Source: an optimization exercise on an open RTL-to-GDS flow (aim: small area and a short achievable clock period). Production flows keep margins and buffers that such runs may drop. RTL that was checked went through simulation tests only; none was proved equivalent to the original. Not every run is shown, and edits may drop behaviour that the tests do not exercise. The RTL of runs 3 to 7 and 13 was laid out without a check of its function. Power is estimated from default activity; no workload was simulated.

[flow/run.sh]
#!/bin/bash
# synth_recipe.tcl (not shown) runs the flow's synth.tcl, then flattens the netlist and writes it again
# the make line also repeats each setting of config.mk as NAME=value (left out here)
make -C /OpenROAD-flow-scripts/flow DESIGN_CONFIG=/design/flow/config.mk WORK_HOME=/design/flow/orfs CLKGATE_MAP_FILE= SYNTH_SCRIPT=/design/flow/synth_recipe.tcl finish
[flow/config.mk]
export PLATFORM = sky130hd
export DESIGN_NAME = CPU
export DESIGN_NICKNAME = CPU
export VERILOG_FILES = /design/flow/design.v
export SDC_FILE = /design/flow/constraint.sdc
export NUM_CORES = 4
export LEC_CHECK = 0
export CAP_MARGIN = 20
export CORE_MARGIN = 2
export CORE_UTILIZATION = 40
export PLACE_DENSITY = 0.6
export SLEW_MARGIN = 20
[flow/design.v]
module Sign_Extenter_6bit(out_16, in_6);
output [15:0] out_16;
input [5:0] in_6;
assign out_16 = {{10{in_6[5]}},in_6[5:0]};
endmodule
module Sign_Extenter_9bit(out_16, in_9);
output [15:0] out_16;
input [8:0] in_9;
assign out_16 = {{7{in_9[8]}},in_9[8:0]};
endmodule
module Zero_Padder_9bit(out_16, in_9);
output [15:0] out_16;
input [8:0] in_9;
assign out_16 = {in_9[8:0], {7{1'b0}}};
endmodule
module PC_Plus_Immediate(PC_out, PC_in, Imm_in);
output [15:0] PC_out;
input [15:0] PC_in, Imm_in;
assign PC_out = PC_in + Imm_in;
endmodule
module mux2to1_16bit
(out_data,in_data0,in_data1,select);
input [15:0] in_data0,in_data1;
input select;
output reg [15:0] out_data;
always @(*)
  begin
    case (select)
      1'b0: out_data = in_data0;
      1'b1: out_data = in_data1;
	endcase
  end
endmodule 
module mux4to1_16bit
(out_data,in_data0,in_data1,in_data2,in_data3,select,reset);
input [15:0] in_data0,in_data1,in_data2,in_data3;
input [1:0] select;
input reset;
output reg [15:0] out_data;
always @(*)
  begin
    case (select)
      2'b00: 
		begin
			if(reset)
				out_data <= 16'b0;
			else
				out_data <= in_data0;
		end
      2'b01: 
		begin
			if(reset)
				out_data <= 16'b0;
			else
				out_data <= in_data1;
		end
      2'b10:
		begin
			if(reset)
				out_data <= 16'b0;
			else
				out_data <= in_data2;
		end
      2'b11:
		begin
			if(reset)
				out_data <= 16'b0;
			else
				out_data <= in_data3;
		end
    endcase
  end
endmodule 
module mux8to1_16bit(out_data,in_data0,in_data1,in_data2,in_data3,in_data4,in_data5,in_data6,in_data7,select);
input [15:0] in_data0,in_data1,in_data2,in_data3,in_data4,in_data5,in_data6,in_data7;
input [2:0] select;
output reg [15:0] out_data;
always @(*)
  begin
    case (select)
      3'b000: out_data = in_data0;
      3'b001: out_data = in_data1;
      3'b010: out_data = in_data2;
      3'b011: out_data = in_data3;
		3'b100: out_data = in_data4;
		3'b101: out_data = in_data5;
		3'b110: out_data = in_data6;
		3'b111: out_data = in_data7;
    endcase
  end
endmodule 
module decoder3to8(outp,inp,enable);
input [2:0]inp;
input enable;
output reg [7:0]outp;
always @(*)  
	begin  
		if(enable == 1'b1)
		begin
			case (inp)  
				3'b000 : outp <= 8'b00000001;  
				3'b001 : outp <= 8'b00000010;  
				3'b010 : outp <= 8'b00000100;   
				3'b011 : outp <= 8'b00001000;    
				3'b100 : outp <= 8'b00010000;    
				3'b101 : outp <= 8'b00100000;    
				3'b110 : outp <= 8'b01000000;   
				3'b111 : outp <= 8'b10000000;    
		 endcase  
		end
		else
			outp <= 8'b0;
  end  
endmodule
module register_16bit(data_out,data_in,clock,reset,enable);
input [15:0] data_in;
input clock,reset,enable;
output reg [15:0] data_out;
always @(posedge clock)
begin
	if(! reset)
	begin
		if(enable)
			data_out <= data_in;
	end
	else
		data_out <= 16'b0;
end
endmodule
module RegisterFile
(data_read0, 
data_read1, 
data_write, 
data_read0_address, 
data_read1_address, 
data_write_address, 
clock, 
reset, 
reg_write_enable);
input [15:0] data_write;
input [2:0] data_read0_address, data_read1_address, data_write_address;
input clock, reset, reg_write_enable;
output [15:0] data_read0, data_read1;
wire [15:0] reg_output [7:0];
wire [7:0] reg_enable ;
decoder3to8 decoder_regFile (reg_enable,data_write_address,reg_write_enable);
assign reg_output[0] = 16'b0;
genvar i;
generate
	for(i=1 ; i<8 ;i=i+1) begin : gen_reg
		register_16bit reg_i (reg_output[i],data_write,clock,reset,reg_enable[i]);
	end
endgenerate
mux8to1_16bit mux_0(data_read0,reg_output[0],reg_output[1],reg_output[2],reg_output[3],reg_output[4],reg_output[5],reg_output[6],reg_output[7],data_read0_address);
mux8to1_16bit mux_1(data_read1,reg_output[0],reg_output[1],reg_output[2],reg_output[3],reg_output[4],reg_output[5],reg_output[6],reg_output[7],data_read1_address);
endmodule
module PC(PC_out, PC_in, clock, reset);
output reg [15:0] PC_out;
input [15:0] PC_in;
input clock, reset;
always @(posedge clock)
begin
	if(! reset)
		PC_out <= PC_in;
	else
		PC_out <= 16'b0;
end
endmodule
module PC_Incrementer(PC_out, PC_in, reset, clock);
output reg [15:0] PC_out;
input [15:0] PC_in;
input reset, clock;
always @(*)
begin
	if(reset)
		PC_out <= 16'b0;
	else
		PC_out <= PC_in + 1'b1;
end
endmodule
module BP_Controller(PC_mux_sel_line, BTA_in, H_BP_out, clock, reset);
output reg PC_mux_sel_line;
input [15:0] BTA_in;
input clock, reset, H_BP_out;
always @(posedge clock)
begin
	if(reset)
		PC_mux_sel_line <= 1'b0;
	else if(BTA_in == 16'b0 && !reset)
		PC_mux_sel_line <= 1'b0;
	else if(BTA_in != 16'b0 && !reset && H_BP_out)
		PC_mux_sel_line <= 1'b1;
	else
		PC_mux_sel_line <= 1'b0;
end
endmodule
module BranchPredictor(add_BP_out, BTA_BP_out, BTA_BP_out_delayed, H_BP_out, add_BP_in, PC_BP_in, BTA_BP_in, H_BP_in, PC_in, clock, reset, BP_write_enable);
output reg [15:0] BTA_BP_out, BTA_BP_out_delayed;
output reg H_BP_out;
output reg [3:0] add_BP_out;
input [15:0] PC_BP_in, BTA_BP_in, PC_in;  
input H_BP_in, clock, reset, BP_write_enable;
input [2:0] add_BP_in;
reg [15:0] PC_BP[7:0];
reg [15:0] BTA_BP[7:0];
reg [2:0] add_BP[7:0];
reg H_BP[7:0];	 
integer k;
always @(posedge clock)
begin
	if(reset)
	begin
		for(k=0; k< 8; k=k+1)
		begin
			PC_BP[k] <= 16'b0;
			BTA_BP[k] <= 16'b0;
			add_BP[k] <= 3'b0;
			H_BP[k] <= 1'b0;
		end
	end
	else if(BP_write_enable)
	begin
		PC_BP[add_BP_in] <= PC_BP_in;
		BTA_BP[add_BP_in] <= BTA_BP_in;
		add_BP[add_BP_in] <= add_BP_in;
		H_BP[add_BP_in] <= H_BP_in;
	end
end
always @(*)  
begin
	if(PC_BP_in == PC_BP[0])
	begin
		add_BP_out <= {1'b1, add_BP[0]};
	end
	else if(PC_BP_in == PC_BP[1])
	begin
		add_BP_out <= {1'b1, add_BP[1]};
	end
	else if(PC_BP_in == PC_BP[2])
	begin
		add_BP_out <= {1'b1, add_BP[2]};
	end
	else if(PC_BP_in == PC_BP[3])
	begin
		add_BP_out <= {1'b1, add_BP[3]};
	end
	else if(PC_BP_in == PC_BP[4])
	begin
		add_BP_out <= {1'b1, add_BP[4]};
	end
	else if(PC_BP_in == PC_BP[5])
	begin
		add_BP_out <= {1'b1, add_BP[5]};
	end
	else if(PC_BP_in == PC_BP[6])
	begin
		add_BP_out <= {1'b1, add_BP[6]};
	end
	else if(PC_BP_in == PC_BP[7])
	begin
		add_BP_out <= {1'b1, add_BP[7]};
	end
	else 
	begin
		add_BP_out <= 4'b0000;
	end
end
always @(*)    
begin
	if(PC_in == PC_BP[0])
	begin
		BTA_BP_out <= BTA_BP[0];
		H_BP_out <= H_BP[0];
	end
	else if(PC_in == PC_BP[1])
		begin
		BTA_BP_out <= BTA_BP[1];
		H_BP_out <= H_BP[1];
	end
	else if(PC_in == PC_BP[2])
		begin
		BTA_BP_out <= BTA_BP[2];
		H_BP_out <= H_BP[2];
	end
	else if(PC_in == PC_BP[3])
		begin
		BTA_BP_out <= BTA_BP[3];
		H_BP_out <= H_BP[3];
	end
	else if(PC_in == PC_BP[4])
		begin
		BTA_BP_out <= BTA_BP[4];
		H_BP_out <= H_BP[4];
	end
	else if(PC_in == PC_BP[5])
		begin
		BTA_BP_out <= BTA_BP[5];
		H_BP_out <= H_BP[5];
	end
	else if(PC_in == PC_BP[6])
		begin
		BTA_BP_out <= BTA_BP[6];
		H_BP_out <= H_BP[6];
	end
	else if(PC_in == PC_BP[7])
		begin
		BTA_BP_out <= BTA_BP[7];
		H_BP_out <= H_BP[7];
	end
	else
		begin
		BTA_BP_out <= 16'b0;
		H_BP_out <= 1'b0;
	end
end
always @(posedge clock)    
begin
	if(PC_in == PC_BP[0])
	begin
		BTA_BP_out_delayed <= BTA_BP[0];
	end
	else if(PC_in == PC_BP[1])
		begin
		BTA_BP_out_delayed <= BTA_BP[1];
	end
	else if(PC_in == PC_BP[2])
		begin
		BTA_BP_out_delayed <= BTA_BP[2];
	end
	else if(PC_in == PC_BP[3])
		begin
		BTA_BP_out_delayed <= BTA_BP[3];
	end
	else if(PC_in == PC_BP[4])
		begin
		BTA_BP_out_delayed <= BTA_BP[4];
	end
	else if(PC_in == PC_BP[5])
		begin
		BTA_BP_out_delayed <= BTA_BP[5];
	end
	else if(PC_in == PC_BP[6])
		begin
		BTA_BP_out_delayed <= BTA_BP[6];
	end
	else if(PC_in == PC_BP[7])
		begin
		BTA_BP_out_delayed <= BTA_BP[7];
	end
	else
		begin
		BTA_BP_out_delayed <= 16'b0;
	end
end
endmodule
module Branch_Predictor_address_counter(count, clock, reset, enable);
output reg [1:0] count;
input clock,reset, enable;
always @(posedge clock)
begin
	if(reset)
		count <= 2'b0;
	else if(!reset && enable)
		count <= count + 1;
end
endmodule
module IF_ID_reg
(
PC_plus1_out_IF_ID,
PC_out_IF_ID,
Instruction_out_IF_ID,
Valid_out_IF_ID,
PC_plus1_in_IF_ID,
PC_in_IF_ID,
Instruction_in_IF_ID,
Valid_in_IF_ID,
clock,
flush
);
output reg [15:0] PC_plus1_out_IF_ID,PC_out_IF_ID, Instruction_out_IF_ID;
output reg Valid_out_IF_ID;
input [15:0] Instruction_in_IF_ID, PC_plus1_in_IF_ID, PC_in_IF_ID;
input Valid_in_IF_ID, clock, flush;
always @(posedge clock)
begin
	if(flush)  
	begin
		PC_plus1_out_IF_ID <= 16'b0;
		Instruction_out_IF_ID <= 16'b1111111111111111;
		PC_out_IF_ID <= 16'b0;
		Valid_out_IF_ID <= 1'b0;
	end
	else 
	begin
		PC_plus1_out_IF_ID <= PC_plus1_in_IF_ID;
		PC_out_IF_ID <= PC_in_IF_ID;
		Instruction_out_IF_ID <= Instruction_in_IF_ID;
		Valid_out_IF_ID <= Valid_in_IF_ID;
	end
end
endmodule
module Instruction_decoder(
WB,
Memory,
EX,
src1,
src2,
dest,
imm9,
imm6,
imm_controller,
Instruction
);
output reg [2:0] WB;
output reg [1:0] Memory;
output reg [3:0] EX;
output reg [3:0] src1, src2;
output reg [2:0] dest;
output reg [8:0] imm9;
output reg [5:0] imm6;
output reg imm_controller;
input [15:0] Instruction;
wire [1:0] condition;
assign condition = Instruction[1:0];
wire [3:0] opcode;
assign opcode = Instruction[15:12];
always @(*)
begin
	case(opcode)
		4'b0000:                              
		begin
			WB <= 3'b110;
			Memory <= 2'b00;
			EX[3] <= 1'b0;
			src1 <= {1'b1, Instruction[11:9]};
			src2 <= {1'b1, Instruction[8:6]};
			dest <= Instruction[5:3];
			imm6 <= Instruction[5:0];
			imm9 <= Instruction[8:0];
			imm_controller <= 1'b0;
				if(condition == 2'b00)          
					EX[2:0] <= 3'b000;	
				else if (condition == 2'b10)    
					EX[2:0] <= 3'b001;
				else if (condition == 2'b01)    
					EX[2:0] <= 3'b010;
				else
					EX[2:0] <= 3'b111;
		end
		4'b0001:  
		begin
			WB <= 3'b110;
			Memory <= 2'b00;
			EX <= 4'b1011;
			src1 <= {1'b1, Instruction[11:9]};
			src2 <= {1'b0, Instruction[8:6]};   
			dest <= Instruction[8:6];   
			imm6 <= Instruction[5:0];
			imm9 <= Instruction[8:0];
			imm_controller <= 1'b1;
		end
		4'b0010:  
		begin
			WB <= 3'b110;
			Memory <= 2'b00;
			EX[3] <= 1'b0;
			src1 <= {1'b1, Instruction[11:9]};
			src2 <= {1'b1, Instruction[8:6]};
			dest <= Instruction[5:3];
			imm6 <= Instruction[5:0];
			imm9 <= Instruction[8:0];
			imm_controller <= 1'b0;
				if(condition == 2'b00) 
					EX[2:0] <= 3'b100;	
				else if (condition == 2'b10) 
					EX[2:0] <= 3'b101;
				else if (condition == 2'b01) 
					EX[2:0] <= 3'b110;
				else
					EX[2:0] <= 3'b111;
		end
		4'b0011:  
		begin
			WB <= 3'b111;
			Memory <= 2'b00;
			EX <= 4'b1111;
			src1 <= {1'b0, Instruction[11:9]};  
			src2 <= {1'b0, Instruction[8:6]};   
			dest <= Instruction[11:9];  
			imm6 <= Instruction[5:0];
			imm9 <= Instruction[8:0];
			imm_controller <= 1'b0;
		end
		4'b0100:  
		begin
			WB <= 3'b100;
			Memory <= 2'b10;
			EX <= 4'b1011;
			src1 <= {1'b1, Instruction[11:9]};		 
			src2 <= {1'b0, Instruction[11:9]};  	 
			dest <= Instruction[8:6]; 		 
			imm6 <= Instruction[5:0];
			imm9 <= Instruction[8:0];
			imm_controller <= 1'b0;
		end
		4'b0101:  
		begin
			WB <= 3'b000;
			Memory <= 2'b01;
			EX <= 4'b1011;
			src1 <= {1'b1, Instruction[11:9]};		 
			src2 <= {1'b1, Instruction[8:6]};	  	 
			dest <= Instruction[8:6]; 				 
			imm6 <= Instruction[5:0];
			imm9 <= Instruction[8:0];
			imm_controller <= 1'b0;
		end
		4'b1100:  
		begin
			WB <= 3'b000;
			Memory <= 2'b00;
			EX <= 4'b0000;
			src1 <= {1'b1, Instruction[11:9]};  
			src2 <= {1'b1, Instruction[8:6]};   
			dest <= Instruction[11:9];  
			imm6 <= Instruction[5:0];
			imm9 <= Instruction[8:0];
			imm_controller <= 1'b0;
		end
		4'b1000:  
		begin
			WB <= 3'b101;
			Memory <= 2'b00;
			EX <= 4'b0000;
			src1 <= {1'b0, Instruction[11:9]};  
			src2 <= {1'b0, Instruction[8:6]};   
			dest <= Instruction[11:9];  
			imm6 <= Instruction[5:0];
			imm9 <= Instruction[8:0];
			imm_controller <= 1'b1;
		end
		4'b1001:  
		begin
			WB <= 3'b101;
			Memory <= 2'b00;
			EX <= 4'b0000;
			src1 <= {1'b0, Instruction[11:9]};  
			src2 <= {1'b1, Instruction[8:6]};   
			dest <= Instruction[11:9];  
			imm6 <= Instruction[5:0];
			imm9 <= Instruction[8:0];
			imm_controller <= 1'b0;
		end
		default :
			begin
			WB <= 3'b000;
			Memory <= 2'b00;
			EX <= 4'b1111;
			src1 <= {1'b0, Instruction[11:9]};  
			src2 <= {1'b1, Instruction[8:6]};  
			dest <= Instruction[11:9];  
			imm6 <= Instruction[5:0];
			imm9 <= Instruction[8:0];
			imm_controller <= 1'b0;
		end
	endcase
end
endmodule
module ID_RF_reg(
PC_out_ID_RF,
PC_plus1_out_ID_RF,
WB_out_ID_RF,
Memory_out_ID_RF,
Ex_out_ID_RF,
opcode_out,
src1_out_ID_RF,
src2_out_ID_RF,
dest_out_ID_RF,
imm9_out,
imm6_out,
Valid_out_ID_RF,
imm_controller_out,
PC_in_ID_RF,
PC_plus1_in_ID_RF,
WB_in_ID_RF,
Memory_in_ID_RF,
Ex_in_ID_RF,
opcode_in,
src1_in_ID_RF,
src2_in_ID_RF,
dest_in_ID_RF,
imm9_in,
imm6_in,
Valid_in_ID_RF,
imm_controller_in,
clock,
reset
);
output reg [15:0] PC_out_ID_RF;
output reg [15:0] PC_plus1_out_ID_RF;
output reg [2:0] WB_out_ID_RF;
output reg [1:0] Memory_out_ID_RF;
output reg [3:0] Ex_out_ID_RF;
output reg [3:0] src1_out_ID_RF, src2_out_ID_RF;
output reg [2:0] dest_out_ID_RF;
output reg [3:0] opcode_out;
output reg [5:0] imm6_out;
output reg [8:0] imm9_out;
output reg Valid_out_ID_RF, imm_controller_out;
input [15:0] PC_in_ID_RF;
input [15:0] PC_plus1_in_ID_RF;
input [2:0] WB_in_ID_RF;
input [1:0] Memory_in_ID_RF;
input [3:0] Ex_in_ID_RF;
input [3:0] src1_in_ID_RF, src2_in_ID_RF;
input [2:0] dest_in_ID_RF;
input [3:0] opcode_in;
input [8:0] imm9_in;
input [5:0] imm6_in;
input Valid_in_ID_RF, imm_controller_in;
input clock;
input reset;
always @(posedge clock)
begin
	if(! reset)
		begin
			PC_out_ID_RF <= PC_in_ID_RF;
			PC_plus1_out_ID_RF <= PC_plus1_in_ID_RF;
			WB_out_ID_RF <= WB_in_ID_RF;
			Memory_out_ID_RF <= Memory_in_ID_RF;
			Ex_out_ID_RF <= Ex_in_ID_RF;
			src1_out_ID_RF <= src1_in_ID_RF;
			src2_out_ID_RF <= src2_in_ID_RF;
			dest_out_ID_RF <= dest_in_ID_RF;
			imm9_out <= imm9_in;
			imm6_out <= imm6_in;
			opcode_out <= opcode_in;
			Valid_out_ID_RF <= Valid_in_ID_RF;
			imm_controller_out <= imm_controller_in;
		end
	else
		begin
			PC_out_ID_RF <= 16'b0;
			PC_plus1_out_ID_RF <= 16'b0;
			WB_out_ID_RF <= 3'b0;
			Memory_out_ID_RF <= 2'b0;
			Ex_out_ID_RF <= 4'b0;
			src1_out_ID_RF <= 4'b0;
			src2_out_ID_RF <= 4'b0;
			dest_out_ID_RF <= 3'b0;
			imm9_out <= 9'b0;
			imm6_out <= 6'b0;
			opcode_out <= 4'b1111;
			Valid_out_ID_RF <= 1'b0;
			imm_controller_out <= 1'b0;
		end
end
endmodule
module Branch_Load_controller
(
mux_controller,
valid,
BP_write_enable,
PC_BP_in,
BTA_BP_in,
H_BP_in,
add_BP_in,
enable1, 
enable2,
IF_ID_src1,
IF_ID_src2,
ID_RF_opcode,
IF_ID_opcode,
ID_RF_dest,
RA_read,
RB_read,
Valid_out_ID_RF,
add_BP_out,
BTA_in_pc_plus_imm,
PC_out_IF_ID,					 
PC_out_ID_RF,
count1,
count2,
clock,
reset
);
output reg [1:0] mux_controller;
output reg valid, BP_write_enable, H_BP_in, enable1, enable2;
output reg [15:0] PC_BP_in, BTA_BP_in;
output reg [2:0] add_BP_in;
input [3:0] IF_ID_src1, IF_ID_src2;
input [2:0] ID_RF_dest;
input [3:0] ID_RF_opcode, IF_ID_opcode, add_BP_out;
input [15:0] RA_read, RB_read, BTA_in_pc_plus_imm, PC_out_IF_ID, PC_out_ID_RF;
input Valid_out_ID_RF, clock, reset;
input [1:0] count1;
input [1:0] count2;
always @(*)
begin
	case(ID_RF_opcode)
		4'b1100:  
		begin
			if((RA_read == RB_read) && Valid_out_ID_RF && (PC_out_IF_ID == BTA_in_pc_plus_imm))
			begin
				mux_controller <= 2'b11;
				valid <=1'b1;                
				BP_write_enable <= 1'b0;
				PC_BP_in <= 16'b0;
				BTA_BP_in <= 16'b0;
				H_BP_in <= 1'b0;
				add_BP_in <= 3'b0;
				enable1 <= 1'b0;
				enable2 <= 1'b0;
			end
			else if((RA_read == RB_read) && Valid_out_ID_RF && (PC_out_IF_ID != BTA_in_pc_plus_imm))
			begin
				mux_controller <= 2'b01;
				valid <=1'b0;                
				BP_write_enable <= 1'b1;
				PC_BP_in <= PC_out_ID_RF;
				BTA_BP_in <= BTA_in_pc_plus_imm;
				H_BP_in <= 1'b1;
				if (add_BP_out[3] == 1'b0)
				begin
					add_BP_in <= {1'b0, count1};
				end
				else
				begin
					add_BP_in <= add_BP_out[2:0];
				end
				enable1 <= 1'b1;
				enable2 <= 1'b0;
			end
			else if((RA_read != RB_read) && Valid_out_ID_RF && (PC_out_IF_ID == BTA_in_pc_plus_imm))	 
			begin
				mux_controller <= 2'b10;
				valid <=1'b0;                
				BP_write_enable <= 1'b1;
				PC_BP_in <= PC_out_ID_RF;
				BTA_BP_in <= BTA_in_pc_plus_imm;
				H_BP_in <= 1'b0;
				add_BP_in <= add_BP_out[2:0];
				enable1 <= 1'b0;
				enable2 <= 1'b0;
			end
			else if((RA_read != RB_read) && Valid_out_ID_RF && (PC_out_IF_ID != BTA_in_pc_plus_imm)) 
			begin
				mux_controller <= 2'b11;
				valid <=1'b1;                
				BP_write_enable <= 1'b1;
				PC_BP_in <= PC_out_ID_RF;
				BTA_BP_in <= BTA_in_pc_plus_imm;
				H_BP_in <= 1'b0;
				if (add_BP_out[3] == 1'b0)
				begin
					add_BP_in <= {1'b0, count1};
				end
				else
				begin
					add_BP_in <= add_BP_out[2:0];
				end
				enable1 <= 1'b0;
				enable2 <= 1'b0;
			end
			else
			begin
				mux_controller <= 2'b11;
				valid <=1'b1;
				BP_write_enable <= 1'b0;
				PC_BP_in <= 16'b0;
				BTA_BP_in <= 16'b0;
				H_BP_in <= 1'b1;
				add_BP_in <= 3'b0;
				enable1 <= 1'b0;
				enable2 <= 1'b0;
			end	
		end
		4'b1000:  
		begin
			if(Valid_out_ID_RF && (PC_out_IF_ID == BTA_in_pc_plus_imm))
			begin
				mux_controller <= 2'b11;
				valid <=1'b1;                
				BP_write_enable <= 1'b0;
				PC_BP_in <= 16'b0;
				BTA_BP_in <= 16'b0;
				H_BP_in <= 1'b1;
				add_BP_in <= 3'b0;
				enable1 <= 1'b0;
				enable2 <= 1'b0;
			end
			else if(Valid_out_ID_RF && (PC_out_IF_ID != BTA_in_pc_plus_imm))
			begin
				mux_controller <= 2'b01;
				valid <=1'b0;                
				BP_write_enable <= 1'b1;
				PC_BP_in <= PC_out_ID_RF;
				BTA_BP_in <= BTA_in_pc_plus_imm;
				H_BP_in <= 1'b1;
				if (add_BP_out[3] == 1'b0)
				begin
					add_BP_in <= {1'b1, count2};
				end
				else
				begin
					add_BP_in <= add_BP_out[2:0];
				end
				enable1 <= 1'b0;
				enable2 <= 1'b1;
			end
			else
			begin
				mux_controller <= 2'b11;
				valid <=1'b1;
				BP_write_enable <= 1'b0;
				PC_BP_in <= 16'b0;
				BTA_BP_in <= 16'b0;
				H_BP_in <= 1'b0;
				add_BP_in <= 3'b0;
				enable1 <= 1'b0;
				enable2 <= 1'b0;
			end	
		end
		4'b1001:  
		begin
			if(Valid_out_ID_RF)
			begin
				mux_controller <= 2'b00;          
				valid <=1'b0;
				BP_write_enable <= 1'b0;
				PC_BP_in <= 16'b0;
				BTA_BP_in <= 16'b0;
				H_BP_in <= 1'b0;
				add_BP_in <= 3'b0;
				enable1 <= 1'b0;
				enable2 <= 1'b0;
			end
			else
			begin
				mux_controller <= 2'b11;
				valid <=1'b1;
				BP_write_enable <= 1'b0;
				PC_BP_in <= 16'b0;
				BTA_BP_in <= 16'b0;
				H_BP_in <= 1'b0;
				add_BP_in <= 3'b0;
				enable1 <= 1'b0;
				enable2 <= 1'b0;
			end
		end
		4'b0011:  
		begin
				mux_controller <= 2'b11;
				valid <=1'b1;
				BP_write_enable <= 1'b0;
				PC_BP_in <= 16'b0;
				BTA_BP_in <= 16'b0;
				H_BP_in <= 1'b0;
				add_BP_in <= 3'b0;
				enable1 <= 1'b0;
				enable2 <= 1'b0;
		end
		4'b0100:  
		begin
			if((((IF_ID_src1[2:0] == ID_RF_dest) && (IF_ID_src1[3] == 1'b1)) || ((IF_ID_src2[2:0] == ID_RF_dest) && (IF_ID_src2[3] == 1'b1))) && (IF_ID_opcode == 4'b0000 || IF_ID_opcode == 4'b0001 || IF_ID_opcode == 4'b0010 
			|| IF_ID_opcode == 4'b0101 || IF_ID_opcode == 4'b1100 || IF_ID_opcode == 4'b1001) && Valid_out_ID_RF)  
			begin
				mux_controller <= 2'b10;
				valid <=1'b0;
				BP_write_enable <= 1'b0;
				PC_BP_in <= 16'b0;
				BTA_BP_in <= 16'b0;
				H_BP_in <= 1'b0;
				add_BP_in <= 3'b0;
				enable1 <= 1'b0;
				enable2 <= 1'b0;
			end
			else
			begin
				mux_controller <= 2'b11;
				valid <=1'b1;
				BP_write_enable <= 1'b0;
				PC_BP_in <= 16'b0;
				BTA_BP_in <= 16'b0;
				H_BP_in <= 1'b0;
				add_BP_in <= 3'b0;
				enable1 <= 1'b0;
				enable2 <= 1'b0;
			end
		end
		default:
		begin
			mux_controller <= 2'b11;
			valid <=1'b1;
			BP_write_enable <= 1'b0;
			PC_BP_in <= 16'b0;
			BTA_BP_in <= 16'b0;
			H_BP_in <= 1'b0;
			add_BP_in <= 3'b0;
			enable1 <= 1'b0;
			enable2 <= 1'b0;
		end
	endcase
end
endmodule
module Forward_Controller
(
mux_controller_A,
mux_controller_B,
src1_ID_RF,
src2_ID_RF,
dest_RF_EX,
dest_EX_M,
dest_M_WB,
wb_RF_EX,
wb_EX_M,
wb_M_WB
);
output reg [1:0] mux_controller_A, mux_controller_B;
input [2:0] src1_ID_RF, src2_ID_RF, dest_RF_EX, dest_EX_M, dest_M_WB;
input wb_RF_EX, wb_EX_M, wb_M_WB;
always @(*)
begin
	if(src1_ID_RF == dest_RF_EX && wb_RF_EX)
		mux_controller_A <= 2'b01;
	else if(src1_ID_RF == dest_EX_M && wb_EX_M)
		mux_controller_A <= 2'b10;
	else if(src1_ID_RF == dest_M_WB && wb_M_WB)
		mux_controller_A <= 2'b11;
	else
		mux_controller_A <= 2'b00;
end
always @(*)
begin
	if(src2_ID_RF == dest_RF_EX && wb_RF_EX)
		mux_controller_B <= 2'b01;
	else if(src2_ID_RF == dest_EX_M && wb_EX_M)
		mux_controller_B <= 2'b10;
	else if(src2_ID_RF == dest_M_WB && wb_M_WB)
		mux_controller_B <= 2'b11;
	else
		mux_controller_B <= 2'b00;
end
endmodule
module RF_EX_reg
(
PC_plus1_out_RF_EX,
WB_out_RF_EX,
Memory_out_RF_EX,
Ex_out_RF_EX,
src1_out_RF_EX,
src2_out_RF_EX,
RA_data_out,
RB_data_out,
RB_direct_data_out,
SE16_out_RF_EX,
Zero_pad_out_RF_EX,
Dest_out_RF_EX,
Valid_out_RF_EX,
PC_plus1_in_RF_EX,
WB_in_RF_EX,
Memory_in_RF_EX,
Ex_in_RF_EX,
src1_in_RF_EX,
src2_in_RF_EX,
RA_data_in,
RB_data_in,
RB_direct_data_in,
SE16_in_RF_EX,
Zero_pad_in_RF_EX,
Dest_in_RF_EX,
Valid_in_RF_EX,
clock,
reset
);
output reg [15:0] PC_plus1_out_RF_EX;
output reg [2:0] WB_out_RF_EX;
output reg [1:0] Memory_out_RF_EX;
output reg [3:0] Ex_out_RF_EX;
output reg [3:0] src1_out_RF_EX, src2_out_RF_EX;
output reg [15:0] RA_data_out, RB_data_out, RB_direct_data_out, SE16_out_RF_EX, Zero_pad_out_RF_EX;
output reg [2:0] Dest_out_RF_EX;
output reg Valid_out_RF_EX;
input [15:0] PC_plus1_in_RF_EX;
input [2:0] WB_in_RF_EX;
input [1:0] Memory_in_RF_EX;
input [3:0] Ex_in_RF_EX;
input [3:0] src1_in_RF_EX, src2_in_RF_EX;
input [15:0] RA_data_in, RB_data_in, RB_direct_data_in, SE16_in_RF_EX, Zero_pad_in_RF_EX;
input [2:0] Dest_in_RF_EX;
input Valid_in_RF_EX;
input clock;
input reset;
always @(posedge clock)
begin
	if(! reset)
		begin
			PC_plus1_out_RF_EX <= PC_plus1_in_RF_EX;
			WB_out_RF_EX <= WB_in_RF_EX;
			Memory_out_RF_EX <= Memory_in_RF_EX;
			Ex_out_RF_EX <= Ex_in_RF_EX;
			src1_out_RF_EX <= src1_in_RF_EX;
			src2_out_RF_EX <= src2_in_RF_EX;
			RA_data_out <= RA_data_in;
			RB_data_out <= RB_data_in;
			RB_direct_data_out <= RB_direct_data_in;
			SE16_out_RF_EX <= SE16_in_RF_EX;
			Zero_pad_out_RF_EX <= Zero_pad_in_RF_EX;
			Dest_out_RF_EX <= Dest_in_RF_EX;
			Valid_out_RF_EX <= Valid_in_RF_EX;
		end
	else
		begin
			PC_plus1_out_RF_EX <= 16'b0;
			WB_out_RF_EX <= 3'b0;
			Memory_out_RF_EX <= 2'b0;
			Ex_out_RF_EX <= 4'b0;
			src1_out_RF_EX <= 4'b0;
			src2_out_RF_EX <= 4'b0;
			RA_data_out <= 16'b0;
			RB_data_out <= 16'b0;
			RB_direct_data_out <= 16'b0;
			SE16_out_RF_EX <= 16'b0;
			Zero_pad_out_RF_EX <= 16'b0;
			Dest_out_RF_EX <= 3'b0;
			Valid_out_RF_EX <= 1'b0;
		end
end
endmodule
module ALU(out_alu, carry_out, zero_out, ccr_enable, bus_a, bus_b, carry_in, zero_in, alu_control);
output reg [15:0] out_alu;
output reg carry_out, zero_out, ccr_enable;
input [15:0] bus_a, bus_b;
input [2:0] alu_control;
input carry_in, zero_in;
wire [16:0] temp_result;
assign temp_result = bus_a + bus_b;
always @(*)
begin
	out_alu <= 16'b0;
	carry_out <= carry_in;
	zero_out <= zero_in;
	ccr_enable <= 1'b0;
	case(alu_control)
		3'b000 :  
		begin
			out_alu <= temp_result[15:0];
			carry_out <= temp_result[16];
			if(temp_result[15:0] == 16'b0)
			begin
				zero_out <= 1'b1;
				ccr_enable <= 1'b1;
			end
			else
			begin
				zero_out <= 1'b0;
				ccr_enable <= 1'b1;
			end
		end
		3'b001 :  
		begin
			if(carry_in == 1'b1)
			begin
				out_alu <= temp_result[15:0];
				carry_out <= temp_result[16];
				if(temp_result[15:0] == 16'b0)
				begin
					zero_out <= 1'b1;
					ccr_enable <= 1'b1;
				end
				else
				begin
					zero_out <= 1'b0;
					ccr_enable <= 1'b1;
				end
			end
			else
			begin
				out_alu <= 16'b0;
				ccr_enable <= 1'b0;
			end
		end
		3'b010 :  
		begin
			if(zero_in == 1'b1)
			begin
				out_alu <= temp_result[15:0];
				carry_out <= temp_result[16];
				if(temp_result[15:0] == 16'b0) 
				begin
					zero_out <= 1'b1;
					ccr_enable <= 1'b1;
				end
				else
				begin
					zero_out <= 1'b0;
					ccr_enable <= 1'b1;
				end
			end
			else
			begin
				out_alu <= 16'b0;
				ccr_enable <= 1'b0;
			end
		end
		3'b011 :  
			begin
				out_alu <= temp_result[15:0];
				if(temp_result[15:0] == 16'b0)
				begin
					zero_out <= 1'b1;
					ccr_enable <= 1'b1;
				end
				else
				begin
					zero_out <= 1'b0;
					ccr_enable <= 1'b1;
				end
			end
		3'b100 :  
			begin
				out_alu <= ~(bus_a & bus_b);
				if(temp_result[15:0] == 16'b0)
				begin
					zero_out <= 1'b1;
					ccr_enable <= 1'b1;
				end
				else
				begin
					zero_out <= 1'b0;
					ccr_enable <= 1'b1;
				end
			end
		3'b101 :  
			begin
				out_alu <= ~(bus_a & bus_b);
				if(temp_result[15:0] == 16'b0)
				begin
					zero_out <= 1'b1;
					ccr_enable <= 1'b1;
				end
				else
				begin
					zero_out <= 1'b0;
					ccr_enable <= 1'b1;
				end
			end
		3'b110 :  
			begin
				out_alu <= ~(bus_a & bus_b);
				if(temp_result[15:0] == 16'b0)
				begin
					zero_out <= 1'b1;
					ccr_enable <= 1'b1;
				end
				else
				begin
					zero_out <= 1'b0;
					ccr_enable <= 1'b1;
				end
			end
		3'b111 :  
			out_alu <= 16'b0;
		default : 
			out_alu <= 16'b0;
	endcase
end
endmodule
module CCR(carry_out, zero_out, carry_in, zero_in, enable, clock, reset);
output reg carry_out, zero_out;
input carry_in, zero_in, enable, clock, reset;
always @(posedge clock)
begin
if(! reset)
	begin
		if(enable)
		begin
			carry_out <= carry_in;
			zero_out <= zero_in;
		end
	end
else
	begin
		carry_out <= 1'b0;
		zero_out <= 1'b0;
	end
end
endmodule
module ALU_with_CCR(
out_alu, bus_a, bus_b, alu_control, clock, reset
);
output [15:0] out_alu;
input [15:0] bus_a, bus_b;
input [2:0] alu_control;
input clock, reset;
wire carry_temp, zero_temp,zero_out, carry_in, carry_out, ccr_enable_temp;
ALU alu_instance(out_alu, carry_temp, zero_temp, ccr_enable_temp, bus_a, bus_b, carry_out, zero_out, alu_control);
CCR ccr_instance(carry_out, zero_out, carry_temp, zero_temp, ccr_enable_temp, clock, reset);
endmodule
module EX_M_reg
(
PC_plus1_out_EX_M,
WB_out_EX_M,
Memory_out_EX_M,
Memory_data_write_out_EX_M,
ALU_out,
Zero_pad_out_EX_M,
Dest_out_EX_M,
Valid_out_EX_M,
PC_plus1_in_EX_M,
WB_in_EX_M,
Memory_in_EX_M,
Memory_data_write_in_EX_M,
ALU_in,
Zero_pad_in_EX_M,
Dest_in_EX_M,
Valid_in_EX_M,
clock,
reset
);
output reg [15:0] PC_plus1_out_EX_M;
output reg [2:0] WB_out_EX_M;
output reg [1:0] Memory_out_EX_M;
output reg [15:0] ALU_out, Memory_data_write_out_EX_M, Zero_pad_out_EX_M;
output reg [2:0] Dest_out_EX_M;
output reg Valid_out_EX_M;
input [15:0] PC_plus1_in_EX_M;
input [2:0] WB_in_EX_M;
input [1:0] Memory_in_EX_M;
input [15:0] ALU_in, Memory_data_write_in_EX_M, Zero_pad_in_EX_M;
input [2:0] Dest_in_EX_M;
input Valid_in_EX_M;
input clock;
input reset;
always @(posedge clock)
begin
	if(! reset)
		begin
			PC_plus1_out_EX_M <= PC_plus1_in_EX_M;
			WB_out_EX_M <= WB_in_EX_M;
			Memory_out_EX_M <= Memory_in_EX_M;
			ALU_out <= ALU_in;
			Memory_data_write_out_EX_M <= Memory_data_write_in_EX_M;
			Zero_pad_out_EX_M <= Zero_pad_in_EX_M;
			Dest_out_EX_M <= Dest_in_EX_M;
			Valid_out_EX_M <= Valid_in_EX_M;
		end
	else
		begin
			PC_plus1_out_EX_M <= 16'b0;
			WB_out_EX_M <= 3'b0;
			Memory_out_EX_M <= 2'b0;
			ALU_out <= 16'b0;
			Memory_data_write_out_EX_M <=16'b0;
			Zero_pad_out_EX_M <= 16'b0;
			Dest_out_EX_M <= 3'b0;
			Valid_out_EX_M <= 1'b0;
		end
end
endmodule
module M_WB_reg
(
PC_plus1_out_M_WB,
WB_out_M_WB,
Memory_data_read_out_M_WB,
ALU_out,
Zero_pad_out_M_WB,
Dest_out_M_WB,
Valid_out_M_WB,
PC_plus1_in_M_WB,
WB_in_M_WB,
Memory_data_read_in_M_WB,
ALU_in,
Zero_pad_in_M_WB,
Dest_in_M_WB,
Valid_in_M_WB,
clock,
reset
);
output reg [15:0] PC_plus1_out_M_WB;
output reg [2:0] WB_out_M_WB;
output reg [15:0] ALU_out, Memory_data_read_out_M_WB, Zero_pad_out_M_WB;
output reg [2:0] Dest_out_M_WB;
output reg Valid_out_M_WB;
input [15:0] PC_plus1_in_M_WB;
input [2:0] WB_in_M_WB;
input [15:0] ALU_in, Memory_data_read_in_M_WB, Zero_pad_in_M_WB;
input [2:0] Dest_in_M_WB;
input Valid_in_M_WB;
input clock;
input reset;
always @(posedge clock)
begin
	if(! reset)
	begin
		PC_plus1_out_M_WB <= PC_plus1_in_M_WB;
		WB_out_M_WB <= WB_in_M_WB;
		ALU_out <= ALU_in;
		Memory_data_read_out_M_WB <= Memory_data_read_in_M_WB;
		Zero_pad_out_M_WB <= Zero_pad_in_M_WB;
		Dest_out_M_WB <= Dest_in_M_WB;
		Valid_out_M_WB <= Valid_in_M_WB;
	end
	else
	begin
		PC_plus1_out_M_WB <= 16'b0;
		WB_out_M_WB <= 3'b0;
		ALU_out <= 16'b0;
		Memory_data_read_out_M_WB <=16'b0;
		Zero_pad_out_M_WB <= 16'b0;
		Dest_out_M_WB <= 3'b0;
		Valid_out_M_WB <= 1'b0;
	end
end
endmodule
module CPU(clock, reset,
imem_addr, imem_data,
dmem_addr, dmem_wdata, dmem_we, dmem_re, dmem_rdata,
rf_we, rf_waddr, rf_wdata);
input clock, reset;
output [15:0] imem_addr;
input [15:0] imem_data;
output [15:0] dmem_addr, dmem_wdata;
output dmem_we, dmem_re;
input [15:0] dmem_rdata;
output rf_we;
output [2:0] rf_waddr;
output [15:0] rf_wdata;
wire [15:0] mux_out, pc_out, inst_bus, pc_plus_one, BTA_out, out_pc, PC_BP_in, BTA_BP_in, BTA_BP_out_delayed;
wire [2:0] WB, add_BP_in;
wire [1:0] Memory, count1, count2;
wire [3:0] EX;
wire [3:0] src1, src2, add_BP_out;
wire [2:0] dest;
wire [8:0] imm9;
wire [5:0] imm6;
wire [15:0] PC_plus1_out_IF_ID, PC_out_IF_ID, Instruction_out_IF_ID;
wire Valid_in, Valid_out_IF_ID, H_BP_in, enable1, enable2, PC_mux_sel, BP_write_enable, H_BP_out; 
wire imm_controller;
wire [15:0] PC_out_ID_RF;
wire [15:0] PC_plus1_out_ID_RF;
wire [2:0] WB_out_ID_RF;
wire [1:0] Memory_out_ID_RF;
wire [3:0] Ex_out_ID_RF;
wire [3:0] src1_out_ID_RF, src2_out_ID_RF;
wire [2:0] dest_out_ID_RF;
wire [3:0] opcode_out;
wire [5:0] imm6_out;
wire [8:0] imm9_out;
wire Valid_out_ID_RF, imm_controller_out;
wire Valid_in_and_gate;
wire [15:0] data_read0, data_read1, data_write;
wire [15:0] out_16_9bit, out_16_6bit, out_16_zero_padder;
wire [15:0] out_data;
wire [15:0] PC_out_mux_in;
wire [1:0] select_from_BL_controller;
wire [15:0] PC_plus1_out_RF_EX;
wire [2:0] WB_out_RF_EX;
wire [1:0] Memory_out_RF_EX;
wire [3:0] Ex_out_RF_EX;
wire [3:0] src1_out_RF_EX, src2_out_RF_EX;
wire [15:0] RA_data_out, RB_data_out, RB_direct_data_out, SE16_out_RF_EX, Zero_pad_out_RF_EX;
wire [2:0] Dest_out_RF_EX;
wire Valid_out_RF_EX;
wire [15:0] mux_instance2_4to1_out, mux_instance3_4to1_out, mux_instance2_2to1_out;
wire [15:0] alu_out_EX, alu_zero_pad_out_mux;
wire [1:0] mux_controller_A, mux_controller_B;
wire [15:0] PC_plus1_out_EX_M;
wire [2:0] WB_out_EX_M;
wire [1:0] Memory_out_EX_M;
wire [15:0] ALU_out_EX_M, Memory_data_write_out_EX_M, Zero_pad_out_EX_M, alu_mem_data_read_out_mux;
wire [2:0] Dest_out_EX_M;
wire Valid_out_EX_M;
wire [15:0] data_bus_read;
wire and1_output;
wire [15:0] PC_plus1_out_M_WB;
wire [2:0] WB_out_M_WB;
wire [15:0] ALU_out_M_WB, Memory_data_read_out_M_WB, Zero_pad_out_M_WB;
wire [2:0] Dest_out_M_WB;
wire Valid_out_M_WB;
wire reg_write_enable;
mux2to1_16bit mux2to1_16bit_instance5(out_pc, mux_out, BTA_BP_out_delayed, PC_mux_sel);
BP_Controller BP_Controller_instance(PC_mux_sel, BTA_out, H_BP_out, clock, reset);
PC pc_instance(pc_out, out_pc, clock, reset);
assign imem_addr = pc_out;
assign inst_bus = imem_data;
PC_Incrementer pc_incrementer_instance(pc_plus_one, pc_out, reset, clock);
BranchPredictor BranchPredictor_instance(add_BP_out, BTA_out, BTA_BP_out_delayed, H_BP_out, 
add_BP_in, PC_BP_in, BTA_BP_in, H_BP_in, mux_out, clock, reset, BP_write_enable);
Branch_Predictor_address_counter counter1(count1, clock, reset, enable1);
Branch_Predictor_address_counter counter2(count2, clock, reset, enable2);
IF_ID_reg if_id_reg_instance(PC_plus1_out_IF_ID, PC_out_IF_ID, Instruction_out_IF_ID, Valid_out_IF_ID,
 pc_plus_one, pc_out, inst_bus, Valid_in, clock, reset );
Instruction_decoder instruction_decoder_instance(WB, Memory, EX, src1, src2, dest, imm9, imm6, imm_controller, Instruction_out_IF_ID);
and and_instance3(Valid_in_and_gate, Valid_in, Valid_out_IF_ID);
ID_RF_reg id_RF_reg_instance(PC_out_ID_RF, PC_plus1_out_ID_RF, WB_out_ID_RF, Memory_out_ID_RF, Ex_out_ID_RF, opcode_out, src1_out_ID_RF,
src2_out_ID_RF, dest_out_ID_RF, imm9_out, imm6_out, Valid_out_ID_RF,imm_controller_out,
PC_out_IF_ID, PC_plus1_out_IF_ID, WB, Memory, EX,
Instruction_out_IF_ID[15:12], src1, src2, dest, imm9, imm6,
Valid_in_and_gate, imm_controller, clock,reset);
RegisterFile registerFile_instance(data_read0, data_read1, 
data_write, src1_out_ID_RF[2:0], src2_out_ID_RF[2:0], Dest_out_M_WB, clock, reset, reg_write_enable);
Sign_Extenter_9bit sign_Extenter_9bit_instance (out_16_9bit, imm9_out);
Sign_Extenter_6bit sign_Extenter_6bit_instance (out_16_6bit, imm6_out);
Zero_Padder_9bit zero_Padder_9bit_instance(out_16_zero_padder, imm9_out);
mux2to1_16bit mux2to1_16bit_instance1(out_data,out_16_6bit,out_16_9bit,imm_controller_out);
PC_Plus_Immediate pc_Plus_Immediate_instance (PC_out_mux_in, PC_out_ID_RF, out_data);
mux4to1_16bit mux4to1_16bit_instance1(mux_out,mux_instance2_2to1_out,PC_out_mux_in,PC_plus1_out_ID_RF,pc_plus_one,select_from_BL_controller, reset);
Branch_Load_controller branch_Load_controller_instance(select_from_BL_controller, 
Valid_in, BP_write_enable, PC_BP_in, BTA_BP_in, H_BP_in, add_BP_in,
enable1, enable2, src1, src2, opcode_out, Instruction_out_IF_ID[15:12], 
dest_out_ID_RF, mux_instance2_4to1_out, mux_instance2_2to1_out, Valid_out_ID_RF,
add_BP_out, PC_out_mux_in, PC_out_IF_ID, PC_out_ID_RF, count1, count2, clock, reset);
Forward_Controller forward_Controller_instance
(
mux_controller_A,
mux_controller_B,
src1_out_ID_RF[2:0], src2_out_ID_RF[2:0], Dest_out_RF_EX, Dest_out_EX_M, Dest_out_M_WB, WB_out_RF_EX[2], WB_out_EX_M[2], WB_out_M_WB[2]);
mux4to1_16bit mux4to1_16bit_instance2(mux_instance2_4to1_out, data_read0, alu_zero_pad_out_mux, alu_mem_data_read_out_mux, data_write, mux_controller_A, reset);
mux4to1_16bit mux4to1_16bit_instance3(mux_instance3_4to1_out, data_read1, alu_zero_pad_out_mux, alu_mem_data_read_out_mux, data_write, mux_controller_B, reset);
mux2to1_16bit mux2to1_16bit_instance2(mux_instance2_2to1_out, mux_instance3_4to1_out, out_16_6bit, Ex_out_ID_RF[3]);
RF_EX_reg rf_ex_reg_instance
(
PC_plus1_out_RF_EX, WB_out_RF_EX, Memory_out_RF_EX, Ex_out_RF_EX, src1_out_RF_EX, src2_out_RF_EX, RA_data_out,
RB_data_out, RB_direct_data_out, SE16_out_RF_EX, Zero_pad_out_RF_EX, Dest_out_RF_EX, Valid_out_RF_EX,
PC_plus1_out_ID_RF, WB_out_ID_RF, Memory_out_ID_RF, Ex_out_ID_RF, src1_out_ID_RF, src2_out_ID_RF,
mux_instance2_4to1_out, mux_instance2_2to1_out, mux_instance3_4to1_out, out_16_6bit, out_16_zero_padder, dest_out_ID_RF, Valid_out_ID_RF, clock, reset);
ALU_with_CCR alu_instance(alu_out_EX, RA_data_out, RB_data_out, Ex_out_RF_EX[2:0], clock, reset);
mux2to1_16bit mux2to1_16bit_instance3(alu_zero_pad_out_mux, alu_out_EX, Zero_pad_out_RF_EX, (WB_out_RF_EX[2] & WB_out_RF_EX[1] & WB_out_RF_EX[0]));
EX_M_reg EX_M_reg_instance
(
PC_plus1_out_EX_M, WB_out_EX_M, Memory_out_EX_M, Memory_data_write_out_EX_M, ALU_out_EX_M,
Zero_pad_out_EX_M, Dest_out_EX_M, Valid_out_EX_M,
PC_plus1_out_RF_EX, WB_out_RF_EX, Memory_out_RF_EX, RB_direct_data_out, alu_out_EX, Zero_pad_out_RF_EX,
Dest_out_RF_EX,Valid_out_RF_EX,clock,reset);
and and_instance1(and1_output, Memory_out_EX_M[1], Valid_out_EX_M);
assign dmem_addr = ALU_out_EX_M;
assign dmem_wdata = Memory_data_write_out_EX_M;
assign dmem_we = Memory_out_EX_M[0] & ~and1_output;
assign dmem_re = and1_output & ~Memory_out_EX_M[0];
assign data_bus_read = dmem_rdata;
mux4to1_16bit mux4to1_16bit_instance5(alu_mem_data_read_out_mux, data_bus_read, 16'b0, ALU_out_EX_M, Zero_pad_out_EX_M, WB_out_EX_M[1:0], reset);
M_WB_reg M_WB_reg_instance
(
PC_plus1_out_M_WB, WB_out_M_WB, Memory_data_read_out_M_WB, ALU_out_M_WB, Zero_pad_out_M_WB, Dest_out_M_WB, Valid_out_M_WB,
PC_plus1_out_EX_M, WB_out_EX_M, data_bus_read, ALU_out_EX_M, Zero_pad_out_EX_M, Dest_out_EX_M, Valid_out_EX_M, clock, reset);
mux4to1_16bit mux4to1_16bit_instance4(data_write, Memory_data_read_out_M_WB, 
PC_plus1_out_M_WB, ALU_out_M_WB, Zero_pad_out_M_WB, WB_out_M_WB[1:0], reset);
and and_instance2(reg_write_enable, WB_out_M_WB[2], Valid_out_M_WB);
assign rf_we = reg_write_enable;
assign rf_waddr = Dest_out_M_WB;
assign rf_wdata = data_write;
endmodule
[flow/constraint.sdc]
create_clock -name core_clock -period 12.0 [get_ports {clock}]
set_input_delay 2.4000 -clock core_clock [delete_from_list [all_inputs] [get_ports {clock}]]
set_output_delay 2.4000 -clock core_clock [all_outputs]
set_load 0.01 [all_outputs]
Fig. 1: run 1, cells colored by class
The bar under the picture is 100 µm long.
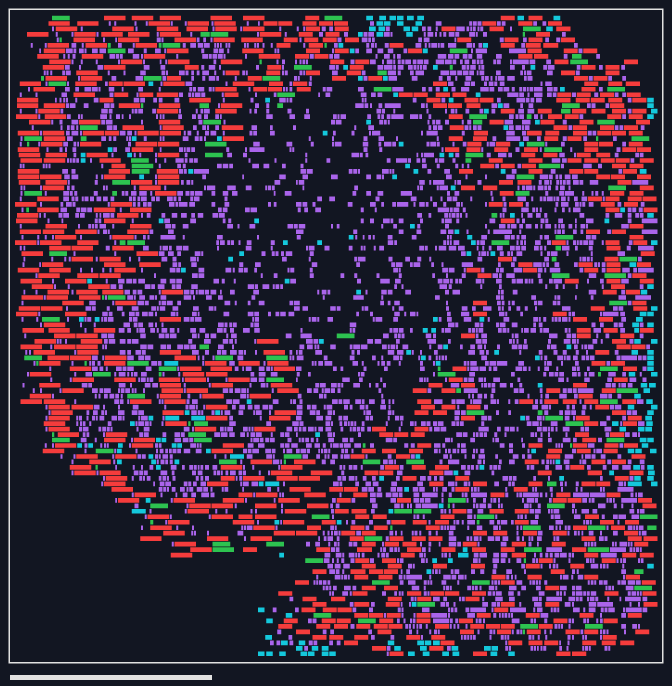
Key: clock drivers and dummy loads = green [cells 148]; remaining buffers and delay cells = cyan [cells 228]; registers = red [cells 775]; remaining logic cells = purple [cells 3417]
fin util: 45.6%
total number of placement rows: 117
Seq area share: 39.8%

Fig. 2: run 1, metal 3
The bar under the picture is 100 µm long. Cells faint in the background.
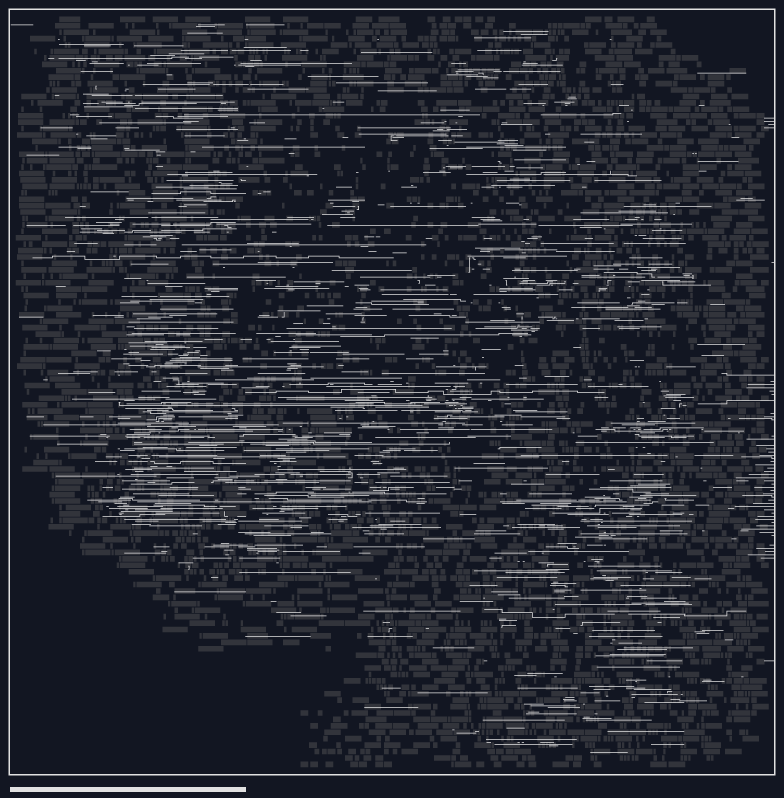
The longest straight run is 128 µm. The wires run mostly horizontal. The layer holds 8.5% of the routed length. The layer carries 15600 µm of wire. 677 nets have wire on it.
Total Wirelength: 183 mm
count of vias placed by the detailed router: 37300
met3 Track Usage GR: 5.89%

==> implementation parameters, run 1 <==
Parameter                              Value

Run status
  Outcome  no timing/DRC/antenna violations

Yosys
  Count of flip-flops with a built-in enable after synthesis    288
  Proportion of synthesized chip area in sequential cells    45.0%
  Post-synthesis xor/xnor area fraction    4.37%
  Summed instance area of the synthesized netlist    40900 µm²
  Synthesized netlist cell count    4494
  Count of synthesis-stage warnings from yosys    21
  Cell with the most instances after synthesis    sky130_fd_sc_hd__nor2_1
  Compound-gate portion of the synthesized area    18.2%
  Flip-flop and latch count after synthesis    775
  Cell types occupying the most area after synthesis    sky130_fd_sc_hd__dfxtp_1 24%, sky130_fd_sc_hd__edfxtp_1 21%, sky130_fd_sc_hd__nor2_1 5.7%
  Count of unique library cells instantiated by Yosys    114
  Post-Synth Adder-Cell Area    1.08%
  Commonest register cell after synthesis    sky130_fd_sc_hd__dfxtp_1
  Share of the synthesized area in the top cell type    23.9%
  Leading area contributor after synthesis    sky130_fd_sc_hd__dfxtp_1
  List of most frequent post-synthesis cells    618 x sky130_fd_sc_hd__nor2_1, 487 x sky130_fd_sc_hd__dfxtp_1, 410 x sky130_fd_sc_hd__nand2_1
  Avg Inst Size Synth    9.09 µm²
  Mux contribution to synthesized area    3.97%

Power and ir drop
  Highest ir drop seen on vdd    0.124 mV
  Internal Power    4.50 mW
  Combinational gate power    503 µW
  Power group with the highest consumption    registers
  Leak Pwr    15.9 nW
  Sequential Power    2.90 mW
  Reported net switching power    1.56 mW
  Part of the power in registers    47.8%
  Power per Cell Area    131 nW/µm²
  Sw Ratio    25.7%
  Clock power frac    43.9%

Clocking
  Insertion delay of the later-clocked pin in the worst-skew pair    690 ps
  CTS H-tree depth    3
  CTS resizes    0
  Clock Path Buffers    3
  Clock tree root buffer cell    sky130_fd_sc_hd__clkbuf_16
  Clock-pin slew on the worst setup and hold paths    60 ps
  TritonCTS buffer count    85
  Clock tree from TritonCTS    yes

STA
  Count of final setup violators    0
  Shortest clock period the worst path allows after layout    10840 ps
  Worst hold margin    433 ps
  Number of failing hold endpoints at the final stage    0
  Highest attainable clock frequency    0.0923 GHz
  Final sum of negative setup slack    0 ps
  Max-slew violation count    0
  Final clock period utilization by the worst path    90.3%
  Worst-case headroom to the max-slew limit    17.0%

Floorplan
  Core outline area    102000 µm²
  Initial core utilization    40.2%
  Vertical extent of the die    324 µm
  Top-level I/O count    104
  Die extent in x    324 µm
  Tapcell Cnt    1368

Placement
  Final weighted congestion in routability-driven placement    1.03
  Detailed placement HPWL    138 mm
  Count of input and output buffers    103
  Placed Cells    5788
  Placement Setup Slack    743 ps

GRT
  Busiest grt layer    met2
  Grt total ovfl    0
  First-pass GRT wire length    257 mm
  Total global routing track utilization    34.3%
  GR Util met2    53.4%
  Largest net degree at the start of global routing    141
  Vias in the first global route    34300

Final layout
  Most common cell after layout, fill and taps aside    sky130_fd_sc_hd__nor2_1
  Number of nets in the final layout    4575
  Largest registers    BranchPredictor_instance.BTA_BP (128), BranchPredictor_instance.PC_BP (128), registerFile_instance.gen.reg_i.data_out (112)
  Multi-input gate share of total cell area    45.2%
  Diode count    2
  Buffer count excluding the clock tree in the final layout    228
  Final instance area    46300 µm²
  Area occupied by registers    18400 µm²
  Area taken by multi-input logic gates    20900 µm²
  Area fraction of clock buffers and clock inverters    6.09%
  Multi-input combinational cell count    3325
  Area growth from synthesis to layout    13.3%
  Final-layout clock buffer total    110
  Non-clock inverter total of the final layout    92
  Cell group occupying the most layout area    multi-input combinational cells
  Most used cells in the layout excluding fill and tap cells    617 x sky130_fd_sc_hd__nor2_1, 479 x sky130_fd_sc_hd__dfxtp_1, 402 x sky130_fd_sc_hd__nand2_1

Critical path
  Crit path kind    in -> reg
  Crit. End Element    register
  Depth of the worst register-to-register path    23
  Critical path startpoint category    input pin
  Setup slack, reg-to-reg    1890 ps
  Worst reg2reg startpoint    id_RF_reg_instance.src2_out_ID_RF[1]$_SDFF_PP0_
  Worst setup endpoint    BP_Controller_instance.PC_mux_sel_line$_SDFF_PP0_
  CP cell instances    buf_8 > or2_2 > nor4_2 > a22oi_1 > a31oi_1 > xor2_1 > a211o_1 > nor4_2 > nand2_1 > o21ai_2 > buf_4 > a31oi_1 > a21oi_1 > xnor2_1 > nand4_1 > nor4_4 > nor2b_1 > a221o_1 > a222oi_1 > or4b_1 > nor4_1 > a41oi_1
  Crit path launch    reset
  Slowest cell on the critical path    sky130_fd_sc_hd__o21ai_2
  Largest stage delay, worst path    930 ps
  Count of cell instances traversed by the critical path    22
  Required time worst endpoint    12540 ps
  Critical path data arrival time    11380 ps

Drt
  Remaining routing DRC violations    0
  Detailed-route wire length per cell    30.8 µm
  Number of design-rule violations left by the first detailed-router iteration    5119
  Number of detailed-route iterations in the first pass    7
  Wire length on met3    15.6 mm
  DRT antenna net count    0
  Wire length the detailed router placed on met1    73.2 mm
  Met2 wire len    80.7 mm

Hold path
  Beginning of the worst hold path    if_id_reg_instance.PC_plus1_out_IF_ID[9]$_DFF_P_
  Hold WC Path Type    reg -> reg
  Cell depth of the worst min-delay path    1
  Hold path endpoint    id_RF_reg_instance.PC_plus1_out_ID_RF[9]$_SDFF_PP0_
Fig. 3: run 1, routed clock nets over the placement
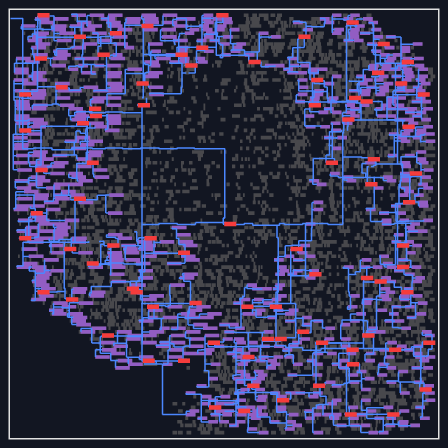
Key: clock-net drivers = red [count 85]; flip-flops = purple [count 775]; clock wires = blue [length 9940 µm]
Position of the flops: widely spread.
clk pwr: 2.66 mW
Clock Skews: 34.6 ps

## Run 2: files that changed since run 1, shown whole
==> flow/design.v <==
module CPU(clock, reset,
imem_addr, imem_data,
dmem_addr, dmem_wdata, dmem_we, dmem_re, dmem_rdata,
rf_we, rf_waddr, rf_wdata);
input clock, reset;
output [15:0] imem_addr;
input  [15:0] imem_data;
output [15:0] dmem_addr, dmem_wdata;
output dmem_we, dmem_re;
input  [15:0] dmem_rdata;
output rf_we;
output [2:0] rf_waddr;
output [15:0] rf_wdata;
reg [15:0] pc;
reg [15:0] btb_pc  [0:7];
reg [8:0]  btb_off [0:7];
reg [7:0]  btb_pred;           
reg [7:1]  btb_wr;             
reg [1:0]  cnt1, cnt2;
reg [15:0] bp_key;             
reg [15:0] pc1, ir1;
reg        v1;
reg [15:0] pc2, ir2;
reg        v2;
reg [15:0] a3, b3, d3;         
reg [2:0]  op3, dst3;
reg        fw3, lhi3, lnk3, ld3, sw3, v3;
reg        bw_we, bw_nt, bw_jal, bw_pred, bw_en1, bw_en2;
reg [8:0]  bw_off;
reg [15:0] res4, wd4;
reg [2:0]  dst4;
reg        fw4, ld4, lnk4, sw4, re4, rw4;
reg [15:0] res5;
reg [2:0]  dst5;
reg        fw5, we5;
reg        cf, zf;
reg [15:0] rf [1:7];
assign imem_addr = pc;
wire [15:0] pc_inc = pc + 16'd1;
wire [3:0] op2 = ir2[15:12];
wire [2:0] ra2 = ir2[11:9];
wire [2:0] rb2 = ir2[8:6];
wire [2:0] rc2 = ir2[5:3];
wire is_alu2 = (op2 == 4'b0000) | (op2 == 4'b0010);
wire is_adi2 = (op2 == 4'b0001);
wire is_lhi2 = (op2 == 4'b0011);
wire is_lw2  = (op2 == 4'b0100);
wire is_sw2  = (op2 == 4'b0101);
wire is_beq2 = (op2 == 4'b1100);
wire is_jal2 = (op2 == 4'b1000);
wire is_jlr2 = (op2 == 4'b1001);
wire lnk2    = is_jal2 | is_jlr2;
wire fw2     = is_alu2 | is_adi2 | is_lhi2 | is_lw2 | lnk2;
wire [2:0] dst2 = is_alu2 ? rc2 : (is_adi2 | is_lw2 | is_sw2) ? rb2 : ra2;
wire immb2   = is_adi2 | is_lhi2 | is_lw2 | is_sw2 | ~(is_alu2 | is_beq2 | lnk2);
reg  [2:0] aop2;
always @(*) begin
  if (op2 == 4'b0000)
    case (ir2[1:0]) 2'b00: aop2 = 3'b000; 2'b10: aop2 = 3'b001; 2'b01: aop2 = 3'b010; default: aop2 = 3'b111; endcase
  else if (op2 == 4'b0010)
    case (ir2[1:0]) 2'b00: aop2 = 3'b100; 2'b10: aop2 = 3'b101; 2'b01: aop2 = 3'b110; default: aop2 = 3'b111; endcase
  else if (is_adi2 | is_lw2 | is_sw2)
    aop2 = 3'b011;
  else if (is_beq2 | lnk2)
    aop2 = 3'b000;
  else
    aop2 = 3'b111;
end
wire [15:0] se6 = {{10{ir2[5]}}, ir2[5:0]};
wire [8:0]  off2 = is_jal2 ? ir2[8:0] : {{3{ir2[5]}}, ir2[5:0]};
wire [15:0] bta = pc2 + {{7{off2[8]}}, off2};
wire [15:0] pc2_inc = pc2 + 16'd1;
wire [15:0] rda = (ra2 == 3'd0) ? 16'd0 : rf[ra2];
wire [15:0] rdb = (rb2 == 3'd0) ? 16'd0 : rf[rb2];
wire [16:0] sum3 = {1'b0, a3} + {1'b0, b3};
wire [15:0] nand3 = ~(a3 & b3);
reg  [15:0] alu3;
reg         cf_n, zf_n;
always @(*) begin
  alu3 = 16'd0;
  cf_n = cf;
  zf_n = zf;
  case (op3)
    3'b000: begin alu3 = sum3[15:0]; cf_n = sum3[16]; zf_n = (sum3[15:0] == 16'd0); end
    3'b001: if (cf) begin alu3 = sum3[15:0]; cf_n = sum3[16]; zf_n = (sum3[15:0] == 16'd0); end
    3'b010: if (zf) begin alu3 = sum3[15:0]; cf_n = sum3[16]; zf_n = (sum3[15:0] == 16'd0); end
    3'b011: begin alu3 = sum3[15:0]; zf_n = (sum3[15:0] == 16'd0); end
    3'b100, 3'b101, 3'b110: begin alu3 = nand3; zf_n = (sum3[15:0] == 16'd0); end
    default: ;
  endcase
end
wire [15:0] exfwd = lhi3 ? d3 : alu3;
wire [15:0] d3_inc = d3 + 16'd1;
wire [15:0] mfwd = ld4 ? dmem_rdata : (lnk4 ? 16'd0 : res4);
wire [15:0] fa = (fw3 & (ra2 == dst3)) ? exfwd :
                 (fw4 & (ra2 == dst4)) ? mfwd  :
                 (fw5 & (ra2 == dst5)) ? res5  : rda;
wire [15:0] fb = (fw3 & (rb2 == dst3)) ? exfwd :
                 (fw4 & (rb2 == dst4)) ? mfwd  :
                 (fw5 & (rb2 == dst5)) ? res5  : rdb;
wire [15:0] bm = immb2 ? se6 : fb;
wire eq = (fa == fb);
wire pm = (pc1 == bta);
wire [3:0] op1 = ir1[15:12];
wire s1v = (op1 == 4'b0000) | (op1 == 4'b0001) | (op1 == 4'b0010) | (op1 == 4'b0101) | (op1 == 4'b1100);
wire s2v = (op1 == 4'b0000) | (op1 == 4'b0010) | (op1 == 4'b0101) | (op1 == 4'b1100) | (op1 == 4'b1001);
wire dep = (s1v & (ir1[11:9] == rb2)) | (s2v & (ir1[8:6] == rb2));
wire vbeq    = v2 & is_beq2;
wire beq_tk  = vbeq & eq & ~pm;              
wire beq_nt  = vbeq & ~eq & pm;              
wire beq_upd = vbeq & ~eq & ~pm;             
wire jal_tk  = v2 & is_jal2 & ~pm;
wire jlr_tk  = v2 & is_jlr2;
wire lw_il   = v2 & is_lw2 & dep;
wire sq_eq1 = (vbeq & ~pm) | jal_tk | jlr_tk | lw_il;
wire sq_eq0 = (vbeq & pm) | jal_tk | jlr_tk | lw_il;
wire squash = eq ? sq_eq1 : sq_eq0;
wire [15:0] npc_eq1 = ((vbeq & ~pm) | jal_tk) ? bta : lw_il ? pc2_inc : pc_inc;
wire [15:0] npc_eq0 = jal_tk ? bta : ((vbeq & pm) | lw_il) ? pc2_inc : pc_inc;
wire [15:0] npc = jlr_tk ? bm : (eq ? npc_eq1 : npc_eq0);
wire [7:0] wrv = {btb_wr, 1'b0};
reg        hit2;
reg  [2:0] add2;
integer k;
always @(*) begin
  hit2 = 1'b0;
  add2 = 3'd0;
  for (k = 7; k >= 0; k = k - 1)
    if (btb_pc[k] == d3) begin
      hit2 = 1'b1;
      add2 = wrv[k] ? k : 3'd0;
    end
end
wire [2:0] bp_addr = (hit2 | bw_nt) ? add2 : (bw_jal ? {1'b1, cnt2} : {1'b0, cnt1});
reg        bp_sel;
reg  [8:0] bp_off;
always @(*) begin
  bp_sel = 1'b0;
  bp_off = btb_off[7];
  for (k = 7; k >= 0; k = k - 1)
    if (btb_pc[k] == bp_key) begin
      bp_sel = btb_pred[k];
      bp_off = btb_off[k];
    end
end
wire [15:0] bp_tgt = bp_key + {{7{bp_off[8]}}, bp_off};
always @(posedge clock) begin
  pc     <= reset ? 16'd0 : (bp_sel ? bp_tgt : npc);
  bp_key <= npc;
  pc1 <= pc;
  ir1 <= {imem_data[15:12] | {4{reset}}, imem_data[11:0]};
  v1  <= ~reset & ~squash;
  pc2 <= pc1;
  ir2 <= {ir1[15:12] | {4{reset}}, ir1[11:0]};
  v2  <= ~reset & ~squash & v1;
  a3   <= fa;
  b3   <= bm;
  d3   <= is_lhi2 ? {ir2[8:0], 7'd0} : ((lnk2 | is_beq2) ? pc2 : fb);
  op3  <= aop2;
  dst3 <= dst2;
  fw3  <= fw2;
  lhi3 <= is_lhi2;
  lnk3 <= lnk2;
  ld3  <= is_lw2;
  sw3  <= is_sw2;
  v3   <= v2;
  bw_we   <= beq_tk | beq_nt | beq_upd | jal_tk;
  bw_nt   <= beq_nt;
  bw_jal  <= is_jal2;
  bw_pred <= (beq_tk | jal_tk) & (bta != 16'd0);
  bw_en1  <= beq_tk;
  bw_en2  <= jal_tk;
  bw_off  <= off2;
  res4 <= lhi3 ? d3 : (lnk3 ? d3_inc : alu3);
  wd4  <= d3;
  dst4 <= dst3;
  fw4  <= ~reset & fw3;
  ld4  <= ld3;
  lnk4 <= lnk3;
  sw4  <= ~reset & sw3;
  re4  <= ~reset & ld3 & v3;
  rw4  <= ~reset & fw3 & v3;
  res5 <= ld4 ? dmem_rdata : res4;
  dst5 <= dst4;
  fw5  <= fw4;
  we5  <= ~reset & rw4;
  if (reset) begin
    cf <= 1'b0;
    zf <= 1'b1;
  end else begin
    cf <= cf_n;
    zf <= zf_n;
  end
  if (reset) begin
    cnt1 <= 2'd0;
    cnt2 <= 2'd0;
  end else begin
    if (bw_en1) cnt1 <= cnt1 + 2'd1;
    if (bw_en2) cnt2 <= cnt2 + 2'd1;
  end
end
wire [15:0] wdat = reset ? 16'd0 : res5;
genvar g;
generate
  for (g = 1; g < 8; g = g + 1) begin : gen_rf
    always @(posedge clock)
      if (reset | (we5 & (dst5 == g)))
        rf[g] <= wdat;
  end
endgenerate
generate
  for (g = 0; g < 8; g = g + 1) begin : gen_btb
    always @(posedge clock) begin
      if (reset | (bw_we & (bp_addr == g))) begin
        btb_pc[g]   <= reset ? 16'd0 : d3;
        btb_pred[g] <= ~reset & bw_pred;
      end
      if (~reset & bw_we & (bp_addr == g))
        btb_off[g] <= bw_off;
    end
    if (g != 0) begin : gen_wr
      always @(posedge clock)
        if (reset | (bw_we & (bp_addr == g)))
          btb_wr[g] <= ~reset;
    end
  end
endgenerate
assign dmem_addr  = res4;
assign dmem_wdata = wd4;
assign dmem_we    = sw4;
assign dmem_re    = re4;
assign rf_we      = we5;
assign rf_waddr   = dst5;
assign rf_wdata   = wdat;
endmodule
==> run 2 against run 1 <==
Still clean on timing, DRC and antenna. Total power decreased by 20%. Via count fell by 39%. Fmax rose by 70%. Synthesized area decreased by 27%. Flip-flop and latch count decreased by 207. Cell area is 28% lower. Critical endpoint is now rf_wdata[3]. Largest power group unchanged. Highest routed layer is now met4.
==> implementation parameters, run 2 <==
Parameter                              Value

Power and ir drop
  Highest ir drop seen on vdd    0.124 mV
  Reported net switching power    1.36 mW
  Internal Power    3.48 mW
  Sw Ratio    28.1%
  Leak Pwr    12.7 nW
  Clock power frac    38.5%
  Clk pwr    1.86 mW
  Power per Cell Area    144 nW/µm²
  Sequential Power    2.28 mW

Yosys
  Post-synthesis xor/xnor area fraction    11.3%
  Flip-flop and latch count after synthesis    568
  Count of synthesis-stage warnings from yosys    20
  Mux contribution to synthesized area    6.07%
  Avg Inst Size Synth    10.6 µm²
  Compound-gate portion of the synthesized area    14.5%
  Synthesized netlist cell count    2791
  Count of flip-flops with a built-in enable after synthesis    327
  Commonest register cell after synthesis    sky130_fd_sc_hd__edfxtp_1
  Leading area contributor after synthesis    sky130_fd_sc_hd__edfxtp_1
  Proportion of synthesized chip area in sequential cells    49.4%
  Cell with the most instances after synthesis    sky130_fd_sc_hd__edfxtp_1

Critical path
  Setup slack, reg-to-reg    5740 ps
  Crit. End Element    output pin
  Worst reg2reg startpoint    bp_key[14]$_DFF_P_
  Largest stage delay, worst path    660 ps
  Critical path data arrival time    3990 ps
  CP cell instances    buf_2 > nor2b_1 > clkdlybuf4s50_1
  Count of cell instances traversed by the critical path    3
  Crit path kind    in -> out
  Depth of the worst register-to-register path    26
  Worst setup endpoint    rf_wdata[3]

Placement
  Final weighted congestion in routability-driven placement    0.979
  Placed Cells    3739
  Detailed placement HPWL    70.7 mm
  Placement Setup Slack    5500 ps

Final layout
  Area taken by multi-input logic gates    14000 µm²
  Largest registers    btb_pc (128), rf (112), btb_off (72)
  Most used cells in the layout excluding fill and tap cells    327 x sky130_fd_sc_hd__edfxtp_1, 243 x sky130_fd_sc_hd__xor2_1, 236 x sky130_fd_sc_hd__dfxtp_1
  Multi-input gate share of total cell area    41.8%
  Area occupied by registers    14700 µm²
  Area fraction of clock buffers and clock inverters    5.84%
  Most common cell after layout, fill and taps aside    sky130_fd_sc_hd__edfxtp_1
  Buffer count excluding the clock tree in the final layout    170
  Diode count    2
  Multi-input combinational cell count    1997
  Fin util    45.9%

Floorplan
  Die extent in x    276 µm
  Vertical extent of the die    276 µm
  Tapcell Cnt    959
  Core outline area    73100 µm²
  Initial core utilization    40.5%

GRT
  Busiest grt layer    met2
  Largest net degree at the start of global routing    65
  Vias in the first global route    22300
  Total global routing track utilization    25.5%
  Grt total ovfl    0
  First-pass GRT wire length    147 mm
  GR Util met2    41.4%

Drt
  Wire length the detailed router placed on met1    41.9 mm
  Wire length on met3    7.10 mm
  Number of design-rule violations left by the first detailed-router iteration    2540
  Detailed-route wire length per cell    26.1 µm
  Met2 wire len    46.2 mm
  Remaining routing DRC violations    0
  Number of detailed-route iterations in the first pass    17

STA
  Max-slew violation count    0
  Number of failing hold endpoints at the final stage    0
  Clock Skews    17.5 ps
  Worst hold margin    325 ps
  Highest attainable clock frequency    0.157 GHz
  Final clock period utilization by the worst path    53.2%

Clocking
  CTS H-tree depth    2
  CTS resizes    0
  Insertion delay of the later-clocked pin in the worst-skew pair    660 ps
  TritonCTS buffer count    60

Run status
  Outcome  no timing/DRC/antenna violations

Hold path
  Hold WC Path Type    reg -> reg
  Hold path endpoint    ir2[2]$_DFF_P_
  Beginning of the worst hold path    ir1[2]$_DFF_P_
  Cell depth of the worst min-delay path    0
Fig. 4: run 2, cell outlines without signal wires
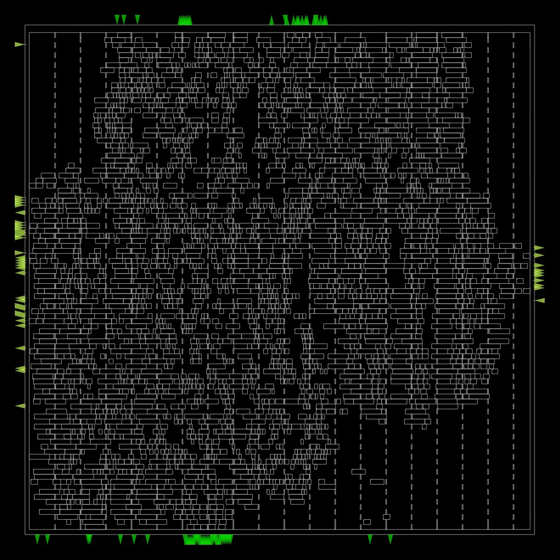
seq_cells: 568
total number of placement rows: 99
Seq area share: 43.7%

Fig. 5: run 2, metal 3
The bar under the picture is 100 µm long. Cells faint in the background.
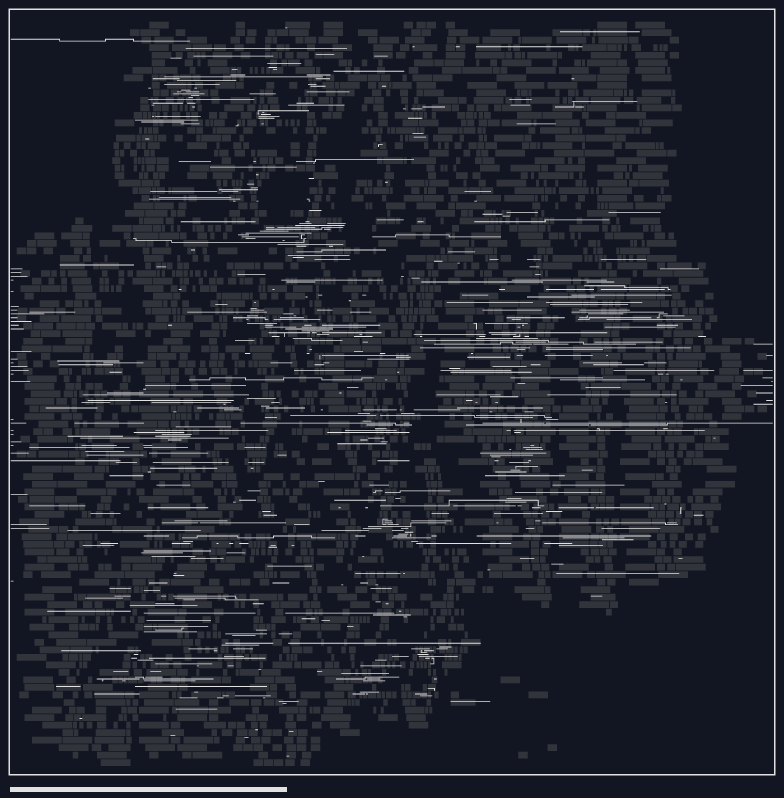
met3 Track Usage GR: 3.32%
count of vias placed by the detailed router: 22900
Total Wirelength: 101 mm

## Run 3: what changed since run 2
--- a/flow/design.v
+++ b/flow/design.v
@@ -13,7 +13,7 @@
 output [15:0] rf_wdata;
 reg [15:0] pc;
 reg [15:0] btb_pc  [0:7];
-reg [8:0]  btb_off [0:7];
+reg [10:0] btb_tgt [0:7];      
 reg [7:0]  btb_pred;           
 reg [7:1]  btb_wr;             
 reg [1:0]  cnt1, cnt2;
@@ -22,11 +22,14 @@
 reg        v1;
 reg [15:0] pc2, ir2;
 reg        v2;
+reg [15:0] bta;                
+reg        pm, c9;             
+reg        rst_q;              
 reg [15:0] a3, b3, d3;         
 reg [2:0]  op3, dst3;
 reg        fw3, lhi3, lnk3, ld3, sw3, v3;
 reg        bw_we, bw_nt, bw_jal, bw_pred, bw_en1, bw_en2;
-reg [8:0]  bw_off;
+reg [10:0] bw_tgt;
 reg [15:0] res4, wd4;
 reg [2:0]  dst4;
 reg        fw4, ld4, lnk4, sw4, re4, rw4;
@@ -68,7 +71,6 @@
 end
 wire [15:0] se6 = {{10{ir2[5]}}, ir2[5:0]};
 wire [8:0]  off2 = is_jal2 ? ir2[8:0] : {{3{ir2[5]}}, ir2[5:0]};
-wire [15:0] bta = pc2 + {{7{off2[8]}}, off2};
 wire [15:0] pc2_inc = pc2 + 16'd1;
 wire [15:0] rda = (ra2 == 3'd0) ? 16'd0 : rf[ra2];
 wire [15:0] rdb = (rb2 == 3'd0) ? 16'd0 : rf[rb2];
@@ -100,7 +102,8 @@
                  (fw5 & (rb2 == dst5)) ? res5  : rdb;
 wire [15:0] bm = immb2 ? se6 : fb;
 wire eq = (fa == fb);
-wire pm = (pc1 == bta);
+wire [8:0]  off1 = (ir1[15:12] == 4'b1000) ? ir1[8:0] : {{3{ir1[5]}}, ir1[5:0]};
+wire [15:0] bta1 = pc1 + {{7{off1[8]}}, off1};
 wire [3:0] op1 = ir1[15:12];
 wire s1v = (op1 == 4'b0000) | (op1 == 4'b0001) | (op1 == 4'b0010) | (op1 == 4'b0101) | (op1 == 4'b1100);
 wire s2v = (op1 == 4'b0000) | (op1 == 4'b0010) | (op1 == 4'b0101) | (op1 == 4'b1100) | (op1 == 4'b1001);
@@ -133,17 +136,19 @@
 end
 wire [2:0] bp_addr = (hit2 | bw_nt) ? add2 : (bw_jal ? {1'b1, cnt2} : {1'b0, cnt1});
 reg        bp_sel;
-reg  [8:0] bp_off;
+reg [10:0] bp_t;
 always @(*) begin
   bp_sel = 1'b0;
-  bp_off = btb_off[7];
+  bp_t   = btb_tgt[7];
   for (k = 7; k >= 0; k = k - 1)
     if (btb_pc[k] == bp_key) begin
       bp_sel = btb_pred[k];
-      bp_off = btb_off[k];
-    end
-end
-wire [15:0] bp_tgt = bp_key + {{7{bp_off[8]}}, bp_off};
+      bp_t   = btb_tgt[k];
+    end
+end
+wire [6:0]  key_hi_inc = bp_key[15:9] + 7'd1;
+wire [6:0]  key_hi_dec = bp_key[15:9] - 7'd1;
+wire [15:0] bp_tgt = {bp_t[10] ? key_hi_inc : (bp_t[9] ? key_hi_dec : bp_key[15:9]), bp_t[8:0]};
 always @(posedge clock) begin
   pc     <= reset ? 16'd0 : (bp_sel ? bp_tgt : npc);
   bp_key <= npc;
@@ -153,6 +158,10 @@
   pc2 <= pc1;
   ir2 <= {ir1[15:12] | {4{reset}}, ir1[11:0]};
   v2  <= ~reset & ~squash & v1;
+  bta <= bta1;
+  pm  <= (pc == bta1);
+  c9  <= bta1[9] ^ pc1[9] ^ off1[8];
+  rst_q <= reset;
   a3   <= fa;
   b3   <= bm;
   d3   <= is_lhi2 ? {ir2[8:0], 7'd0} : ((lnk2 | is_beq2) ? pc2 : fb);
@@ -170,7 +179,7 @@
   bw_pred <= (beq_tk | jal_tk) & (bta != 16'd0);
   bw_en1  <= beq_tk;
   bw_en2  <= jal_tk;
-  bw_off  <= off2;
+  bw_tgt  <= {c9 & ~off2[8], off2[8] & ~c9, bta[8:0]};
   res4 <= lhi3 ? d3 : (lnk3 ? d3_inc : alu3);
   wd4  <= d3;
   dst4 <= dst3;
@@ -184,14 +193,14 @@
   dst5 <= dst4;
   fw5  <= fw4;
   we5  <= ~reset & rw4;
-  if (reset) begin
+  if (rst_q) begin
     cf <= 1'b0;
     zf <= 1'b1;
   end else begin
     cf <= cf_n;
     zf <= zf_n;
   end
-  if (reset) begin
+  if (rst_q) begin
     cnt1 <= 2'd0;
     cnt2 <= 2'd0;
   end else begin
@@ -199,29 +208,29 @@
     if (bw_en2) cnt2 <= cnt2 + 2'd1;
   end
 end
-wire [15:0] wdat = reset ? 16'd0 : res5;
+wire [15:0] wdat = rst_q ? 16'd0 : res5;
 genvar g;
 generate
   for (g = 1; g < 8; g = g + 1) begin : gen_rf
     always @(posedge clock)
-      if (reset | (we5 & (dst5 == g)))
+      if (rst_q | (we5 & (dst5 == g)))
         rf[g] <= wdat;
   end
 endgenerate
 generate
   for (g = 0; g < 8; g = g + 1) begin : gen_btb
     always @(posedge clock) begin
-      if (reset | (bw_we & (bp_addr == g))) begin
-        btb_pc[g]   <= reset ? 16'd0 : d3;
-        btb_pred[g] <= ~reset & bw_pred;
+      if (rst_q | (bw_we & (bp_addr == g))) begin
+        btb_pc[g]   <= rst_q ? 16'd0 : d3;
+        btb_pred[g] <= ~rst_q & bw_pred;
       end
-      if (~reset & bw_we & (bp_addr == g))
-        btb_off[g] <= bw_off;
+      if (~rst_q & bw_we & (bp_addr == g))
+        btb_tgt[g] <= bw_tgt;
     end
     if (g != 0) begin : gen_wr
       always @(posedge clock)
-        if (reset | (bw_we & (bp_addr == g)))
-          btb_wr[g] <= ~reset;
+        if (rst_q | (bw_we & (bp_addr == g)))
+          btb_wr[g] <= ~rst_q;
     end
   end
 endgenerate
@@ -231,5 +240,5 @@
 assign dmem_re    = re4;
 assign rf_we      = we5;
 assign rf_waddr   = dst5;
-assign rf_wdata   = wdat;
+assign rf_wdata   = reset ? 16'd0 : res5;    
 endmodule
==> flow/flow/run.sh (new file) <==
#!/bin/bash
# Standard ORFS layout, with faster port buffers and a timing-repair target
# tighter than the clock period (the SDC and clock period are unchanged).
set -euo pipefail
bash standard.sh \
  "BUFFER_PORTS_ARGS=-buffer_cell sky130_fd_sc_hd__buf_4" \
  "SETUP_SLACK_MARGIN=7" \
  finish > flow.log 2>&1
==> flow/standard.sh (new file) <==
#!/bin/bash
# synth_recipe.tcl (not shown) runs the flow's synth.tcl, then flattens the netlist and writes it again
# the make line also repeats each setting of config.mk as NAME=value (left out here)
make -C /OpenROAD-flow-scripts/flow DESIGN_CONFIG=/design/flow/config.mk WORK_HOME=/design/flow/orfs CLKGATE_MAP_FILE= SYNTH_SCRIPT=/design/flow/synth_recipe.tcl "${@:-finish}"
removed: flow/run.sh
==> run 3 against run 2 <==
Cell count is 1.1% higher. First-iteration DRC count is 5.9% lower. Synthesized cell count is 0.32% higher. Sequential power is 8% higher. Total power is 11% higher. Hold slack better by 30 ps. Sequential share of layout area is 1.1 points higher. Worst setup slack better by 1200 ps. Highest routed layer unchanged. Clock power is 19% higher. Wire length is 0.99% higher. Largest cell class unchanged. Clock-buffer cell count is 12 higher. Synthesized area is 1.7% higher.
==> implementation parameters, run 3 <==
Parameter                              Value

Run status
  Outcome  no timing/DRC/antenna violations

Placement
  Final weighted congestion in routability-driven placement    0.936
  Detailed placement HPWL    68.9 mm
  Placed Cells    3752

Final layout
  Most common cell after layout, fill and taps aside    sky130_fd_sc_hd__edfxtp_1
  Seq_cells    605
  Fin util    46.6%
  Final instance area    34700 µm²
  Largest registers    btb_pc (128), rf (112), btb_tgt (88)
  Cell group occupying the most layout area    flip-flops and latches
  Area occupied by registers    15600 µm²
  Final-layout clock buffer total    97
  Area growth from synthesis to layout    15.2%
  Diode count    0
  Seq area share    44.8%
  Most used cells in the layout excluding fill and tap cells    343 x sky130_fd_sc_hd__edfxtp_1, 255 x sky130_fd_sc_hd__dfxtp_1, 216 x sky130_fd_sc_hd__xor2_1
  Buffer count excluding the clock tree in the final layout    171
  Area taken by multi-input logic gates    13800 µm²
  Non-clock inverter total of the final layout    59
  Multi-input gate share of total cell area    39.9%
  Area fraction of clock buffers and clock inverters    6.90%

Yosys
  List of most frequent post-synthesis cells    343 x sky130_fd_sc_hd__edfxtp_1, 262 x sky130_fd_sc_hd__dfxtp_1, 216 x sky130_fd_sc_hd__xor2_1
  Count of unique library cells instantiated by Yosys    93
  Cell types occupying the most area after synthesis    sky130_fd_sc_hd__edfxtp_1 34%, sky130_fd_sc_hd__dfxtp_1 17%, sky130_fd_sc_hd__xor2_1 6.3%
  Mux contribution to synthesized area    6.09%
  Leading area contributor after synthesis    sky130_fd_sc_hd__edfxtp_1
  Avg Inst Size Synth    10.8 µm²
  Summed instance area of the synthesized netlist    30100 µm²
  Commonest register cell after synthesis    sky130_fd_sc_hd__edfxtp_1
  Compound-gate portion of the synthesized area    12.9%
  Count of synthesis-stage warnings from yosys    20
  Share of the synthesized area in the top cell type    34.2%
  Post-synthesis xor/xnor area fraction    11.0%
  Proportion of synthesized chip area in sequential cells    51.6%
  Cell with the most instances after synthesis    sky130_fd_sc_hd__edfxtp_1

Critical path
  Setup slack, reg-to-reg    7150 ps
  Largest stage delay, worst path    130 ps
  Slowest cell on the critical path    sky130_fd_sc_hd__buf_16
  Crit path launch    reset
  Worst setup endpoint    rf_wdata[15]
  Crit path kind    in -> out
  Critical path startpoint category    input pin
  Critical path data arrival time    2770 ps
  Depth of the worst register-to-register path    15
  CP cell instances    buf_16 > nor2b_4 > buf_6
  Count of cell instances traversed by the critical path    3

Clocking
  Clock-pin slew on the worst setup and hold paths    60 ps
  Clock Path Buffers    3
  TritonCTS buffer count    70
  Clock tree root buffer cell    sky130_fd_sc_hd__clkbuf_16
  CTS H-tree depth    3
  CTS resizes    25

Floorplan
  Core outline area    74400 µm²
  Total number of placement rows    100
  Die extent in x    278 µm
  Tapcell Cnt    969
  Initial core utilization    40.5%

Power and ir drop
  Highest ir drop seen on vdd    0.121 mV
  Reported net switching power    1.46 mW
  Power per Cell Area    154 nW/µm²
  Sequential Power    2.46 mW
  Power group with the highest consumption    registers
  Internal Power    3.89 mW
  Sw Ratio    27.3%
  Part of the power in registers    46.0%

STA
  Worst hold margin    355 ps
  Shortest clock period the worst path allows after layout    5170 ps
  Final clock period utilization by the worst path    43.1%
  Max-slew violation count    0
  Number of failing hold endpoints at the final stage    0
  Highest attainable clock frequency    0.193 GHz
  Worst-case headroom to the max-slew limit    18.5%

GRT
  Grt total ovfl    0
  Largest net degree at the start of global routing    57
  Busiest grt layer    met2
  GR Util met2    40.7%
  Vias in the first global route    22700

Drt
  Remaining routing DRC violations    0
  Number of detailed-route iterations in the first pass    8
  Number of design-rule violations left by the first detailed-router iteration    2389
  Wire length on met3    8.59 mm

Hold path
  Cell depth of the worst min-delay path    0
  Hold path endpoint    pc2[4]$_DFF_P_
Fig. 6: run 3, metal 3
The bar under the picture is 100 µm long. Cells faint in the background.
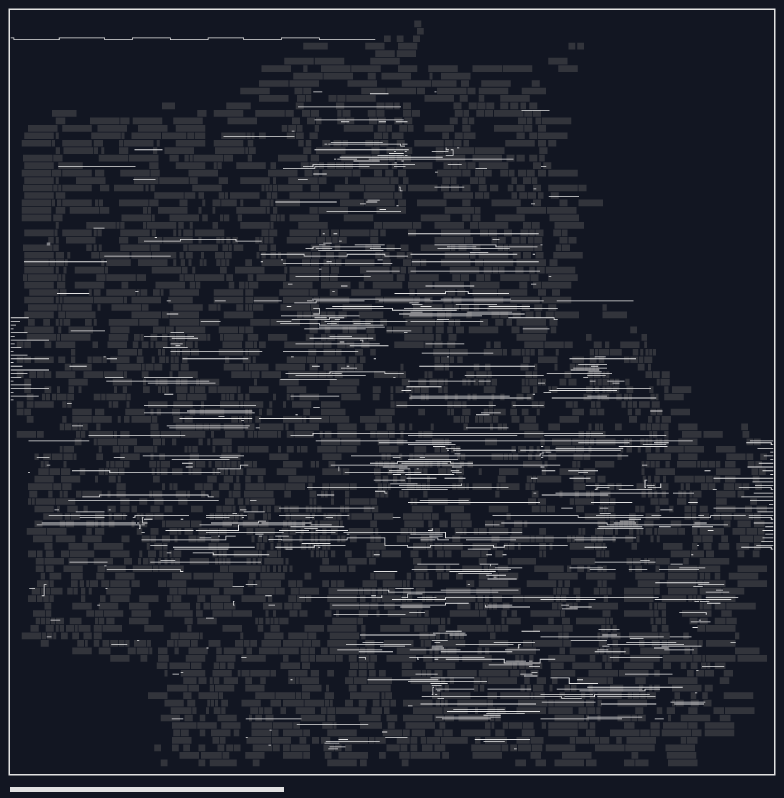
Total Wirelength: 102 mm
met3 Track Usage GR: 4.99%
count of vias placed by the detailed router: 23300

Fig. 7: run 3, routed clock nets over the placement
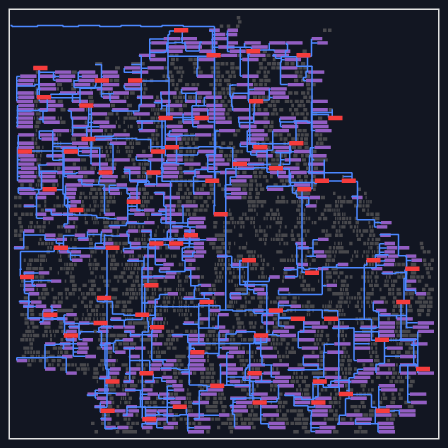
Key: flip-flops = purple [count 605]; clock wires = blue [length 7940 µm]; clock-net drivers = red [count 70]
There are 71 routed clock nets.
insertion delay of the later-clocked pin in the worst-skew pair: 640 ps
Clock power frac: 41.2%
Clock Skews: 40.1 ps
clk pwr: 2.21 mW

## Run 4: what changed since run 3
--- a/flow/design.v
+++ b/flow/design.v
@@ -236,7 +236,7 @@
 endgenerate
 assign dmem_addr  = res4;
 assign dmem_wdata = wd4;
-assign dmem_we    = sw4;
+assign dmem_we    = sw4 & ~re4 & ~fw4 & ~ld4;
 assign dmem_re    = re4;
 assign rf_we      = we5;
 assign rf_waddr   = dst5;
--- a/flow/config.mk
+++ b/flow/config.mk
@@ -8,5 +8,8 @@
 export CAP_MARGIN = 20
 export CORE_MARGIN = 2
 export CORE_UTILIZATION = 40
+export CTS_BUF_LIST = sky130_fd_sc_hd__clkbuf_8
+export CTS_CLUSTER_DIAMETER = 50
+export CTS_CLUSTER_SIZE = 16
 export PLACE_DENSITY = 0.6
 export SLEW_MARGIN = 20
==> run 4 against run 3 <==
Still clean. Hold slack gained 0.91 ps. Clock-buffer cell count shrank 20. First-iteration DRC count grew 12%. Global-route usage is 0.71 points higher. Via count is essentially flat. Flip-flop and latch count did not move. Clock skew grew 48 ps. Register-to-register slack barely moved. Combinational power rose by 2%. Critical path type unchanged. Critical endpoint is now rf_wdata[10]. Largest cell class unchanged. Largest power group unchanged.
==> implementation parameters, run 4 <==
Parameter                              Value

Run status
  Outcome  no timing/DRC/antenna violations

Yosys
  Mux contribution to synthesized area    5.71%
  Post-synthesis xor/xnor area fraction    11.1%
  Compound-gate portion of the synthesized area    14.3%
  Post-Synth Adder-Cell Area    1.63%
  Proportion of synthesized chip area in sequential cells    51.7%
  Count of unique library cells instantiated by Yosys    93
  List of most frequent post-synthesis cells    343 x sky130_fd_sc_hd__edfxtp_1, 262 x sky130_fd_sc_hd__dfxtp_1, 231 x sky130_fd_sc_hd__xor2_1
  Count of synthesis-stage warnings from yosys    20

Drt
  Met2 wire len    46.6 mm
  Wire length on met3    9.67 mm
  Remaining routing DRC violations    0

GRT
  Grt total ovfl    0
  Met3 Track Usage GR    4.42%
  First-pass GRT wire length    152 mm
  Total global routing track utilization    26.5%

Clocking
  TritonCTS buffer count    76
  Clock Path Buffers    3
  Clock tree root buffer cell    sky130_fd_sc_hd__clkbuf_8

Final layout
  Final instance area    34000 µm²
  Area occupied by registers    15600 µm²
  Most used cells in the layout excluding fill and tap cells    343 x sky130_fd_sc_hd__edfxtp_1, 256 x sky130_fd_sc_hd__dfxtp_1, 231 x sky130_fd_sc_hd__xor2_1
  Number of nets in the final layout    2898
  Area taken by multi-input logic gates    13800 µm²
  Area fraction of clock buffers and clock inverters    5.15%
  Area growth from synthesis to layout    13.0%

Critical path
  Slowest cell on the critical path    sky130_fd_sc_hd__buf_16
  Largest stage delay, worst path    170 ps
  Critical path data arrival time    2960 ps
  CP cell instances    buf_16 > buf_16 > nor2b_4 > buf_6
  Depth of the worst register-to-register path    13
  Crit path kind    in -> out
  Required time worst endpoint    9600 ps
  Worst setup endpoint    rf_wdata[10]

Power and ir drop
  Reported net switching power    1.48 mW
  Part of the power in registers    50.2%
  Power group with the highest consumption    registers
  Highest ir drop seen on vdd    0.108 mV

STA
  Max-slew violation count    0

Hold path
  Hold path endpoint    ld4$_DFF_P_
  Beginning of the worst hold path    ld3$_DFF_P_
  Cell depth of the worst min-delay path    0

Floorplan
  Initial core utilization    40.4%
  Core outline area    74400 µm²
  Die extent in x    278 µm
Fig. 8: run 4, routed clock nets over the placement
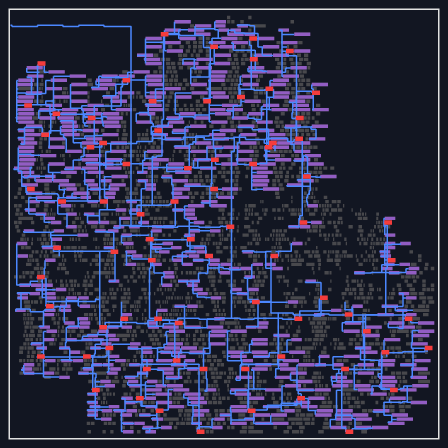
Key: flip-flops = purple [count 605]; clock-net drivers = red [count 76]; clock wires = blue [length 7880 µm]
Position of the flops: widely spread. There are 77 routed clock nets.
Clock Skews: 88.3 ps
clk pwr: 1.73 mW
insertion delay of the later-clocked pin in the worst-skew pair: 730 ps

Fig. 9: run 4, cell outlines without signal wires
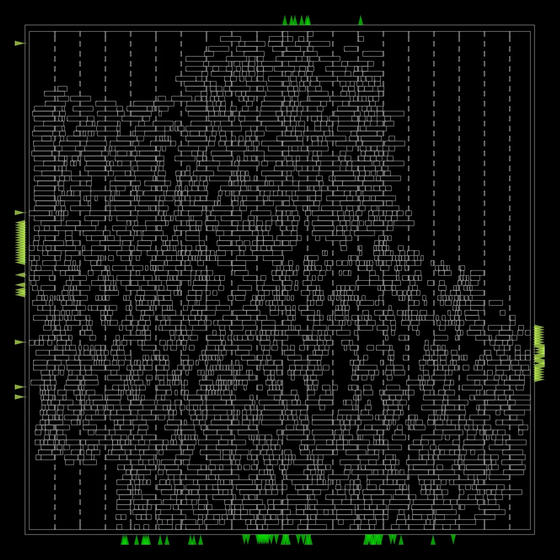
seq_cells: 605
total number of placement rows: 100
Seq area share: 45.7%

## Run 5: what changed since run 4
--- a/flow/config.mk
+++ b/flow/config.mk
@@ -7,9 +7,9 @@
 export LEC_CHECK = 0
 export CAP_MARGIN = 20
 export CORE_MARGIN = 2
-export CORE_UTILIZATION = 40
+export CORE_UTILIZATION = 55
 export CTS_BUF_LIST = sky130_fd_sc_hd__clkbuf_8
 export CTS_CLUSTER_DIAMETER = 50
 export CTS_CLUSTER_SIZE = 16
-export PLACE_DENSITY = 0.6
+export PLACE_DENSITY = 0.7
 export SLEW_MARGIN = 20
==> run 5 against run 4 <==
Still clean. Clock skew decreased by 45 ps. Critical path depth decreased by 1. Utilization increased by 16 points. Fmax increased by 3.5%. Critical endpoint is now rf_wdata[7]. Largest power group unchanged. Highest routed layer unchanged.
==> implementation parameters, run 5 <==
Parameter                              Value

Yosys
  Avg Inst Size Synth    10.9 µm²
  Compound-gate portion of the synthesized area    14.3%
  Cell types occupying the most area after synthesis    sky130_fd_sc_hd__edfxtp_1 34%, sky130_fd_sc_hd__dfxtp_1 17%, sky130_fd_sc_hd__xor2_1 6.7%
  Flip-flop and latch count after synthesis    605
  Count of synthesis-stage warnings from yosys    20
  Mux contribution to synthesized area    5.71%
  Post-Synth Simple-Gate Area    12.2%
  Cell with the most instances after synthesis    sky130_fd_sc_hd__edfxtp_1
  Proportion of synthesized chip area in sequential cells    51.7%
  Post-synthesis xor/xnor area fraction    11.1%
  Count of flip-flops with a built-in enable after synthesis    343
  Share of the synthesized area in the top cell type    34.2%
  List of most frequent post-synthesis cells    343 x sky130_fd_sc_hd__edfxtp_1, 262 x sky130_fd_sc_hd__dfxtp_1, 231 x sky130_fd_sc_hd__xor2_1
  Synthesized netlist cell count    2748
  Leading area contributor after synthesis    sky130_fd_sc_hd__edfxtp_1
  Summed instance area of the synthesized netlist    30100 µm²
  Commonest register cell after synthesis    sky130_fd_sc_hd__edfxtp_1
  Count of unique library cells instantiated by Yosys    93

STA
  Clock Skews    43.6 ps
  Final sum of negative setup slack    0 ps
  Final clock period utilization by the worst path    43.2%
  Number of failing hold endpoints at the final stage    0
  Count of final setup violators    0
  Worst-case headroom to the max-slew limit    20.7%
  Highest attainable clock frequency    0.193 GHz
  Worst hold margin    344 ps
  Shortest clock period the worst path allows after layout    5180 ps
  Max-slew violation count    0

Clocking
  TritonCTS buffer count    61
  Clock tree root buffer cell    sky130_fd_sc_hd__clkbuf_8
  Insertion delay of the later-clocked pin in the worst-skew pair    750 ps
  CTS resizes    24
  Clock Path Buffers    3
  Clock-pin slew on the worst setup and hold paths    100 ps
  Clock tree from TritonCTS    yes
  CTS H-tree depth    2

Critical path
  Worst setup endpoint    rf_wdata[7]
  Crit-path leading delay family    buffers and inverters
  Slowest cell on the critical path    sky130_fd_sc_hd__buf_16
  Count of cell instances traversed by the critical path    3
  Critical path data arrival time    2780 ps
  Critical path startpoint category    input pin
  CP cell instances    buf_16 > nor2b_4 > buf_6
  Largest stage delay, worst path    130 ps
  Crit path launch    reset
  Crit. End Element    output pin
  Required time worst endpoint    9600 ps
  Setup slack, reg-to-reg    7160 ps
  Crit path kind    in -> out
  Depth of the worst register-to-register path    15
  Worst reg2reg startpoint    a3[0]$_DFF_P_

Power and ir drop
  Power group with the highest consumption    registers
  Power per Cell Area    140 nW/µm²
  Clk pwr    1.52 mW
  Highest ir drop seen on vdd    0.135 mV
  Clock power frac    32.8%
  Leak Pwr    12.6 nW
  Part of the power in registers    52.5%
  Reported net switching power    1.37 mW
  Sw Ratio    29.4%
  Sequential Power    2.44 mW
  Internal Power    3.29 mW

Final layout
  Multi-input combinational cell count    1918
  Multi-input gate share of total cell area    41.4%
  Most common cell after layout, fill and taps aside    sky130_fd_sc_hd__edfxtp_1
  Area fraction of clock buffers and clock inverters    4.33%
  Diode count    2
  Cell group occupying the most layout area    flip-flops and latches
  Buffer count excluding the clock tree in the final layout    176
  Non-clock inverter total of the final layout    43
  Area growth from synthesis to layout    10.6%
  Final-layout clock buffer total    63
  Area occupied by registers    15600 µm²
  Seq_cells    605
  Largest registers    btb_pc (128), rf (112), btb_tgt (88)
  Area taken by multi-input logic gates    13800 µm²
  Number of nets in the final layout    2877
  Most used cells in the layout excluding fill and tap cells    343 x sky130_fd_sc_hd__edfxtp_1, 255 x sky130_fd_sc_hd__dfxtp_1, 231 x sky130_fd_sc_hd__xor2_1

Drt
  Count of vias placed by the detailed router    23200
  Number of detailed-route iterations in the first pass    9
  Wire length the detailed router placed on met1    41.8 mm
  Wire length on met3    9.88 mm
  Detailed-route wire length per cell    27.8 µm
  Remaining routing DRC violations    0
  Number of design-rule violations left by the first detailed-router iteration    3364
  DRT antenna net count    0
  Total Wirelength    98.9 mm
  Met2 wire len    43.5 mm

Placement
  Placed Cells    3423
  Count of input and output buffers    103
  Detailed placement HPWL    67.7 mm
  Placement Setup Slack    5490 ps

GRT
  Grt total ovfl    0
  Vias in the first global route    22100
  First-pass GRT wire length    144 mm
  Total global routing track utilization    34.5%
  GR Util met2    52.4%
  Met3 Track Usage GR    6.88%
  Busiest grt layer    met2
  Largest net degree at the start of global routing    62

Floorplan
  Vertical extent of the die    238 µm
  Top-level I/O count    104
  Die extent in x    238 µm
  Initial core utilization    55.8%

Run status
  Outcome  no timing/DRC/antenna violations

Hold path
  Cell depth of the worst min-delay path    0
  Hold path endpoint    ld4$_DFF_P_
  Hold WC Path Type    reg -> reg
Fig. 10: run 5, cell outlines without signal wires
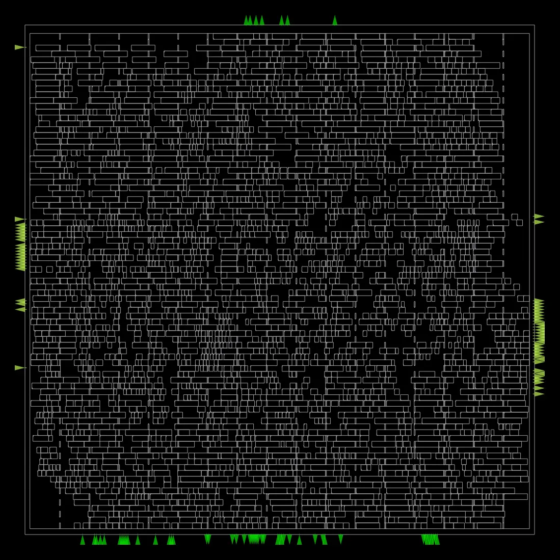
count of non-filler cells in the finished layout: 3556
total number of placement rows: 85
Seq area share: 46.7%
Tapcell Cnt: 696
final-layout fill cell count: 4349

Fig. 11: run 5, cells colored by class
The bar under the picture is 50 µm long.
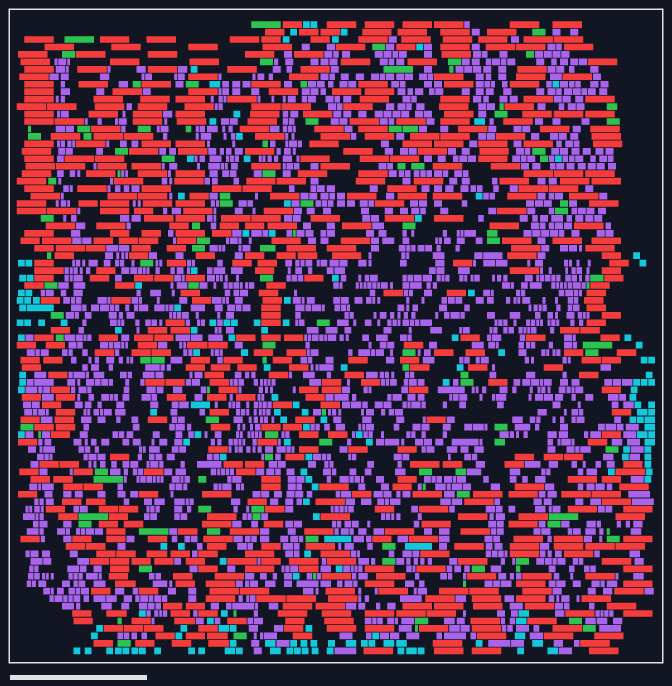
Key: registers = red [cells 605]; remaining logic cells = purple [cells 1961]; remaining buffers and delay cells = cyan [cells 176]; clock drivers and dummy loads = green [cells 116]
fin util: 61.7%
core outline area: 53900 µm²
final instance area: 33300 µm²

## Run 6: what changed since run 5
==> flow/flow/run.sh (replaced) <==
#!/bin/bash
# Standard ORFS layout, with faster port buffers and a timing-repair target
# tighter than the clock period (the SDC and clock period are unchanged).
set -euo pipefail
bash standard.sh \
  "BUFFER_PORTS_ARGS=-buffer_cell sky130_fd_sc_hd__buf_2" \
  "SETUP_SLACK_MARGIN=7" \
  finish > flow.log 2>&1
--- a/flow/config.mk
+++ b/flow/config.mk
@@ -7,9 +7,9 @@
 export LEC_CHECK = 0
 export CAP_MARGIN = 20
 export CORE_MARGIN = 2
-export CORE_UTILIZATION = 55
+export CORE_UTILIZATION = 40
 export CTS_BUF_LIST = sky130_fd_sc_hd__clkbuf_8
-export CTS_CLUSTER_DIAMETER = 50
-export CTS_CLUSTER_SIZE = 16
-export PLACE_DENSITY = 0.7
+export CTS_CLUSTER_DIAMETER = 60
+export CTS_CLUSTER_SIZE = 20
+export PLACE_DENSITY = 0.6
 export SLEW_MARGIN = 20
==> run 6 against run 5 <==
Highest routed layer unchanged. Synthesized cell count is the same. Clock power down 8%. Non-clock buffer count up 20. Worst setup slack lost 290 ps. Global-route usage fell by 8.4 points. Still clean on timing, DRC and antenna. Wire length up 5.8%. Cell area rose by 0.49%. Sequential power about the same. Largest cell class unchanged.
==> implementation parameters, run 6 <==
Parameter                              Value

Final layout
  Final-layout fill cell count    6879
  Final-layout clock buffer total    54
  Diode count    1
  Largest registers    btb_pc (128), rf (112), btb_tgt (88)
  Area taken by multi-input logic gates    13800 µm²
  Multi-input combinational cell count    1919
  Area fraction of clock buffers and clock inverters    3.74%
  Area occupied by registers    15600 µm²
  Cell group occupying the most layout area    flip-flops and latches
  Number of nets in the final layout    2888
  Seq_cells    605
  Most used cells in the layout excluding fill and tap cells    343 x sky130_fd_sc_hd__edfxtp_1, 256 x sky130_fd_sc_hd__dfxtp_1, 231 x sky130_fd_sc_hd__xor2_1
  Area growth from synthesis to layout    11.1%
  Fin util    44.9%
  Non-clock inverter total of the final layout    43
  Seq area share    46.5%

STA
  Shortest clock period the worst path allows after layout    5480 ps
  Worst hold margin    360 ps
  Transition time of the tightest slew-check pin    1310 ps
  Final clock period utilization by the worst path    45.6%
  Worst-case headroom to the max-slew limit    12.8%
  Clock Skews    51.4 ps
  Max-slew violation count    0
  Number of failing hold endpoints at the final stage    0
  Count of final setup violators    0
  Final sum of negative setup slack    0 ps
  Highest attainable clock frequency    0.183 GHz

Hold path
  Hold WC Path Type    reg -> reg
  Beginning of the worst hold path    ld3$_DFF_P_
  Hold path endpoint    ld4$_DFF_P_

Yosys
  Count of synthesis-stage warnings from yosys    20
  List of most frequent post-synthesis cells    343 x sky130_fd_sc_hd__edfxtp_1, 262 x sky130_fd_sc_hd__dfxtp_1, 231 x sky130_fd_sc_hd__xor2_1
  Mux contribution to synthesized area    5.71%
  Synthesized netlist cell count    2748
  Count of flip-flops with a built-in enable after synthesis    343
  Leading area contributor after synthesis    sky130_fd_sc_hd__edfxtp_1
  Summed instance area of the synthesized netlist    30100 µm²
  Share of the synthesized area in the top cell type    34.2%
  Post-Synth Simple-Gate Area    12.2%
  Proportion of synthesized chip area in sequential cells    51.7%
  Avg Inst Size Synth    10.9 µm²
  Post-Synth Adder-Cell Area    1.63%
  Cell types occupying the most area after synthesis    sky130_fd_sc_hd__edfxtp_1 34%, sky130_fd_sc_hd__dfxtp_1 17%, sky130_fd_sc_hd__xor2_1 6.7%
  Compound-gate portion of the synthesized area    14.3%
  Cell with the most instances after synthesis    sky130_fd_sc_hd__edfxtp_1
  Commonest register cell after synthesis    sky130_fd_sc_hd__edfxtp_1
  Count of unique library cells instantiated by Yosys    93

GRT
  Busiest grt layer    met2
  Vias in the first global route    22200
  First-pass GRT wire length    149 mm
  Grt total ovfl    0
  GR Util met2    40.8%
  Total global routing track utilization    26.2%
  Largest net degree at the start of global routing    60
  Met3 Track Usage GR    5.62%

Drt
  Met2 wire len    46.1 mm
  Detailed-route wire length per cell    27.3 µm
  Wire length on met3    10.3 mm
  Count of vias placed by the detailed router    23100
  DRT antenna net count    0
  Number of detailed-route iterations in the first pass    6
  Wire length the detailed router placed on met1    44.5 mm
  Number of design-rule violations left by the first detailed-router iteration    2661
  Remaining routing DRC violations    0

Clocking
  Clock-pin slew on the worst setup and hold paths    110 ps
  CTS resizes    30
  Clock tree from TritonCTS    yes
  Clock tree root buffer cell    sky130_fd_sc_hd__clkbuf_8
  TritonCTS buffer count    51
  CTS H-tree depth    2
  Insertion delay of the later-clocked pin in the worst-skew pair    710 ps

Floorplan
  Initial core utilization    40.4%
  Total number of placement rows    100
  Vertical extent of the die    278 µm
  Tapcell Cnt    969
  Top-level I/O count    104
  Die extent in x    278 µm

Power and ir drop
  Final Power    4.54 mW
  Highest ir drop seen on vdd    0.119 mV
  Sw Ratio    30.3%
  Part of the total power dissipated in combinational logic    15.4%
  Combinational gate power    699 µW
  Power group with the highest consumption    registers
  Power per Cell Area    136 nW/µm²
  Clk pwr    1.40 mW
  Sequential Power    2.44 mW
  Internal Power    3.16 mW
  Part of the power in registers    53.8%
  Clock power frac    30.8%

Placement
  Count of input and output buffers    103
  Final weighted congestion in routability-driven placement    0.965
  Placement Setup Slack    5350 ps
  Placed Cells    3704

Critical path
  Worst setup endpoint    rf_wdata[2]
  Crit. End Element    output pin
  CP cell instances    buf_8 > buf_12 > buf_16 > nor2b_4 > buf_6
  Critical path data arrival time    3080 ps
  Count of cell instances traversed by the critical path    5
  Worst reg2reg startpoint    a3[0]$_DFF_P_
  Critical path startpoint category    input pin
  Setup slack, reg-to-reg    7150 ps
  Crit-path leading delay family    buffers and inverters
  Depth of the worst register-to-register path    15
  Sum of buffers and inverters on the critical path    4
  Slowest cell on the critical path    sky130_fd_sc_hd__buf_16
  Largest stage delay, worst path    170 ps
  Crit path launch    reset
  Required time worst endpoint    9600 ps

Run status
  Outcome  no timing/DRC/antenna violations
Fig. 12: run 6, the whole layout, all layers
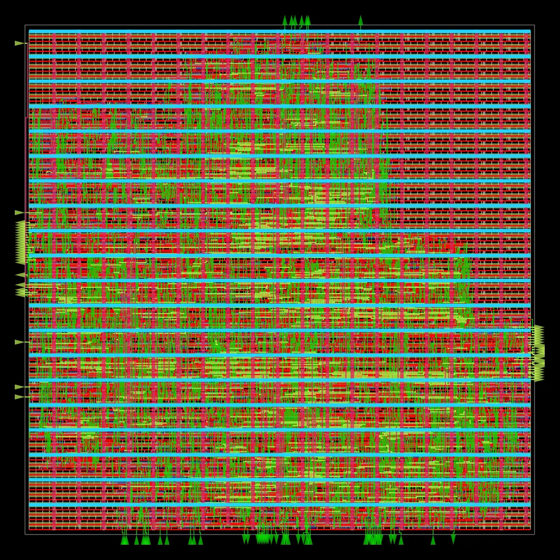
Total Wirelength: 105 mm
final instance area: 33400 µm²

Fig. 13: run 6, gate-type map
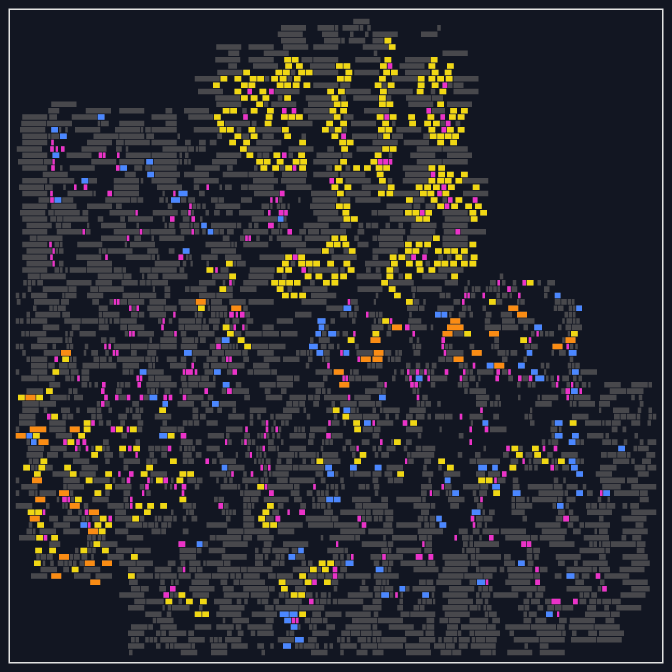
Key: fa/ha/maj cells = orange [cells 38, most used ha_1]; nand cells = magenta [cells 279, most used nand2_1]; xor and xnor cells = yellow [cells 382, most used xor2_1]; non-inverting ao/oa cells = blue [cells 98, most used a211o_1]
count of non-filler cells in the finished layout: 3829
multi-input gate share of total cell area: 41.3%
most common cell after layout, fill and taps aside: sky130_fd_sc_hd__edfxtp_1

## Run 7: what changed since run 6
--- a/flow/config.mk
+++ b/flow/config.mk
@@ -8,8 +8,8 @@
 export CAP_MARGIN = 20
 export CORE_MARGIN = 2
 export CORE_UTILIZATION = 40
-export CTS_BUF_LIST = sky130_fd_sc_hd__clkbuf_8
-export CTS_CLUSTER_DIAMETER = 60
-export CTS_CLUSTER_SIZE = 20
+export CTS_BUF_LIST = sky130_fd_sc_hd__clkbuf_4 sky130_fd_sc_hd__clkbuf_8
+export CTS_CLUSTER_DIAMETER = 40
+export CTS_CLUSTER_SIZE = 12
 export PLACE_DENSITY = 0.6
 export SLEW_MARGIN = 20
==> run 7 against run 6 <==
Still clean on timing, DRC and antenna. Clock-buffer cell count increased by 54. Sequential share of layout area is 1.2 points lower. Wire length is 0.33% higher. Flip-flop and latch count did not move. Combinational power down 0.7%. Cell count up 1.9%. Non-clock buffer count fell by 1. Register-to-register slack better by 70 ps. Critical path depth is the same. Highest routed layer is now met5.
==> implementation parameters, run 7 <==
Parameter                              Value

Yosys
  Mux contribution to synthesized area    5.71%
  Summed instance area of the synthesized netlist    30100 µm²
  Leading area contributor after synthesis    sky130_fd_sc_hd__edfxtp_1
  List of most frequent post-synthesis cells    343 x sky130_fd_sc_hd__edfxtp_1, 262 x sky130_fd_sc_hd__dfxtp_1, 231 x sky130_fd_sc_hd__xor2_1
  Count of flip-flops with a built-in enable after synthesis    343
  Synthesized netlist cell count    2748
  Cell types occupying the most area after synthesis    sky130_fd_sc_hd__edfxtp_1 34%, sky130_fd_sc_hd__dfxtp_1 17%, sky130_fd_sc_hd__xor2_1 6.7%
  Avg Inst Size Synth    10.9 µm²
  Commonest register cell after synthesis    sky130_fd_sc_hd__edfxtp_1
  Share of the synthesized area in the top cell type    34.2%
  Count of synthesis-stage warnings from yosys    20
  Cell with the most instances after synthesis    sky130_fd_sc_hd__edfxtp_1

Floorplan
  Core outline area    74400 µm²
  Die extent in x    278 µm
  Initial core utilization    40.4%

Drt
  Total Wirelength    105 mm
  Number of detailed-route iterations in the first pass    6
  Met2 wire len    46.5 mm
  Number of design-rule violations left by the first detailed-router iteration    2813
  Wire length the detailed router placed on met1    45.0 mm
  Remaining routing DRC violations    0

Critical path
  CP cell instances    buf_8 > buf_12 > buf_16 > nor2b_4 > buf_6
  Crit. End Element    output pin
  Worst reg2reg startpoint    ir2[6]$_DFF_P_
  Slowest cell on the critical path    sky130_fd_sc_hd__buf_16
  Crit path kind    in -> out
  Required time worst endpoint    9600 ps
  Critical path data arrival time    3080 ps

GRT
  Met3 Track Usage GR    5.15%
  Largest net degree at the start of global routing    60
  Vias in the first global route    22700
  Total global routing track utilization    26.5%
  First-pass GRT wire length    152 mm
  Grt total ovfl    0
  GR Util met2    41.0%

Final layout
  Seq_cells    605
  Count of non-filler cells in the finished layout    3903
  Buffer count excluding the clock tree in the final layout    195
  Final-layout clock buffer total    108
  Largest registers    btb_pc (128), rf (112), btb_tgt (88)
  Final instance area    34300 µm²
  Area growth from synthesis to layout    14.2%

Power and ir drop
  Sequential Power    2.44 mW
  Combinational gate power    694 µW
  Clk pwr    2.03 mW
  Final Power    5.17 mW
  Power per Cell Area    150 nW/µm²
  Highest ir drop seen on vdd    0.0896 mV
  Sw Ratio    28.9%
  Internal Power    3.67 mW

Clocking
  CTS H-tree depth    3
  TritonCTS buffer count    92
  Clock tree from TritonCTS    yes

Placement
  Placed Cells    3704
  Placement Setup Slack    5350 ps
  Final weighted congestion in routability-driven placement    0.965

STA
  Count of final setup violators    0
  Highest attainable clock frequency    0.182 GHz
  Shortest clock period the worst path allows after layout    5480 ps
  Worst-case headroom to the max-slew limit    11.0%
  Final sum of negative setup slack    0 ps
  Number of failing hold endpoints at the final stage    0
  Clock Skews    27.0 ps
  Max-slew violation count    0

Hold path
  Beginning of the worst hold path    pc1[14]$_DFF_P_
  Cell depth of the worst min-delay path    0

Run status
  Outcome  no timing/DRC/antenna violations
Fig. 14: run 7, cells colored by class
The bar under the picture is 100 µm long.
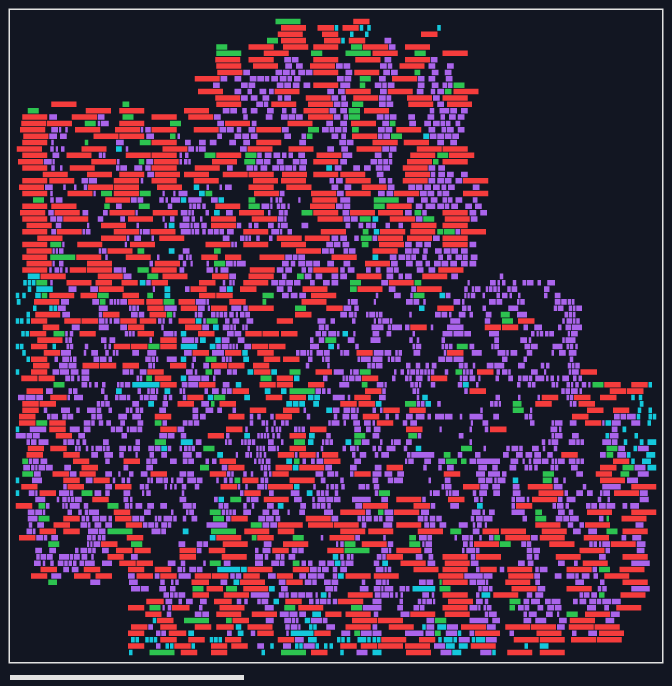
fin util: 46.1%
total number of placement rows: 100

Fig. 15: run 7, cell outlines without signal wires
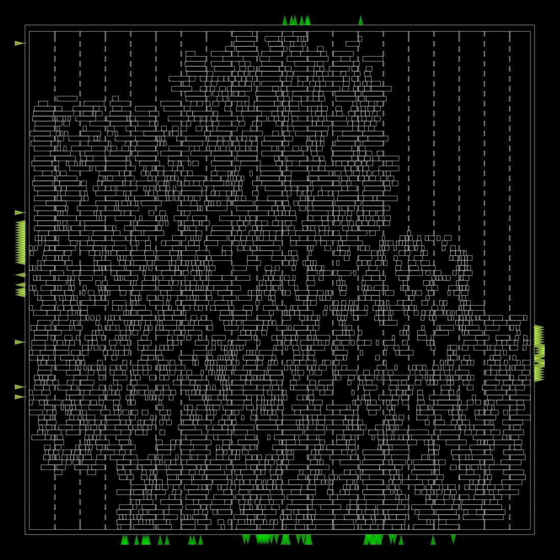
final-layout fill cell count: 6838
Tapcell Cnt: 969
Seq area share: 45.3%

## Run 8: what changed since run 7
--- a/flow/design.v
+++ b/flow/design.v
@@ -38,9 +38,14 @@
 reg        fw5, we5;
 reg        cf, zf;
 reg [15:0] rf [1:7];
-assign imem_addr = pc;
-wire [15:0] pc_inc = pc + 16'd1;
-wire [3:0] op2 = ir2[15:12];
+wire [15:0] pc_e  = rst_q ? 16'd0 : pc;
+wire [15:0] ir1_e = {ir1[15:12] | {4{rst_q}}, ir1[11:0]};
+wire        v1_e  = v1 & ~rst_q;
+wire [15:0] ir2_e = {ir2[15:12] | {4{rst_q}}, ir2[11:0]};
+wire        v2_e  = v2 & ~rst_q;
+assign imem_addr = pc_e;
+wire [15:0] pc_inc = pc_e + 16'd1;
+wire [3:0] op2 = ir2_e[15:12];
 wire [2:0] ra2 = ir2[11:9];
 wire [2:0] rb2 = ir2[8:6];
 wire [2:0] rc2 = ir2[5:3];
@@ -104,17 +109,17 @@
 wire eq = (fa == fb);
 wire [8:0]  off1 = (ir1[15:12] == 4'b1000) ? ir1[8:0] : {{3{ir1[5]}}, ir1[5:0]};
 wire [15:0] bta1 = pc1 + {{7{off1[8]}}, off1};
-wire [3:0] op1 = ir1[15:12];
+wire [3:0] op1 = ir1_e[15:12];
 wire s1v = (op1 == 4'b0000) | (op1 == 4'b0001) | (op1 == 4'b0010) | (op1 == 4'b0101) | (op1 == 4'b1100);
 wire s2v = (op1 == 4'b0000) | (op1 == 4'b0010) | (op1 == 4'b0101) | (op1 == 4'b1100) | (op1 == 4'b1001);
 wire dep = (s1v & (ir1[11:9] == rb2)) | (s2v & (ir1[8:6] == rb2));
-wire vbeq    = v2 & is_beq2;
+wire vbeq    = v2_e & is_beq2;
 wire beq_tk  = vbeq & eq & ~pm;              
 wire beq_nt  = vbeq & ~eq & pm;              
 wire beq_upd = vbeq & ~eq & ~pm;             
-wire jal_tk  = v2 & is_jal2 & ~pm;
-wire jlr_tk  = v2 & is_jlr2;
-wire lw_il   = v2 & is_lw2 & dep;
+wire jal_tk  = v2_e & is_jal2 & ~pm;
+wire jlr_tk  = v2_e & is_jlr2;
+wire lw_il   = v2_e & is_lw2 & dep;
 wire sq_eq1 = (vbeq & ~pm) | jal_tk | jlr_tk | lw_il;
 wire sq_eq0 = (vbeq & pm) | jal_tk | jlr_tk | lw_il;
 wire squash = eq ? sq_eq1 : sq_eq0;
@@ -150,16 +155,16 @@
 wire [6:0]  key_hi_dec = bp_key[15:9] - 7'd1;
 wire [15:0] bp_tgt = {bp_t[10] ? key_hi_inc : (bp_t[9] ? key_hi_dec : bp_key[15:9]), bp_t[8:0]};
 always @(posedge clock) begin
-  pc     <= reset ? 16'd0 : (bp_sel ? bp_tgt : npc);
+  pc     <= bp_sel ? bp_tgt : npc;
   bp_key <= npc;
-  pc1 <= pc;
-  ir1 <= {imem_data[15:12] | {4{reset}}, imem_data[11:0]};
-  v1  <= ~reset & ~squash;
+  pc1 <= pc_e;
+  ir1 <= imem_data;
+  v1  <= ~squash;
   pc2 <= pc1;
-  ir2 <= {ir1[15:12] | {4{reset}}, ir1[11:0]};
-  v2  <= ~reset & ~squash & v1;
+  ir2 <= ir1_e;
+  v2  <= ~squash & v1_e;
   bta <= bta1;
-  pm  <= (pc == bta1);
+  pm  <= (pc_e == bta1);
   c9  <= bta1[9] ^ pc1[9] ^ off1[8];
   rst_q <= reset;
   a3   <= fa;
@@ -172,7 +177,7 @@
   lnk3 <= lnk2;
   ld3  <= is_lw2;
   sw3  <= is_sw2;
-  v3   <= v2;
+  v3   <= v2_e;
   bw_we   <= beq_tk | beq_nt | beq_upd | jal_tk;
   bw_nt   <= beq_nt;
   bw_jal  <= is_jal2;
==> flow/flow/run.sh (replaced) <==
#!/bin/bash
# Standard ORFS layout, with faster port buffers and a timing-repair target
# tighter than the clock period (the SDC and clock period are unchanged).
set -euo pipefail
bash standard.sh \
  "BUFFER_PORTS_ARGS=-buffer_cell sky130_fd_sc_hd__buf_4" \
  "SETUP_SLACK_MARGIN=7" \
  finish > flow.log 2>&1
==> flow/config.mk (replaced) <==
export PLATFORM = sky130hd
export DESIGN_NAME = CPU
export DESIGN_NICKNAME = CPU
export VERILOG_FILES = /design/flow/design.v
export SDC_FILE = /design/flow/constraint.sdc
export NUM_CORES = 4
export LEC_CHECK = 0
export CAP_MARGIN = 20
export CORE_MARGIN = 2
export CORE_UTILIZATION = 70
export CTS_BUF_LIST = sky130_fd_sc_hd__clkbuf_8
export CTS_CLUSTER_DIAMETER = 50
export CTS_CLUSTER_SIZE = 16
export PLACE_DENSITY = 0.82
export SLEW_MARGIN = 20
==> run 8 against run 7 <==
Clock skew grew 7.3 ps. Via count grew 4.5%. Critical path type unchanged. Clock-buffer cell count shrank 52. Combinational power grew 13%. Sequential power grew 2%. Cell count shrank 11%. Total power shrank 12%. First-iteration DRC count grew 37%. Register-to-register slack is essentially flat. Non-clock buffer count shrank 24. Clock power shrank 37%. Fmax grew 6.0%.
==> implementation parameters, run 8 <==
Parameter                              Value

Floorplan
  Top-level I/O count    104
  Vertical extent of the die    212 µm
  Tapcell Cnt    585
  Total number of placement rows    76
  Initial core utilization    70.6%

Drt
  Wire length the detailed router placed on met1    37.0 mm
  Met2 wire len    41.9 mm
  Detailed-route wire length per cell    27.8 µm
  Number of design-rule violations left by the first detailed-router iteration    3844
  Number of detailed-route iterations in the first pass    7

Critical path
  Crit path kind    in -> out
  Worst reg2reg startpoint    ir2[9]$_DFF_P_
  Crit. End Element    output pin
  CP cell instances    buf_16 > nor2b_4 > buf_6
  Slowest cell on the critical path    sky130_fd_sc_hd__buf_16
  Count of cell instances traversed by the critical path    3
  Depth of the worst register-to-register path    13
  Required time worst endpoint    9600 ps

Power and ir drop
  Final Power    4.55 mW
  Part of the total power dissipated in combinational logic    17.2%
  Power per Cell Area    138 nW/µm²
  Combinational gate power    784 µW
  Sequential Power    2.50 mW
  Part of the power in registers    54.9%

Yosys
  Post-Synth Simple-Gate Area    12.9%
  Count of unique library cells instantiated by Yosys    106
  Leading area contributor after synthesis    sky130_fd_sc_hd__edfxtp_1
  Summed instance area of the synthesized netlist    30400 µm²
  Proportion of synthesized chip area in sequential cells    51.2%
  Synthesized netlist cell count    2818
  Compound-gate portion of the synthesized area    14.3%
  Count of flip-flops with a built-in enable after synthesis    343
  Count of synthesis-stage warnings from yosys    20
  List of most frequent post-synthesis cells    343 x sky130_fd_sc_hd__edfxtp_1, 262 x sky130_fd_sc_hd__dfxtp_1, 230 x sky130_fd_sc_hd__xor2_1
  Mux contribution to synthesized area    5.71%
  Share of the synthesized area in the top cell type    33.9%

Placement
  Placed Cells    3384
  Count of input and output buffers    103
  Final weighted congestion in routability-driven placement    1.00

Final layout
  Non-clock inverter total of the final layout    60
  Area fraction of clock buffers and clock inverters    3.35%
  Final-layout clock buffer total    56
  Final-layout fill cell count    2835
  Most common cell after layout, fill and taps aside    sky130_fd_sc_hd__edfxtp_1
  Buffer count excluding the clock tree in the final layout    171
  Area growth from synthesis to layout    8.58%
  Fin util    76.7%

STA
  Number of failing hold endpoints at the final stage    0
  Worst hold margin    343 ps
  Final clock period utilization by the worst path    43.1%
  Transition time of the tightest slew-check pin    1260 ps
  Final sum of negative setup slack    0 ps
  Highest attainable clock frequency    0.193 GHz
  Shortest clock period the worst path allows after layout    5170 ps

GRT
  Met3 Track Usage GR    9.54%
  First-pass GRT wire length    144 mm
  GR Util met2    64.5%
  Largest net degree at the start of global routing    78
  Total global routing track utilization    43.0%

Clocking
  Clock tree root buffer cell    sky130_fd_sc_hd__clkbuf_8
  Clock-pin slew on the worst setup and hold paths    100 ps
  CTS resizes    25

Run status
  Outcome  no timing/DRC/antenna violations

Hold path
  Beginning of the worst hold path    d3[3]$_SDFF_PP0_
  Hold path endpoint    wd4[3]$_DFF_P_
Fig. 16: run 8, routed clock nets over the placement
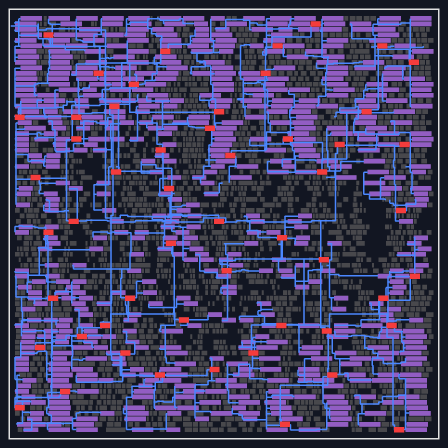
clk pwr: 1.27 mW
insertion delay of the later-clocked pin in the worst-skew pair: 720 ps
Clock power frac: 27.9%
Clock Skews: 34.3 ps

Fig. 17: run 8, metal 3
The bar under the picture is 50 µm long. Cells faint in the background.
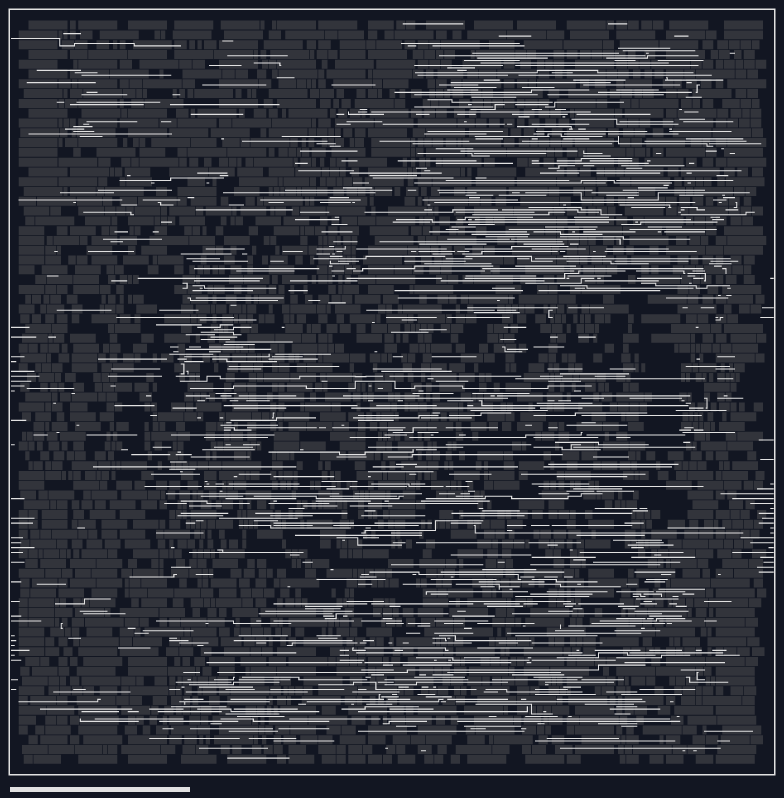
516 nets have wire on it. The layer carries 13500 µm of wire. The wires run mostly horizontal. The longest straight run is 83.7 µm. The layer holds 14% of the routed length.
count of vias placed by the detailed router: 24400
Total Wirelength: 96.9 mm

## Run 9: what changed since run 8
==> flow/flow/run.sh (replaced) <==
#!/bin/bash
# Standard ORFS layout, with faster port buffers and a timing-repair target
# tighter than the clock period (the SDC and clock period are unchanged).
set -euo pipefail
bash standard.sh \
  "BUFFER_PORTS_ARGS=-buffer_cell sky130_fd_sc_hd__buf_2" \
  "SETUP_SLACK_MARGIN=7.5" \
  finish > flow.log 2>&1
--- a/flow/config.mk
+++ b/flow/config.mk
@@ -7,9 +7,9 @@
 export LEC_CHECK = 0
 export CAP_MARGIN = 20
 export CORE_MARGIN = 2
-export CORE_UTILIZATION = 70
+export CORE_UTILIZATION = 55
 export CTS_BUF_LIST = sky130_fd_sc_hd__clkbuf_8
 export CTS_CLUSTER_DIAMETER = 50
 export CTS_CLUSTER_SIZE = 16
-export PLACE_DENSITY = 0.82
+export PLACE_DENSITY = 0.7
 export SLEW_MARGIN = 20
==> run 9 against run 8 <==
Wire length up 3.2%. Sequential power about the same. Utilization down 15 points. Synthesized cell count unchanged. Via count down 2.8%. Combinational power about the same. Critical path type unchanged. Critical endpoint is now rf_wdata[1]. Largest cell class unchanged.
==> implementation parameters, run 9 <==
Parameter                              Value

Clocking
  Clock Path Buffers    3
  Clock tree root buffer cell    sky130_fd_sc_hd__clkbuf_8
  Clock-pin slew on the worst setup and hold paths    100 ps
  Insertion delay of the later-clocked pin in the worst-skew pair    720 ps
  TritonCTS buffer count    58
  CTS H-tree depth    2
  Clock tree from TritonCTS    yes
  CTS resizes    60

Floorplan
  Initial core utilization    55.3%
  Tapcell Cnt    704
  Die extent in x    239 µm
  Top-level I/O count    104
  Total number of placement rows    86
  Vertical extent of the die    239 µm

Yosys
  List of most frequent post-synthesis cells    343 x sky130_fd_sc_hd__edfxtp_1, 262 x sky130_fd_sc_hd__dfxtp_1, 230 x sky130_fd_sc_hd__xor2_1
  Count of flip-flops with a built-in enable after synthesis    343
  Post-synthesis xor/xnor area fraction    10.6%
  Summed instance area of the synthesized netlist    30400 µm²
  Share of the synthesized area in the top cell type    33.9%
  Post-Synth Simple-Gate Area    12.9%
  Synthesized netlist cell count    2818
  Count of synthesis-stage warnings from yosys    20
  Cell types occupying the most area after synthesis    sky130_fd_sc_hd__edfxtp_1 34%, sky130_fd_sc_hd__dfxtp_1 17%, sky130_fd_sc_hd__xor2_1 6.6%
  Mux contribution to synthesized area    5.71%
  Avg Inst Size Synth    10.8 µm²
  Count of unique library cells instantiated by Yosys    106
  Post-Synth Adder-Cell Area    1.62%
  Leading area contributor after synthesis    sky130_fd_sc_hd__edfxtp_1
  Commonest register cell after synthesis    sky130_fd_sc_hd__edfxtp_1

Final layout
  Count of non-filler cells in the finished layout    3629
  Area fraction of clock buffers and clock inverters    3.92%
  Area growth from synthesis to layout    10.8%
  Seq_cells    605
  Multi-input combinational cell count    1974
  Most common cell after layout, fill and taps aside    sky130_fd_sc_hd__edfxtp_1
  Cell group occupying the most layout area    flip-flops and latches
  Largest registers    btb_pc (128), rf (112), btb_tgt (88)
  Most used cells in the layout excluding fill and tap cells    343 x sky130_fd_sc_hd__edfxtp_1, 238 x sky130_fd_sc_hd__dfxtp_1, 229 x sky130_fd_sc_hd__xor2_1
  Non-clock inverter total of the final layout    60
  Number of nets in the final layout    2948
  Final-layout clock buffer total    61
  Seq area share    46.3%
  Area occupied by registers    15600 µm²
  Multi-input gate share of total cell area    42.4%
  Diode count    1

Placement
  Detailed placement HPWL    68.6 mm
  Final weighted congestion in routability-driven placement    0.964
  Placement Setup Slack    6220 ps

Power and ir drop
  Part of the power in registers    53.2%
  Part of the total power dissipated in combinational logic    16.6%
  Final Power    4.72 mW
  Sw Ratio    30.9%
  Power group with the highest consumption    registers
  Internal Power    3.26 mW
  Combinational gate power    786 µW
  Reported net switching power    1.46 mW
  Highest ir drop seen on vdd    0.130 mV
  Leak Pwr    12.9 nW
  Power per Cell Area    140 nW/µm²

GRT
  Grt total ovfl    0
  Vias in the first global route    22400
  Met3 Track Usage GR    6.42%
  Busiest grt layer    met2
  GR Util met2    50.4%
  Largest net degree at the start of global routing    57
  First-pass GRT wire length    145 mm
  Total global routing track utilization    34.4%

Critical path
  Count of cell instances traversed by the critical path    3
  Required time worst endpoint    9600 ps
  Crit path kind    in -> out
  Critical path data arrival time    2770 ps
  Worst reg2reg startpoint    a3[0]$_DFF_P_
  Setup slack, reg-to-reg    7620 ps
  Critical path startpoint category    input pin
  Crit path launch    reset
  Sum of buffers and inverters on the critical path    2
  Worst setup endpoint    rf_wdata[1]
  Largest stage delay, worst path    130 ps
  Crit-path leading delay family    buffers and inverters
  Depth of the worst register-to-register path    15

Drt
  Total Wirelength    100 mm
  Number of detailed-route iterations in the first pass    8
  Met2 wire len    42.7 mm
  Remaining routing DRC violations    0
  Wire length the detailed router placed on met1    42.3 mm
  Number of design-rule violations left by the first detailed-router iteration    3083
  Wire length on met3    10.6 mm
  DRT antenna net count    0
  Detailed-route wire length per cell    27.6 µm

Hold path
  Hold WC Path Type    reg -> reg
  Hold path endpoint    pc2[14]$_DFF_P_
  Beginning of the worst hold path    pc1[14]$_DFF_P_
  Cell depth of the worst min-delay path    0

STA
  Number of failing hold endpoints at the final stage    0
  Worst-case headroom to the max-slew limit    20.8%
  Transition time of the tightest slew-check pin    1190 ps
  Worst hold margin    349 ps
  Highest attainable clock frequency    0.193 GHz
  Count of final setup violators    0

Run status
  Outcome  no timing/DRC/antenna violations
Fig. 18: run 9, cells colored by class
The bar under the picture is 50 µm long.
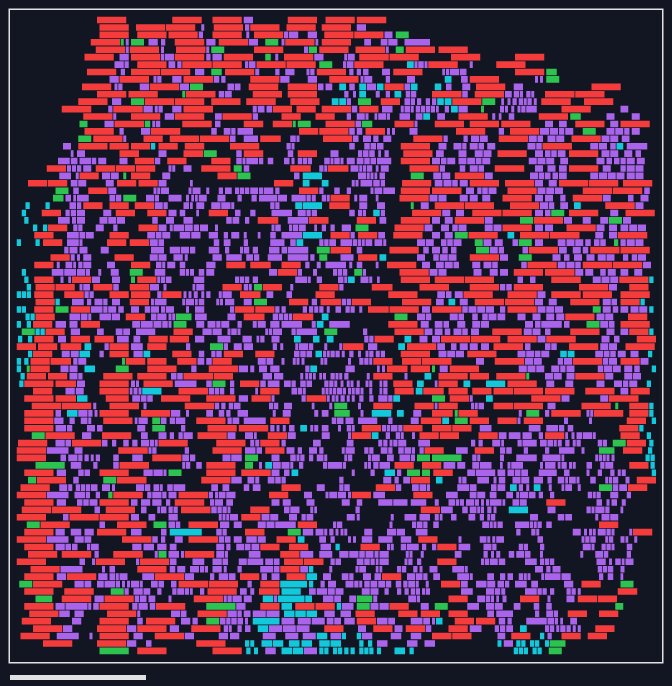
final instance area: 33600 µm²
fin util: 61.3%

Fig. 19: run 9, routed clock nets over the placement
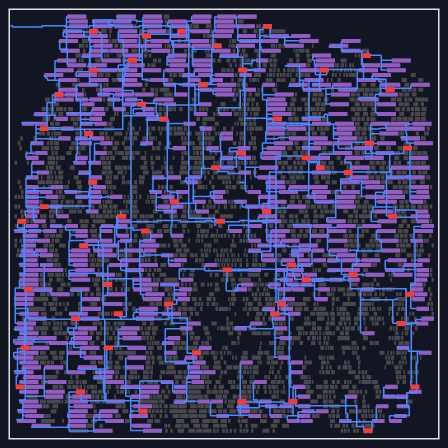
Key: flip-flops = purple [count 605]; clock-net drivers = red [count 58]; clock wires = blue [length 6960 µm]
There are 59 routed clock nets.
Clock Skews: 38.6 ps
Clock power frac: 30.1%
clk pwr: 1.42 mW

## Run 10: what changed since run 9
--- a/flow/flow/run.sh
+++ b/flow/flow/run.sh
@@ -4,5 +4,5 @@
 set -euo pipefail
 bash standard.sh \
   "BUFFER_PORTS_ARGS=-buffer_cell sky130_fd_sc_hd__buf_2" \
-  "SETUP_SLACK_MARGIN=7.5" \
+  "SETUP_SLACK_MARGIN=7" \
   finish > flow.log 2>&1
==> run 10 against run 9 <==
Die area unchanged. Worst setup slack got worse by 13 ps. Sequential share of layout area is 0.38 points higher. Fmax is 0.25% lower. Synthesized cell count is the same. Global-route usage up 0.24 points. Cell area down 0.94%. Largest power group unchanged. Highest routed layer is now met5.
==> implementation parameters, run 10 <==
Parameter                              Value

Critical path
  Largest stage delay, worst path    130 ps
  Crit path launch    reset
  Crit path kind    in -> out
  Count of cell instances traversed by the critical path    3
  Setup slack, reg-to-reg    7230 ps
  Depth of the worst register-to-register path    13
  Sum of buffers and inverters on the critical path    2
  Slowest cell on the critical path    sky130_fd_sc_hd__buf_16
  Required time worst endpoint    9600 ps

Drt
  Wire length the detailed router placed on met1    42.1 mm
  Total Wirelength    99.8 mm
  Remaining routing DRC violations    0
  Number of design-rule violations left by the first detailed-router iteration    3065
  Count of vias placed by the detailed router    23800
  Number of detailed-route iterations in the first pass    6
  DRT antenna net count    0

Final layout
  Buffer count excluding the clock tree in the final layout    166
  Area occupied by registers    15600 µm²
  Multi-input gate share of total cell area    41.9%
  Area fraction of clock buffers and clock inverters    4.51%
  Number of nets in the final layout    2943
  Most used cells in the layout excluding fill and tap cells    343 x sky130_fd_sc_hd__edfxtp_1, 253 x sky130_fd_sc_hd__dfxtp_1, 230 x sky130_fd_sc_hd__xor2_1
  Count of non-filler cells in the finished layout    3631
  Non-clock inverter total of the final layout    60
  Multi-input combinational cell count    1971
  Final-layout clock buffer total    73

GRT
  Grt total ovfl    0
  First-pass GRT wire length    146 mm
  GR Util met2    51.5%
  Vias in the first global route    22300

Power and ir drop
  Leak Pwr    12.8 nW
  Reported net switching power    1.50 mW
  Power per Cell Area    145 nW/µm²
  Part of the power in registers    52.0%
  Sw Ratio    30.9%
  Power group with the highest consumption    registers
  Sequential Power    2.52 mW
  Part of the total power dissipated in combinational logic    15.9%

STA
  Highest attainable clock frequency    0.193 GHz
  Transition time of the tightest slew-check pin    1190 ps
  Worst-case headroom to the max-slew limit    20.4%
  Max-slew violation count    0
  Final sum of negative setup slack    0 ps
  Final clock period utilization by the worst path    43.2%

Yosys
  Cell types occupying the most area after synthesis    sky130_fd_sc_hd__edfxtp_1 34%, sky130_fd_sc_hd__dfxtp_1 17%, sky130_fd_sc_hd__xor2_1 6.6%
  Count of unique library cells instantiated by Yosys    106
  List of most frequent post-synthesis cells    343 x sky130_fd_sc_hd__edfxtp_1, 262 x sky130_fd_sc_hd__dfxtp_1, 230 x sky130_fd_sc_hd__xor2_1
  Post-Synth Simple-Gate Area    12.9%
  Cell with the most instances after synthesis    sky130_fd_sc_hd__edfxtp_1
  Compound-gate portion of the synthesized area    14.3%
  Proportion of synthesized chip area in sequential cells    51.2%
  Post-Synth Adder-Cell Area    1.62%
  Count of synthesis-stage warnings from yosys    20
  Count of flip-flops with a built-in enable after synthesis    343
  Summed instance area of the synthesized netlist    30400 µm²

Clocking
  CTS resizes    28
  Clock Path Buffers    3
  CTS H-tree depth    3
  Clock-pin slew on the worst setup and hold paths    90 ps

Run status
  Outcome  no timing/DRC/antenna violations

Placement
  Placement Setup Slack    6010 ps
  Placed Cells    3493

Floorplan
  Tapcell Cnt    704
  Vertical extent of the die    239 µm
Fig. 20: run 10, routed clock nets over the placement
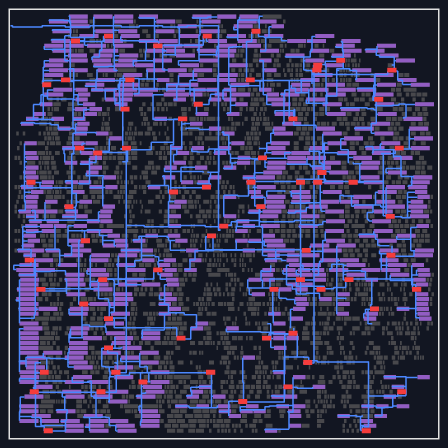
Key: clock wires = blue [length 7260 µm]; clock-net drivers = red [count 67]; flip-flops = purple [count 605]
There are 68 routed clock nets.
insertion delay of the later-clocked pin in the worst-skew pair: 690 ps
Clock power frac: 32.1%
Clock Skews: 39.4 ps
clk pwr: 1.55 mW

Fig. 21: run 10, cell outlines without signal wires
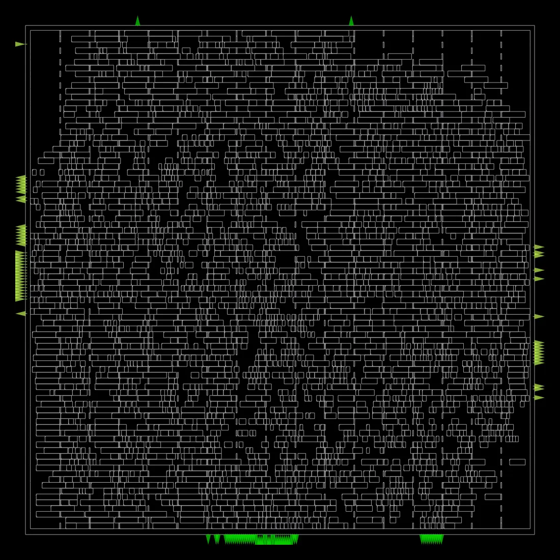
final-layout fill cell count: 4501
Seq area share: 46.7%

## Run 11: what changed since run 10
==> flow/config.mk (replaced) <==
export PLATFORM = sky130hd
export DESIGN_NAME = CPU
export DESIGN_NICKNAME = CPU
export VERILOG_FILES = /design/flow/design.v
export SDC_FILE = /design/flow/constraint.sdc
export NUM_CORES = 4
export LEC_CHECK = 0
export CAP_MARGIN = 10
export CORE_MARGIN = 2
export CORE_UTILIZATION = 62
export CTS_BUF_LIST = sky130_fd_sc_hd__clkbuf_8
export CTS_CLUSTER_DIAMETER = 50
export CTS_CLUSTER_SIZE = 16
export PLACE_DENSITY = 0.75
export SLEW_MARGIN = 10
==> run 11 against run 10 <==
Critical path depth stayed put. Die area shrank 11%. First-iteration DRC count rose by 12%. Hold slack improved by 3.6 ps. Register-to-register slack lost 190 ps. Cell count decreased by 2.4%. Via count about the same. Non-clock buffer count increased by 8. Combinational power is 0.8% lower. Total power decreased by 3.8%. Wire length shrank 2.6%. Sequential share of layout area rose by 0.42 points. Largest cell class unchanged. Highest routed layer unchanged.
==> implementation parameters, run 11 <==
Parameter                              Value

Power and ir drop
  Final Power    4.66 mW
  Clock power frac    29.6%
  Combinational gate power    764 µW
  Sw Ratio    30.6%
  Sequential Power    2.52 mW
  Clk pwr    1.38 mW
  Internal Power    3.23 mW
  Highest ir drop seen on vdd    0.137 mV
  Reported net switching power    1.43 mW
  Part of the power in registers    54.0%
  Leak Pwr    12.8 nW
  Power group with the highest consumption    registers

Critical path
  Count of cell instances traversed by the critical path    3
  Critical path startpoint category    input pin
  Crit path kind    in -> out
  Setup slack, reg-to-reg    7040 ps
  Critical path data arrival time    2790 ps
  CP cell instances    buf_16 > nor2b_4 > buf_6
  Depth of the worst register-to-register path    14

Run status
  Outcome  no timing/DRC/antenna violations

Hold path
  Hold WC Path Type    reg -> reg
  Beginning of the worst hold path    ir1[4]$_DFF_P_

Drt
  Wire length on met3    11.7 mm
  DRT antenna net count    0
  Remaining routing DRC violations    0
  Number of detailed-route iterations in the first pass    8
  Number of design-rule violations left by the first detailed-router iteration    3433
  Count of vias placed by the detailed router    23800

Clocking
  Clock-pin slew on the worst setup and hold paths    100 ps
  CTS resizes    29
  CTS H-tree depth    2
  Clock Path Buffers    3
  Clock tree from TritonCTS    yes

Floorplan
  Initial core utilization    62.4%
  Tapcell Cnt    622

Yosys
  List of most frequent post-synthesis cells    343 x sky130_fd_sc_hd__edfxtp_1, 262 x sky130_fd_sc_hd__dfxtp_1, 230 x sky130_fd_sc_hd__xor2_1
  Commonest register cell after synthesis    sky130_fd_sc_hd__edfxtp_1
  Proportion of synthesized chip area in sequential cells    51.2%
  Synthesized netlist cell count    2818
  Share of the synthesized area in the top cell type    33.9%
  Flip-flop and latch count after synthesis    605
  Cell with the most instances after synthesis    sky130_fd_sc_hd__edfxtp_1
  Post-Synth Simple-Gate Area    12.9%
  Post-synthesis xor/xnor area fraction    10.6%
  Avg Inst Size Synth    10.8 µm²
  Summed instance area of the synthesized netlist    30400 µm²
  Count of synthesis-stage warnings from yosys    20

Final layout
  Number of nets in the final layout    2942
  Multi-input gate share of total cell area    42.2%
  Most used cells in the layout excluding fill and tap cells    343 x sky130_fd_sc_hd__edfxtp_1, 255 x sky130_fd_sc_hd__dfxtp_1, 230 x sky130_fd_sc_hd__xor2_1
  Final-layout clock buffer total    60
  Multi-input combinational cell count    1972
  Area growth from synthesis to layout    8.77%
  Largest registers    btb_pc (128), rf (112), btb_tgt (88)
  Seq_cells    605
  Diode count    4
  Cell group occupying the most layout area    flip-flops and latches
  Final-layout fill cell count    3633

Placement
  Final weighted congestion in routability-driven placement    1.00
  Count of input and output buffers    103
  Placed Cells    3414

STA
  Shortest clock period the worst path allows after layout    5190 ps
  Number of failing hold endpoints at the final stage    0
  Clock Skews    43.1 ps
  Count of final setup violators    0
  Max-slew violation count    0

GRT
  First-pass GRT wire length    142 mm
Fig. 22: run 11, cell outlines without signal wires
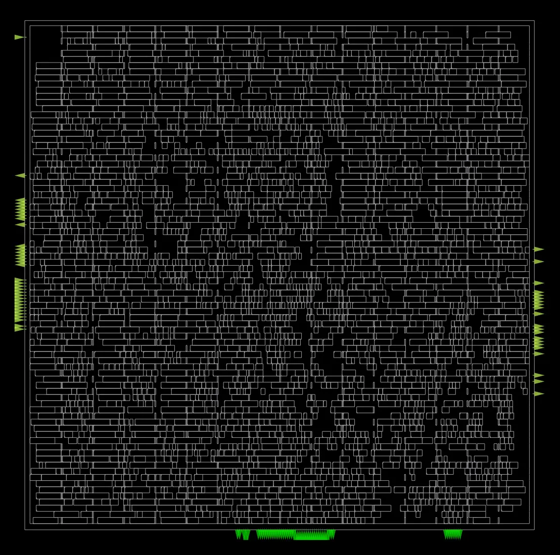
count of non-filler cells in the finished layout: 3544
total number of placement rows: 81
fin util: 67.9%
Seq area share: 47.1%
core outline area: 48600 µm²

Fig. 23: run 11, the whole layout, all layers
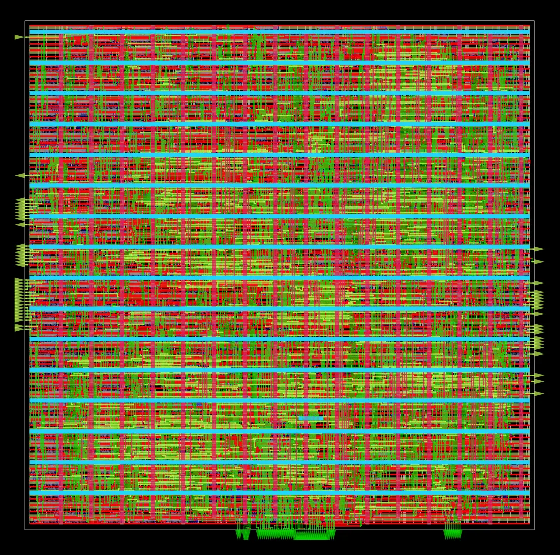
die extent in x: 225 µm
Total Wirelength: 97.2 mm
final instance area: 33000 µm²

## Run 12: what changed since run 11
--- a/flow/flow/run.sh
+++ b/flow/flow/run.sh
@@ -4,5 +4,5 @@
 set -euo pipefail
 bash standard.sh \
   "BUFFER_PORTS_ARGS=-buffer_cell sky130_fd_sc_hd__buf_2" \
-  "SETUP_SLACK_MARGIN=7" \
+  "SETUP_SLACK_MARGIN=6.85" \
   finish > flow.log 2>&1
==> run 12 against run 11 <==
Synthesized area did not move. Highest routed layer unchanged. Sequential power barely moved. Worst setup slack got worse by 49 ps. Hold slack got worse by 4.2 ps. Non-clock buffer count fell by 12. Clock-buffer cell count rose by 4. Still clean on timing, DRC and antenna.
==> implementation parameters, run 12 <==
Parameter                              Value

Yosys
  Post-Synth Adder-Cell Area    1.62%
  Post-Synth Simple-Gate Area    12.9%
  Mux contribution to synthesized area    5.71%
  Leading area contributor after synthesis    sky130_fd_sc_hd__edfxtp_1
  Proportion of synthesized chip area in sequential cells    51.2%
  Count of flip-flops with a built-in enable after synthesis    343
  Synthesized netlist cell count    2818
  Summed instance area of the synthesized netlist    30400 µm²
  Avg Inst Size Synth    10.8 µm²
  List of most frequent post-synthesis cells    343 x sky130_fd_sc_hd__edfxtp_1, 262 x sky130_fd_sc_hd__dfxtp_1, 230 x sky130_fd_sc_hd__xor2_1
  Cell with the most instances after synthesis    sky130_fd_sc_hd__edfxtp_1
  Cell types occupying the most area after synthesis    sky130_fd_sc_hd__edfxtp_1 34%, sky130_fd_sc_hd__dfxtp_1 17%, sky130_fd_sc_hd__xor2_1 6.6%
  Count of unique library cells instantiated by Yosys    106
  Count of synthesis-stage warnings from yosys    20

Final layout
  Area taken by multi-input logic gates    13800 µm²
  Final-layout fill cell count    3788
  Cell group occupying the most layout area    flip-flops and latches
  Buffer count excluding the clock tree in the final layout    162
  Area fraction of clock buffers and clock inverters    3.93%
  Final-layout clock buffer total    64
  Non-clock inverter total of the final layout    60
  Area occupied by registers    15600 µm²
  Largest registers    btb_pc (128), rf (112), btb_tgt (88)
  Diode count    3
  Multi-input combinational cell count    1971
  Number of nets in the final layout    2932

Critical path
  Required time worst endpoint    9600 ps
  Critical path data arrival time    2840 ps
  CP cell instances    clkbuf_16 > nor2b_1 > buf_2
  Count of cell instances traversed by the critical path    3
  Setup slack, reg-to-reg    6790 ps
  Worst setup endpoint    rf_wdata[5]
  Depth of the worst register-to-register path    14
  Largest stage delay, worst path    150 ps
  Crit path kind    in -> out
  Worst reg2reg startpoint    ir2[9]$_DFF_P_
  Sum of buffers and inverters on the critical path    2
  Crit-path leading delay family    buffers and inverters
  Slowest cell on the critical path    sky130_fd_sc_hd__nor2b_1

Drt
  Count of vias placed by the detailed router    23800
  Wire length the detailed router placed on met1    40.4 mm
  Detailed-route wire length per cell    27.8 µm
  DRT antenna net count    0
  Wire length on met3    11.5 mm
  Number of detailed-route iterations in the first pass    6
  Number of design-rule violations left by the first detailed-router iteration    3066

GRT
  First-pass GRT wire length    143 mm
  Vias in the first global route    22400
  Busiest grt layer    met2
  Total global routing track utilization    38.4%
  GR Util met2    56.6%

Power and ir drop
  Highest ir drop seen on vdd    0.132 mV
  Combinational gate power    773 µW
  Clk pwr    1.36 mW
  Final Power    4.63 mW
  Sequential Power    2.50 mW
  Sw Ratio    31.4%
  Power per Cell Area    141 nW/µm²
  Part of the total power dissipated in combinational logic    16.7%

Hold path
  Beginning of the worst hold path    pc1[0]$_DFF_P_
  Hold WC Path Type    reg -> reg

STA
  Highest attainable clock frequency    0.191 GHz
  Final sum of negative setup slack    0 ps
  Transition time of the tightest slew-check pin    1190 ps
  Worst-case headroom to the max-slew limit    20.4%
  Clock Skews    39.7 ps
  Shortest clock period the worst path allows after layout    5240 ps
  Worst hold margin    351 ps
  Number of failing hold endpoints at the final stage    0

Placement
  Detailed placement HPWL    67.8 mm
  Placement Setup Slack    6210 ps
  Placed Cells    3416
  Count of input and output buffers    103
  Final weighted congestion in routability-driven placement    0.955

Clocking
  Insertion delay of the later-clocked pin in the worst-skew pair    730 ps
  CTS H-tree depth    2
  TritonCTS buffer count    60
  Clock-pin slew on the worst setup and hold paths    90 ps
  Clock Path Buffers    3
  Clock tree from TritonCTS    yes
  Clock tree root buffer cell    sky130_fd_sc_hd__clkbuf_8

Floorplan
  Die extent in x    225 µm
  Tapcell Cnt    622
  Initial core utilization    62.4%
  Core outline area    48600 µm²

Run status
  Outcome  no timing/DRC/antenna violations
Fig. 24: run 12, gate-type map
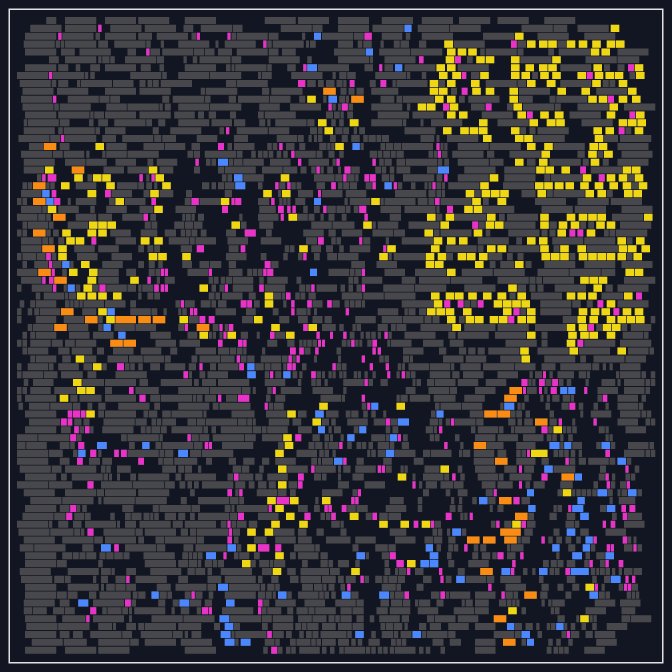
Key: xor and xnor cells = yellow [cells 368, most used xor2_1]; fa/ha/maj cells = orange [cells 38, most used ha_1]; nand cells = magenta [cells 320, most used nand2_1, where widely spread]; non-inverting ao/oa cells = blue [cells 96, most used a21o_1, where widely spread]
multi-input gate share of total cell area: 42.3%
count of non-filler cells in the finished layout: 3537

Fig. 25: run 12, cells colored by class
The bar under the picture is 50 µm long.
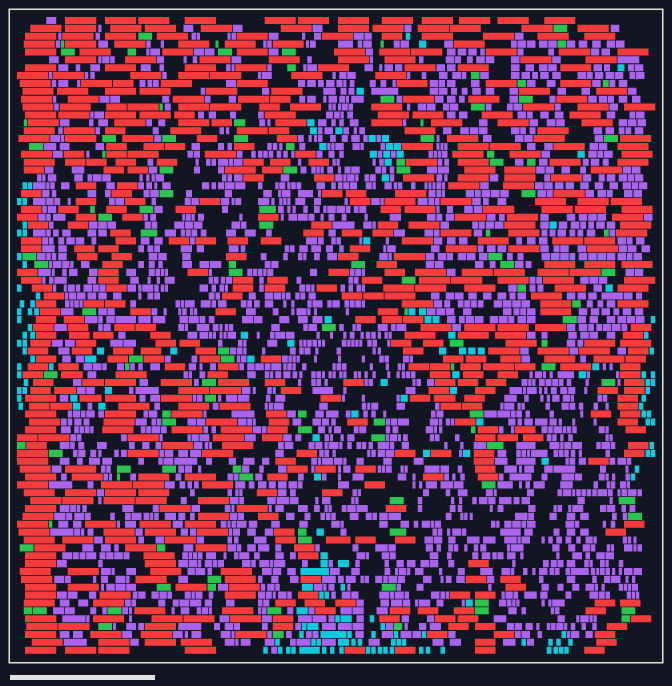
final instance area: 32700 µm²
Seq area share: 47.5%
fin util: 67.3%

## Run 13: what changed since run 12
--- a/flow/design.v
+++ b/flow/design.v
@@ -13,7 +13,7 @@
 output [15:0] rf_wdata;
 reg [15:0] pc;
 reg [15:0] btb_pc  [0:7];
-reg [10:0] btb_tgt [0:7];      
+reg [8:0]  btb_tgt [0:7];      
 reg [7:0]  btb_pred;           
 reg [7:1]  btb_wr;             
 reg [1:0]  cnt1, cnt2;
@@ -23,13 +23,13 @@
 reg [15:0] pc2, ir2;
 reg        v2;
 reg [15:0] bta;                
-reg        pm, c9;             
+reg        pm;                 
 reg        rst_q;              
 reg [15:0] a3, b3, d3;         
 reg [2:0]  op3, dst3;
 reg        fw3, lhi3, lnk3, ld3, sw3, v3;
 reg        bw_we, bw_nt, bw_jal, bw_pred, bw_en1, bw_en2;
-reg [10:0] bw_tgt;
+reg [8:0]  bw_tgt;
 reg [15:0] res4, wd4;
 reg [2:0]  dst4;
 reg        fw4, ld4, lnk4, sw4, re4, rw4;
@@ -141,7 +141,7 @@
 end
 wire [2:0] bp_addr = (hit2 | bw_nt) ? add2 : (bw_jal ? {1'b1, cnt2} : {1'b0, cnt1});
 reg        bp_sel;
-reg [10:0] bp_t;
+reg [8:0]  bp_t;
 always @(*) begin
   bp_sel = 1'b0;
   bp_t   = btb_tgt[7];
@@ -151,9 +151,7 @@
       bp_t   = btb_tgt[k];
     end
 end
-wire [6:0]  key_hi_inc = bp_key[15:9] + 7'd1;
-wire [6:0]  key_hi_dec = bp_key[15:9] - 7'd1;
-wire [15:0] bp_tgt = {bp_t[10] ? key_hi_inc : (bp_t[9] ? key_hi_dec : bp_key[15:9]), bp_t[8:0]};
+wire [15:0] bp_tgt = bp_key + {{7{bp_t[8]}}, bp_t};
 always @(posedge clock) begin
   pc     <= bp_sel ? bp_tgt : npc;
   bp_key <= npc;
@@ -165,7 +163,6 @@
   v2  <= ~squash & v1_e;
   bta <= bta1;
   pm  <= (pc_e == bta1);
-  c9  <= bta1[9] ^ pc1[9] ^ off1[8];
   rst_q <= reset;
   a3   <= fa;
   b3   <= bm;
@@ -184,7 +181,7 @@
   bw_pred <= (beq_tk | jal_tk) & (bta != 16'd0);
   bw_en1  <= beq_tk;
   bw_en2  <= jal_tk;
-  bw_tgt  <= {c9 & ~off2[8], off2[8] & ~c9, bta[8:0]};
+  bw_tgt  <= off2;
   res4 <= lhi3 ? d3 : (lnk3 ? d3_inc : alu3);
   wd4  <= d3;
   dst4 <= dst3;
==> flow/flow/run.sh (replaced) <==
#!/bin/bash
# Standard ORFS layout, with faster port buffers and a timing-repair target
# tighter than the clock period (the SDC and clock period are unchanged).
set -euo pipefail
bash standard.sh \
  "BUFFER_PORTS_ARGS=-buffer_cell sky130_fd_sc_hd__buf_4" \
  "SETUP_SLACK_MARGIN=7" \
  finish > flow.log 2>&1
==> flow/config.mk (replaced) <==
export PLATFORM = sky130hd
export DESIGN_NAME = CPU
export DESIGN_NICKNAME = CPU
export VERILOG_FILES = /design/flow/design.v
export SDC_FILE = /design/flow/constraint.sdc
export NUM_CORES = 4
export LEC_CHECK = 0
export CAP_MARGIN = 20
export CORE_MARGIN = 2
export CORE_UTILIZATION = 55
export CTS_BUF_LIST = sky130_fd_sc_hd__clkbuf_8
export CTS_CLUSTER_DIAMETER = 50
export CTS_CLUSTER_SIZE = 16
export PLACE_DENSITY = 0.7
export SLEW_MARGIN = 20
==> run 13 against run 12 <==
Cell count increased by 4.1%. Flip-flop and latch count shrank 19. Fmax grew 1.2%. Via count shrank 0.68%. Total power about the same. Sequential share of layout area decreased by 2.7 points. Register-to-register slack gained 90 ps. Global-route usage decreased by 2.5 points. Critical endpoint is now rf_wdata[2]. Largest cell class unchanged.
==> implementation parameters, run 13 <==
Parameter                              Value

Placement
  Placed Cells    3527
  Detailed placement HPWL    72.0 mm

Critical path
  Crit. End Element    output pin
  Setup slack, reg-to-reg    6880 ps
  Slowest cell on the critical path    sky130_fd_sc_hd__buf_16
  Crit-path leading delay family    buffers and inverters
  Required time worst endpoint    9600 ps
  Count of cell instances traversed by the critical path    3
  Critical path startpoint category    input pin

Yosys
  Synthesized netlist cell count    2859
  Compound-gate portion of the synthesized area    13.3%
  Count of unique library cells instantiated by Yosys    95
  Cell with the most instances after synthesis    sky130_fd_sc_hd__edfxtp_1
  Post-synthesis xor/xnor area fraction    11.1%
  Count of flip-flops with a built-in enable after synthesis    327
  Commonest register cell after synthesis    sky130_fd_sc_hd__edfxtp_1
  Summed instance area of the synthesized netlist    30200 µm²
  Share of the synthesized area in the top cell type    32.6%

Floorplan
  Vertical extent of the die    238 µm
  Top-level I/O count    104
  Total number of placement rows    85

Power and ir drop
  Combinational gate power    824 µW
  Sequential Power    2.41 mW
  Final Power    4.63 mW
  Part of the total power dissipated in combinational logic    17.8%
  Internal Power    3.18 mW
  Part of the power in registers    52.0%

Final layout
  Diode count    3
  Area taken by multi-input logic gates    14500 µm²
  Buffer count excluding the clock tree in the final layout    199

Run status
  Outcome  no timing/DRC/antenna violations

Hold path
  Cell depth of the worst min-delay path    0
  Beginning of the worst hold path    ld3$_DFF_P_

Clocking
  Clock-pin slew on the worst setup and hold paths    100 ps
  CTS resizes    56

Drt
  Number of detailed-route iterations in the first pass    6
  Count of vias placed by the detailed router    23700
  Remaining routing DRC violations    0

GRT
  GR Util met2    58.3%
  Met3 Track Usage GR    5.96%

STA
  Shortest clock period the worst path allows after layout    5180 ps
  Transition time of the tightest slew-check pin    1160 ps
Fig. 26: run 13, gate-type map
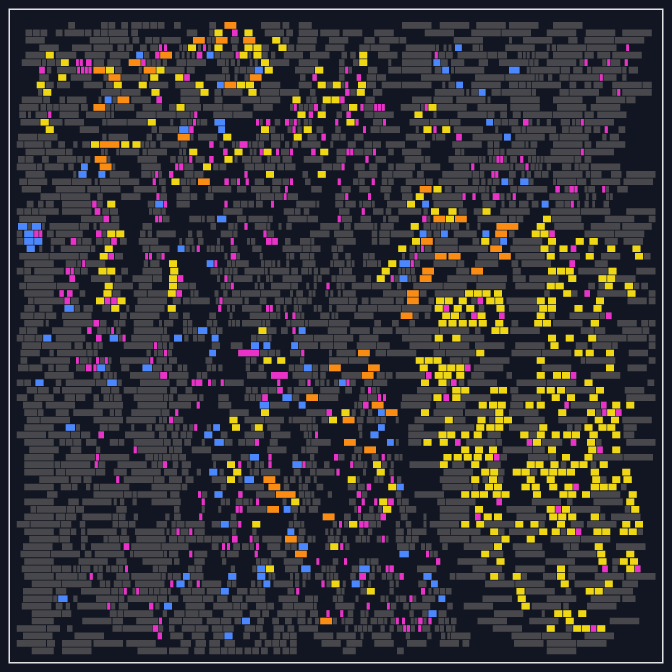
Key: xor and xnor cells = yellow [cells 381, most used xor2_1, where widely spread]; non-inverting ao/oa cells = blue [cells 96, most used a21o_1]; nand cells = magenta [cells 307, most used nand2_1, where widely spread]; fa/ha/maj cells = orange [cells 52, most used ha_1]
count of non-filler cells in the finished layout: 3682
multi-input gate share of total cell area: 43.1%

Fig. 27: run 13, cell outlines without signal wires
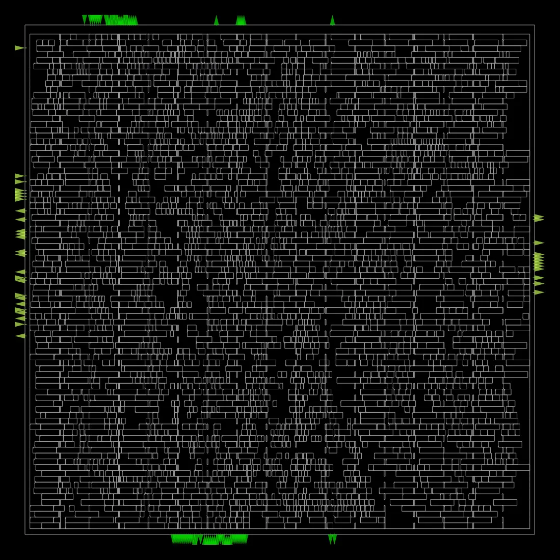
final-layout fill cell count: 4414
Seq area share: 44.8%
core outline area: 54000 µm²
seq_cells: 586

==> separate check: timing with driven ports <==
How much do the figures lean on ideal ports? The routed layouts below were timed once more, with nothing changed but the port constraints.
Step 1, drivers: a clkbuf_16 drives clock and a buf_2 each remaining input, both assumed.
Step 2 times the ports against the registers' clock, not the clock port: input delays grow and output delays shrink by t, the midpoint of the rising clock arrivals with the driver on.
a / b / c = ideal ports / drivers / drivers and shift; a / b = the first two.
| run | t (ns) | setup slack, ns | worst setup path after step 2 | slew at the worst register clock pin (ns) | cell pins on the clock port's net |
|---|---|---|---|---|---|
| run 1 | 0.755 | 1.163 / 1.181 / 0.426 | input to register | 0.07 / 0.07 | 1 |
| run 2 | 0.711 | 5.610 / 5.481 / 5.432 | input to register | 0.07 / 0.07 | 1 |
| run 3 | 0.677 | 6.825 / 6.520 / 6.489 | input to register | 0.07 / 0.07 | 1 |
| run 4 | 0.744 | 6.636 / 6.514 / 6.410 | input to register | 0.10 / 0.10 | 1 |
| run 5 | 0.780 | 6.818 / 6.522 / 6.378 | input to register | 0.10 / 0.10 | 1 |
| run 6 | 0.749 | 6.524 / 6.478 / 6.436 | input to register | 0.12 / 0.12 | 1 |
| run 7 | 0.756 | 6.517 / 6.471 / 6.471 | input to output | 0.08 / 0.08 | 1 |
| run 8 | 0.758 | 6.825 / 6.608 / 6.420 | input to register | 0.11 / 0.11 | 1 |
| run 9 | 0.763 | 6.830 / 6.683 / 6.683 | input to output | 0.11 / 0.11 | 1 |
| run 10 | 0.732 | 6.817 / 6.573 / 6.469 | input to register | 0.10 / 0.10 | 1 |
| run 11 | 0.762 | 6.807 / 6.663 / 6.299 | input to register | 0.10 / 0.10 | 1 |
| run 12 | 0.772 | 6.758 / 6.637 / 6.342 | input to register | 0.11 / 0.11 | 1 |
| run 13 | 0.776 | 6.819 / 6.587 / 6.332 | input to register | 0.11 / 0.11 | 1 |
After both steps setup and hold are still met in every run listed. The setup slack of run 1, which loses most, moves by +0.018 ns with the drivers and by -0.737 ns with both steps.
